From an optimization exercise on the open Yosys and OpenROAD flow, aimed at small area; shortcuts taken in it are not production practice. At most, simulation tests tie the RTL to the original design; equivalence was not proved. Some runs may be left out. An edit can pass the tests and still lose a function that they never use. The RTL of runs 2 to 6, 9 and 14 was laid out without a check of its function. The clock port is modelled as an ideal driver; clocking choices that lean on that would not hold on a real chip.

### Routed metal, one color a layer, run 1

Bar = 50 µm.
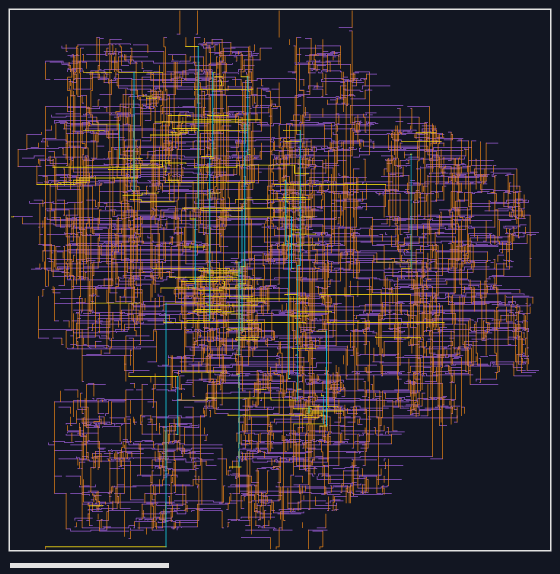
### Placed cells, one color a class, run 1

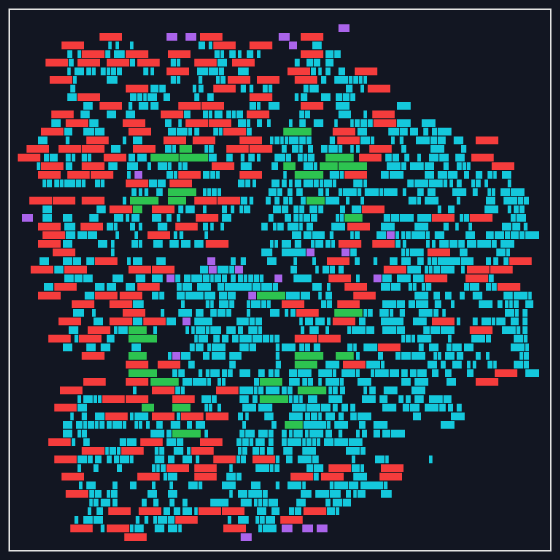
### Where the registers sit, run 1

Other sequential cells in the stronger gray, the rest of the logic in the fainter gray.
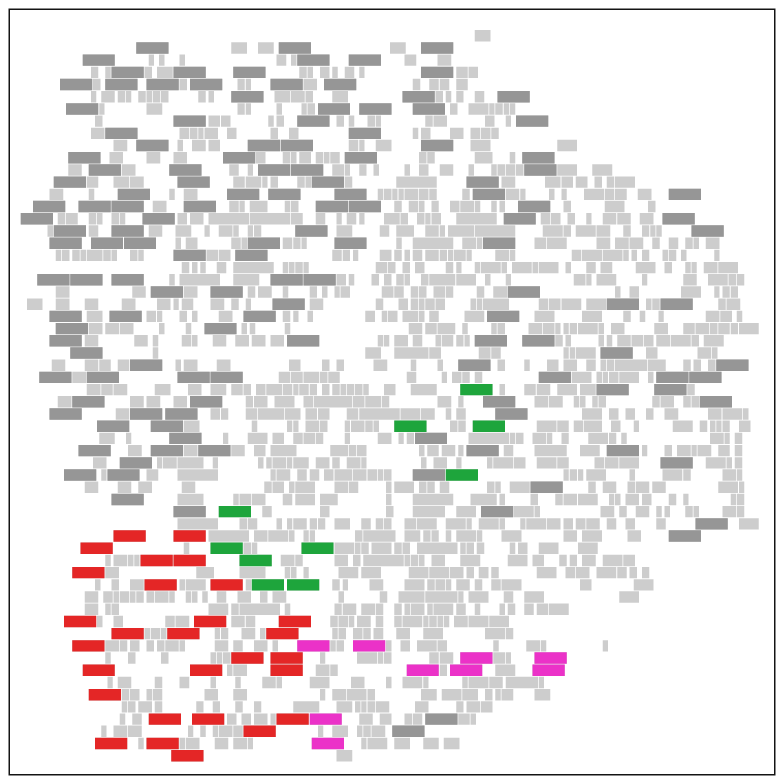
$ cat flow/constraint.sdc
create_clock -name core_clock -period 40.0 [get_ports {clk}]
set_input_delay 8.0000 -clock core_clock [delete_from_list [all_inputs] [get_ports {clk}]]
set_output_delay 8.0000 -clock core_clock [all_outputs]
set_load 0.01 [all_outputs]
$ cat flow/design.v
module signal_generator(input clk25,
       input rst,
       output hsyncOut,
       output vsyncOut,
       output [9:0] xposOut,
       output [9:0] yposOut);
reg
[9:0] xpos;
reg
[9:0] ypos;
wire
endline = (xpos == 799);
always
@(posedge clk25) begin
 if (rst || endline)
   xpos <= 0;
 else
   xpos <= xpos + 1;
end
always
@(posedge clk25) begin
 if (rst)
  ypos <= 0;
 else if (endline) begin
  if (ypos == 520)
   ypos <= 0;
  else
   ypos <= ypos + 1; 
 end
end
reg
hsync, vsync;
always
@(posedge clk25) begin
 if (rst) begin
 hsync <= 1'b1;
 vsync <= 1'b1;
 end else begin
 hsync <= ~(xpos > 664 && xpos
<= 759);   
 vsync <= ~(ypos == 490 || ypos ==
491);    
 end
end
assign
hsyncOut = hsync;
assign
vsyncOut = vsync;
assign
xposOut = xpos;
assign
yposOut = ypos;
endmodule
module game(input clk25,
    input rst,
    input [9:0] xpos,
    input [9:0] ypos,
    input rota,
    input rotb,
    input de,
    output red,
    output green,
    output blue);
reg [8:0] paddlePosition;
reg [27:0] counter;
always @(posedge clk25)
begin
 if (rst) begin
  counter <= 0;
  paddlePosition <= 160;
 end
 else begin
  counter <= counter + 1;
  if (counter == 250_000)
    begin
      counter <= 0;
if(rota || rotb)
begin
 if(rota) begin
  if(paddlePosition < 520)         
   paddlePosition <= paddlePosition + 3 ; 
 end
 else if(rotb) begin
  if(paddlePosition >= 0)         
   paddlePosition <= paddlePosition - 3;  
 end
end
end
 end
end
reg [9:0] ballX;
reg [8:0] ballY;
reg ballXpos, ballYpos;
reg Xbounce, Ybounce;
wire endOfFrame = (xpos == 0 && ypos == 480);
integer b; 
always @(posedge clk25) begin
 if (rst) begin
  ballX <= 0;
  ballY <= 0;
 end
 else if (endOfFrame) begin  
  if (ballX == 0 && ballY == 0) begin   
  ballX <= 25;
  ballY <= 280;  
  end
  else begin
   if (ballXpos ^ Xbounce) 
    ballX <= ballX + b;  
   else 
    ballX <= ballX - b;  
   if (ballYpos ^ Ybounce) 
    ballY <= ballY + b;   
   else
    ballY <= ballY - b;   
  end
 end 
end
reg [5:0] missTimer; 
reg brick_alive1;
reg brick_alive2;
reg brick_alive3;
reg brick_alive4;
reg brick_alive5;
reg brick_alive6;
reg brick_alive7;
reg brick_alive8;
reg brick_alive9; 
reg brick_alive10;
reg brick_alive11;
reg brick_alive12;
reg brick_alive13;
reg brick_alive14;
reg brick_alive15;
reg brick_alive16;
reg brick_alive17;
reg brick_alive18;
reg brick_alive19;
reg brick_alive20;
reg brick_alive21;
reg brick_alive22;
reg brick_alive23;
reg brick_alive24;
reg brick_alive25;
reg brick_alive26;
reg brick_alive27;
reg brick_alive28;
reg brick_alive29;
reg brick_alive30;
reg brick_alive31;
reg brick_alive32;
reg brick_alive33;
reg brick_alive34;
reg brick_alive35;
reg brick_alive36;
reg brick_alive37;
reg brick_alive38;  
reg brick_alive39;
reg brick_alive40;
reg brick_alive41;
reg brick_alive42;
reg brick_alive43;
reg brick_alive44;
reg brick_alive45; 
reg brick_alive46;
reg brick_alive47;
reg brick_alive48;
reg brick_alive49;
reg brick_alive50;
reg brick_alive51;
reg brick_alive52;
reg brick_alive53;
reg brick_alive54;
reg brick_alive55;
reg brick_alive56;
reg brick_alive57;
reg brick_alive58;
reg brick_alive59;
reg brick_alive60;
reg brick_alive61;
reg brick_alive62;
reg brick_alive63;
reg brick_alive64;
reg brick_alive65;
reg brick_alive66;
reg brick_alive67;
reg brick_alive68;
reg brick_alive69;
reg brick_alive70;
reg brick_alive71;
reg brick_alive72;
reg brick_alive73;
reg brick_alive74;
reg brick_alive75;
reg brick_alive76;
reg brick_alive77;
reg brick_alive78;
reg brick_alive79;
reg brick_alive80;
reg brick_alive81;
reg brick_alive82;
reg brick_alive83;
reg brick_alive84;
reg brick_alive85;
reg brick_alive86;
reg brick_alive87;
reg brick_alive88;
reg brick_alive89;
reg brick_alive90;
reg brick_alive91;
reg brick_alive92;
reg brick_alive93;
reg brick_alive94;
reg brick_alive95;
reg brick_alive96;
wire area = (xpos < 640 && ypos < 480);
wire top = (area && ypos <= 10);
wire bottom = (area && ypos >= 476);
wire left = (area && xpos <= 3);
wire right = (area && xpos >= 637);
wire border = (area && (left || right || top ));
wire brick1 = ((area && xpos >= 13 && xpos <=55 && ypos<=50 && ypos>=30)&& brick_alive1);
wire brick2 = ((area && xpos >= 65 && xpos <=107 && ypos<=50 && ypos>=30)&& brick_alive2);
wire brick3 = ((area && xpos >= 117 && xpos <=159 && ypos<=50 && ypos>=30)&& brick_alive3);
wire brick4 = ((area && xpos >= 169 && xpos <=211 && ypos<=50 && ypos>=30)&& brick_alive4);
wire brick5 = ((area && xpos >= 221 && xpos <=263 && ypos<=50 && ypos>=30)&& brick_alive5);
wire brick6 = ((area && xpos >= 273 && xpos <=315 && ypos<=50 && ypos>=30)&& brick_alive6);
wire brick7 = ((area && xpos >= 325 && xpos <=367 && ypos<=50 && ypos>=30)&& brick_alive7);
wire brick8 = ((area && xpos >= 377 && xpos <=419 && ypos<=50 && ypos>=30)&& brick_alive8);
wire brick9 = ((area && xpos >= 429 && xpos <=471 && ypos<=50 && ypos>=30)&& brick_alive9);
wire brick10 = ((area && xpos >= 481 && xpos <=523 && ypos<=50 && ypos>=30)&& brick_alive10);
wire brick11 = ((area && xpos >= 533 && xpos <=575 && ypos<=50 && ypos>=30)&& brick_alive11);
wire brick12 = ((area && xpos >= 585 && xpos <=627 && ypos<=50 && ypos>=30)&& brick_alive12);
wire brick13 = ((area && xpos >= 13 && xpos <=55 && ypos<=80 && ypos>=60)&& brick_alive13);
wire brick14 = ((area && xpos >= 65 && xpos <=107 && ypos<=80 && ypos>=60)&& brick_alive14);
wire brick15 = ((area && xpos >= 117 && xpos <=159 && ypos<=80 && ypos>=60)&& brick_alive15);
wire brick16 = ((area && xpos >= 169 && xpos <=211 && ypos<=80 && ypos>=60)&& brick_alive16);
wire brick17 = ((area && xpos >= 221 && xpos <=263 && ypos<=80 && ypos>=60)&& brick_alive17);
wire brick18 = ((area && xpos >= 273 && xpos <=315 && ypos<=80 && ypos>=60)&& brick_alive18);
wire brick19 = ((area && xpos >= 325 && xpos <=367 && ypos<=80 && ypos>=60)&& brick_alive19);
wire brick20 = ((area && xpos >= 377 && xpos <=419 && ypos<=80 && ypos>=60)&& brick_alive20);
wire brick21 = ((area && xpos >= 429 && xpos <=471 && ypos<=80 && ypos>=60)&& brick_alive21);
wire brick22 = ((area && xpos >= 481 && xpos <=523 && ypos<=80 && ypos>=60)&& brick_alive22);
wire brick23 = ((area && xpos >= 533 && xpos <=575 && ypos<=80 && ypos>=60)&& brick_alive23);
wire brick24 = ((area && xpos >= 585 && xpos <=627 && ypos<=80 && ypos>=60)&& brick_alive24);
wire brick25 = ((area && xpos >= 13 && xpos <=55 && ypos<=110 && ypos>=90)&& brick_alive25);
wire brick26 = ((area && xpos >= 65 && xpos <=107 && ypos<=110 && ypos>=90)&& brick_alive26);
wire brick27 = ((area && xpos >= 117 && xpos <=159 && ypos<=110 && ypos>=90)&& brick_alive27);
wire brick28 = ((area && xpos >= 169 && xpos <=211 && ypos<=110 && ypos>=90)&& brick_alive28);
wire brick29 = ((area && xpos >= 221 && xpos <=263 && ypos<=110 && ypos>=90)&& brick_alive29);
wire brick30 = ((area && xpos >= 273 && xpos <=315 && ypos<=110 && ypos>=90)&& brick_alive30);
wire brick31 = ((area && xpos >= 325 && xpos <=367 && ypos<=110 && ypos>=90)&& brick_alive31);
wire brick32 = ((area && xpos >= 377 && xpos <=419 && ypos<=110 && ypos>=90)&& brick_alive32);
wire brick33 = ((area && xpos >= 429 && xpos <=471 && ypos<=110 && ypos>=90)&& brick_alive33);
wire brick34 = ((area && xpos >= 481 && xpos <=523 && ypos<=110 && ypos>=90)&& brick_alive34);
wire brick35 = ((area && xpos >= 533 && xpos <=575 && ypos<=110 && ypos>=90)&& brick_alive35);
wire brick36 = ((area && xpos >= 585 && xpos <=627 && ypos<=110 && ypos>=90)&& brick_alive36);
wire brick37 = ((area && xpos >= 13 && xpos <=55 && ypos<=140 && ypos>=120)&& brick_alive37);
wire brick38 = ((area && xpos >= 65 && xpos <=107 && ypos<=140 && ypos>=120)&& brick_alive38);
wire brick39 = ((area && xpos >= 117 && xpos <=159 && ypos<=140 && ypos>=120)&& brick_alive39);
wire brick40 = ((area && xpos >= 169 && xpos <=211 && ypos<=140 && ypos>=120)&& brick_alive40);
wire brick41 = ((area && xpos >= 221 && xpos <=263 && ypos<=140 && ypos>=120)&& brick_alive41);
wire brick42 = ((area && xpos >= 273 && xpos <=315 && ypos<=140 && ypos>=120)&& brick_alive42);
wire brick43 = ((area && xpos >= 325 && xpos <=367 && ypos<=140 && ypos>=120)&& brick_alive43);
wire brick44 = ((area && xpos >= 377 && xpos <=419 && ypos<=140 && ypos>=120)&& brick_alive44);
wire brick45 = ((area && xpos >= 429 && xpos <=471 && ypos<=140 && ypos>=120)&& brick_alive45);
wire brick46 = ((area && xpos >= 481 && xpos <=523 && ypos<=140 && ypos>=120)&& brick_alive46);
wire brick47 = ((area && xpos >= 533 && xpos <=575 && ypos<=140 && ypos>=120)&& brick_alive47);
wire brick48 = ((area && xpos >= 585 && xpos <=627 && ypos<=140 && ypos>=120)&& brick_alive48);
wire brick49 = ((area && xpos >= 13 && xpos <=55 && ypos<=170 && ypos>=150)&& brick_alive49);
wire brick50 = ((area && xpos >= 65 && xpos <=107 && ypos<=170 && ypos>=150)&& brick_alive50);
wire brick51 = ((area && xpos >= 117 && xpos <=159 && ypos<=170 && ypos>=150)&& brick_alive51);
wire brick52 = ((area && xpos >= 169 && xpos <=211 && ypos<=170 && ypos>=150)&& brick_alive52);
wire brick53 = ((area && xpos >= 221 && xpos <=263 && ypos<=170 && ypos>=150)&& brick_alive53);
wire brick54 = ((area && xpos >= 273 && xpos <=315 && ypos<=170 && ypos>=150)&& brick_alive54);
wire brick55 = ((area && xpos >= 325 && xpos <=367 && ypos<=170 && ypos>=150)&& brick_alive55);
wire brick56 = ((area && xpos >= 377 && xpos <=419 && ypos<=170 && ypos>=150)&& brick_alive56);
wire brick57 = ((area && xpos >= 429 && xpos <=471 && ypos<=170 && ypos>=150)&& brick_alive57);
wire brick58 = ((area && xpos >= 481 && xpos <=523 && ypos<=170 && ypos>=150)&& brick_alive58);
wire brick59 = ((area && xpos >= 533 && xpos <=575 && ypos<=170 && ypos>=150)&& brick_alive59);
wire brick60 = ((area && xpos >= 585 && xpos <=627 && ypos<=170 && ypos>=150)&& brick_alive60);
wire brick61 = ((area && xpos >= 13 && xpos <=55 && ypos<=200 && ypos>=180)&& brick_alive61);
wire brick62 = ((area && xpos >= 65 && xpos <=107 && ypos<=200 && ypos>=180)&& brick_alive62);
wire brick63 = ((area && xpos >= 117 && xpos <=159 && ypos<=200 && ypos>=180)&& brick_alive63);
wire brick64 = ((area && xpos >= 169 && xpos <=211 && ypos<=200 && ypos>=180)&& brick_alive64);
wire brick65 = ((area && xpos >= 221 && xpos <=263 && ypos<=200 && ypos>=180)&& brick_alive65);
wire brick66 = ((area && xpos >= 273 && xpos <=315 && ypos<=200 && ypos>=180)&& brick_alive66);
wire brick67 = ((area && xpos >= 325 && xpos <=367 && ypos<=200 && ypos>=180)&& brick_alive67);
wire brick68 = ((area && xpos >= 377 && xpos <=419 && ypos<=200 && ypos>=180)&& brick_alive68);
wire brick69 = ((area && xpos >= 429 && xpos <=471 && ypos<=200 && ypos>=180)&& brick_alive69);
wire brick70 = ((area && xpos >= 481 && xpos <=523 && ypos<=200 && ypos>=180)&& brick_alive70);
wire brick71 = ((area && xpos >= 533 && xpos <=575 && ypos<=200 && ypos>=180)&& brick_alive71);
wire brick72 = ((area && xpos >= 585 && xpos <=627 && ypos<=200 && ypos>=180)&& brick_alive72);
wire brick73 = ((area && xpos >= 13 && xpos <=55 && ypos<=230 && ypos>=210)&& brick_alive73);
wire brick74 = ((area && xpos >= 65 && xpos <=107 && ypos<=230 && ypos>=210)&& brick_alive74);
wire brick75 = ((area && xpos >= 117 && xpos <=159 && ypos<=230 && ypos>=210)&& brick_alive75);
wire brick76 = ((area && xpos >= 169 && xpos <=211 && ypos<=230 && ypos>=210)&& brick_alive76);
wire brick77 = ((area && xpos >= 221 && xpos <=263 && ypos<=230 && ypos>=210)&& brick_alive77);
wire brick78 = ((area && xpos >= 273 && xpos <=315 && ypos<=230 && ypos>=210)&& brick_alive78);
wire brick79 = ((area && xpos >= 325 && xpos <=367 && ypos<=230 && ypos>=210)&& brick_alive79);
wire brick80 = ((area && xpos >= 377 && xpos <=419 && ypos<=230 && ypos>=210)&& brick_alive80);
wire brick81 = ((area && xpos >= 429 && xpos <=471 && ypos<=230 && ypos>=210)&& brick_alive81);
wire brick82 = ((area && xpos >= 481 && xpos <=523 && ypos<=230 && ypos>=210)&& brick_alive82);
wire brick83 = ((area && xpos >= 533 && xpos <=575 && ypos<=230 && ypos>=210)&& brick_alive83);
wire brick84 = ((area && xpos >= 585 && xpos <=627 && ypos<=230 && ypos>=210)&& brick_alive84);
wire brick85 = ((area && xpos >= 13 && xpos <=55 && ypos<=260 && ypos>=240)&& brick_alive85);
wire brick86 = ((area && xpos >= 65 && xpos <=107 && ypos<=260 && ypos>=240)&& brick_alive86);
wire brick87 = ((area && xpos >= 117 && xpos <=159 && ypos<=260 && ypos>=240)&& brick_alive87);
wire brick88 = ((area && xpos >= 169 && xpos <=211 && ypos<=260 && ypos>=240)&& brick_alive88);
wire brick89 = ((area && xpos >= 221 && xpos <=263 && ypos<=260 && ypos>=240)&& brick_alive89);
wire brick90 = ((area && xpos >= 273 && xpos <=315 && ypos<=260 && ypos>=240)&& brick_alive90);
wire brick91 = ((area && xpos >= 325 && xpos <=367 && ypos<=260 && ypos>=240)&& brick_alive91);
wire brick92 = ((area && xpos >= 377 && xpos <=419 && ypos<=260 && ypos>=240)&& brick_alive92);
wire brick93 = ((area && xpos >= 429 && xpos <=471 && ypos<=260 && ypos>=240)&& brick_alive93);
wire brick94 = ((area && xpos >= 481 && xpos <=523 && ypos<=260 && ypos>=240)&& brick_alive94);
wire brick95 = ((area && xpos >= 533 && xpos <=575 && ypos<=260 && ypos>=240)&& brick_alive95);
wire brick96 = ((area && xpos >= 585 && xpos <=627 && ypos<=260 && ypos>=240)&& brick_alive96);
integer a;
wire paddle = (xpos >= paddlePosition+4 && xpos <= paddlePosition+80+a && ypos >= 440 && ypos <= 447); 
wire ball = (xpos >= ballX && xpos <= ballX+5 && ypos >= ballY && ypos <= ballY+5); 
wire background = (area && !(border || paddle || ball));
wire missed = area && missTimer != 0;
assign red   = { missed || border || paddle || ball || brick1 || brick2 || brick3 || brick4 || brick5 || brick6 || brick7 || brick8 
                                                 || brick9 || brick10 || brick11 || brick12 || brick13 || brick14 || brick15 || brick16 
                 || brick17 || brick18 || brick19 || brick20 || brick21 || brick22 || brick23 || brick24 
                 || brick73 || brick74 || brick75 || brick76 || brick77 || brick78 || brick79 || brick80 
                 || brick81 || brick82 || brick83 || brick84 || brick85 || brick86 || brick87 || brick88 
                 || brick89 || brick90 || brick91 || brick92 || brick93 || brick94 || brick95 || brick96};
assign green = {  missed ||  border || paddle ||ball || brick25 || brick26 || brick27 || brick28 || brick29 || brick32
                 || brick33 || brick34 || brick35 || brick36 || brick37 || brick38 || brick39 || brick40 
                 || brick41 || brick42 || brick43 || brick44 || brick45 || brick46 || brick47 || brick48 
                 || brick49 || brick50 || brick51 || brick52 || brick53 || brick54 || brick55 || brick56 
                 || brick57 || brick58 || brick59 || brick60 || brick61 || brick62 || brick63 || brick64 
                 || brick65 || brick66 || brick67 || brick68 || brick69 || brick70 || brick71 || brick72 
                 || brick73 || brick74 || brick75 || brick76 || brick77 || brick78 || brick79 || brick80 
                 || brick81 || brick82 || brick83 || brick84 || brick85 || brick86 || brick87 || brick88 
                 || brick89 || brick90 || brick91 || brick92 || brick93 || brick94 || brick95 || brick96 };
assign blue  = {  missed ||  border || paddle || ball || brick25 || brick26 || brick27 || brick28 || brick29 || brick30 || brick31 || brick32 
                 || brick33 || brick34 || brick35 || brick36 || brick37 || brick38 || brick39 || brick40 
               || brick41 || brick42 || brick43 || brick44 || brick45 || brick46 || brick47 || brick48};
always @(posedge clk25) begin
 if (rst) begin
  Xbounce <= 0;
  Ybounce <= 0;
  ballXpos <= 1;
  ballYpos <= 1;
  missTimer <= 0;
a=4;
b=3;
brick_alive1=1;
brick_alive2=1;
brick_alive3=1;
brick_alive4=1;
brick_alive5=1;
brick_alive6=1;
brick_alive7=1;
brick_alive8=1;
brick_alive9=1;
brick_alive10=1;
brick_alive11=1;
brick_alive12=1;
brick_alive13=1;
brick_alive14=1;
brick_alive15=1;
brick_alive16=1;
brick_alive17=1;
brick_alive18=1;
brick_alive19=1;
brick_alive20=1;
brick_alive21=1;
brick_alive22=1;
brick_alive23=1;
brick_alive24=1;
brick_alive25=1;
brick_alive26=1;
brick_alive27=1;
brick_alive28=1;
brick_alive29=1;
brick_alive30=1;
brick_alive31=1;
brick_alive32=1;
brick_alive33=1;
brick_alive34=1;
brick_alive35=1;
brick_alive36=1;
brick_alive37=1;
brick_alive38=1;
brick_alive39=1;
brick_alive40=1;
brick_alive41=1;
brick_alive42=1;
brick_alive43=1;
brick_alive44=1;
brick_alive45=1;
brick_alive46=1;
brick_alive47=1;
brick_alive48=1;
brick_alive49=1;
brick_alive50=1;
brick_alive51=1;
brick_alive52=1;
brick_alive53=1;
brick_alive54=1;
brick_alive55=1;
brick_alive56=1;
brick_alive57=1;
brick_alive58=1;
brick_alive59=1;
brick_alive60=1;
brick_alive61=1;
brick_alive62=1;
brick_alive63=1;
brick_alive64=1;
brick_alive65=1;
brick_alive66=1;
brick_alive67=1;
brick_alive68=1;
brick_alive69=1;
brick_alive70=1;
brick_alive71=1;
brick_alive72=1;
brick_alive73=1;
brick_alive74=1;
brick_alive75=1;
brick_alive76=1;
brick_alive77=1;
brick_alive78=1;
brick_alive79=1;
brick_alive80=1;
brick_alive81=1;
brick_alive82=1;
brick_alive83=1;
brick_alive84=1;
brick_alive85=1;
brick_alive86=1;
brick_alive87=1;
brick_alive88=1;
brick_alive89=1;
brick_alive90=1;
brick_alive91=1;
brick_alive92=1;
brick_alive93=1;
brick_alive94=1;
brick_alive95=1;
brick_alive96=1;
 end
 else if (!endOfFrame) begin
  if (ball && (left || right))
   Xbounce <= 1;
  if (ball && (top || bottom || (paddle && ballYpos)))
   Ybounce <= 1;
  if (ball && bottom)
   missTimer <= 60; 
   if (de==1'b1) begin
a=4;
b=3;
brick_alive1=1;
brick_alive2=1;
brick_alive3=1;
brick_alive4=1;
brick_alive5=1;
brick_alive6=1;
brick_alive7=1;
brick_alive8=1;
brick_alive9=1; 
brick_alive10=1;
brick_alive11=1;
brick_alive12=1;
brick_alive13=1;
brick_alive14=1;
brick_alive15=1;
brick_alive16=1;
brick_alive17=1;
brick_alive18=1;
brick_alive19=1;
brick_alive20=1;
brick_alive21=1;
brick_alive22=1;
brick_alive23=1;
brick_alive24=1;
brick_alive25=1;
brick_alive26=1;
brick_alive27=1;
brick_alive28=1;
brick_alive29=1;
brick_alive30=1;
brick_alive31=1;
brick_alive32=1;
brick_alive33=1;
brick_alive34=1;
brick_alive35=1;
brick_alive36=1;
brick_alive37=1;
brick_alive38=1;  
brick_alive39=1;
brick_alive40=1;
brick_alive41=1;
brick_alive42=1;
brick_alive43=1;
brick_alive44=1;
brick_alive45=1; 
brick_alive46=1;
brick_alive47=1;
brick_alive48=1;
brick_alive49=1;
brick_alive50=1;
brick_alive51=1;
brick_alive52=1;
brick_alive53=1;
brick_alive54=1;
brick_alive55=1;
brick_alive56=1;
brick_alive57=1;
brick_alive58=1;
brick_alive59=1;
brick_alive60=1;
brick_alive61=1;
brick_alive62=1;
brick_alive63=1;
brick_alive64=1;
brick_alive65=1;
brick_alive66=1;
brick_alive67=1;
brick_alive68=1;
brick_alive69=1;
brick_alive70=1;
brick_alive71=1;
brick_alive72=1;
brick_alive73=1;
brick_alive74=1;
brick_alive75=1;
brick_alive76=1;
brick_alive77=1;
brick_alive78=1;
brick_alive79=1;
brick_alive80=1;
brick_alive81=1;
brick_alive82=1;
brick_alive83=1;
brick_alive84=1;
brick_alive85=1;
brick_alive86=1;
brick_alive87=1;
brick_alive88=1;
brick_alive89=1;
brick_alive90=1;
brick_alive91=1;
brick_alive92=1;
brick_alive93=1;
brick_alive94=1;
brick_alive95=1;
brick_alive96=1;
   end
     if (ball && (area && xpos >= 13 && xpos <=55 && ypos<=50 && ypos>=30)) 
     brick_alive1 = 0;
     if (ball && (area && xpos >= 65 && xpos <=107 && ypos<=50 && ypos>=30)) 
     brick_alive2=0;
     if (ball&& (area && xpos >= 117 && xpos <=159 && ypos<=50 && ypos>=30))
     brick_alive3=0;
     if ( ball && (area && xpos >= 169 && xpos <=211 && ypos<=50 && ypos>=30)) 
    brick_alive4=0;
     if ( ball && (area && xpos >= 221 && xpos <=263 && ypos<=50 && ypos>=30)) 
    brick_alive5=0;
     if ( ball&& (area && xpos >= 273 && xpos <=315 && ypos<=50 && ypos>=30)) 
    brick_alive6=0;
     if (ball&& (area && xpos >= 325 && xpos <=367 && ypos<=50 && ypos>=30)) begin
    brick_alive7=0;
    end
     if ( ball&& (area && xpos >= 377 && xpos <=419 && ypos<=50 && ypos>=30)) begin
    brick_alive8=0;
    end
     if ( ball&& (area && xpos >= 429 && xpos <=471 && ypos<=50 && ypos>=30)) begin
    brick_alive9=0;
    end
     if ( ball && (area && xpos >= 481 && xpos <=523 && ypos<=50 && ypos>=30)) begin
    brick_alive10=0;
    end
     if ( ball && (area && xpos >= 533 && xpos <=575 && ypos<=50 && ypos>=30)) begin
    brick_alive11=0;
    end
     if ( ball && (area && xpos >= 585 && xpos <=627 && ypos<=50 && ypos>=30)) begin
    brick_alive12=0;
    end
     if (ball && (area && xpos >= 13 && xpos <=55 && ypos<=80 && ypos>=60))begin
     brick_alive13 = 0;
    end
     if (ball && (area && xpos >= 65 && xpos <=107 && ypos<=80 && ypos>=60)) begin
     brick_alive14=0;
    end
     if (ball&& (area && xpos >= 117 && xpos <=159 && ypos<=80 && ypos>=60))begin
     brick_alive15=0;
    end
     if ( ball && (area && xpos >= 169 && xpos <=211 && ypos<=80 && ypos>=60)) begin
    brick_alive16=0;
    end
     if ( ball && (area && xpos >= 221 && xpos <=263 && ypos<=80 && ypos>=60)) begin
    brick_alive17=0;
    end
     if ( ball&& (area && xpos >= 273 && xpos <=315 && ypos<=80 && ypos>=60)) begin
    brick_alive18=0;
    end
     if (ball&& (area && xpos >= 325 && xpos <=367 && ypos<=80 && ypos>=60)) begin
    brick_alive19=0;
    end
     if ( ball&& (area && xpos >= 377 && xpos <=419 && ypos<=80 && ypos>=60)) begin
    brick_alive20=0;
    end
     if ( ball&& (area && xpos >= 429 && xpos <=471 && ypos<=80 && ypos>=60)) begin
    brick_alive21=0;
    end
     if ( ball && (area && xpos >= 481 && xpos <=523 && ypos<=80 && ypos>=60)) begin
    brick_alive22=0;
    end
     if ( ball && (area && xpos >= 533 && xpos <=575 && ypos<=80 && ypos>=60)) begin
    brick_alive23=0;
    end
     if ( ball && (area && xpos >= 585 && xpos <=627 && ypos<=80 && ypos>=60)) begin
    brick_alive24=0;
    end
     if (ball && (area && xpos >= 13 && xpos <=55 && ypos<=110 && ypos>=90)) begin
     brick_alive25 = 0;
    end
     if (ball && (area && xpos >= 65 && xpos <=107 && ypos<=110 && ypos>=90)) begin
     brick_alive26=0;
    end
     if (ball&& (area && xpos >= 117 && xpos <=159 && ypos<=110 && ypos>=90))begin
     brick_alive27=0;
    end
     if ( ball && (area && xpos >= 169 && xpos <=211 && ypos<=110 && ypos>=90)) begin
    brick_alive28=0;
    end
     if ( ball && (area && xpos >= 221 && xpos <=263 && ypos<=110 && ypos>=90)) begin
    brick_alive29=0;
    end
     if ( ball&& (area && xpos >= 273 && xpos <=315 && ypos<=110 && ypos>=90)) begin
    brick_alive30=0;
    a=40;
    end
     if (ball&& (area && xpos >= 325 && xpos <=367 && ypos<=110 && ypos>=90)) begin
    brick_alive31=0;
    b=5;
    end
     if ( ball&& (area && xpos >= 377 && xpos <=419 && ypos<=110 && ypos>=90)) begin
    brick_alive32=0;
    end
     if ( ball&& (area && xpos >= 429 && xpos <=471 && ypos<=110 && ypos>=90)) begin
    brick_alive33=0;
    end
     if ( ball && (area && xpos >= 481 && xpos <=523 && ypos<=110 && ypos>=90)) begin
    brick_alive34=0;
    end
     if ( ball && (area && xpos >= 533 && xpos <=575 && ypos<=110 && ypos>=90)) begin
    brick_alive35=0;
    end
     if ( ball && (area && xpos >= 585 && xpos <=627 && ypos<=110 && ypos>=90)) begin
    brick_alive36=0;
    end
     if (ball && (area && xpos >= 13 && xpos <=55 && ypos<=140 && ypos>=120))begin
     brick_alive37 = 0;
    end
     if (ball && (area && xpos >= 65 && xpos <=107 && ypos<=140 && ypos>=120)) begin
     brick_alive38=0;
    end
     if (ball&& (area && xpos >= 117 && xpos <=159 && ypos<=140 && ypos>=120))begin
     brick_alive39=0;
    end
     if ( ball && (area && xpos >= 169 && xpos <=211 && ypos<=140 && ypos>=120)) begin
    brick_alive40=0;
    end
     if ( ball && (area && xpos >= 221 && xpos <=263 && ypos<=140 && ypos>=120)) begin
    brick_alive41=0;
    end
     if ( ball&& (area && xpos >= 273 && xpos <=315 && ypos<=140 && ypos>=120)) begin
    brick_alive42=0;
    end
     if (ball&& (area && xpos >= 325 && xpos <=367 && ypos<=140 && ypos>=120)) begin
    brick_alive43=0;
    end
     if ( ball&& (area && xpos >= 377 && xpos <=419 && ypos<=140 && ypos>=120)) begin
    brick_alive44=0;
    end
     if ( ball&& (area && xpos >= 429 && xpos <=471 && ypos<=140 && ypos>=120)) begin
    brick_alive45=0;
    end
     if ( ball && (area && xpos >= 481 && xpos <=523 && ypos<=140 && ypos>=120)) begin
    brick_alive46=0;
    end
     if ( ball && (area && xpos >= 533 && xpos <=575 && ypos<=140 && ypos>=120)) begin
    brick_alive47=0;
    end
     if ( ball && (area && xpos >= 585 && xpos <=627 && ypos<=140 && ypos>=120)) begin
    brick_alive48=0;
    end
     if (ball && (area && xpos >= 13 && xpos <=55 && ypos<=170 && ypos>=150)) begin
     brick_alive49 = 0;
    end
     if (ball && (area && xpos >= 65 && xpos <=107 && ypos<=170 && ypos>=150)) begin
     brick_alive50=0;
    end
     if (ball&& (area && xpos >= 117 && xpos <=159 && ypos<=170 && ypos>=150))begin
     brick_alive51=0;
    end
     if ( ball && (area && xpos >= 169 && xpos <=211 && ypos<=170 && ypos>=150)) begin
    brick_alive52=0;
    end
     if ( ball && (area && xpos >= 221 && xpos <=263 && ypos<=170 && ypos>=150)) begin
    brick_alive53=0;
    end
     if ( ball&& (area && xpos >= 273 && xpos <=315 && ypos<=170 && ypos>=150)) begin
    brick_alive54=0;
    end
     if (ball&& (area && xpos >= 325 && xpos <=367 && ypos<=170 && ypos>=150)) begin
    brick_alive55=0;
    end
     if ( ball&& (area && xpos >= 377 && xpos <=419 && ypos<=170 && ypos>=150)) begin
    brick_alive56=0;
    end
     if ( ball&& (area && xpos >= 429 && xpos <=471 && ypos<=170 && ypos>=150)) begin
    brick_alive57=0;
    end
     if ( ball && (area && xpos >= 481 && xpos <=523 && ypos<=170 && ypos>=150)) begin
    brick_alive58=0;
    end
     if ( ball && (area && xpos >= 533 && xpos <=575 && ypos<=170 && ypos>=150)) begin
    brick_alive59=0;
    end
     if ( ball && (area && xpos >= 585 && xpos <=627 && ypos<=170 && ypos>=150)) begin
    brick_alive60=0;
    end
     if (ball && (area && xpos >= 13 && xpos <=55 && ypos<=200 && ypos>=180)) begin
     brick_alive61 = 0;
    end
     if (ball && (area && xpos >= 65 && xpos <=107 && ypos<=200 && ypos>=180)) begin
     brick_alive62=0;
    end
     if (ball&& (area && xpos >= 117 && xpos <=159 && ypos<=200 && ypos>=180))begin
     brick_alive63=0;
    end
     if ( ball && (area && xpos >= 169 && xpos <=211 && ypos<=200 && ypos>=180)) begin
    brick_alive64=0;
    end
     if ( ball && (area && xpos >= 221 && xpos <=263 && ypos<=200 && ypos>=180)) begin
    brick_alive65=0;
    end
     if ( ball&& (area && xpos >= 273 && xpos <=315 && ypos<=200 && ypos>=180)) begin
    brick_alive66=0;
    end
     if (ball&& (area && xpos >= 325 && xpos <=367 && ypos<=200 && ypos>=180)) begin
    brick_alive67=0;
    end
     if ( ball&& (area && xpos >= 377 && xpos <=419 && ypos<=200 && ypos>=180)) begin
    brick_alive68=0;
    end
     if ( ball&& (area && xpos >= 429 && xpos <=471 && ypos<=200 && ypos>=180)) begin
    brick_alive69=0;   
    end
     if ( ball && (area && xpos >= 481 && xpos <=523 && ypos<=200 && ypos>=180)) begin
    brick_alive70=0;
    end
     if ( ball && (area && xpos >= 533 && xpos <=575 && ypos<=200 && ypos>=180)) begin
    brick_alive71=0;
    end
     if ( ball && (area && xpos >= 585 && xpos <=627 && ypos<=200 && ypos>=180)) begin
    brick_alive72=0;
    end
     if (ball && (area && xpos >= 13 && xpos <=55 && ypos<=230 && ypos>=210)) begin
     brick_alive73 =0;
    end
     if (ball && (area && xpos >= 65 && xpos <=107 && ypos<=230 && ypos>=210)) begin
     brick_alive74=0;
    end
     if (ball&& (area && xpos >= 117 && xpos <=159 && ypos<=230 && ypos>=210))begin
     brick_alive75=0;
    end
     if ( ball && (area && xpos >= 169 && xpos <=211 && ypos<=230 && ypos>=210)) begin
    brick_alive76=0;
    end
     if ( ball && (area && xpos >= 221 && xpos <=263 && ypos<=230 && ypos>=210)) begin
    brick_alive77=0;
    end
     if ( ball&& (area && xpos >= 273 && xpos <=315 && ypos<=230 && ypos>=210)) begin
    brick_alive78=0;
    end
     if (ball&& (area && xpos >= 325 && xpos <=367 && ypos<=230 && ypos>=210)) begin
    brick_alive79=0;
    end
     if ( ball&& (area && xpos >= 377 && xpos <=419 && ypos<=230 && ypos>=210)) begin
    brick_alive80=0;
    end
     if ( ball&& (area && xpos >= 429 && xpos <=471 && ypos<=230 && ypos>=210)) begin
    brick_alive81=0;
    end
     if ( ball && (area && xpos >= 481 && xpos <=523 && ypos<=230 && ypos>=210)) begin
    brick_alive82=0;
    end
     if ( ball && (area && xpos >= 533 && xpos <=575 && ypos<=230 && ypos>=210)) begin
    brick_alive83=0;
    end
     if ( ball && (area && xpos >= 585 && xpos <=627 && ypos<=230 && ypos>=210)) begin
    brick_alive84=0;
    end
     if (ball && (area && xpos >= 13 && xpos <=55 && ypos<=260 && ypos>=240)) begin
     brick_alive85 = 0;
    end
     if (ball && (area && xpos >= 65 && xpos <=107 && ypos<=260 && ypos>=240)) begin
     brick_alive86=0;
    end
     if (ball&& (area && xpos >= 117 && xpos <=159 && ypos<=260 && ypos>=240))begin
     brick_alive87=0;
    end
     if ( ball && (area && xpos >= 169 && xpos <=211 && ypos<=260 && ypos>=240)) begin
    brick_alive88=0;
    end
     if ( ball && (area && xpos >= 221 && xpos <=263 && ypos<=260 && ypos>=240)) begin
    brick_alive89=0;
    end
     if ( ball&& (area && xpos >= 273 && xpos <=315 && ypos<=260 && ypos>=240)) begin
    brick_alive90=0;
    end
     if (ball&& (area && xpos >= 325 && xpos <=367 && ypos<=260 && ypos>=240)) begin
    brick_alive91=0;
    end
     if ( ball&& (area && xpos >= 377 && xpos <=419 && ypos<=260 && ypos>=240)) begin
    brick_alive92=0;
    end
     if ( ball&& (area && xpos >= 429 && xpos <=471 && ypos<=260 && ypos>=240)) begin
    brick_alive93=0;
    end
     if ( ball && (area && xpos >= 481 && xpos <=523 && ypos<=260 && ypos>=240)) begin
    brick_alive94=0;
    end
     if ( ball && (area && xpos >= 533 && xpos <=575 && ypos<=260 && ypos>=240)) begin
    brick_alive95=0;
    end
     if ( ball && (area && xpos >= 585 && xpos <=627 && ypos<=260 && ypos>=240)) begin
    brick_alive96=0;
    end    
 end
  else begin
  if (ballX == 0 && ballY == 0) begin 
   ballXpos <= 1;
   ballYpos <= 1;
   Xbounce <= 0;
   Ybounce <= 0;
  end 
  else begin
   if (Xbounce)
    ballXpos <= ~ballXpos;
   if (Ybounce)
    ballYpos <= ~ballYpos;   
   Xbounce <= 0;  
   Ybounce <= 0;  
   if (missTimer != 0)
    missTimer <= missTimer - 1;
  end
 end
end  
endmodule
module breakout(
    input  clk,
    input  rst,
    input  rota,
    input  rotb,
    input  de,
    output red,
    output green,
    output blue,
    output hsync,
    output vsync
    );
wire [9:0] xpos;
wire [9:0] ypos;
signal_generator signal_generator_inst(clk, rst, hsync, vsync, xpos, ypos);
game game_inst(clk, rst, xpos, ypos, ~rota, ~rotb, ~de, red, green, blue);
endmodule
$ cat flow/config.mk
export PLATFORM = sky130hd
export DESIGN_NAME = breakout
export DESIGN_NICKNAME = breakout
export VERILOG_FILES = /design/flow/design.v
export SDC_FILE = /design/flow/constraint.sdc
export NUM_CORES = 4
export LEC_CHECK = 0
export CAP_MARGIN = 20
export CORE_MARGIN = 2
export CORE_UTILIZATION = 40
export SLEW_MARGIN = 20
$ cat flow/run.sh
#!/bin/bash
# synth_recipe.tcl (not shown) runs the flow's synth.tcl, then flattens the netlist and writes it again
# the make line also repeats each setting of config.mk as NAME=value (left out here)
make -C /OpenROAD-flow-scripts/flow DESIGN_CONFIG=/design/flow/config.mk WORK_HOME=/design/flow/orfs CLKGATE_MAP_FILE= SYNTH_SCRIPT=/design/flow/synth_recipe.tcl finish
==> key figures, run 1 <==
Critical path
  • Critical path class: reg2out
  • FF-to-FF setup slack: 36.45 ns
  • WP data required: 32.00 ns
  • Crit path from: game_inst.paddlePosition[4]
  • Critical path's slowest cell: nor4b_1
  • CP endpoint: blue
  • Critical Path AT: between 5 and 6 ns
  • RR Endpoint: game_inst.Ybounce
  • Reg2Reg Launch Point: game_inst.paddlePosition[4]

Timing
  • Final Critical Period: 13.18 ns
  • Final setup vio count: 0
  • Peak Freq: 0.07589 GHz
  • Clock Skew: between 0.02 and 0.025 ns
  • Worst Tran Pin Value: 1.058 ns
  • RSZ-0062 raised after global routing: false
  • Rel. slew slack: 29.07%

Global routing
  • Met1 usage: 28.05%
  • M3 GR Usage: under 10%
  • Top Usage Layer GRT: met2
  • First-pass GRT wire length: approximately 48000 µm

Floorplan
  • Die area: 0.02900 mm²
  • Number of I/O pins: 10
  • Core Area: 0.02703 mm²
  • Die height: ~170 µm
  • Initial Util: 40.93%

Final layout
  • Final Util: between 40% and 50%
  • Most frequent cells in the layout: dfxtp_1, nor2_1, a21oi_1
  • Non-filler instance count after layout: 1658
  • Leading cell type in the layout, fill and taps excluded: dfxtp_1

Worst hold path
  • Hold Crit Class: reg2reg
  • HP Start: game_inst.counter[0]
  • Hold path depth: 1

Clocking
  • Post-CTS Setup Inserts: 0
  • CTS tree: built
  • Inserted Clock Buffers: 17
  • Sink Count: 186

Yosys
  • Post-Syn Nets: 1432
  • Area contributors post-synth: dfxtp_1, ha_1, nor2_1
  • Post-Synth Simple-Gate Area: 20.86%
  • Main synth FF type: dfxtp_1
  • Multiplexer share of the synthesized area: 0.5429%
  • Post-synth EDFFs: 0
  • Synth async-reset ratio: 0%
  • Area leader, netlist: dfxtp_1
  • Main combinational cell family by area after synthesis: compound AO/OA/AOI/OAI gates
  • Distinct cells, synth: 77
  • Seq cells post-synth: 186

Placed design
  • Placed cell count: 1626

Routing
  • Router iterations before antenna repair: 6
  • Met2 WL post-DR: 13280 µm
  • Vias: just under 10000
  • Routed WL per cell: roughly 18 µm
  • Routed WL: 29210 µm

Outcome
  • Status: no timing/DRC/antenna violations
## Picture notes: 'Routed metal, one color a layer'
purple -> metal 1  # wire length 14000 µm
orange -> metal 2  # wire length 13300 µm
cyan -> metal 4  # wire length 704 µm
yellow -> metal 3  # wire length 1260 µm

## Picture notes: 'Placed cells, one color a class'
red -> sequential cells  # cells 186, share of their area 32%
purple -> remaining buffers and delay cells  # cells 23, share of their area 1.7%
cyan -> combinational and other logic  # cells 1076, share of their area 61%
green -> clock drivers and dummy loads  # cells 32, share of their area 5.6%

## Picture notes: 'Where the registers sit'
green -> signal_generator_inst.xpos  # sequential cells 10
magenta -> game_inst.paddlePosition  # sequential cells 9, where bottom center
red -> game_inst.counter  # sequential cells 28, where lower left

-- run 1: state kept, by name (all words and copies together) (netlist names), 2 cells and up --
name and count:
signal_generator_inst.ypos 10, game_inst.missTimer 6, game_inst.a 2, signal_generator_inst.xpos 10, game_inst.ballX 10, game_inst.counter 28, game_inst.b 2, game_inst.ballY 9
game_inst.paddlePosition 9
-- run 1: through the flow --
stage	setup WS (ns)	cell area [µm²]	hold WS (ns)
after floorplan	28.76	11060	0.4258
after global placement	27.53	11480	0.4446
after detailed placement	27.33	11480	0.4536
after CTS	26.84	12140	0.4727
after global routing	26.37	12150	0.4912
final	26.82	12150	0.4666
-- run 1: worst max-delay path: cells and delay by family, from the launching register on --
kind,cells,cell delay [ns]
compound gates,8,1.47
simple gates,4,1.16
fa+ha+maj,3,0.94
buf+inv,1,0.55
flops,1,0.54
xor+xnor,1,0.09
-- run 1: layout make-up --
class                   count  area, µm²  area share (%)
inverters                  57      214.0           1.762
clock buffers              17      425.4           3.503
multi-input cells        1019       6932           57.07
clock inverters            15      229.0           1.885
repair buffers             23      195.2           1.607
flip-flops and latches    186       3724           30.66
well taps                 341      426.7           3.513
--- run 2 (changed files replaced; the others as in run 1) ---
==> flow/design.v <==
module signal_generator(input clk25,
       input rst,
       output hsyncOut,
       output vsyncOut,
       output [9:0] xposOut,
       output [9:0] yposOut);
reg [9:0] xpos;
reg [9:0] ypos;
wire endline = (xpos == 799);
always @(posedge clk25) begin
 if (rst || endline)
   xpos <= 0;
 else
   xpos <= xpos + 1;
end
always @(posedge clk25) begin
 if (rst)
  ypos <= 0;
 else if (endline) begin
  if (ypos == 520)
   ypos <= 0;
  else
   ypos <= ypos + 1;
 end
end
assign hsyncOut = ~(xpos >= 666 && xpos <= 760);
wire x0 = (xpos == 0);
assign vsyncOut = ~(x0 ? (ypos == 491 || ypos == 492) : (ypos == 490 || ypos == 491));
assign xposOut = xpos;
assign yposOut = ypos;
endmodule
module game(input clk25,
    input rst,
    input [9:0] xpos,
    input [9:0] ypos,
    input rota,
    input rotb,
    input de,
    output red,
    output green,
    output blue);
reg [17:0] tmr;
wire tmr_wrap = (tmr == 18'h0de83);
wire tmr_fb = ~(tmr[17] ^ tmr[10]);
always @(posedge clk25) begin
 if (rst || tmr_wrap)
  tmr <= 18'd0;
 else
  tmr <= {tmr[16:0], tmr_fb};
end
reg [8:0] paddlePosition;
always @(posedge clk25) begin
 if (rst)
  paddlePosition <= 160;
 else if (tmr_wrap) begin
  if (rota)
   paddlePosition <= paddlePosition + 3;
  else if (rotb)
   paddlePosition <= paddlePosition - 3;
 end
end
reg [95:0] dead;
wire wide = dead[29];    
wire fast = dead[30];    
wire endOfFrame = (xpos == 0 && ypos == 480);
wire [7:0] row;
wire [11:0] col;
genvar gi;
generate
 for (gi = 0; gi < 8; gi = gi + 1) begin : g_row
  assign row[gi] = (ypos >= 30 + 30*gi) && (ypos <= 50 + 30*gi);
 end
 for (gi = 0; gi < 12; gi = gi + 1) begin : g_col
  assign col[gi] = (xpos >= 13 + 52*gi) && (xpos <= 55 + 52*gi);
 end
endgenerate
reg [9:0] ballX;
reg [8:0] ballY;
reg ballXpos, ballYpos;
reg Xbounce, Ybounce;
reg [5:0] missTimer;
wire [10:0] dbx = {1'b0, xpos} - {1'b0, ballX};
wire [10:0] dby = {1'b0, ypos} - {2'b0, ballY};
wire ball = (dbx <= 5) && (dby <= 5);
wire [10:0] dpx = {1'b0, xpos} - {2'b0, paddlePosition};
wire paddle = (dpx >= 4) && (dpx <= (wide ? 120 : 84)) && (ypos >= 440) && (ypos <= 447);
wire area = (xpos < 640 && ypos < 480);
wire top = (area && ypos <= 10);
wire bottom = (area && ypos >= 476);
wire left = (area && xpos <= 3);
wire right = (area && xpos >= 637);
wire border = left || right || top;
wire missed = area && (missTimer != 0);
wire atOrigin = (ballX == 0 && ballY == 0);
wire [3:0] step = fast ? 4'd5 : 4'd3;
always @(posedge clk25) begin
 if (rst) begin
  ballX <= 0;
  ballY <= 0;
 end
 else if (endOfFrame) begin
  if (atOrigin) begin
   ballX <= 25;
   ballY <= 280;
  end
  else begin
   if (ballXpos ^ Xbounce)
    ballX <= ballX + step;
   else
    ballX <= ballX - step;
   if (ballYpos ^ Ybounce)
    ballY <= ballY + step;
   else
    ballY <= ballY - step;
  end
 end
end
always @(posedge clk25) begin
 if (rst) begin
  Xbounce <= 0;
  Ybounce <= 0;
  ballXpos <= 1;
  ballYpos <= 1;
  missTimer <= 0;
 end
 else if (!endOfFrame) begin
  if (ball && (left || right))
   Xbounce <= 1;
  if (ball && (top || bottom || (paddle && ballYpos)))
   Ybounce <= 1;
  if (ball && bottom)
   missTimer <= 60;
 end
 else begin
  if (atOrigin) begin
   ballXpos <= 1;
   ballYpos <= 1;
   Xbounce <= 0;
   Ybounce <= 0;
  end
  else begin
   if (Xbounce)
    ballXpos <= ~ballXpos;
   if (Ybounce)
    ballYpos <= ~ballYpos;
   Xbounce <= 0;
   Ybounce <= 0;
   if (missTimer != 0)
    missTimer <= missTimer - 1;
  end
 end
end
wire set_all = rst | (~endOfFrame & de);
wire [7:0] hitrow = row & {8{ball & ~endOfFrame & ~rst}};
wire [95:0] hit;
wire [95:0] lit;
generate
 for (gi = 0; gi < 96; gi = gi + 1) begin : g_brick
  assign hit[gi] = hitrow[gi / 12] & col[gi % 12];
  assign lit[gi] = row[gi / 12] & col[gi % 12] & ~dead[gi];
 end
endgenerate
always @(posedge clk25)
 dead <= hit | (dead & {96{~set_all}});
wire common = missed || border || paddle || ball;
wire bR = |lit[23:0] | |lit[95:72];
wire bG = |lit[28:24] | |lit[95:31];
wire bB = |lit[47:24];
assign red   = common | bR;
assign green = common | bG;
assign blue  = common | bB;
endmodule
module breakout(
    input  clk,
    input  rst,
    input  rota,
    input  rotb,
    input  de,
    output red,
    output green,
    output blue,
    output hsync,
    output vsync
    );
wire [9:0] xpos;
wire [9:0] ypos;
signal_generator signal_generator_inst(clk, rst, hsync, vsync, xpos, ypos);
game game_inst(clk, rst, xpos, ypos, ~rota, ~rotb, ~de, red, green, blue);
endmodule
==> key figures, run 2 <==
Outcome
  • Status: no timing/DRC/antenna violations

Critical path
  • FF-to-FF setup slack: around 36 ns
  • RR Endpoint: game_inst.dead[9]
  • Critical path class: reg2out
  • Largest delay contributor family on the critical path: compound AO/OA/AOI/OAI gates
  • Buf/Inv on CP: 1
  • Critical Path AT: around 5 ns
  • Reg2Reg Launch Point: signal_generator_inst.xpos[0]
  • CP endpoint: blue
  • Crit path from: signal_generator_inst.xpos[3]
  • CP Depth: 13
  • Critical path's slowest cell: a2111oi_0
  • WP data required: 32.00 ns
  • Startpoint types: register

Final layout
  • Top reg by flops: game_inst.dead
  • Final Cell Area: 0.01083 mm²
  • Max reg flops: 96
  • Multi-input gate area: 0.005978 mm²
  • Top flop regs: game_inst.dead: 96 flops, game_inst.tmr: 18 flops
  • Leading cell type in the layout, fill and taps excluded: dfxtp_1
  • Most frequent cells in the layout: dfxtp_1, nand2_1, o21ai_0
  • Non-filler instance count after layout: 1553

Global routing
  • Top Usage Layer GRT: met2
  • First-pass GRT wire length: 43390 µm
  • Met1 usage: 28.67%
  • M3 GR Usage: 3.544%

Yosys
  • Area contributors post-synth: dfxtp_1, ha_1, o21ai_0
  • Distinct cells, synth: 79
  • Main synth FF type: dfxtp_1
  • Post-Syn Nets: 1302
  • Seq cells post-synth: 172
  • Synth async-reset ratio: 0%
  • Post-synth EDFFs: 0
  • Synthesis warning total: 2

Timing
  • Rel. slew slack: 19.96%
  • RSZ-0062 raised after global routing: false
  • Worst Tran Pin Value: around 1.2 ns
  • Final Critical Period: around 13 ns
  • Post-route worst setup slack: 27.02 ns
  • Peak Freq: ~0.077 GHz
  • Hold_ws: 0.4529 ns
  • Final setup vio count: 0
  • Clock Skew: 0.01798 ns

Worst hold path
  • Hold path depth: 1
  • Hold Crit Class: reg2reg
  • HP Start: game_inst.tmr[7]

Placed design
  • Setup WS pre-CTS: 27.61 ns
  • Placement Cell Area: between 0.01 and 0.015 mm²

Floorplan
  • Core Area: about 0.024 mm²
  • Die area: 0.02596 mm²
  • Number of I/O pins: 10

Clocking
  • Post-CTS Setup Inserts: 0
  • CTS tree: built
  • Inserted Clock Buffers: 17
  • Sink Count: 172

Routing
  • Vias: 8727
  • Router iterations before antenna repair: 5
  • Routed WL per cell: 16.80 µm
  • Routed WL: 26090 µm
==> run 2: changes by cell type after synthesis, sizes merged, moves of 36 or more <==
cell,change
nor2,-54
nand2,+55
a21oi,-65
ha,-38
o22a,-36
o21ai,+76
==> run 2: final cells by class <==
class / instances / area share, %
well taps: 324 / 3.743
multi-input cells: 942 / 55.19
repair buffers: 23 / 1.802
flip-flops and latches: 172 / 31.79
inverters: 60 / 2.079
clock inverters: 14 / 1.340
clock buffers: 18 / 4.055
==> run 2: cell families (layout without fill, tap and decap cells) <==
kind of cell	after synthesis	in the layout	share of synthesized area (%)
fa+ha+maj	67	67	8.946
flops	172	172	34.87
simple gates	476	476	23.88
mux	9	9	0.9250
compound gates	331	331	21.48
xor+xnor	59	59	5.233
buf+inv	116	115	4.663
==> run 2: routing by layer <==
metal	share of wire, %	up-vias
li1	-	4369
met1	49	4117
met2	45	203
met3	3.8	38
met4	2.0	0
met5	0	-
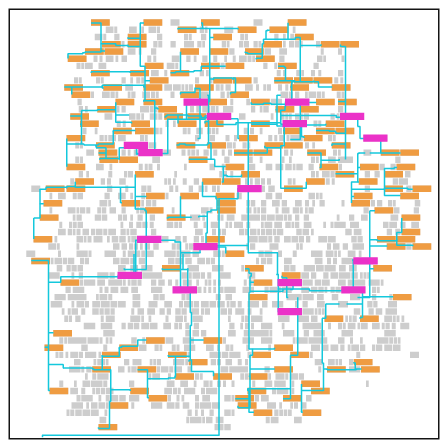
*Clock distribution, run 2*
orange -> flip-flops  # count 172
cyan -> clock wires  # length 2370 µm
magenta -> clock drivers  # count 17
flops lie = widely spread
routed clock nets = 18

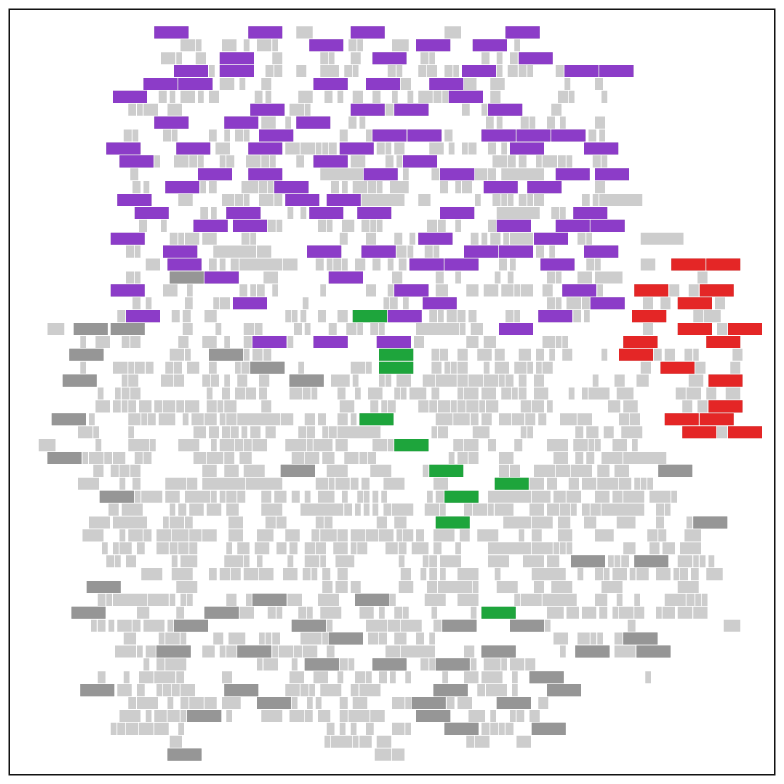
*Where the registers sit, run 2*
Other sequential cells in the stronger gray, the rest of the logic in the fainter gray.
Seq. cell area: 0.003443 mm²
Final Util: 44.67%
sequential share of cell area: 31.79%

==> run 3, diff against run 2 <==
--- a/flow/config.mk
+++ b/flow/config.mk
@@ -7,5 +7,6 @@
 export LEC_CHECK = 0
 export CAP_MARGIN = 20
 export CORE_MARGIN = 2
-export CORE_UTILIZATION = 40
+export CORE_UTILIZATION = 60
+export CTS_BUF_LIST = sky130_fd_sc_hd__clkbuf_8
 export SLEW_MARGIN = 20
==> key figures, run 3 <==
Routing
  • Remaining DRCs: 0
  • Routed WL: 25690 µm
  • Met3 routed WL: 1509 µm
  • Antenna Nets Post-Route: 0
  • Routed WL per cell: 17.76 µm
  • Uppermost routed layer: met4
  • Met2 WL post-DR: 11850 µm
  • Router iterations before antenna repair: 7
  • Routed met1 length: 11490 µm
  • Vias: 8737
  • Initial drt markers: ~670

Final layout
  • Most frequent cells in the layout: dfxtp_1, nand2_1, o21ai_0
  • Leading cell type in the layout, fill and taps excluded: dfxtp_1
  • Top flop regs: game_inst.dead: 96 flops, game_inst.tmr: 18 flops
  • Final Cell Area: around 0.011 mm²
  • Final Util: 65.87%
  • N_diodes: 0
  • Max reg flops: 96
  • Top reg by flops: game_inst.dead

Global routing
  • Top Usage Layer GRT: met2
  • First-pass GRT wire length: 41880 µm
  • Met1 usage: slightly below 40%
  • M3 GR Usage: 4.729%
  • Met2 Usage GRT: 47.89%
  • Remaining Overflow, GRT: 0

Yosys
  • Multiplexer share of the synthesized area: 0.9250%
  • Synth Area in XOR/XNOR: ~5.2%
  • Main synth FF type: dfxtp_1
  • Post-Synth Simple-Gate Area: 23.88%
  • Synth top area share: 34.87%
  • Area contributors post-synth: dfxtp_1, ha_1, o21ai_0
  • Commonest cells post-synth: dfxtp_1, nand2_1, o21ai_0
  • Seq cells post-synth: 172
  • Seq/Total Area, Yosys: a little over a third
  • Most frequent cell after synthesis: dfxtp_1
  • Post-Syn Nets: 1302
  • Synthesis warning total: 2
  • Main combinational cell family by area after synthesis: simple AND/OR/NAND/NOR gates
  • Distinct cells, synth: 79
  • Post-synth EDFFs: 0
  • Area leader, netlist: dfxtp_1
  • Synth Area per Inst: 8.028 µm²
  • Synth async-reset ratio: 0%
  • Synth Area in Compound Gates: between 20% and 30%
  • Synth Area in Adders: roughly 8.9%

Critical path
  • Startpoint types: register
  • CP max stage delay: 0.94 ns
  • CP max FO: 19
  • Critical path's slowest cell: a2111oi_0
  • WP data required: 32.00 ns
  • Critical Path AT: 4.89 ns
  • Critical path class: reg2out
  • Buf/Inv on CP: 1
  • Largest delay contributor family on the critical path: compound AO/OA/AOI/OAI gates

Clocking
  • Inserted Clock Buffers: 17
  • Root buf cell: clkbuf_8
  • Sink Count: 172
  • CTS tree: built
  • Clk Latency, worst-skew pair: 0.48 ns
  • Post-CTS Setup Inserts: 0

Floorplan
  • Core Area: 0.01600 mm²
  • Number of I/O pins: 10
  • Die area: 0.01750 mm²
  • Row count: 46
  • Initial Util: 61.71%

Timing
  • Final Critical Period: 12.89 ns
  • Post-route worst setup slack: 27.11 ns
  • Peak Freq: 0.07761 GHz
  • Final Hold Viols: 0
  • Rel. slew slack: a little under a quarter
  • Hold_ws: 0.4501 ns
  • Clock Skew: 0.01877 ns
  • Worst Tran Pin Value: about 1.1 ns
  • Final setup vio count: 0
  • Final Cycle Share: about 32%
  • Fin. max-slew vios: 0
  • RSZ-0062 raised after global routing: false

Placed design
  • Placement Cell Area: 0.01012 mm²
  • Placed cell count: between 1000 and 1500
  • Setup WS pre-CTS: ~28 ns

Outcome
  • Status: no timing/DRC/antenna violations

Worst hold path
  • Hold Crit Class: reg2reg
==> run 3: cell counts after synthesis <==
Identical to the previous run, type by type.
==> run 3: final cells by class <==
class	count	area (µm²)
Clock buffer	17	234.0
Clock inverter	15	186.4
Fill cell	1449	5460
Inverter	60	225.2
Multi-Input combinational cell	942	5978
Sequential cell	172	3443
Tap cell	216	270.3
Timing Repair Buffer	24	202.7
==> run 3: final timing paths <==
path / depth (start not counted) / slack (ns) / endpoint / startpoint
max reg2reg: 9 / 35.84 / game_inst.dead[3] / signal_generator_inst.ypos[4]
max: 13 / 27.11 / green / signal_generator_inst.xpos[3]
min reg2reg: 1 / 0.45 / game_inst.tmr[8] / game_inst.tmr[7]
min: 1 / 0.45 / game_inst.tmr[8] / game_inst.tmr[7]
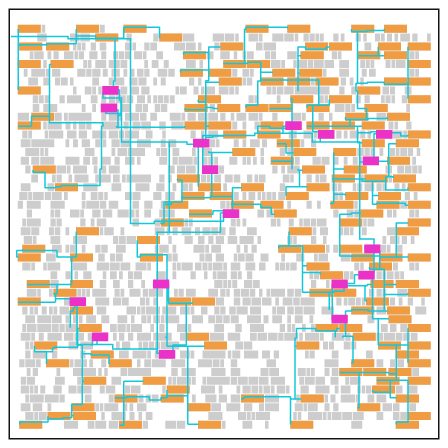
*Clock distribution, run 3*
cyan -> clock wires  # length 2090 µm
orange -> flip-flops  # count 172
magenta -> clock drivers  # count 17
routed clock nets = 18

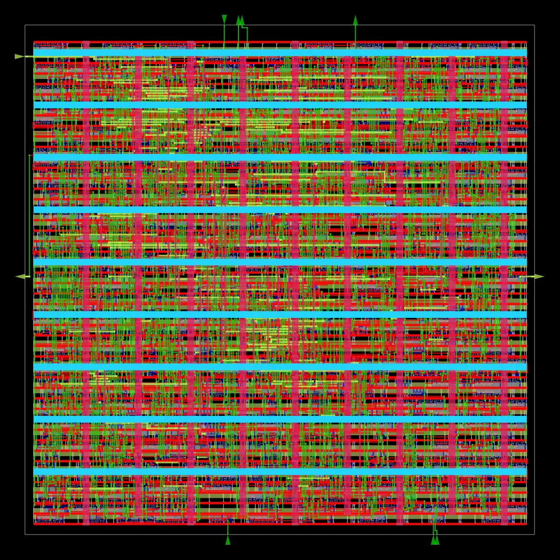
*Top view of the die, run 3*
die height: 132.3 µm
Chip Width: 132.3 µm
non-filler instance count after layout: 1446

==> run 4, diff against run 3 <==
--- a/flow/config.mk
+++ b/flow/config.mk
@@ -7,6 +7,6 @@
 export LEC_CHECK = 0
 export CAP_MARGIN = 20
 export CORE_MARGIN = 2
-export CORE_UTILIZATION = 60
+export CORE_UTILIZATION = 80
 export CTS_BUF_LIST = sky130_fd_sc_hd__clkbuf_8
 export SLEW_MARGIN = 20
==> key figures, run 4 <==
Outcome
  • Status: no timing/DRC/antenna violations

Yosys
  • Post-synth EDFFs: 0
  • Synthesis warning total: 2
  • Commonest cells post-synth: dfxtp_1, nand2_1, o21ai_0
  • Synth top area share: 34.87%
  • Area leader, netlist: dfxtp_1
  • Seq/Total Area, Yosys: 34.87%
  • Area contributors post-synth: dfxtp_1, ha_1, o21ai_0
  • Most frequent cell after synthesis: dfxtp_1
  • Distinct cells, synth: 79
  • Synth async-reset ratio: 0%
  • Synth Area per Inst: between 8 and 9 µm²

Routing
  • Routed WL per cell: around 19 µm
  • Antenna Nets Post-Route: 0
  • Remaining DRCs: 0
  • Initial drt markers: roughly 1000
  • Router iterations before antenna repair: 5

Worst hold path
  • HP Start: game_inst.dead[5]
  • Hold EP: game_inst.dead[5]
  • Hold Crit Class: reg2reg

Final layout
  • Sequential share of cell area: 33.16%
  • Leading cell type in the layout, fill and taps excluded: dfxtp_1
  • # clk buffers: 19
  • Non-Clock Inverter Count: 60
  • Top flop regs: game_inst.dead: 96 flops, game_inst.tmr: 18 flops
  • Multi-In Gates: about 940
  • Fill cell count: 669
  • Non-clk buf share: 1.807%
  • Nonclk buf count: 22
  • Max reg flops: between 90 and 100
  • Multi-input gate area: 0.005978 mm²
  • Final Util: between 80% and 90%
  • Top reg by flops: game_inst.dead
  • Seq. cell area: roughly 0.0034 mm²
  • Most frequent cells in the layout: dfxtp_1, nand2_1, o21ai_0
  • Dominant kind of cell: multi-input combinational cells

Floorplan
  • Row count: 40
  • Core Area: ~0.012 mm²
  • Initial Util: 82.21%
  • Chip Width: 115.1 µm

Critical path
  • Crit path from: signal_generator_inst.xpos[3]
  • Critical path's slowest cell: a2111oi_0
  • Critical Path AT: 4.92 ns
  • CP endpoint: green
  • CP Depth: 13
  • CP max stage delay: 0.90 ns
  • Critical path class: reg2out
  • FF-to-FF setup slack: 35.99 ns
  • Reg2Reg Launch Point: signal_generator_inst.ypos[4]
  • CP max FO: 19
  • Buf/Inv on CP: 1
  • Worst R2R Path Depth: 9
  • Startpoint types: register

Placed design
  • Port Buf Inserts: 9
  • Placed cell count: 1343
  • Setup WS pre-CTS: 27.77 ns

Timing
  • Final Hold Viols: 0
  • Rel. slew slack: 23.58%
  • Final Critical Period: between 10 and 15 ns
  • Final setup vio count: 0
  • Post-route worst setup slack: 27.08 ns
  • Peak Freq: 0.07741 GHz
  • RSZ-0062 raised after global routing: false

Clocking
  • Sink Count: 172
  • Clk Latency, worst-skew pair: 0.48 ns
  • CTS tree: built
  • Inserted Clock Buffers: 17

Global routing
  • First-pass GRT wire length: 42170 µm
==> run 4: cell types whose count changed in the layout (fill, tap and decap cells not counted), sizes merged <==
| cell | delta |
|---|---|
| diode | +1 |
| clkinv | +1 |
| bufinv | -1 |
| clkbuf | +2 |
| inv | -2 |
| buf | -2 |
==> run 4: kinds of logic after synthesis <==
group           synth area share, %
simple gates                  23.88
xor+xnor                      5.233
compound gates                21.48
buf+inv                       4.663
flops                         34.87
fa+ha+maj                     8.946
mux                          0.9250
==> run 4: per-stage QoR <==
stage	hold slack [ns]	area [µm²]
3_3_place_gp	0.4295	10020
2_1_floorplan	0.4199	9874
6_report	0.4619	10390
4_1_cts	0.4616	10380
3_5_place_dp	0.4367	10020
5_1_grt	0.4771	10380
==> run 4: routing by layer <==
layer | track usage (%) | share of wire, % | vias up
met2 | 66.51 | 47 | 510
met5 | 0 | 0 | -
met3 | 8.382 | 8.6 | 127
met4 | 23.61 | 5.4 | 0
met1 | 48.68 | 39 | 4306
li1 | - | - | 4357
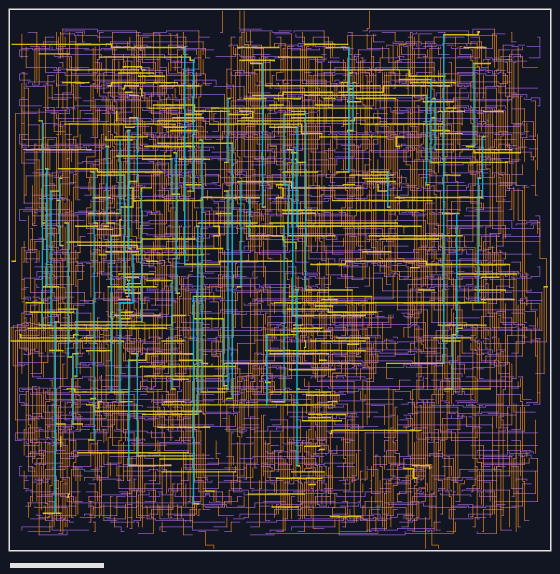
*Routed metal, one color a layer, run 4*
Bar = 20 µm.
purple -> metal 1  # wire length 10300 µm
orange -> metal 2  # wire length 12400 µm
cyan -> metal 4  # wire length 1430 µm
yellow -> metal 3  # wire length 2260 µm

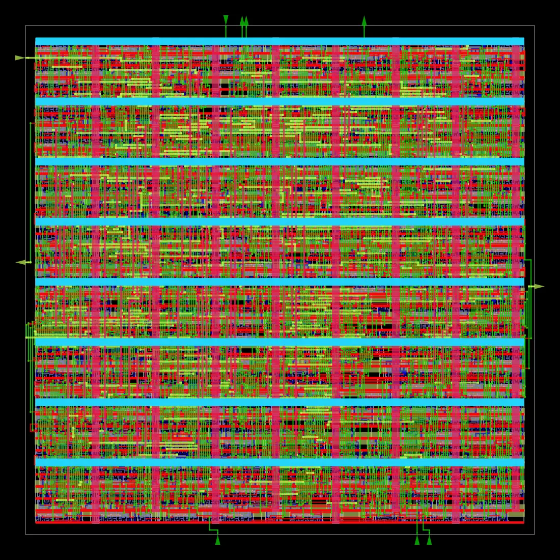
*Top view of the die, run 4*
Final Cell Area: 0.01039 mm²
number of I/O pins: 10
non-filler instance count after layout: 1376

==> run 5, diff against run 4 <==
--- a/flow/config.mk
+++ b/flow/config.mk
@@ -9,4 +9,6 @@
 export CORE_MARGIN = 2
 export CORE_UTILIZATION = 80
 export CTS_BUF_LIST = sky130_fd_sc_hd__clkbuf_8
+export GPL_ROUTABILITY_DRIVEN = 0
+export GPL_TIMING_DRIVEN = 0
 export SLEW_MARGIN = 20
==> key figures, run 5 <==
Timing
  • RSZ-0062 raised after global routing: false
  • Peak Freq: 0.07696 GHz
  • Fin. max-slew vios: 0
  • Final setup vio count: 0
  • Final Critical Period: between 10 and 15 ns

Critical path
  • CP endpoint: red
  • Crit path from: signal_generator_inst.xpos[0]
  • FF-to-FF setup slack: between 30 and 40 ns
  • Reg2Reg Launch Point: signal_generator_inst.ypos[1]
  • Critical path's slowest cell: a2111oi_1
  • CP max FO: 5
  • Largest delay contributor family on the critical path: simple AND/OR/NAND/NOR gates
  • Startpoint types: register
  • CP max stage delay: 0.89 ns
  • Buf/Inv on CP: 2

Final layout
  • Most frequent cells in the layout: dfxtp_1, nand2_1, o21ai_0
  • Dominant kind of cell: multi-input combinational cells
  • Final Cell Area: 0.01066 mm²
  • Non-Clock Inverter Count: 60
  • Clk cell area share: 4.556%
  • Fill cell count: 635
  • Leading cell type in the layout, fill and taps excluded: dfxtp_1
  • Max reg flops: 96
  • Multi-input gate area: 0.005979 mm²
  • # clk buffers: 18
  • Multi-input logic portion of the cell area: 56.12%
  • Seq. cell area: 0.003443 mm²
  • Top flop regs: game_inst.dead: 96 flops, game_inst.tmr: 18 flops

Yosys
  • Main synth FF type: dfxtp_1
  • Post-synth EDFFs: 0
  • Synth async-reset ratio: 0%
  • Area leader, netlist: dfxtp_1
  • Commonest cells post-synth: dfxtp_1, nand2_1, o21ai_0
  • Seq/Total Area, Yosys: 34.87%
  • Post-Synth Simple-Gate Area: 23.88%
  • Multiplexer share of the synthesized area: 0.9250%
  • Area contributors post-synth: dfxtp_1, ha_1, o21ai_0
  • Synth Area in Compound Gates: 21.48%
  • Distinct cells, synth: 79

Placed design
  • Placement Cell Area: between 0.01 and 0.015 mm²
  • Port Buf Inserts: 9

Clocking
  • Inserted Clock Buffers: 17
  • Root buf cell: clkbuf_8
  • Post-CTS Setup Inserts: 0

Floorplan
  • Number of I/O pins: 10
  • N_taps: 147
  • Die area: ~0.013 mm²
  • Row count: 40
  • Chip Width: 115.1 µm
  • Initial Util: 82.21%

Routing
  • Antenna Nets Post-Route: 0
  • Routed met1 length: 11080 µm
  • Routed WL: 29150 µm

Worst hold path
  • HP Start: game_inst.dead[12]
  • Hold Crit Class: reg2reg

Global routing
  • M3 GR Usage: 13.39%
  • First-pass GRT wire length: approximately 47000 µm
  • Met2 Usage GRT: 69.33%
  • Top Usage Layer GRT: met2
  • Remaining Overflow, GRT: 0

Outcome
  • Status: no timing/DRC/antenna violations
## run 5: cell counts after synthesis
Identical to the previous run, type by type.
## run 5: worst min path at each step
stage                                    end  slack (ns)  cells after the start
final                     game_inst.dead[12]        0.47                      2
after global routing      game_inst.dead[92]        0.47                      2
after CTS                 game_inst.dead[91]        0.46                      2
after detailed placement    game_inst.tmr[7]        0.44                      1
after global placement      game_inst.tmr[7]        0.43                      1
after floorplan           game_inst.dead[51]        0.42                      2
## run 5: stage by stage
stage | utilization (%) | instances | hold WS (ns) | worst slack, ns
floorplan | - | 1230 | 0.4199 | 28.99
global route | 88.71 | 1419 | 0.4743 | 26.88
finish | 88.71 | 1419 | 0.4657 | 27.01
global placement | 84.49 | 1386 | 0.4274 | 27.56
detailed placement | 84.66 | 1388 | 0.4414 | 27.55
CTS | 88.70 | 1419 | 0.4603 | 27.02
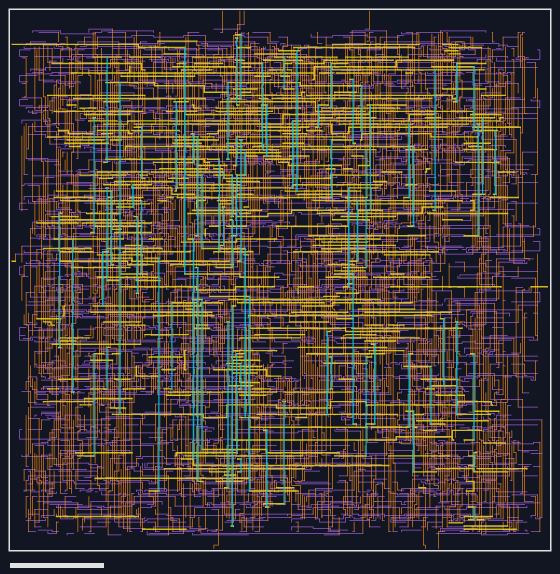
*Routed metal, one color a layer, run 5*
Bar = 20 µm.
orange -> metal 2  # wire length 12600 µm
yellow -> metal 3  # wire length 3960 µm
purple -> metal 1  # wire length 11100 µm
cyan -> metal 4  # wire length 1520 µm

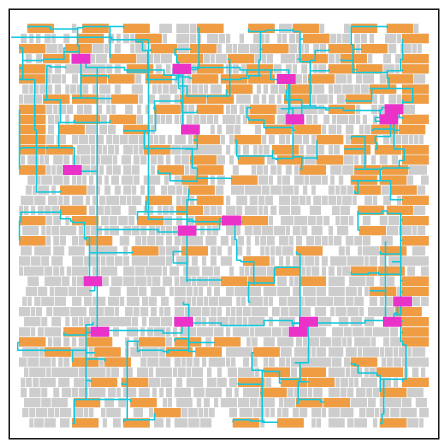
*Clock distribution, run 5*
Clk Latency, worst-skew pair: 0.49 ns
Clock Skew: 0.01623 ns

==> run 6, diff against run 5 <==
==> flow/config.mk (replaced) <==
export PLATFORM = sky130hd
export DESIGN_NAME = breakout
export DESIGN_NICKNAME = breakout
export VERILOG_FILES = /design/flow/design.v
export SDC_FILE = /design/flow/constraint.sdc
export NUM_CORES = 4
export LEC_CHECK = 0
export CAP_MARGIN = 20
export CORE_MARGIN = 2
export CORE_UTILIZATION = 60
export CTS_BUF_LIST = sky130_fd_sc_hd__clkbuf_4 sky130_fd_sc_hd__clkbuf_8
export SLEW_MARGIN = 20
==> key figures, run 6 <==
Yosys
  • Seq cells post-synth: 172
  • Area leader, netlist: dfxtp_1
  • Area contributors post-synth: dfxtp_1, ha_1, o21ai_0
  • Post-Synth Simple-Gate Area: a little under a quarter
  • Synth Area per Inst: about 8 µm²
  • Distinct cells, synth: 79
  • Synthesized area: 0.009874 mm²
  • Commonest cells post-synth: dfxtp_1, nand2_1, o21ai_0
  • Most frequent cell after synthesis: dfxtp_1
  • Synth Area in Adders: 8.946%
  • Synth Area in Compound Gates: 21.48%
  • Seq/Total Area, Yosys: roughly a third
  • Syn Inst Count: 1230
  • Synthesis warning total: 2
  • Main synth FF type: dfxtp_1
  • Synth top area share: 34.87%
  • Multiplexer share of the synthesized area: 0.9250%
  • Main combinational cell family by area after synthesis: simple AND/OR/NAND/NOR gates
  • Post-synth EDFFs: 0
  • Synth Area in XOR/XNOR: approximately 5.2%
  • Post-Syn Nets: 1302
  • Synth async-reset ratio: 0%

Critical path
  • Critical Path AT: 4.89 ns
  • CP max FO: 19
  • Buf/Inv on CP: 1
  • WP data required: 32.00 ns
  • Critical path class: reg2out
  • Critical Path Sink Type: primary output
  • Largest delay contributor family on the critical path: compound AO/OA/AOI/OAI gates
  • Critical-path cell list: ha_1 > a21o_1 > nand2_1 > nand3b_1 > xor2_1 > ha_1 > and3_1 > nand4_1 > a21o_1 > a2111oi_0 > nor3_1 > nand4_1 > clkdlybuf4s50_1
  • Startpoint types: register
  • CP max stage delay: 0.94 ns
  • Critical path's slowest cell: a2111oi_0

Placed design
  • DP Wirelength: about 18000 µm
  • GP Congestion: 0.9480
  • Placed cell count: 1414
  • Placement Cell Area: roughly 0.010 mm²
  • Port Buf Inserts: 9

Final layout
  • Top reg by flops: game_inst.dead
  • Synthesis-to-finish area growth: 6.741%
  • Seq. cell area: 0.003443 mm²
  • Multi-input gate area: 0.005978 mm²
  • N_diodes: 0
  • Top flop regs: game_inst.dead: 96 flops, game_inst.tmr: 18 flops
  • Final net count: 1289
  • Most frequent cells in the layout: dfxtp_1, nand2_1, o21ai_0
  • Max reg flops: 96
  • Leading cell type in the layout, fill and taps excluded: dfxtp_1
  • Final Util: 65.87%
  • Share of layout cells above drive strength 1: 6.911%
  • Non-filler instance count after layout: 1446
  • Fill cell count: 1449

Clocking
  • Gates resized, CTS repair: 0
  • Root buf cell: clkbuf_8
  • CTS max path bufs: 2
  • Depth of the CTS H-tree: 4
  • Post-CTS Hold Buffers: 0
  • Clk Latency, worst-skew pair: 0.48 ns
  • CTS tree: built
  • Inserted Clock Buffers: 17
  • Worst-path clk slew: approximately 0.10 ns
  • Post-CTS Setup Inserts: 0
  • Sink Count: between 150 and 200

Timing
  • Peak Freq: 0.07761 GHz
  • Fin. max-slew vios: 0
  • Clock Skew: between 0.015 and 0.02 ns
  • Final Hold Viols: 0
  • Hold_ws: ~0.45 ns
  • Worst Tran Pin Value: 1.132 ns
  • Final setup vio count: 0
  • Final Cycle Share: 32.21%
  • Rel. slew slack: 22.57%
  • TNS Setup: 0 ns
  • RSZ-0062 raised after global routing: false
  • Final Critical Period: 12.89 ns

Flow run
  • Max-cap viol count: 0

Routing
  • Met2 WL post-DR: 11850 µm
  • Router iterations before antenna repair: 7
  • Initial drt markers: 671
  • Routed met1 length: ~11000 µm
  • Met3 routed WL: 1509 µm
  • Antenna Nets Post-Route: 0
  • Remaining DRCs: 0
  • Routed WL per cell: 17.76 µm
  • Uppermost routed layer: met4
  • Vias: 8737
  • Routed WL: 25690 µm
  • Vias/cell: 6.042

Floorplan
  • Die height: 132.3 µm
  • Number of I/O pins: 10
  • Die area: between 0.015 and 0.02 mm²
  • Chip Width: 132.3 µm
  • Initial Util: 61.71%

Global routing
  • First-pass GRT wire length: 41880 µm
  • Top Usage Layer GRT: met2
  • Remaining Overflow, GRT: 0
  • Met2 Usage GRT: 47.89%
  • Met1 usage: between 30% and 40%
  • M3 GR Usage: 4.729%
  • Tot GR Track Use: ~30%
  • Largest net degree at the start of global routing: 97
  • Initial antenna violation count: 0
  • Vias in the first global route: 8129

Worst hold path
  • Hold Crit Class: reg2reg

Outcome
  • Status: no timing/DRC/antenna violations
run 6: cell counts after synthesis:
No cell type changed its count.
run 6: cell type report:
class	count	area share, %
timing repair buffer	24	1.923
inverter	60	2.137
tap	216	2.564
sequential	172	32.67
clock inverter	15	1.769
multi-input combinational	942	56.72
clock buffer	17	2.220
run 6: worst paths after layout:
| kind | startpoint | to | slack, ns | cells after the start |
|---|---|---|---|---|
| hold / removal | game_inst.tmr[7] | game_inst.tmr[8] | 0.45 | 1 |
| setup reg to reg | signal_generator_inst.ypos[4] | game_inst.dead[3] | 35.84 | 9 |
| hold reg to reg | game_inst.tmr[7] | game_inst.tmr[8] | 0.45 | 1 |
| setup / recovery | signal_generator_inst.xpos[3] | green | 27.11 | 13 |
run 6: metrics by stage:
stage	worst slack, ns
floorplan	28.99
global placement	27.87
detailed placement	27.70
CTS	27.17
global route	26.97
finish	27.11
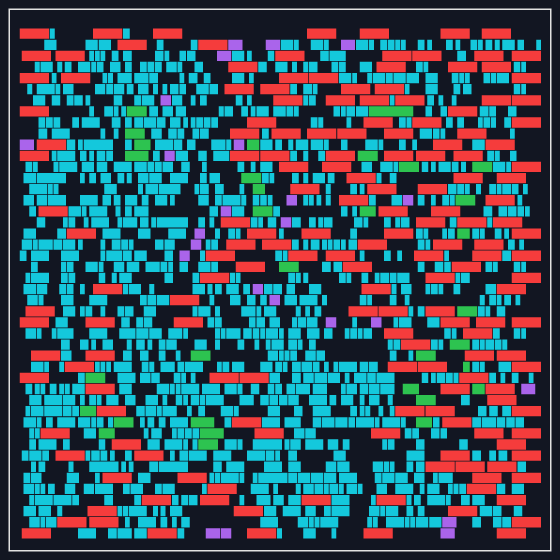
*Placed cells, one color a class, run 6*
row count: 46
sequential share of cell area: 32.67%
Final Cell Area: 0.01054 mm²
Core Area: 0.01600 mm²

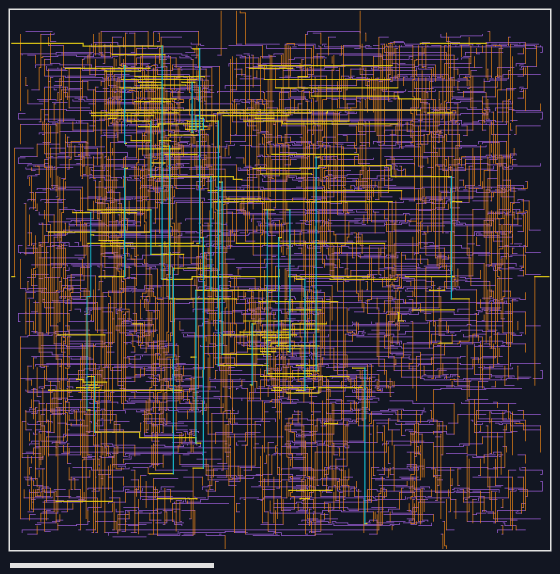
*Routed metal, one color a layer, run 6*
Bar = 50 µm.
purple -> metal 1  # wire length 11500 µm
orange -> metal 2  # wire length 11900 µm
yellow -> metal 3  # wire length 1510 µm
cyan -> metal 4  # wire length 831 µm

==> run 7, diff against run 6 <==
--- a/flow/design.v
+++ b/flow/design.v
@@ -39,6 +39,17 @@
     output red,
     output green,
     output blue);
+function automatic [10:0] radd10(input [9:0] a, input [9:0] b, input cin);
+  integer i; reg c; reg [9:0] s;
+  begin
+    c = cin;
+    for (i = 0; i < 10; i = i + 1) begin
+      s[i] = a[i] ^ b[i] ^ c;
+      c = (a[i] & b[i]) | ((a[i] ^ b[i]) & c);
+    end
+    radd10 = {c, s};
+  end
+endfunction
 reg [17:0] tmr;
 wire tmr_wrap = (tmr == 18'h0de83);
 wire tmr_fb = ~(tmr[17] ^ tmr[10]);
@@ -48,16 +59,14 @@
  else
   tmr <= {tmr[16:0], tmr_fb};
 end
-reg [8:0] paddlePosition;
+reg [8:0] nP;
+wire [9:0] kP = rota ? 10'h3fd : 10'h003;           
+wire [10:0] nPadd = radd10({1'b0, nP}, kP, 1'b0);
 always @(posedge clk25) begin
  if (rst)
-  paddlePosition <= 160;
- else if (tmr_wrap) begin
-  if (rota)
-   paddlePosition <= paddlePosition + 3;
-  else if (rotb)
-   paddlePosition <= paddlePosition - 3;
- end
+  nP <= ~9'd160;
+ else if (tmr_wrap && (rota || rotb))
+  nP <= nPadd[8:0];
 end
 reg [95:0] dead;
 wire wide = dead[29];    
@@ -74,16 +83,21 @@
   assign col[gi] = (xpos >= 13 + 52*gi) && (xpos <= 55 + 52*gi);
  end
 endgenerate
-reg [9:0] ballX;
-reg [8:0] ballY;
+reg [9:0] nbx;
+reg [8:0] nby;
 reg ballXpos, ballYpos;
 reg Xbounce, Ybounce;
 reg [5:0] missTimer;
-wire [10:0] dbx = {1'b0, xpos} - {1'b0, ballX};
-wire [10:0] dby = {1'b0, ypos} - {2'b0, ballY};
-wire ball = (dbx <= 5) && (dby <= 5);
-wire [10:0] dpx = {1'b0, xpos} - {2'b0, paddlePosition};
-wire paddle = (dpx >= 4) && (dpx <= (wide ? 120 : 84)) && (ypos >= 440) && (ypos <= 447);
+wire [9:0] ballX = ~nbx;
+wire [8:0] ballY = ~nby;
+wire [8:0] paddlePosition = ~nP;
+wire [10:0] sbx = radd10(xpos, nbx, 1'b1);
+wire [10:0] sby = radd10(ypos, {1'b1, nby}, 1'b1);
+wire ball = sbx[10] && (sbx[9:3] == 0) && !(sbx[2] && sbx[1]) &&
+            sby[10] && (sby[9:3] == 0) && !(sby[2] && sby[1]);
+wire [10:0] spx = radd10(xpos, {1'b1, nP}, 1'b1);
+wire [9:0] dpx = spx[9:0];
+wire paddle = spx[10] && (dpx >= 4) && (dpx <= (wide ? 120 : 84)) && (ypos[9:3] == 55);
 wire area = (xpos < 640 && ypos < 480);
 wire top = (area && ypos <= 10);
 wire bottom = (area && ypos >= 476);
@@ -91,27 +105,26 @@
 wire right = (area && xpos >= 637);
 wire border = left || right || top;
 wire missed = area && (missTimer != 0);
-wire atOrigin = (ballX == 0 && ballY == 0);
-wire [3:0] step = fast ? 4'd5 : 4'd3;
+wire atOrigin = (&nbx) && (&nby);
+wire dirX = ballXpos ^ Xbounce;
+wire dirY = ballYpos ^ Ybounce;
+wire sx = dirX ^ fast;
+wire sy = dirY ^ fast;
+wire [10:0] nbxn = radd10(nbx, {{7{dirX}}, sx, ~sx, 1'b1}, 1'b0);
+wire [10:0] nbyn = radd10({1'b0, nby}, {1'b0, {6{dirY}}, sy, ~sy, 1'b1}, 1'b0);
 always @(posedge clk25) begin
  if (rst) begin
-  ballX <= 0;
-  ballY <= 0;
+  nbx <= 10'h3ff;
+  nby <= 9'h1ff;
  end
  else if (endOfFrame) begin
   if (atOrigin) begin
-   ballX <= 25;
-   ballY <= 280;
+   nbx <= ~10'd25;
+   nby <= ~9'd280;
   end
   else begin
-   if (ballXpos ^ Xbounce)
-    ballX <= ballX + step;
-   else
-    ballX <= ballX - step;
-   if (ballYpos ^ Ybounce)
-    ballY <= ballY + step;
-   else
-    ballY <= ballY - step;
+   nbx <= nbxn[9:0];
+   nby <= nbyn[8:0];
   end
  end
 end
@@ -139,10 +152,8 @@
    Ybounce <= 0;
   end
   else begin
-   if (Xbounce)
-    ballXpos <= ~ballXpos;
-   if (Ybounce)
-    ballYpos <= ~ballYpos;
+   ballXpos <= dirX;
+   ballYpos <= dirY;
    Xbounce <= 0;
    Ybounce <= 0;
    if (missTimer != 0)
--- a/flow/config.mk
+++ b/flow/config.mk
@@ -7,6 +7,6 @@
 export LEC_CHECK = 0
 export CAP_MARGIN = 20
 export CORE_MARGIN = 2
-export CORE_UTILIZATION = 60
-export CTS_BUF_LIST = sky130_fd_sc_hd__clkbuf_4 sky130_fd_sc_hd__clkbuf_8
+export CORE_UTILIZATION = 80
+export CTS_BUF_LIST = sky130_fd_sc_hd__clkbuf_8
 export SLEW_MARGIN = 20
==> key figures, run 7 <==
Final layout
  • Final net count: 983
  • Top flop regs: game_inst.dead: 96 flops, game_inst.tmr: 18 flops
  • Most frequent cells in the layout: dfxtp_1, nor2_1, a22o_1
  • Max reg flops: 96
  • Final Util: 86.11%
  • Share of layout cells above drive strength 1: under 10%
  • Leading cell type in the layout, fill and taps excluded: dfxtp_1
  • Top reg by flops: game_inst.dead
  • Multi-input gate area: around 0.005 mm²

Floorplan
  • Die area: roughly 0.012 mm²
  • Row count: 38

Clocking
  • Post-CTS Setup Inserts: 0
  • Sink Count: 172
  • Clk Latency, worst-skew pair: 0.49 ns
  • Gates resized, CTS repair: 0
  • CTS max path bufs: 2

Critical path
  • Critical path class: reg2out
  • Critical Path Sink Type: primary output
  • CP max FO: 5
  • Critical Path AT: 6.31 ns

Yosys
  • Post-synth EDFFs: 0
  • Synth Area per Inst: 9.260 µm²
  • Area contributors post-synth: dfxtp_1, fa_1, a22o_1
  • Seq cells post-synth: 172
  • Synth top area share: between 30 and 40%

Global routing
  • Largest net degree at the start of global routing: 97
  • Remaining Overflow, GRT: 0
  • Initial antenna violation count: 0

Placed design
  • DP Wirelength: approximately 16000 µm
  • Placed cell count: about 1000
  • Placement Cell Area: approximately 0.009 mm²
  • GP Congestion: 0.9569
  • Port Buf Inserts: 9

Timing
  • Hold_ws: around 0.46 ns
  • Final setup vio count: 0
  • Rel. slew slack: about 24%
  • Fin. max-slew vios: 0
  • Final Cycle Share: 35.79%

Routing
  • Initial drt markers: ~1200
  • Antenna Nets Post-Route: 0
  • Remaining DRCs: 0
  • Vias/cell: 7.091
  • Routed WL per cell: between 20 and 25 µm
  • Vias: 7594

Outcome
  • Status: no timing/DRC/antenna violations
## run 7: logic make-up after synthesis
family	share of synthesized area, %
xor gates and xnor gates	2.682
and+or+nand+nor	17.97
AOI/OAI and AO/OA	21.83
DFF	39.06
adders and majority gates	12.52
buffers and inverters	5.947
## run 7: path summary, 6_finish.rpt
path / slack [ns] / start / cells past startpoint / end
min: 0.46 / game_inst.tmr[4] / 1 / game_inst.tmr[5]
min reg2reg: 0.46 / game_inst.tmr[4] / 1 / game_inst.tmr[5]
max reg2reg: 34.03 / signal_generator_inst.xpos[1] / 18 / game_inst.dead[32]
max: 25.69 / signal_generator_inst.xpos[1] / 19 / green
## run 7: per-layer routing
| metal | track usage [%] | routed length (µm) | share of wire, % | up-vias |
|---|---|---|---|---|
| li1 | - | - | - | 3351 |
| met1 | 53.32 | 8994 | 38 | 3600 |
| met2 | 64.33 | 10940 | 47 | 544 |
| met3 | 14.29 | 2763 | 12 | 99 |
| met4 | 19.78 | 776 | 3.3 | 0 |
| met5 | 0 | 0 | 0 | - |
## run 7: final cells by class
cell class,instances,area share (%)
clock buffer,18,2.666
clock inverter,14,1.979
inverter,66,2.666
multi-input combinational,646,52.30
sequential,172,37.05
tap,140,1.885
timing repair buffer,15,1.454
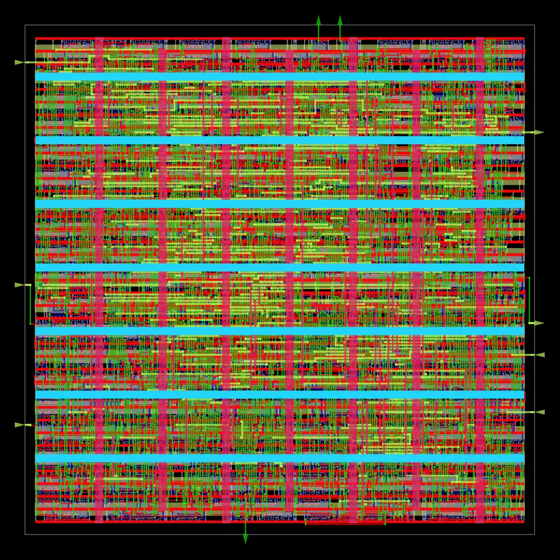
*Top view of the die, run 7*
die height: 109.0 µm
Routed WL: 23480 µm

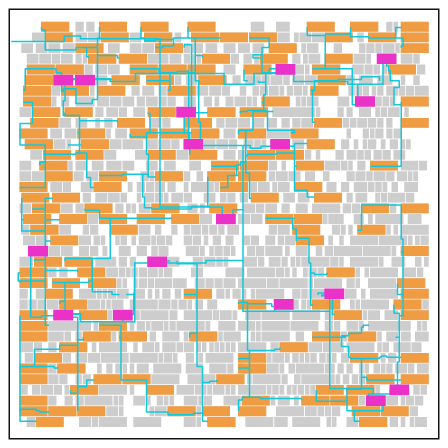
*Clock distribution, run 7*
cyan -> clock wires  # length 1870 µm
orange -> flip-flops  # count 172
magenta -> clock drivers  # count 17
flops lie = widely spread
routed clock nets = 18

==> run 8, diff against run 7 <==
--- a/flow/design.v
+++ b/flow/design.v
@@ -60,12 +60,13 @@
   tmr <= {tmr[16:0], tmr_fb};
 end
 reg [8:0] nP;
-wire [9:0] kP = rota ? 10'h3fd : 10'h003;           
+wire pmove = tmr_wrap && (rota || rotb);
+wire [9:0] kP = {1'b0, {7{pmove & rota}}, pmove & ~rota, pmove};   
 wire [10:0] nPadd = radd10({1'b0, nP}, kP, 1'b0);
 always @(posedge clk25) begin
  if (rst)
   nP <= ~9'd160;
- else if (tmr_wrap && (rota || rotb))
+ else
   nP <= nPadd[8:0];
 end
 reg [95:0] dead;
@@ -91,10 +92,21 @@
 wire [9:0] ballX = ~nbx;
 wire [8:0] ballY = ~nby;
 wire [8:0] paddlePosition = ~nP;
-wire [10:0] sbx = radd10(xpos, nbx, 1'b1);
-wire [10:0] sby = radd10(ypos, {1'b1, nby}, 1'b1);
-wire ball = sbx[10] && (sbx[9:3] == 0) && !(sbx[2] && sbx[1]) &&
-            sby[10] && (sby[9:3] == 0) && !(sby[2] && sby[1]);
+wire atOrigin = (&nbx) && (&nby);
+wire dirX = ballXpos ^ Xbounce;
+wire dirY = ballYpos ^ Ybounce;
+wire sx = dirX ^ fast;
+wire sy = dirY ^ fast;
+wire [9:0] kx = {{7{dirX}}, sx, ~sx, 1'b1};
+wire [9:0] ky = {1'b0, {6{dirY}}, sy, ~sy, 1'b1};
+wire [9:0] ax = xpos | ({10{endOfFrame}} & kx);
+wire [9:0] ay = (ypos & ~({10{endOfFrame}} & 10'b0111100000)) | ({10{endOfFrame}} & ky);
+wire [10:0] sbx = radd10(ax, nbx, ~endOfFrame);
+wire [10:0] sby = radd10(ay, {1'b1, nby}, ~endOfFrame);
+wire ball_run = sbx[10] && (sbx[9:3] == 0) && !(sbx[2] && sbx[1]) &&
+                sby[10] && (sby[9:3] == 0) && !(sby[2] && sby[1]);
+wire ball_eof = (&nbx) && (ballY >= 475) && (ballY <= 480);
+wire ball = endOfFrame ? ball_eof : ball_run;
 wire [10:0] spx = radd10(xpos, {1'b1, nP}, 1'b1);
 wire [9:0] dpx = spx[9:0];
 wire paddle = spx[10] && (dpx >= 4) && (dpx <= (wide ? 120 : 84)) && (ypos[9:3] == 55);
@@ -105,13 +117,6 @@
 wire right = (area && xpos >= 637);
 wire border = left || right || top;
 wire missed = area && (missTimer != 0);
-wire atOrigin = (&nbx) && (&nby);
-wire dirX = ballXpos ^ Xbounce;
-wire dirY = ballYpos ^ Ybounce;
-wire sx = dirX ^ fast;
-wire sy = dirY ^ fast;
-wire [10:0] nbxn = radd10(nbx, {{7{dirX}}, sx, ~sx, 1'b1}, 1'b0);
-wire [10:0] nbyn = radd10({1'b0, nby}, {1'b0, {6{dirY}}, sy, ~sy, 1'b1}, 1'b0);
 always @(posedge clk25) begin
  if (rst) begin
   nbx <= 10'h3ff;
@@ -123,8 +128,8 @@
    nby <= ~9'd280;
   end
   else begin
-   nbx <= nbxn[9:0];
-   nby <= nbyn[8:0];
+   nbx <= sbx[9:0];
+   nby <= sby[8:0];
   end
  end
 end
@@ -164,19 +169,24 @@
 wire set_all = rst | (~endOfFrame & de);
 wire [7:0] hitrow = row & {8{ball & ~endOfFrame & ~rst}};
 wire [95:0] hit;
-wire [95:0] lit;
 generate
  for (gi = 0; gi < 96; gi = gi + 1) begin : g_brick
   assign hit[gi] = hitrow[gi / 12] & col[gi % 12];
-  assign lit[gi] = row[gi / 12] & col[gi % 12] & ~dead[gi];
  end
 endgenerate
 always @(posedge clk25)
  dead <= hit | (dead & {96{~set_all}});
 wire common = missed || border || paddle || ball;
-wire bR = |lit[23:0] | |lit[95:72];
-wire bG = |lit[28:24] | |lit[95:31];
-wire bB = |lit[47:24];
+wire [7:0] S;
+generate
+ for (gi = 0; gi < 8; gi = gi + 1) begin : g_rowsel
+  assign S[gi] = |(col & ~dead[12*gi +: 12]);
+ end
+endgenerate
+wire S2g = |(col[4:0] & ~dead[28:24]) | |(col[11:7] & ~dead[35:31]);
+wire bR = (row[0] & S[0]) | (row[1] & S[1]) | (row[6] & S[6]) | (row[7] & S[7]);
+wire bG = (row[2] & S2g) | (row[3] & S[3]) | (row[4] & S[4]) | (row[5] & S[5]) | (row[6] & S[6]) | (row[7] & S[7]);
+wire bB = (row[2] & S[2]) | (row[3] & S[3]);
 assign red   = common | bR;
 assign green = common | bG;
 assign blue  = common | bB;
==> key figures, run 8 <==
Flow run
  • Max-cap viol count: 0

Global routing
  • Met2 Usage GRT: 66.91%
  • Vias in the first global route: ~7300
  • First-pass GRT wire length: 38350 µm
  • M3 GR Usage: 9.383%
  • Met1 usage: 58.43%

Timing
  • Final setup vio count: 0
  • Final Hold Viols: 0
  • Worst Tran Pin Value: 1.013 ns

Final layout
  • Seq. cell area: 0.003443 mm²
  • Top flop regs: game_inst.dead: 96 flops, game_inst.tmr: 18 flops
  • Final net count: ~960
  • Leading cell type in the layout, fill and taps excluded: dfxtp_1
  • Max reg flops: 96
  • Synthesis-to-finish area growth: 5.589%

Critical path
  • RR Endpoint: game_inst.dead[77]
  • Reg2Reg Launch Point: signal_generator_inst.xpos[7]
  • Critical Path Sink Type: primary output
  • CP max stage delay: 0.67 ns
  • CP max FO: 18
  • Startpoint types: register
  • Buf/Inv on CP: 5

Routing
  • Vias: between 7000 and 8000
  • Router iterations before antenna repair: 7
  • Uppermost routed layer: met4

Worst hold path
  • HP Start: game_inst.tmr[14]
  • Hold Crit Class: reg2reg

Floorplan
  • Chip Width: 107.3 µm
  • Die area: 0.01150 mm²
  • Core Area: 0.01032 mm²

Clocking
  • Worst-path clk slew: 0.09 ns
  • Depth of the CTS H-tree: 4
  • Inserted Clock Buffers: 17
  • Post-CTS Hold Buffers: 0

Yosys
  • Synth async-reset ratio: 0%
  • Seq cells post-synth: 172
  • Most frequent cell after synthesis: dfxtp_1
  • Main synth FF type: dfxtp_1
  • Seq/Total Area, Yosys: 40.37%

Placed design
  • Setup WS pre-CTS: 23.90 ns

Outcome
  • Status: no timing/DRC/antenna violations
## run 8: cell types whose count changed after synthesis, sizes merged, moves of 5 or more
cell | before | now
o21ai | 23 | 31
fa | 47 | 33
or3 | 13 | 4
a211o | 9 | 2
nand2 | 27 | 35
or2 | 3 | 10
nand3 | 22 | 15
inv | 66 | 57
a21oi | 47 | 41
clkbuf | 52 | 40
o22a | 5 | 10
## run 8: kinds of logic after synthesis
kind of cell             share of synthesized area (%)
AO/OA/AOI/OAI                                    22.53
XOR/XNOR                                         2.567
flip-flops                                       40.37
AND/OR/NAND/NOR                                  19.51
adder cells (fa/ha/maj)                          9.799
buffers and inverters                            5.222
## run 8: layout make-up
type                            count  area share, %
Timing Repair Buffer               16          1.584
Tap cell                          136          1.889
Clock buffer                       19          2.904
Sequential cell                   172          38.23
Clock inverter                     13          1.181
Inverter                           58          2.417
Multi-Input combinational cell    640          51.79
## run 8: stage by stage
step	cell area (µm²)	hold slack (ns)
2_1_floorplan	8529	0.4202
3_3_place_gp	8623	0.4355
3_5_place_dp	8623	0.4480
4_1_cts	8991	0.4772
5_1_grt	9006	0.4879
6_report	9006	0.4771
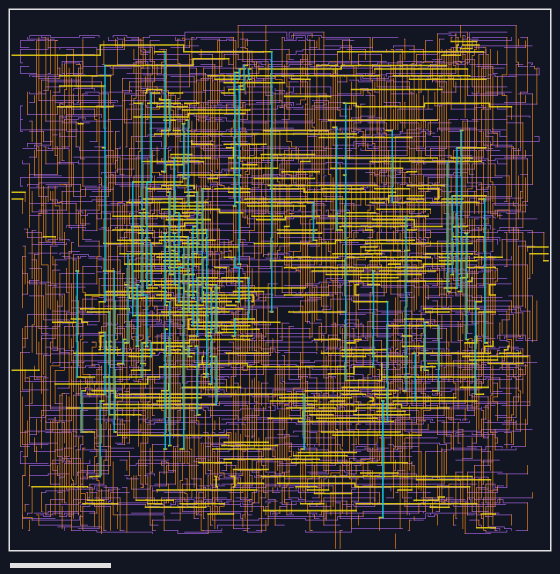
*Routed metal, one color a layer, run 8*
Bar = 20 µm.
Routed WL: 24260 µm
Routed WL per cell: 23.02 µm

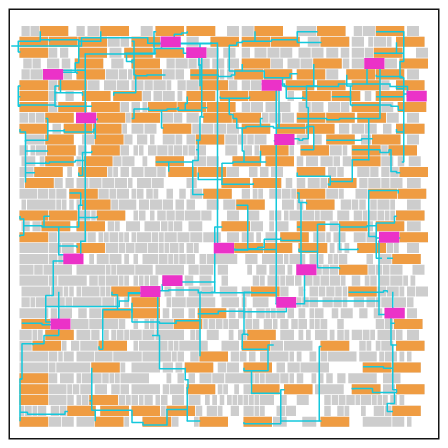
*Clock distribution, run 8*
Clk Latency, worst-skew pair: 0.48 ns

==> run 9, diff against run 8 <==
--- a/flow/design.v
+++ b/flow/design.v
@@ -59,15 +59,15 @@
  else
   tmr <= {tmr[16:0], tmr_fb};
 end
-reg [8:0] nP;
+reg [8:0] paddlePosition;
 wire pmove = tmr_wrap && (rota || rotb);
-wire [9:0] kP = {1'b0, {7{pmove & rota}}, pmove & ~rota, pmove};   
-wire [10:0] nPadd = radd10({1'b0, nP}, kP, 1'b0);
+wire [9:0] kP = {1'b0, {7{pmove & ~rota}}, pmove & rota, pmove};   
+wire [10:0] Padd = radd10({1'b0, paddlePosition}, kP, 1'b0);
 always @(posedge clk25) begin
  if (rst)
-  nP <= ~9'd160;
+  paddlePosition <= 9'd160;
  else
-  nP <= nPadd[8:0];
+  paddlePosition <= Padd[8:0];
 end
 reg [95:0] dead;
 wire wide = dead[29];    
@@ -84,32 +84,30 @@
   assign col[gi] = (xpos >= 13 + 52*gi) && (xpos <= 55 + 52*gi);
  end
 endgenerate
-reg [9:0] nbx;
-reg [8:0] nby;
+reg [9:0] ballX;
+reg [8:0] ballY;
 reg ballXpos, ballYpos;
 reg Xbounce, Ybounce;
 reg [5:0] missTimer;
-wire [9:0] ballX = ~nbx;
-wire [8:0] ballY = ~nby;
-wire [8:0] paddlePosition = ~nP;
-wire atOrigin = (&nbx) && (&nby);
+wire [9:0] nx = ~xpos;
+wire [9:0] ny = ~ypos;
+wire atOrigin = (ballX == 0) && (ballY == 0);
 wire dirX = ballXpos ^ Xbounce;
 wire dirY = ballYpos ^ Ybounce;
 wire sx = dirX ^ fast;
 wire sy = dirY ^ fast;
-wire [9:0] kx = {{7{dirX}}, sx, ~sx, 1'b1};
-wire [9:0] ky = {1'b0, {6{dirY}}, sy, ~sy, 1'b1};
-wire [9:0] ax = xpos | ({10{endOfFrame}} & kx);
-wire [9:0] ay = (ypos & ~({10{endOfFrame}} & 10'b0111100000)) | ({10{endOfFrame}} & ky);
-wire [10:0] sbx = radd10(ax, nbx, ~endOfFrame);
-wire [10:0] sby = radd10(ay, {1'b1, nby}, ~endOfFrame);
-wire ball_run = sbx[10] && (sbx[9:3] == 0) && !(sbx[2] && sbx[1]) &&
-                sby[10] && (sby[9:3] == 0) && !(sby[2] && sby[1]);
-wire ball_eof = (&nbx) && (ballY >= 475) && (ballY <= 480);
+wire [9:0] kx = {{7{~dirX}}, ~sx, sx, 1'b1};
+wire [9:0] ky = {1'b0, {6{~dirY}}, ~sy, sy, 1'b1};
+wire [9:0] ax = nx & ~({10{endOfFrame}} & ~kx);
+wire [9:0] ay = (ny & ~({10{endOfFrame}} & ~ky & 10'b1000011111)) | ({10{endOfFrame}} & ky & 10'b0111100000);
+wire [10:0] ebx = radd10(ax, ballX, 1'b0);             
+wire [10:0] eby = radd10(ay, {1'b0, ballY}, 1'b0);     
+wire ball_run = !ebx[10] && (&ebx[9:3]) && (ebx[2] || ebx[1]) &&
+                !eby[10] && (&eby[9:3]) && (eby[2] || eby[1]);
+wire ball_eof = (ballX == 0) && (ballY >= 475) && (ballY <= 480);
 wire ball = endOfFrame ? ball_eof : ball_run;
-wire [10:0] spx = radd10(xpos, {1'b1, nP}, 1'b1);
-wire [9:0] dpx = spx[9:0];
-wire paddle = spx[10] && (dpx >= 4) && (dpx <= (wide ? 120 : 84)) && (ypos[9:3] == 55);
+wire [10:0] epx = radd10(nx, {1'b0, paddlePosition}, 1'b0);
+wire paddle = !epx[10] && (epx[9:0] <= 1019) && (epx[9:0] >= (wide ? 903 : 939)) && (ypos[9:3] == 55);
 wire area = (xpos < 640 && ypos < 480);
 wire top = (area && ypos <= 10);
 wire bottom = (area && ypos >= 476);
@@ -119,17 +117,17 @@
 wire missed = area && (missTimer != 0);
 always @(posedge clk25) begin
  if (rst) begin
-  nbx <= 10'h3ff;
-  nby <= 9'h1ff;
+  ballX <= 0;
+  ballY <= 0;
  end
  else if (endOfFrame) begin
   if (atOrigin) begin
-   nbx <= ~10'd25;
-   nby <= ~9'd280;
+   ballX <= 25;
+   ballY <= 280;
   end
   else begin
-   nbx <= sbx[9:0];
-   nby <= sby[8:0];
+   ballX <= ebx[9:0];
+   ballY <= eby[8:0];
   end
  end
 end
==> key figures, run 9 <==
Outcome
  • Status: no timing/DRC/antenna violations

Timing
  • Clock Skew: approximately 0.012 ns
  • Final setup vio count: 0
  • Hold_ws: 0.4615 ns
  • Final Critical Period: 16.70 ns
  • Final Cycle Share: a little over two fifths

Final layout
  • Seq. cell area: 0.003443 mm²
  • Max reg flops: 96
  • Non-clk buf share: 1.609%
  • Non-Clock Inverter Count: 51
  • Multi-In Gates: between 600 and 700
  • Dominant kind of cell: multi-input combinational cells
  • N_diodes: 0
  • Sequential share of cell area: 38.85%
  • Final Cell Area: ~0.0089 mm²
  • Clk cell area share: 4.560%

Clocking
  • Worst-path clk slew: roughly 0.09 ns
  • Clk Latency, worst-skew pair: around 0.48 ns
  • CTS tree: built

Yosys
  • Post-Synth Simple-Gate Area: between 20% and 30%
  • Synth Area per Inst: approximately 8.6 µm²
  • Main synth FF type: dfxtp_1
  • Post-synth EDFFs: 0
  • Seq/Total Area, Yosys: 41.01%
  • Seq cells post-synth: between 150 and 200
  • Most frequent cell after synthesis: dfxtp_1
  • Main combinational cell family by area after synthesis: simple AND/OR/NAND/NOR gates

Routing
  • Remaining DRCs: 0
  • Routed met1 length: 8620 µm
  • Uppermost routed layer: met4

Floorplan
  • Core Area: 0.01028 mm²
  • Die area: 0.01133 mm²
  • Die height: 106.5 µm
  • Chip Width: 106.5 µm

Critical path
  • CP max stage delay: 0.93 ns
  • Critical Path Sink Type: primary output
  • Critical path's slowest cell: a2111oi_0
  • CP max FO: 16
  • WP data required: 32.00 ns
## run 9: changes by cell type after synthesis, moves of 5 or more
cell | before | now
a21oi_1 | 41 | 31
a22o_1 | 97 | 30
and2_1 | 24 | 18
clkbuf_1 | 40 | 55
inv_1 | 57 | 50
nand2_1 | 35 | 120
nand3_1 | 15 | 20
nor2_1 | 98 | 71
o21ai_0 | 31 | 107
o22a_1 | 10 | 5
or3_1 | 4 | 10
## run 9: path summary, 6_finish.rpt
| path | cells after the start | slack [ns] | from | end |
|---|---|---|---|---|
| setup / recovery | 24 | 23.30 | signal_generator_inst.xpos[1] | green |
| hold / removal | 2 | 0.46 | game_inst.dead[31] | game_inst.dead[31] |
| setup reg to reg | 23 | 32.43 | signal_generator_inst.xpos[1] | game_inst.dead[91] |
| hold reg to reg | 2 | 0.46 | game_inst.dead[31] | game_inst.dead[31] |
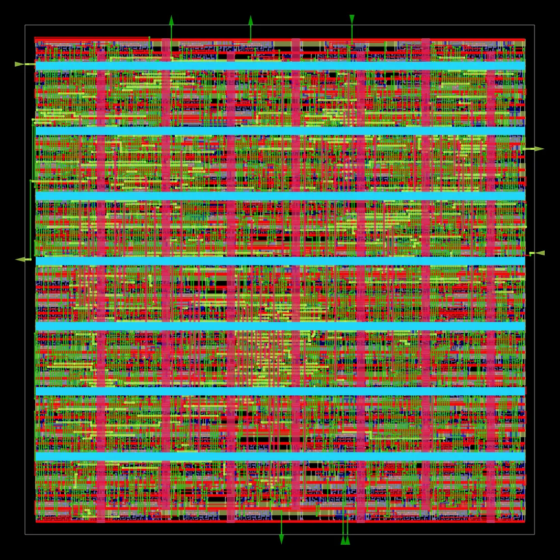
*Top view of the die, run 9*
non-filler instance count after layout: 1097
row count: 37
Final Util: 86.24%
Routed WL: 22580 µm

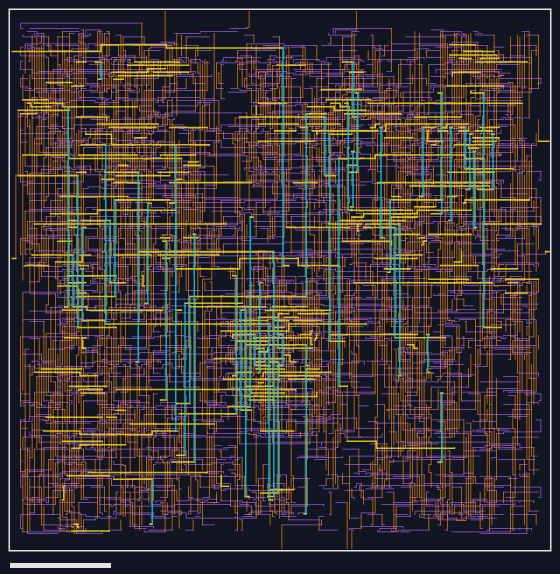
*Routed metal, one color a layer, run 9*
Bar = 20 µm.
purple -> metal 1  # wire length 8620 µm
orange -> metal 2  # wire length 10800 µm
yellow -> metal 3  # wire length 1920 µm
cyan -> metal 4  # wire length 1210 µm

==> run 10, diff against run 9 <==
--- a/flow/design.v
+++ b/flow/design.v
@@ -6,7 +6,7 @@
        output [9:0] yposOut);
 reg [9:0] xpos;
 reg [9:0] ypos;
-wire endline = (xpos == 799);
+wire endline = xpos[9] & xpos[8] & (&xpos[4:0]);
 always @(posedge clk25) begin
  if (rst || endline)
    xpos <= 0;
@@ -17,7 +17,7 @@
  if (rst)
   ypos <= 0;
  else if (endline) begin
-  if (ypos == 520)
+  if (ypos[9] & ypos[3])    
    ypos <= 0;
   else
    ypos <= ypos + 1;
@@ -89,6 +89,7 @@
 reg ballXpos, ballYpos;
 reg Xbounce, Ybounce;
 reg [5:0] missTimer;
+wire [5:0] missStep = {missTimer[4:0], ~(missTimer[5] ^ missTimer[4])};
 wire [9:0] nx = ~xpos;
 wire [9:0] ny = ~ypos;
 wire atOrigin = (ballX == 0) && (ballY == 0);
@@ -145,7 +146,7 @@
   if (ball && (top || bottom || (paddle && ballYpos)))
    Ybounce <= 1;
   if (ball && bottom)
-   missTimer <= 60;
+   missTimer <= 6'd7;
  end
  else begin
   if (atOrigin) begin
@@ -160,7 +161,7 @@
    Xbounce <= 0;
    Ybounce <= 0;
    if (missTimer != 0)
-    missTimer <= missTimer - 1;
+    missTimer <= missStep;
   end
  end
 end
==> key figures, run 10 <==
Placed design
  • Setup WS pre-CTS: 24.53 ns
  • GP Congestion: 1.037
  • Placed cell count: 998

Yosys
  • Main synth FF type: dfxtp_1
  • Main combinational cell family by area after synthesis: compound AO/OA/AOI/OAI gates
  • Seq cells post-synth: 172
  • Synth Area per Inst: 9.089 µm²
  • Synthesized area: between 0.008 and 0.009 mm²
  • Synth Area in Compound Gates: 21.51%
  • Post-Synth Simple-Gate Area: 19.30%
  • Seq/Total Area, Yosys: a little over two fifths
  • Area leader, netlist: dfxtp_1
  • Synth Area in XOR/XNOR: under 10%
  • Synthesis warning total: 2
  • Synth async-reset ratio: 0%
  • Post-synth EDFFs: 0

Final layout
  • Most frequent cells in the layout: dfxtp_1, nand2_1, nor2_1
  • Fill cell count: 529
  • Final net count: 935
  • Non-filler instance count after layout: 1030
  • Leading cell type in the layout, fill and taps excluded: dfxtp_1
  • Top reg by flops: game_inst.dead
  • Share of layout cells above drive strength 1: 5.481%

Clocking
  • Depth of the CTS H-tree: 4
  • Sink Count: 172
  • Worst-path clk slew: 0.09 ns
  • Clk Latency, worst-skew pair: 0.48 ns
  • Root buf cell: clkbuf_8
  • Gates resized, CTS repair: 0
  • Post-CTS Hold Buffers: 0

Critical path
  • Critical Path AT: 8.13 ns
  • WP data required: 32.00 ns
  • Startpoint types: register
  • Critical path's slowest cell: a2111oi_1
  • Critical-path cell list: nor4_1 > and3_1 > and4_1 > a21oi_1 > fa_1 > inv_1 > fa_1 > fa_1 > fa_1 > fa_1 > fa_1 > fa_1 > fa_1 > fa_1 > nor2_1 > nand4_1 > nor3_1 > a2111oi_1 > o211a_1 > o211ai_1 > clkdlybuf4s50_1
  • CP max stage delay: around 0.9 ns
  • Largest delay contributor family on the critical path: adder cells
  • CP max FO: 15
  • Buf/Inv on CP: 2

Routing
  • Uppermost routed layer: met4
  • Antenna Nets Post-Route: 0
  • Routed met1 length: 8834 µm
  • Routed WL: 24520 µm
  • Vias: around 7500

Timing
  • Rel. slew slack: between 10% and 20%
  • Final Critical Period: 16.13 ns
  • Post-route worst setup slack: approximately 24 ns
  • Peak Freq: 0.06198 GHz
  • Hold_ws: 0.4606 ns

Floorplan
  • Die area: 0.01115 mm²
  • Chip Width: ~110 µm
  • Row count: 37

Outcome
  • Status: no timing/DRC/antenna violations

Global routing
  • Largest net degree at the start of global routing: 97
run 10: final timing paths:
| check | start | to | slack, ns | cells past startpoint |
|---|---|---|---|---|
| max reg2reg | signal_generator_inst.xpos[5] | game_inst.dead[21] | 32.02 | 20 |
| min | game_inst.tmr[7] | game_inst.tmr[8] | 0.46 | 1 |
| max | signal_generator_inst.xpos[5] | red | 23.87 | 21 |
| min reg2reg | game_inst.tmr[7] | game_inst.tmr[8] | 0.46 | 1 |
run 10: layout make-up:
type,instances,area (µm²),share of cell area (%)
Multi-Input combinational cell,639,4436,50.59
Sequential cell,172,3443,39.27
Clock buffer,20,275.3,3.140
Clock inverter,12,183.9,2.098
Tap cell,136,170.2,1.941
Inverter,39,146.4,1.670
Timing Repair Buffer,12,112.6,1.284
run 10: metrics by stage:
stage          utilization (%)
3_3_place_gp             81.54
2_1_floorplan                -
6_report                 86.08
5_1_grt                  86.08
3_5_place_dp             81.54
4_1_cts                  86.04
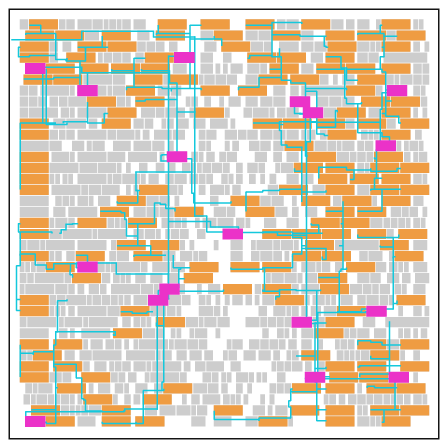
*Clock distribution, run 10*
magenta -> clock drivers  # count 17
cyan -> clock wires  # length 1870 µm
orange -> flip-flops  # count 172
routed clock nets = 18
flops lie = widely spread

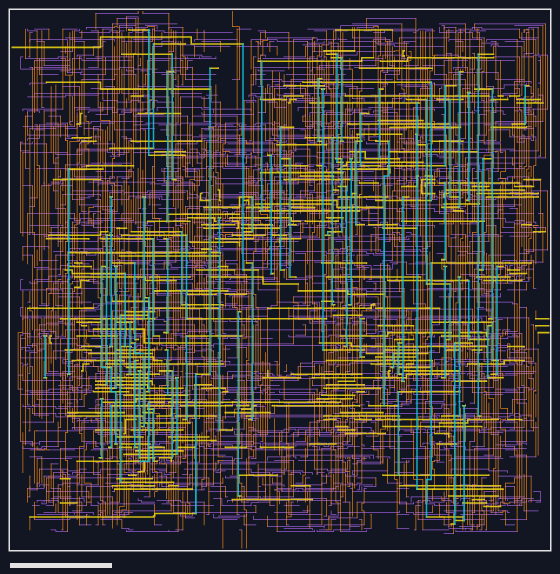
*Routed metal, one color a layer, run 10*
Bar = 20 µm.
purple -> metal 1  # wire length 8830 µm
cyan -> metal 4  # wire length 1910 µm
yellow -> metal 3  # wire length 2560 µm
orange -> metal 2  # wire length 11200 µm

==> run 11, diff against run 10 <==
==> flow/flow/run.sh (new file) <==
#!/bin/bash
# Standard ORFS layout (standard.sh), with two changes:
#  - port buffers use the smallest buffer cell (every port still gets one)
#  - clock tree: clkbuf_8 root, clkbuf_4 leaves, no dummy loads
set -o pipefail
export BUFFER_PORTS_ARGS="-buffer_cell sky130_fd_sc_hd__buf_1"
export CTS_ARGS="-sink_clustering_enable -repair_clock_nets -buf_list sky130_fd_sc_hd__clkbuf_4 -root_buf sky130_fd_sc_hd__clkbuf_8 -dont_use_dummy_load"
bash standard.sh > standard_flow.log 2>&1
==> flow/standard.sh (new file) <==
#!/bin/bash
# synth_recipe.tcl (not shown) runs the flow's synth.tcl, then flattens the netlist and writes it again
# the make line also repeats each setting of config.mk as NAME=value (left out here)
make -C /OpenROAD-flow-scripts/flow DESIGN_CONFIG=/design/flow/config.mk WORK_HOME=/design/flow/orfs CLKGATE_MAP_FILE= SYNTH_SCRIPT=/design/flow/synth_recipe.tcl "${@:-finish}"
--- a/flow/config.mk
+++ b/flow/config.mk
@@ -7,6 +7,6 @@
 export LEC_CHECK = 0
 export CAP_MARGIN = 20
 export CORE_MARGIN = 2
-export CORE_UTILIZATION = 80
+export CORE_UTILIZATION = 88
 export CTS_BUF_LIST = sky130_fd_sc_hd__clkbuf_8
 export SLEW_MARGIN = 20
removed: flow/run.sh
==> key figures, run 11 <==
Floorplan
  • Initial Util: between 90% and 100%
  • Die height: 100.8 µm
  • Chip Width: 100.8 µm
  • Row count: 35

Yosys
  • Synthesized area: between 0.008 and 0.009 mm²
  • Synth top area share: 41.72%
  • Synthesis warning total: 2
  • Seq cells post-synth: 172
  • Distinct cells, synth: 63
  • Syn Inst Count: 908
  • Area leader, netlist: dfxtp_1
  • Seq/Total Area, Yosys: about two fifths
  • Main synth FF type: dfxtp_1
  • Most frequent cell after synthesis: dfxtp_1
  • Commonest cells post-synth: dfxtp_1, nand2_1, nor2_1
  • Post-Syn Nets: around 960
  • Synth async-reset ratio: 0%
  • Synth Area per Inst: between 9 and 10 µm²
  • Post-synth EDFFs: 0
  • Area contributors post-synth: dfxtp_1, fa_1, a22o_1

Outcome
  • Status: did not finish
  • Error msg: [ERROR GPL-0301] Utilization 101.666 % exceeds 100%.
  • Last stage: global placement without I/O (3_1_place_gp_skip_io)
## run 11: cell families after synthesis
group	after synthesis	synth area share (%)
mux	1	0.1213
xor+xnor	22	2.335
compound gates	254	21.51
buf+inv	97	4.669
fa+ha+maj	49	10.34
simple gates	313	19.30
flops	172	41.72
==> run 12, diff against run 11 <==
==> flow/flow/run.sh (replaced) <==
#!/bin/bash
# Standard ORFS layout (standard.sh), with two changes:
#  - port buffers use the smallest buffer cell (every port still gets one)
#  - clock tree: clkbuf_8 buffers, no dummy loads
set -o pipefail
export BUFFER_PORTS_ARGS="-buffer_cell sky130_fd_sc_hd__buf_1"
export CTS_ARGS="-sink_clustering_enable -repair_clock_nets -buf_list sky130_fd_sc_hd__clkbuf_8 -dont_use_dummy_load -sink_clustering_size 24 -sink_clustering_max_diameter 150 -balance_levels"
bash standard.sh > standard_flow.log 2>&1
--- a/flow/config.mk
+++ b/flow/config.mk
@@ -7,6 +7,6 @@
 export LEC_CHECK = 0
 export CAP_MARGIN = 20
 export CORE_MARGIN = 2
-export CORE_UTILIZATION = 88
+export CORE_UTILIZATION = 80
 export CTS_BUF_LIST = sky130_fd_sc_hd__clkbuf_8
 export SLEW_MARGIN = 20
==> key figures, run 12 <==
Global routing
  • Tot GR Track Use: 42.04%
  • Met1 usage: a little over half
  • Remaining Overflow, GRT: 0
  • First-pass GRT wire length: 36160 µm
  • M3 GR Usage: 10.20%
  • Top Usage Layer GRT: met2
  • Largest net degree at the start of global routing: 97
  • Vias in the first global route: 7053
  • Met2 Usage GRT: 65.94%
  • Initial antenna violation count: 0

Final layout
  • Leading cell type in the layout, fill and taps excluded: dfxtp_1
  • Multi-input gate area: 0.004433 mm²
  • N_diodes: 0
  • Top flop regs: game_inst.dead: 96 flops, game_inst.tmr: 18 flops
  • Final net count: roughly 940
  • Most frequent cells in the layout: dfxtp_1, nand2_1, nor2_1
  • Max reg flops: 96
  • Share of layout cells above drive strength 1: 3.754%
  • Final Cell Area: approximately 0.0085 mm²
  • Top reg by flops: game_inst.dead
  • Fill cell count: 589
  • Non-filler instance count after layout: between 1000 and 1500
  • Seq. cell area: 0.003443 mm²

Critical path
  • Critical path's slowest cell: a2111oi_1
  • Critical Path Sink Type: primary output
  • Reg2Reg Launch Point: signal_generator_inst.ypos[5]
  • Startpoint types: register
  • Worst R2R Path Depth: 21
  • Crit path from: signal_generator_inst.xpos[2]
  • Buf/Inv on CP: 1
  • CP endpoint: red
  • Critical path class: reg2out
  • Critical Path AT: 7.62 ns
  • CP max FO: 21
  • Largest delay contributor family on the critical path: adder cells
  • RR Endpoint: game_inst.dead[54]
  • Critical-path cell list: nor4_1 > and3_1 > nand4_1 > o21ai_0 > fa_1 > fa_1 > fa_1 > fa_1 > fa_1 > fa_1 > fa_1 > fa_1 > nor2_1 > nand4_1 > nor3_1 > a2111oi_1 > o211a_1 > o211ai_1 > buf_1
  • CP max stage delay: 0.94 ns
  • CP Depth: 19

Yosys
  • Synthesized area: 0.008253 mm²
  • Commonest cells post-synth: dfxtp_1, nand2_1, nor2_1
  • Synth top area share: 41.72%
  • Area contributors post-synth: dfxtp_1, fa_1, a22o_1
  • Main synth FF type: dfxtp_1
  • Most frequent cell after synthesis: dfxtp_1
  • Distinct cells, synth: 63
  • Post-synth EDFFs: 0
  • Syn Inst Count: ~900

Placed design
  • Setup WS pre-CTS: 24.94 ns
  • Port Buf Inserts: 9
  • Placed cell count: 997

Timing
  • Peak Freq: 0.06402 GHz
  • Post-route worst setup slack: 24.38 ns
  • Final Critical Period: 15.62 ns
  • Final Hold Viols: 0
  • Rel. slew slack: about a quarter
  • TNS Setup: 0 ns
  • RSZ-0062 raised after global routing: false
  • Worst Tran Pin Value: about 1.1 ns
  • Hold_ws: 0.4614 ns
  • Clock Skew: ~0.02 ns

Routing
  • Vias/cell: approximately 7.1
  • Met3 routed WL: 2145 µm
  • Uppermost routed layer: met4
  • Initial drt markers: 934
  • Routed WL per cell: 22.33 µm
  • Vias: 7251
  • Met2 WL post-DR: 10530 µm
  • Router iterations before antenna repair: 6
  • Remaining DRCs: 0
  • Antenna Nets Post-Route: 0
  • Routed met1 length: roughly 8700 µm

Clocking
  • Sink Count: 172
  • Post-CTS Setup Inserts: 0
  • Clk Latency, worst-skew pair: 0.48 ns
  • CTS tree: built
  • Worst-path clk slew: 0.08 ns
  • Inserted Clock Buffers: 17
  • Depth of the CTS H-tree: 4
  • Gates resized, CTS repair: 0
  • Post-CTS Hold Buffers: 0
  • Root buf cell: clkbuf_8

Worst hold path
  • Hold Crit Class: reg2reg

Floorplan
  • Row count: 37
  • Core Area: 0.01018 mm²

Flow run
  • Max-cap viol count: 0

Outcome
  • Status: no timing/DRC/antenna violations
[run 12: cell counts after synthesis]
Identical to the previous run, type by type.
[run 12: area by class of cell]
type / count / share of cell area (%)
multi-input combinational: 639 / 52.26
sequential: 172 / 40.59
clock buffer: 17 / 2.758
tap: 136 / 2.006
inverter: 39 / 1.726
timing repair buffer: 12 / 0.6637
[run 12: how the worst min path moves through the flow]
stage,slack [ns],startpoint,end,cells past startpoint
floorplan,0.42,game_inst.tmr[13],game_inst.tmr[14],1
global route,0.48,game_inst.missTimer[5],game_inst.missTimer[5],2
finish,0.46,game_inst.missTimer[5],game_inst.missTimer[5],2
global placement,0.43,game_inst.tmr[6],game_inst.tmr[7],1
CTS,0.46,game_inst.missTimer[5],game_inst.missTimer[5],2
detailed placement,0.44,game_inst.dead[9],game_inst.dead[9],2
[run 12: cell families after synthesis]
kind of cell	synth area share, %
flops	41.72
buf+inv	4.669
simple gates	19.30
compound gates	21.51
xor+xnor	2.335
mux	0.1213
fa+ha+maj	10.34
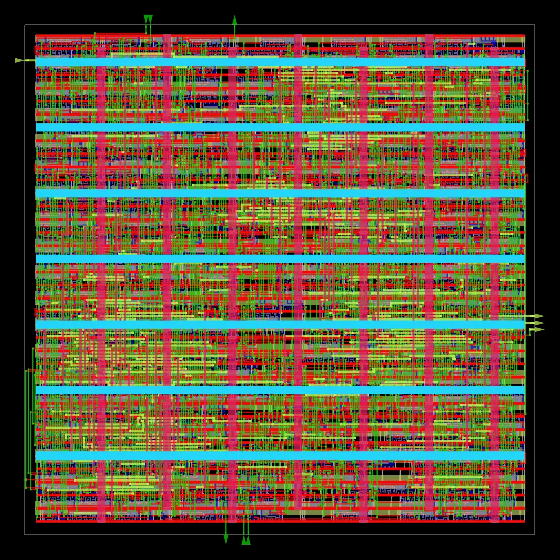
*Top view of the die, run 12*
die area: 0.01115 mm²
Routed WL: 22670 µm
Chip Width: 105.6 µm
die height: 105.6 µm

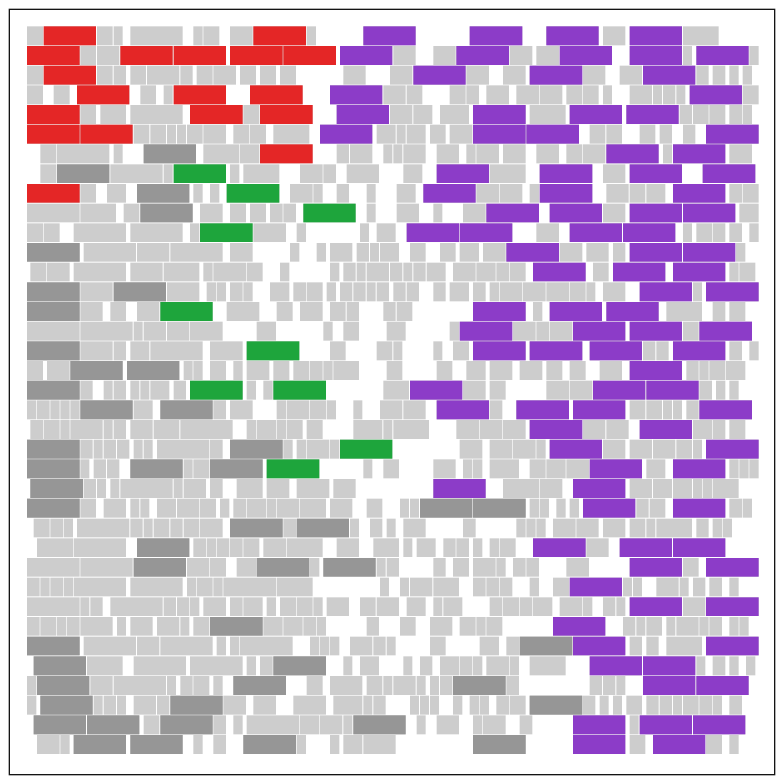
*Where the registers sit, run 12*
Other sequential cells in the stronger gray, the rest of the logic in the fainter gray.
sequential share of cell area: 40.59%
Final Util: 83.29%

==> run 13, diff against run 12 <==
==> flow/flow/run.sh (replaced) <==
#!/bin/bash
# Standard ORFS layout (standard.sh), with two changes:
#  - port buffers use the smallest buffer cell (every port still gets one)
#  - clock tree: clkbuf_8 buffers, no dummy loads
set -o pipefail
export BUFFER_PORTS_ARGS="-buffer_cell sky130_fd_sc_hd__buf_1"
export CTS_ARGS="-sink_clustering_enable -repair_clock_nets -buf_list sky130_fd_sc_hd__clkbuf_8 -dont_use_dummy_load"
bash standard.sh > standard_flow.log 2>&1
==> key figures, run 13 <==
Yosys
  • Area contributors post-synth: dfxtp_1, fa_1, a22o_1
  • Main synth FF type: dfxtp_1
  • Seq/Total Area, Yosys: between 40% and 50%
  • Post-synth EDFFs: 0
  • Multiplexer share of the synthesized area: 0.1213%
  • Syn Inst Count: 908
  • Synthesis warning total: 2
  • Most frequent cell after synthesis: dfxtp_1
  • Synthesized area: 0.008253 mm²
  • Area leader, netlist: dfxtp_1
  • Synth Area in Adders: 10.34%
  • Synth top area share: a little over two fifths
  • Synth Area in Compound Gates: 21.51%
  • Post-Synth Simple-Gate Area: between 10% and 20%
  • Commonest cells post-synth: dfxtp_1, nand2_1, nor2_1
  • Synth Area in XOR/XNOR: 2.335%
  • Distinct cells, synth: 63
  • Synth Area per Inst: between 9 and 10 µm²
  • Main combinational cell family by area after synthesis: compound AO/OA/AOI/OAI gates

Clocking
  • Worst-path clk slew: 0.08 ns
  • Inserted Clock Buffers: 17
  • Post-CTS Setup Inserts: 0
  • Sink Count: 172
  • Gates resized, CTS repair: 0
  • Root buf cell: clkbuf_8
  • Post-CTS Hold Buffers: 0
  • Depth of the CTS H-tree: 4
  • CTS tree: built
  • CTS max path bufs: 2

Critical path
  • Critical path's slowest cell: a2111oi_1
  • Crit path from: signal_generator_inst.xpos[2]
  • Critical-path cell list: nor4_1 > and3_1 > nand4_1 > o21ai_0 > fa_1 > fa_1 > fa_1 > fa_1 > fa_1 > fa_1 > fa_1 > fa_1 > nor2_1 > nand4_1 > nor3_1 > a2111oi_1 > o211a_1 > o211ai_1 > buf_1
  • Critical Path Sink Type: primary output
  • CP Depth: 19
  • WP data required: between 30 and 40 ns
  • Reg2Reg Launch Point: signal_generator_inst.ypos[5]
  • CP endpoint: red
  • Largest delay contributor family on the critical path: adder cells
  • Startpoint types: register
  • Critical path class: reg2out
  • CP max stage delay: approximately 0.94 ns
  • RR Endpoint: game_inst.dead[54]
  • FF-to-FF setup slack: 32.35 ns
  • Buf/Inv on CP: 1

Worst hold path
  • Hold EP: game_inst.missTimer[5]
  • Hold Crit Class: reg2reg
  • Hold path depth: 2
  • HP Start: game_inst.missTimer[5]

Routing
  • Met2 WL post-DR: 10530 µm
  • Vias/cell: 7.144
  • Router iterations before antenna repair: 6
  • Uppermost routed layer: met4
  • Routed met1 length: 8729 µm
  • Antenna Nets Post-Route: 0
  • Initial drt markers: about 930
  • Met3 routed WL: 2145 µm

Global routing
  • Largest net degree at the start of global routing: 97
  • Vias in the first global route: around 7000
  • Initial antenna violation count: 0
  • First-pass GRT wire length: about 36000 µm
  • Remaining Overflow, GRT: 0

Final layout
  • Max reg flops: 96
  • Share of layout cells above drive strength 1: under 10%
  • Leading cell type in the layout, fill and taps excluded: dfxtp_1
  • Synthesis-to-finish area growth: 2.790%
  • Fill cell count: 589
  • Final net count: 935
  • Non-filler instance count after layout: just over 1000
  • Top flop regs: game_inst.dead: 96 flops, game_inst.tmr: 18 flops
  • N_diodes: 0
  • Most frequent cells in the layout: dfxtp_1, nand2_1, nor2_1

Floorplan
  • Die height: 105.6 µm
  • Initial Util: ~81%
  • Chip Width: 105.6 µm
  • Core Area: about 0.010 mm²
  • Row count: 37
  • Die area: ~0.011 mm²

Timing
  • TNS Setup: 0 ns
  • Post-route worst setup slack: 24.38 ns
  • Rel. slew slack: between 20% and 30%
  • Final Cycle Share: 39.05%
  • Clock Skew: 0.01993 ns
  • Fin. max-slew vios: 0
  • Worst Tran Pin Value: 1.143 ns
  • RSZ-0062 raised after global routing: false
  • Final setup vio count: 0

Placed design
  • Setup WS pre-CTS: 24.94 ns
  • GP Congestion: 0.9961
  • DP Wirelength: 15980 µm
  • Placed cell count: roughly 1000

Outcome
  • Status: no timing/DRC/antenna violations

Flow run
  • Max-cap viol count: 0
[run 13: cell counts in the layout (fill, tap and decap cells not counted)]
Identical to the previous run, type by type.
[run 13: area by class of cell]
| type | count | area [µm²] | share of cell area (%) |
|---|---|---|---|
| multi-input combinational | 639 | 4433 | 52.26 |
| sequential | 172 | 3443 | 40.59 |
| clock buffer | 17 | 234.0 | 2.758 |
| tap | 136 | 170.2 | 2.006 |
| inverter | 39 | 146.4 | 1.726 |
| timing repair buffer | 12 | 56.30 | 0.6637 |
[run 13: through the flow]
stage	instance area [µm²]	util (%)
2_1_floorplan	8253	-
3_3_place_gp	8240	80.91
3_5_place_dp	8240	80.91
4_1_cts	8474	83.21
5_1_grt	8483	83.29
6_report	8483	83.29
[run 13: metal layers]
metal  track usage (%)  vias to the layer above
met5                 0                        -
met4             24.72                        0
met3             10.20                      115
met2             65.94                      508
met1             52.94                     3435
li1                  -                     3193
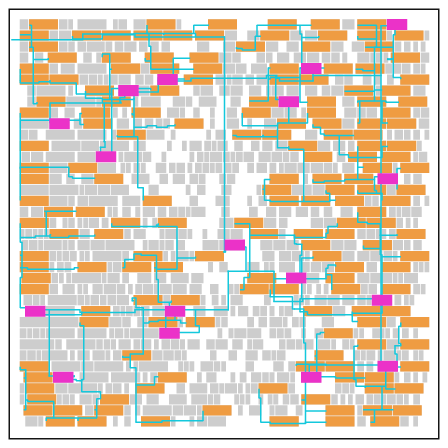
*Clock distribution, run 13*
magenta -> clock drivers  # count 17
orange -> flip-flops  # count 172
cyan -> clock wires  # length 1820 µm
routed clock nets = 18

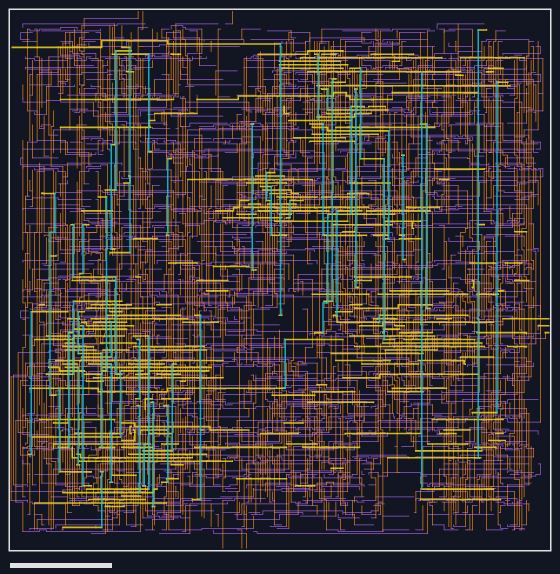
*Routed metal, one color a layer, run 13*
Bar = 20 µm.
Routed WL per cell: 22.33 µm
Tot GR Track Use: 42.04%
vias: 7251

==> run 14, diff against run 13 <==
--- a/flow/design.v
+++ b/flow/design.v
@@ -50,14 +50,16 @@
     radd10 = {c, s};
   end
 endfunction
-reg [17:0] tmr;
+localparam [17:0] TMASK = 18'h2aaaa;
+reg [17:0] ts;
+wire [17:0] tmr = ts ^ TMASK;
 wire tmr_wrap = (tmr == 18'h0de83);
 wire tmr_fb = ~(tmr[17] ^ tmr[10]);
 always @(posedge clk25) begin
  if (rst || tmr_wrap)
-  tmr <= 18'd0;
+  ts <= TMASK;
  else
-  tmr <= {tmr[16:0], tmr_fb};
+  ts <= {tmr[16:0], tmr_fb} ^ TMASK;
 end
 reg [8:0] paddlePosition;
 wire pmove = tmr_wrap && (rota || rotb);
==> key figures, run 14 <==
Global routing
  • Remaining Overflow, GRT: 0
  • Tot GR Track Use: 41.01%
  • Initial antenna violation count: 0
  • Largest net degree at the start of global routing: 97
  • Vias in the first global route: 6981

Critical path
  • CP Depth: 22
  • Startpoint types: register
  • Critical Path AT: 7.97 ns
  • Largest delay contributor family on the critical path: adder cells
  • CP endpoint: green
  • Critical-path cell list: inv_1 > nand4_1 > nor3_2 > buf_4 > a21oi_1 > fa_1 > inv_1 > fa_1 > fa_1 > fa_1 > fa_1 > fa_1 > fa_1 > fa_1 > fa_1 > or4_1 > nor4_1 > nor2b_1 > nor4b_1 > o211ai_1 > or4_1 > buf_1
  • CP max stage delay: 0.80 ns
  • Worst R2R Path Depth: 21
  • Critical path class: reg2out
  • RR Endpoint: game_inst.dead[22]
  • Crit path from: signal_generator_inst.xpos[2]
  • Buf/Inv on CP: 4
  • Most Frequent Cell on Critical Path: fa_1
  • Critical Path Sink Type: primary output
  • Critical path's slowest cell: nor4b_1
  • FF-to-FF setup slack: roughly 32 ns
  • Reg2Reg Launch Point: signal_generator_inst.xpos[2]
  • CP max FO: 17
  • WP data required: 32.00 ns

Placed design
  • DP Wirelength: 16240 µm
  • Placed cell count: 1011
  • Port Buf Inserts: 9
  • Setup WS pre-CTS: 24.90 ns
  • GP Congestion: 0.9631
  • Placement Cell Area: 0.008310 mm²

Yosys
  • Seq/Total Area, Yosys: 41.67%
  • Synthesis warning total: 2
  • Commonest cells post-synth: dfxtp_1, nand2_1, a22o_1
  • Main synth FF type: dfxtp_1
  • Distinct cells, synth: 68
  • Synthesized area: 0.008264 mm²
  • Post-Syn Nets: 969
  • Synth Area per Inst: 9.032 µm²
  • Syn Inst Count: roughly 900
  • Synth top area share: 41.67%
  • Area leader, netlist: dfxtp_1
  • Most frequent cell after synthesis: dfxtp_1
  • Synth async-reset ratio: 0%
  • Post-synth EDFFs: 0
  • Seq cells post-synth: 172
  • Area contributors post-synth: dfxtp_1, a22o_1, fa_1

Timing
  • Peak Freq: 0.06264 GHz
  • Final Critical Period: 15.97 ns
  • Clock Skew: 0.02880 ns
  • Final Hold Viols: 0
  • Final Cycle Share: approximately two fifths
  • Rel. slew slack: around 27%
  • RSZ-0062 raised after global routing: false
  • TNS Setup: 0 ns
  • Final setup vio count: 0
  • Hold_ws: 0.4014 ns
  • Worst Tran Pin Value: 1.096 ns
  • Fin. max-slew vios: 0
  • Post-route worst setup slack: ~24 ns

Final layout
  • Most frequent cells in the layout: dfxtp_1, nand2_1, a22o_1
  • Max reg flops: 96
  • Multi-input gate area: 0.004459 mm²
  • Seq. cell area: 0.003443 mm²
  • Top flop regs: game_inst.dead: 96 flops, game_inst.ts: 18 flops
  • Share of layout cells above drive strength 1: 4.596%
  • Non-filler instance count after layout: roughly 1000
  • Final net count: between 900 and 1000
  • Final Cell Area: ~0.0085 mm²
  • N_diodes: 0
  • Synthesis-to-finish area growth: 3.391%
  • Leading cell type in the layout, fill and taps excluded: dfxtp_1
  • Top reg by flops: game_inst.dead

Clocking
  • CTS tree: built
  • Inserted Clock Buffers: 17
  • Post-CTS Setup Inserts: 0
  • Root buf cell: clkbuf_8
  • Sink Count: ~170
  • CTS max path bufs: 2
  • Post-CTS Hold Buffers: 0
  • Clk Latency, worst-skew pair: 0.47 ns
  • Depth of the CTS H-tree: 4
  • Gates resized, CTS repair: 0

Worst hold path
  • Hold Crit Class: reg2reg
  • Hold path depth: 1
  • Hold EP: game_inst.ts[3]
  • HP Start: game_inst.ts[2]

Floorplan
  • Die area: ~0.011 mm²
  • Chip Width: 105.6 µm
  • Die height: 105.6 µm
  • Row count: 37
  • Core Area: 0.01018 mm²
  • Initial Util: 81.14%
  • Number of I/O pins: 10

Flow run
  • Max-cap viol count: 0

Routing
  • Antenna Nets Post-Route: 0
  • Remaining DRCs: 0
  • Vias/cell: 7.089
  • Routed WL per cell: 22.11 µm
  • Routed WL: 22730 µm
  • Router iterations before antenna repair: 6

Outcome
  • Status: no timing/DRC/antenna violations
## run 14: per-layer routing
layer	up-vias	share of wire, %	track usage, %
met5	-	0	0
met4	0	4.7	20.86
met3	108	9.0	9.276
met2	465	48	68.39
li1	3246	-	-
met1	3468	38	49.94
## run 14: kinds of logic (layout without fill, tap and decap cells)
| family | after synthesis | count (layout) | share of synthesized area (%) |
|---|---|---|---|
| AO/OA/AOI/OAI | 253 | 253 | 21.70 |
| adder cells (fa/ha/maj) | 49 | 49 | 10.33 |
| XOR/XNOR | 18 | 18 | 1.908 |
| AND/OR/NAND/NOR | 326 | 326 | 19.94 |
| flip-flops | 172 | 172 | 41.67 |
| buffers and inverters | 97 | 74 | 4.466 |
## run 14: final cells by class
cell class                 count  share of cell area, %
multi-input combinational    646                  52.19
sequential                   172                  40.30
inverter                      42                  1.845
tap                          136                  1.992
clock buffer                  17                  2.738
timing repair buffer          15                 0.9372
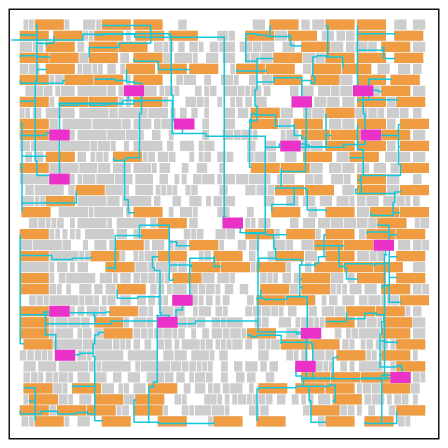
*Clock distribution, run 14*
orange -> flip-flops  # count 172
magenta -> clock drivers  # count 17
cyan -> clock wires  # length 1790 µm
routed clock nets = 18

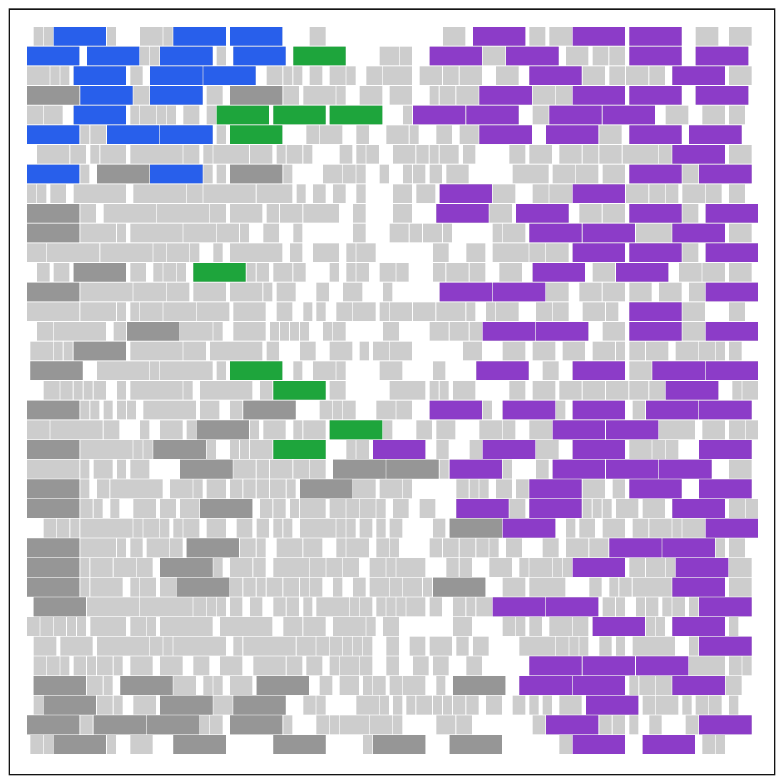
*Where the registers sit, run 14*
Other sequential cells in the stronger gray, the rest of the logic in the fainter gray.
Final Util: 83.89%
sequential share of cell area: 40.30%

==> run 15, diff against run 14 <==
--- a/flow/design.v
+++ b/flow/design.v
@@ -50,16 +50,14 @@
     radd10 = {c, s};
   end
 endfunction
-localparam [17:0] TMASK = 18'h2aaaa;
-reg [17:0] ts;
-wire [17:0] tmr = ts ^ TMASK;
+reg [17:0] tmr;
 wire tmr_wrap = (tmr == 18'h0de83);
 wire tmr_fb = ~(tmr[17] ^ tmr[10]);
 always @(posedge clk25) begin
  if (rst || tmr_wrap)
-  ts <= TMASK;
+  tmr <= 18'd0;
  else
-  ts <= {tmr[16:0], tmr_fb} ^ TMASK;
+  tmr <= {tmr[16:0], tmr_fb};
 end
 reg [8:0] paddlePosition;
 wire pmove = tmr_wrap && (rota || rotb);
==> flow/flow/run.sh (replaced) <==
#!/bin/bash
# Standard ORFS layout (standard.sh), with these changes:
#  - port buffers use the smallest buffer cell (every port still gets one)
#  - clock tree: clkbuf_8 buffers, no dummy loads
#  - after CTS, leaf clock buffers whose sinks keep a small slew with a
#    clkbuf_4 are downsized to clkbuf_4 (flow/downsize_clk.tcl)
set -eo pipefail
export BUFFER_PORTS_ARGS="-buffer_cell sky130_fd_sc_hd__buf_1"
export CTS_ARGS="-sink_clustering_enable -repair_clock_nets -buf_list sky130_fd_sc_hd__clkbuf_8 -dont_use_dummy_load"
bash standard.sh cts > standard_cts.log 2>&1
openroad -no_init -exit flow/downsize_clk.tcl > downsize_clk.log 2>&1
bash standard.sh > standard_flow.log 2>&1
==> flow/flow/downsize_clk.tcl (new file) <==
# Downsize leaf clock buffers (clkbuf_8 -> clkbuf_4) where the estimated
# slew at every sink stays below a conservative limit.
set res orfs/results/sky130hd/breakout/base
read_db $res/4_cts.odb
read_liberty $::env(FLOW_HOME)/platforms/sky130hd/lib/sky130_fd_sc_hd__tt_025C_1v80.lib
read_sdc $res/4_cts.sdc
source $::env(FLOW_HOME)/platforms/sky130hd/setRC.tcl
set limit 0.100
proc sink_slew { inst } {
  set out [get_pins -of_objects $inst -filter "direction == output"]
  set net [get_nets -of_objects $out]
  set mx 0
  foreach l [get_pins -of_objects $net -filter "direction == input"] {
    set s [get_property $l slew_max]
    if { $s > $mx } { set mx $s }
  }
  return $mx
}
proc drives_only_flops { inst } {
  set out [get_pins -of_objects $inst -filter "direction == output"]
  set net [get_nets -of_objects $out]
  foreach l [get_pins -of_objects $net -filter "direction == input"] {
    set c [get_cells -of_objects $l]
    if { ![string match "*df*" [get_property $c ref_name]] } { return 0 }
  }
  return 1
}
estimate_parasitics -placement
foreach inst [get_cells -filter "ref_name == sky130_fd_sc_hd__clkbuf_8"] {
  if { ![drives_only_flops $inst] } { continue }
  set before [sink_slew $inst]
  replace_cell $inst sky130_fd_sc_hd__clkbuf_4
  estimate_parasitics -placement
  set after [sink_slew $inst]
  if { $after > $limit } {
    replace_cell $inst sky130_fd_sc_hd__clkbuf_8
    estimate_parasitics -placement
    puts "keep [get_full_name $inst]: slew $before -> $after"
  } else {
    puts "downsize [get_full_name $inst]: slew $before -> $after"
  }
}
write_db $res/4_cts.odb
==> key figures, run 15 <==
Outcome
  • Status: no timing/DRC/antenna violations

Critical path
  • Worst R2R Path Depth: 21
  • Crit path from: signal_generator_inst.xpos[2]
  • Reg2Reg Launch Point: signal_generator_inst.ypos[5]
  • Critical Path Sink Type: primary output
  • CP max FO: 21
  • CP max stage delay: 0.93 ns
  • RR Endpoint: game_inst.dead[54]
  • FF-to-FF setup slack: approximately 32 ns
  • Startpoint types: register
  • Critical path class: reg2out
  • CP endpoint: red
  • WP data required: between 30 and 40 ns
  • Critical-path cell list: nor4_1 > and3_1 > nand4_1 > o21ai_0 > fa_1 > fa_1 > fa_1 > fa_1 > fa_1 > fa_1 > fa_1 > fa_1 > nor2_1 > nand4_1 > nor3_1 > a2111oi_1 > o211a_1 > o211ai_1 > buf_1
  • Critical path's slowest cell: a2111oi_1

Yosys
  • Post-Syn Nets: a little under 1000
  • Synthesis warning total: 2
  • Area leader, netlist: dfxtp_1
  • Area contributors post-synth: dfxtp_1, fa_1, a22o_1
  • Most frequent cell after synthesis: dfxtp_1
  • Seq cells post-synth: 172
  • Synth async-reset ratio: 0%
  • Synthesized area: 0.008253 mm²
  • Syn Inst Count: about 900

Floorplan
  • Initial Util: 81.03%
  • Chip Width: between 100 and 150 µm
  • Die area: ~0.011 mm²
  • Row count: 37
  • Core Area: ~0.01 mm²

Final layout
  • Final net count: 935
  • Synthesis-to-finish area growth: 2.411%
  • Share of layout cells above drive strength 1: under 10%
  • Top flop regs: game_inst.dead: 96 flops, game_inst.tmr: 18 flops

Clocking
  • Worst-path clk slew: about 0.10 ns
  • Clk Latency, worst-skew pair: 0.49 ns
  • CTS tree: built
  • Inserted Clock Buffers: 17
  • Post-CTS Hold Buffers: 0
  • Root buf cell: clkbuf_8
  • Depth of the CTS H-tree: 4

Worst hold path
  • HP Start: game_inst.tmr[9]
  • Hold path depth: 1
  • Hold EP: game_inst.tmr[10]

Timing
  • Final Cycle Share: 39.07%
  • RSZ-0062 raised after global routing: false
  • Clock Skew: just over 0.03 ns
  • Peak Freq: 0.06399 GHz
  • Final Critical Period: 15.63 ns
  • TNS Setup: 0 ns
  • Final setup vio count: 0

Global routing
  • Initial antenna violation count: 0
  • Met2 Usage GRT: 65.76%
  • Vias in the first global route: 7056
  • M3 GR Usage: 10.33%
  • Remaining Overflow, GRT: 0

Routing
  • Router iterations before antenna repair: 8
  • Uppermost routed layer: met4
  • Met3 routed WL: ~2000 µm
  • Routed met1 length: 8851 µm

Placed design
  • GP Congestion: 0.9961
  • DP Wirelength: roughly 16000 µm
  • Placed cell count: 997
## run 15: worst max-delay path, delay by kind of cell, from the launching register on
family	cells	cell delay, ns
flip-flops	1	0.64
AO/OA/AOI/OAI	4	1.60
adder cells (fa/ha/maj)	8	3.40
buffers and inverters	1	0.16
AND/OR/NAND/NOR	6	1.34
## run 15: per-stage QoR
stage / setup slack (ns)
detailed placement: 24.94
global route: 24.09
floorplan: 26.07
finish: 24.37
global placement: 25.19
CTS: 24.38
## run 15: area by class of cell
| cell class | instances | area [µm²] |
|---|---|---|
| Sequential cell | 172 | 3443 |
| Tap cell | 136 | 170.2 |
| Clock buffer | 17 | 202.7 |
| Timing Repair Buffer | 12 | 56.30 |
| Inverter | 39 | 146.4 |
| Multi-Input combinational cell | 639 | 4433 |
| Fill cell | 594 | 1733 |
## run 15: kinds of logic (layout without fill, tap and decap cells)
group	Yosys count	in the layout	synth area share, %
buf+inv	97	68	4.669
mux	1	1	0.1213
compound gates	254	254	21.51
simple gates	313	313	19.30
xor+xnor	22	22	2.335
flops	172	172	41.72
fa+ha+maj	49	49	10.34
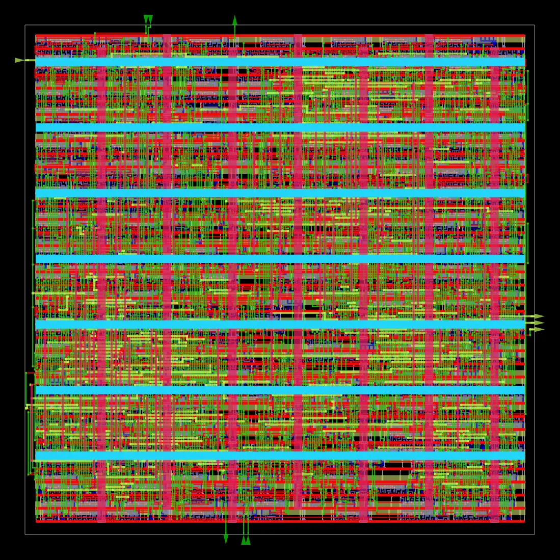
*Top view of the die, run 15*
Routed WL: 22680 µm
non-filler instance count after layout: 1015
Final Cell Area: 0.008452 mm²
Final Util: 82.99%

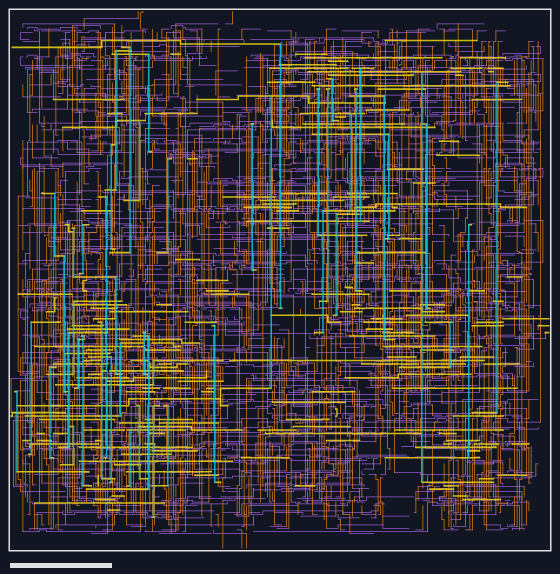
*Routed metal, one color a layer, run 15*
Bar = 20 µm.
Routed WL per cell: 22.35 µm
Tot GR Track Use: 42.08%
vias: 7190

==> run 16, diff against run 15 <==
--- a/flow/flow/downsize_clk.tcl
+++ b/flow/flow/downsize_clk.tcl
@@ -5,7 +5,7 @@
 read_liberty $::env(FLOW_HOME)/platforms/sky130hd/lib/sky130_fd_sc_hd__tt_025C_1v80.lib
 read_sdc $res/4_cts.sdc
 source $::env(FLOW_HOME)/platforms/sky130hd/setRC.tcl
-set limit 0.100
+set limit 0.112
 proc sink_slew { inst } {
   set out [get_pins -of_objects $inst -filter "direction == output"]
   set net [get_nets -of_objects $out]
==> key figures, run 16 <==
Outcome
  • Status: no timing/DRC/antenna violations

Timing
  • Peak Freq: approximately 0.064 GHz
  • Worst Tran Pin Value: 1.175 ns
  • TNS Setup: 0 ns

Critical path
  • Most Frequent Cell on Critical Path: fa_1
  • CP max stage delay: between 0.9 and 1 ns
  • Critical Path AT: 7.61 ns
  • Critical-path cell list: nor4_1 > and3_1 > nand4_1 > o21ai_0 > fa_1 > fa_1 > fa_1 > fa_1 > fa_1 > fa_1 > fa_1 > fa_1 > nor2_1 > nand4_1 > nor3_1 > a2111oi_1 > o211a_1 > o211ai_1 > buf_1
  • Critical Path Sink Type: primary output
  • Critical path class: reg2out

Clocking
  • Sink Count: approximately 170
  • Post-CTS Setup Inserts: 0
  • Inserted Clock Buffers: 17
  • Clk Latency, worst-skew pair: 0.48 ns

Final layout
  • Top flop regs: game_inst.dead: 96 flops, game_inst.tmr: 18 flops
  • Nonclk buf count: 11
  • Multi-input logic portion of the cell area: 52.61%
  • Top reg by flops: game_inst.dead
  • N_diodes: 0
  • Max reg flops: between 90 and 100
  • Leading cell type in the layout, fill and taps excluded: dfxtp_1
  • Non-clk buf share: less than 1%

Floorplan
  • Die height: 105.6 µm
  • Die area: around 0.011 mm²
  • Initial Util: 81.03%
  • N_taps: around 140
  • Core Area: 0.01018 mm²

Yosys
  • Most frequent cell after synthesis: dfxtp_1
  • Main synth FF type: dfxtp_1
  • Post-synth EDFFs: 0
  • Synth async-reset ratio: 0%

Routing
  • Routed met1 length: 8750 µm
  • Uppermost routed layer: met4
  • Vias/cell: 7.185
  • Antenna Nets Post-Route: 0
  • Router iterations before antenna repair: 6
  • Remaining DRCs: 0

Global routing
  • Vias in the first global route: 7048
  • First-pass GRT wire length: 36180 µm

Placed design
  • Port Buf Inserts: 9
  • Setup WS pre-CTS: 24.94 ns
run 16: cell counts after synthesis:
No cell type changed its count.
run 16: cells by family after synthesis:
group	after synthesis	share of synthesized area [%]
AO/OA/AOI/OAI	254	21.51
XOR/XNOR	22	2.335
adder cells (fa/ha/maj)	49	10.34
buffers and inverters	97	4.669
flip-flops	172	41.72
multiplexers	1	0.1213
AND/OR/NAND/NOR	313	19.30
run 16: final timing paths:
kind / cells after the start / to / start
worst max-delay path: 19 / red / signal_generator_inst.xpos[2]
worst min-delay path: 2 / game_inst.dead[10] / game_inst.dead[10]
worst max register to register: 21 / game_inst.dead[54] / signal_generator_inst.ypos[5]
worst min register to register: 2 / game_inst.dead[10] / game_inst.dead[10]
run 16: stage by stage:
| stage | hold WS, ns |
|---|---|
| floorplan | 0.4202 |
| global placement | 0.4335 |
| detailed placement | 0.4439 |
| CTS | 0.4585 |
| global route | 0.4616 |
| finish | 0.4627 |
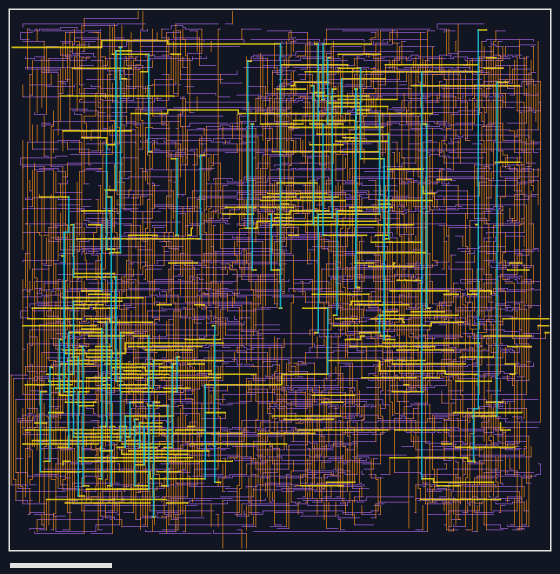
*Routed metal, one color a layer, run 16*
Bar = 20 µm.
yellow -> metal 3  # wire length 2100 µm
cyan -> metal 4  # wire length 1380 µm
orange -> metal 2  # wire length 10400 µm
purple -> metal 1  # wire length 8750 µm

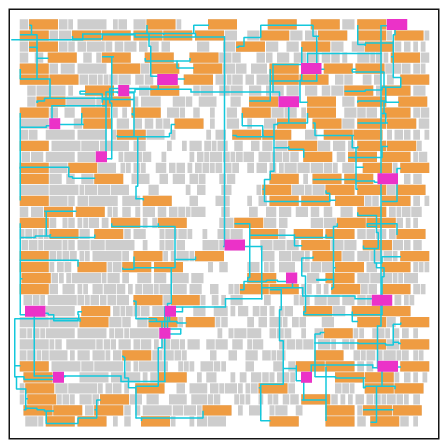
*Clock distribution, run 16*


==> layout pictures side by side <==
Clock distribution.
(a)
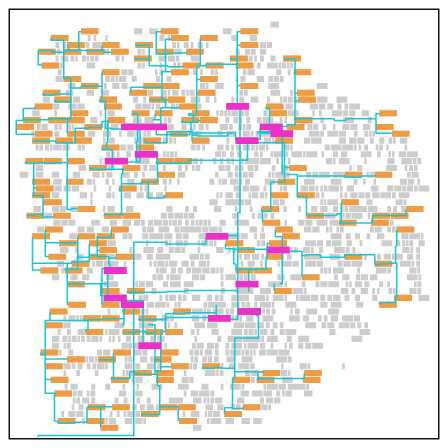
(b)
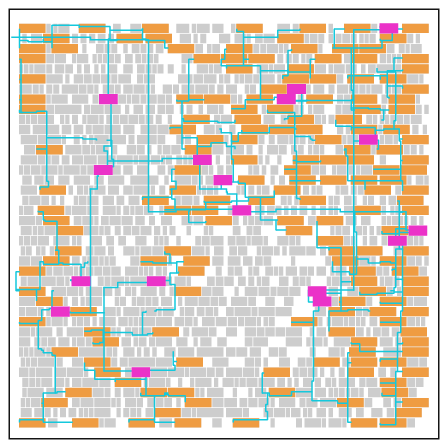
(c)
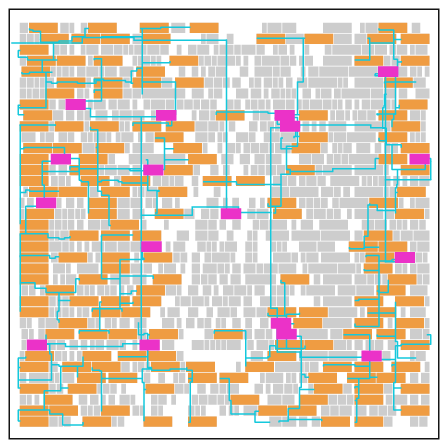
(d)
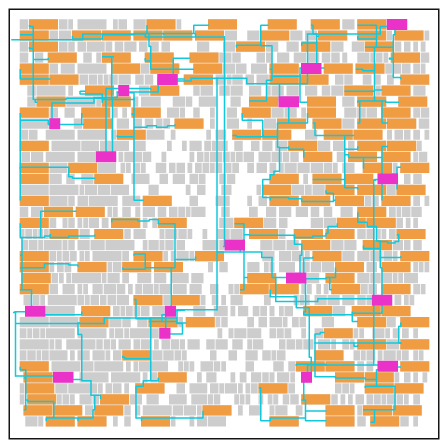
(b) -> run 4
(d) -> run 15
(a) -> run 1
(c) -> run 9


==> gallery <==
Routed metal, one color a layer.
Plate I
Bar = 20 µm.
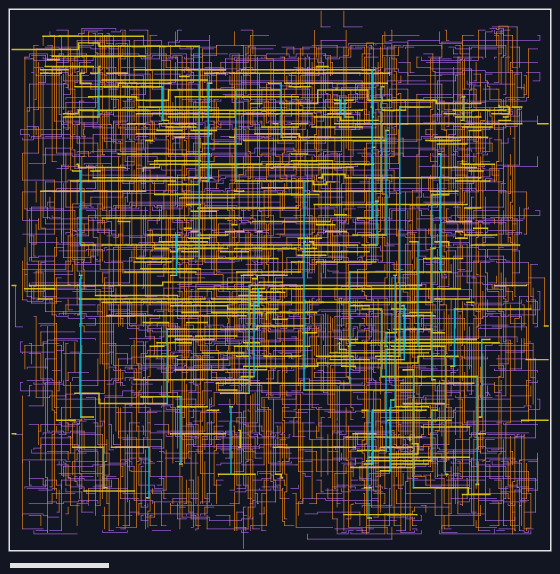
Plate II
Bar = 50 µm.
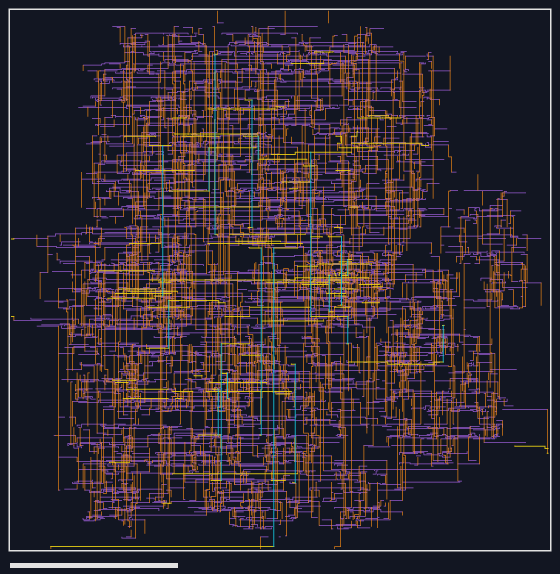
Plate III
Bar = 20 µm.
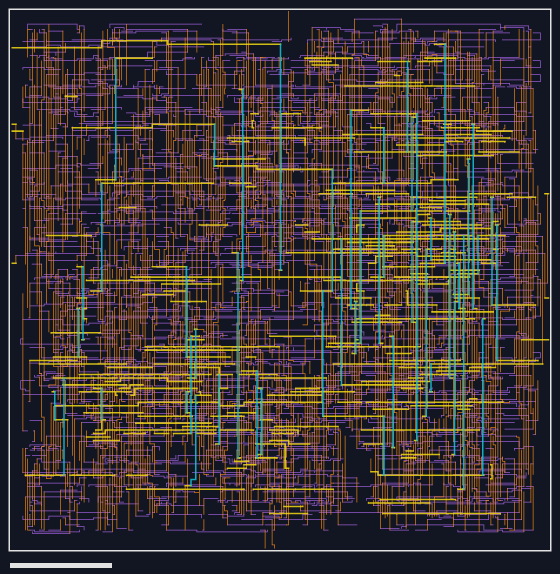
The one with the largest die is Plate II.
Plate III -> run 14
Plate I -> run 7
Plate II -> run 2

[static timing again, ports no longer ideal]
The results above use ideal ports. As a check the final layouts listed here were re-extracted and re-timed, cells and wires unchanged.
Step 1 (the two cells are an assumption about what drives the block):
set clk [get_ports {clk}]
set_driving_cell -lib_cell sky130_fd_sc_hd__clkbuf_16 $clk
set_driving_cell -lib_cell sky130_fd_sc_hd__buf_2 [delete_from_list [all_inputs] $clk]
Step 2 times the ports against the registers' clock, not the clock port: input delays grow and output delays shrink by t, the midpoint of the rising clock arrivals with the driver on.
Slacks: ideal / step 1 / step 2; pairs: ideal / step 1.
run	t (ns)	setup WS [ns]	worst slew at a driven data input, ns
run 1	0.480	26.823 / 26.777 / 27.258	0.03
run 2	0.483	27.025 / 26.977 / 27.460	0.04
run 3	0.514	27.114 / 27.073 / 27.588	0.03
run 4	0.514	27.081 / 27.043 / 27.557	0.03
run 5	0.518	27.006 / 26.966 / 27.484	0.03
run 6	0.514	27.114 / 27.073 / 27.588	0.03
run 7	0.517	25.686 / 25.648 / 26.165	0.04
run 8	0.511	23.183 / 23.145 / 23.656	0.03
run 9	0.515	23.300 / 23.264 / 23.779	0.03
run 10	0.514	23.866 / 23.829 / 24.343	0.05
run 12	0.508	24.379 / 24.340 / 24.848	0.03
run 13	0.508	24.379 / 24.340 / 24.848	0.03
run 14	0.496	24.035 / 23.997 / 24.494	0.03
run 15	0.508	24.373 / 24.335 / 24.843	0.03
run 16	0.502	24.394 / 24.356 / 24.859	0.03
After both steps every run listed still meets setup and hold.
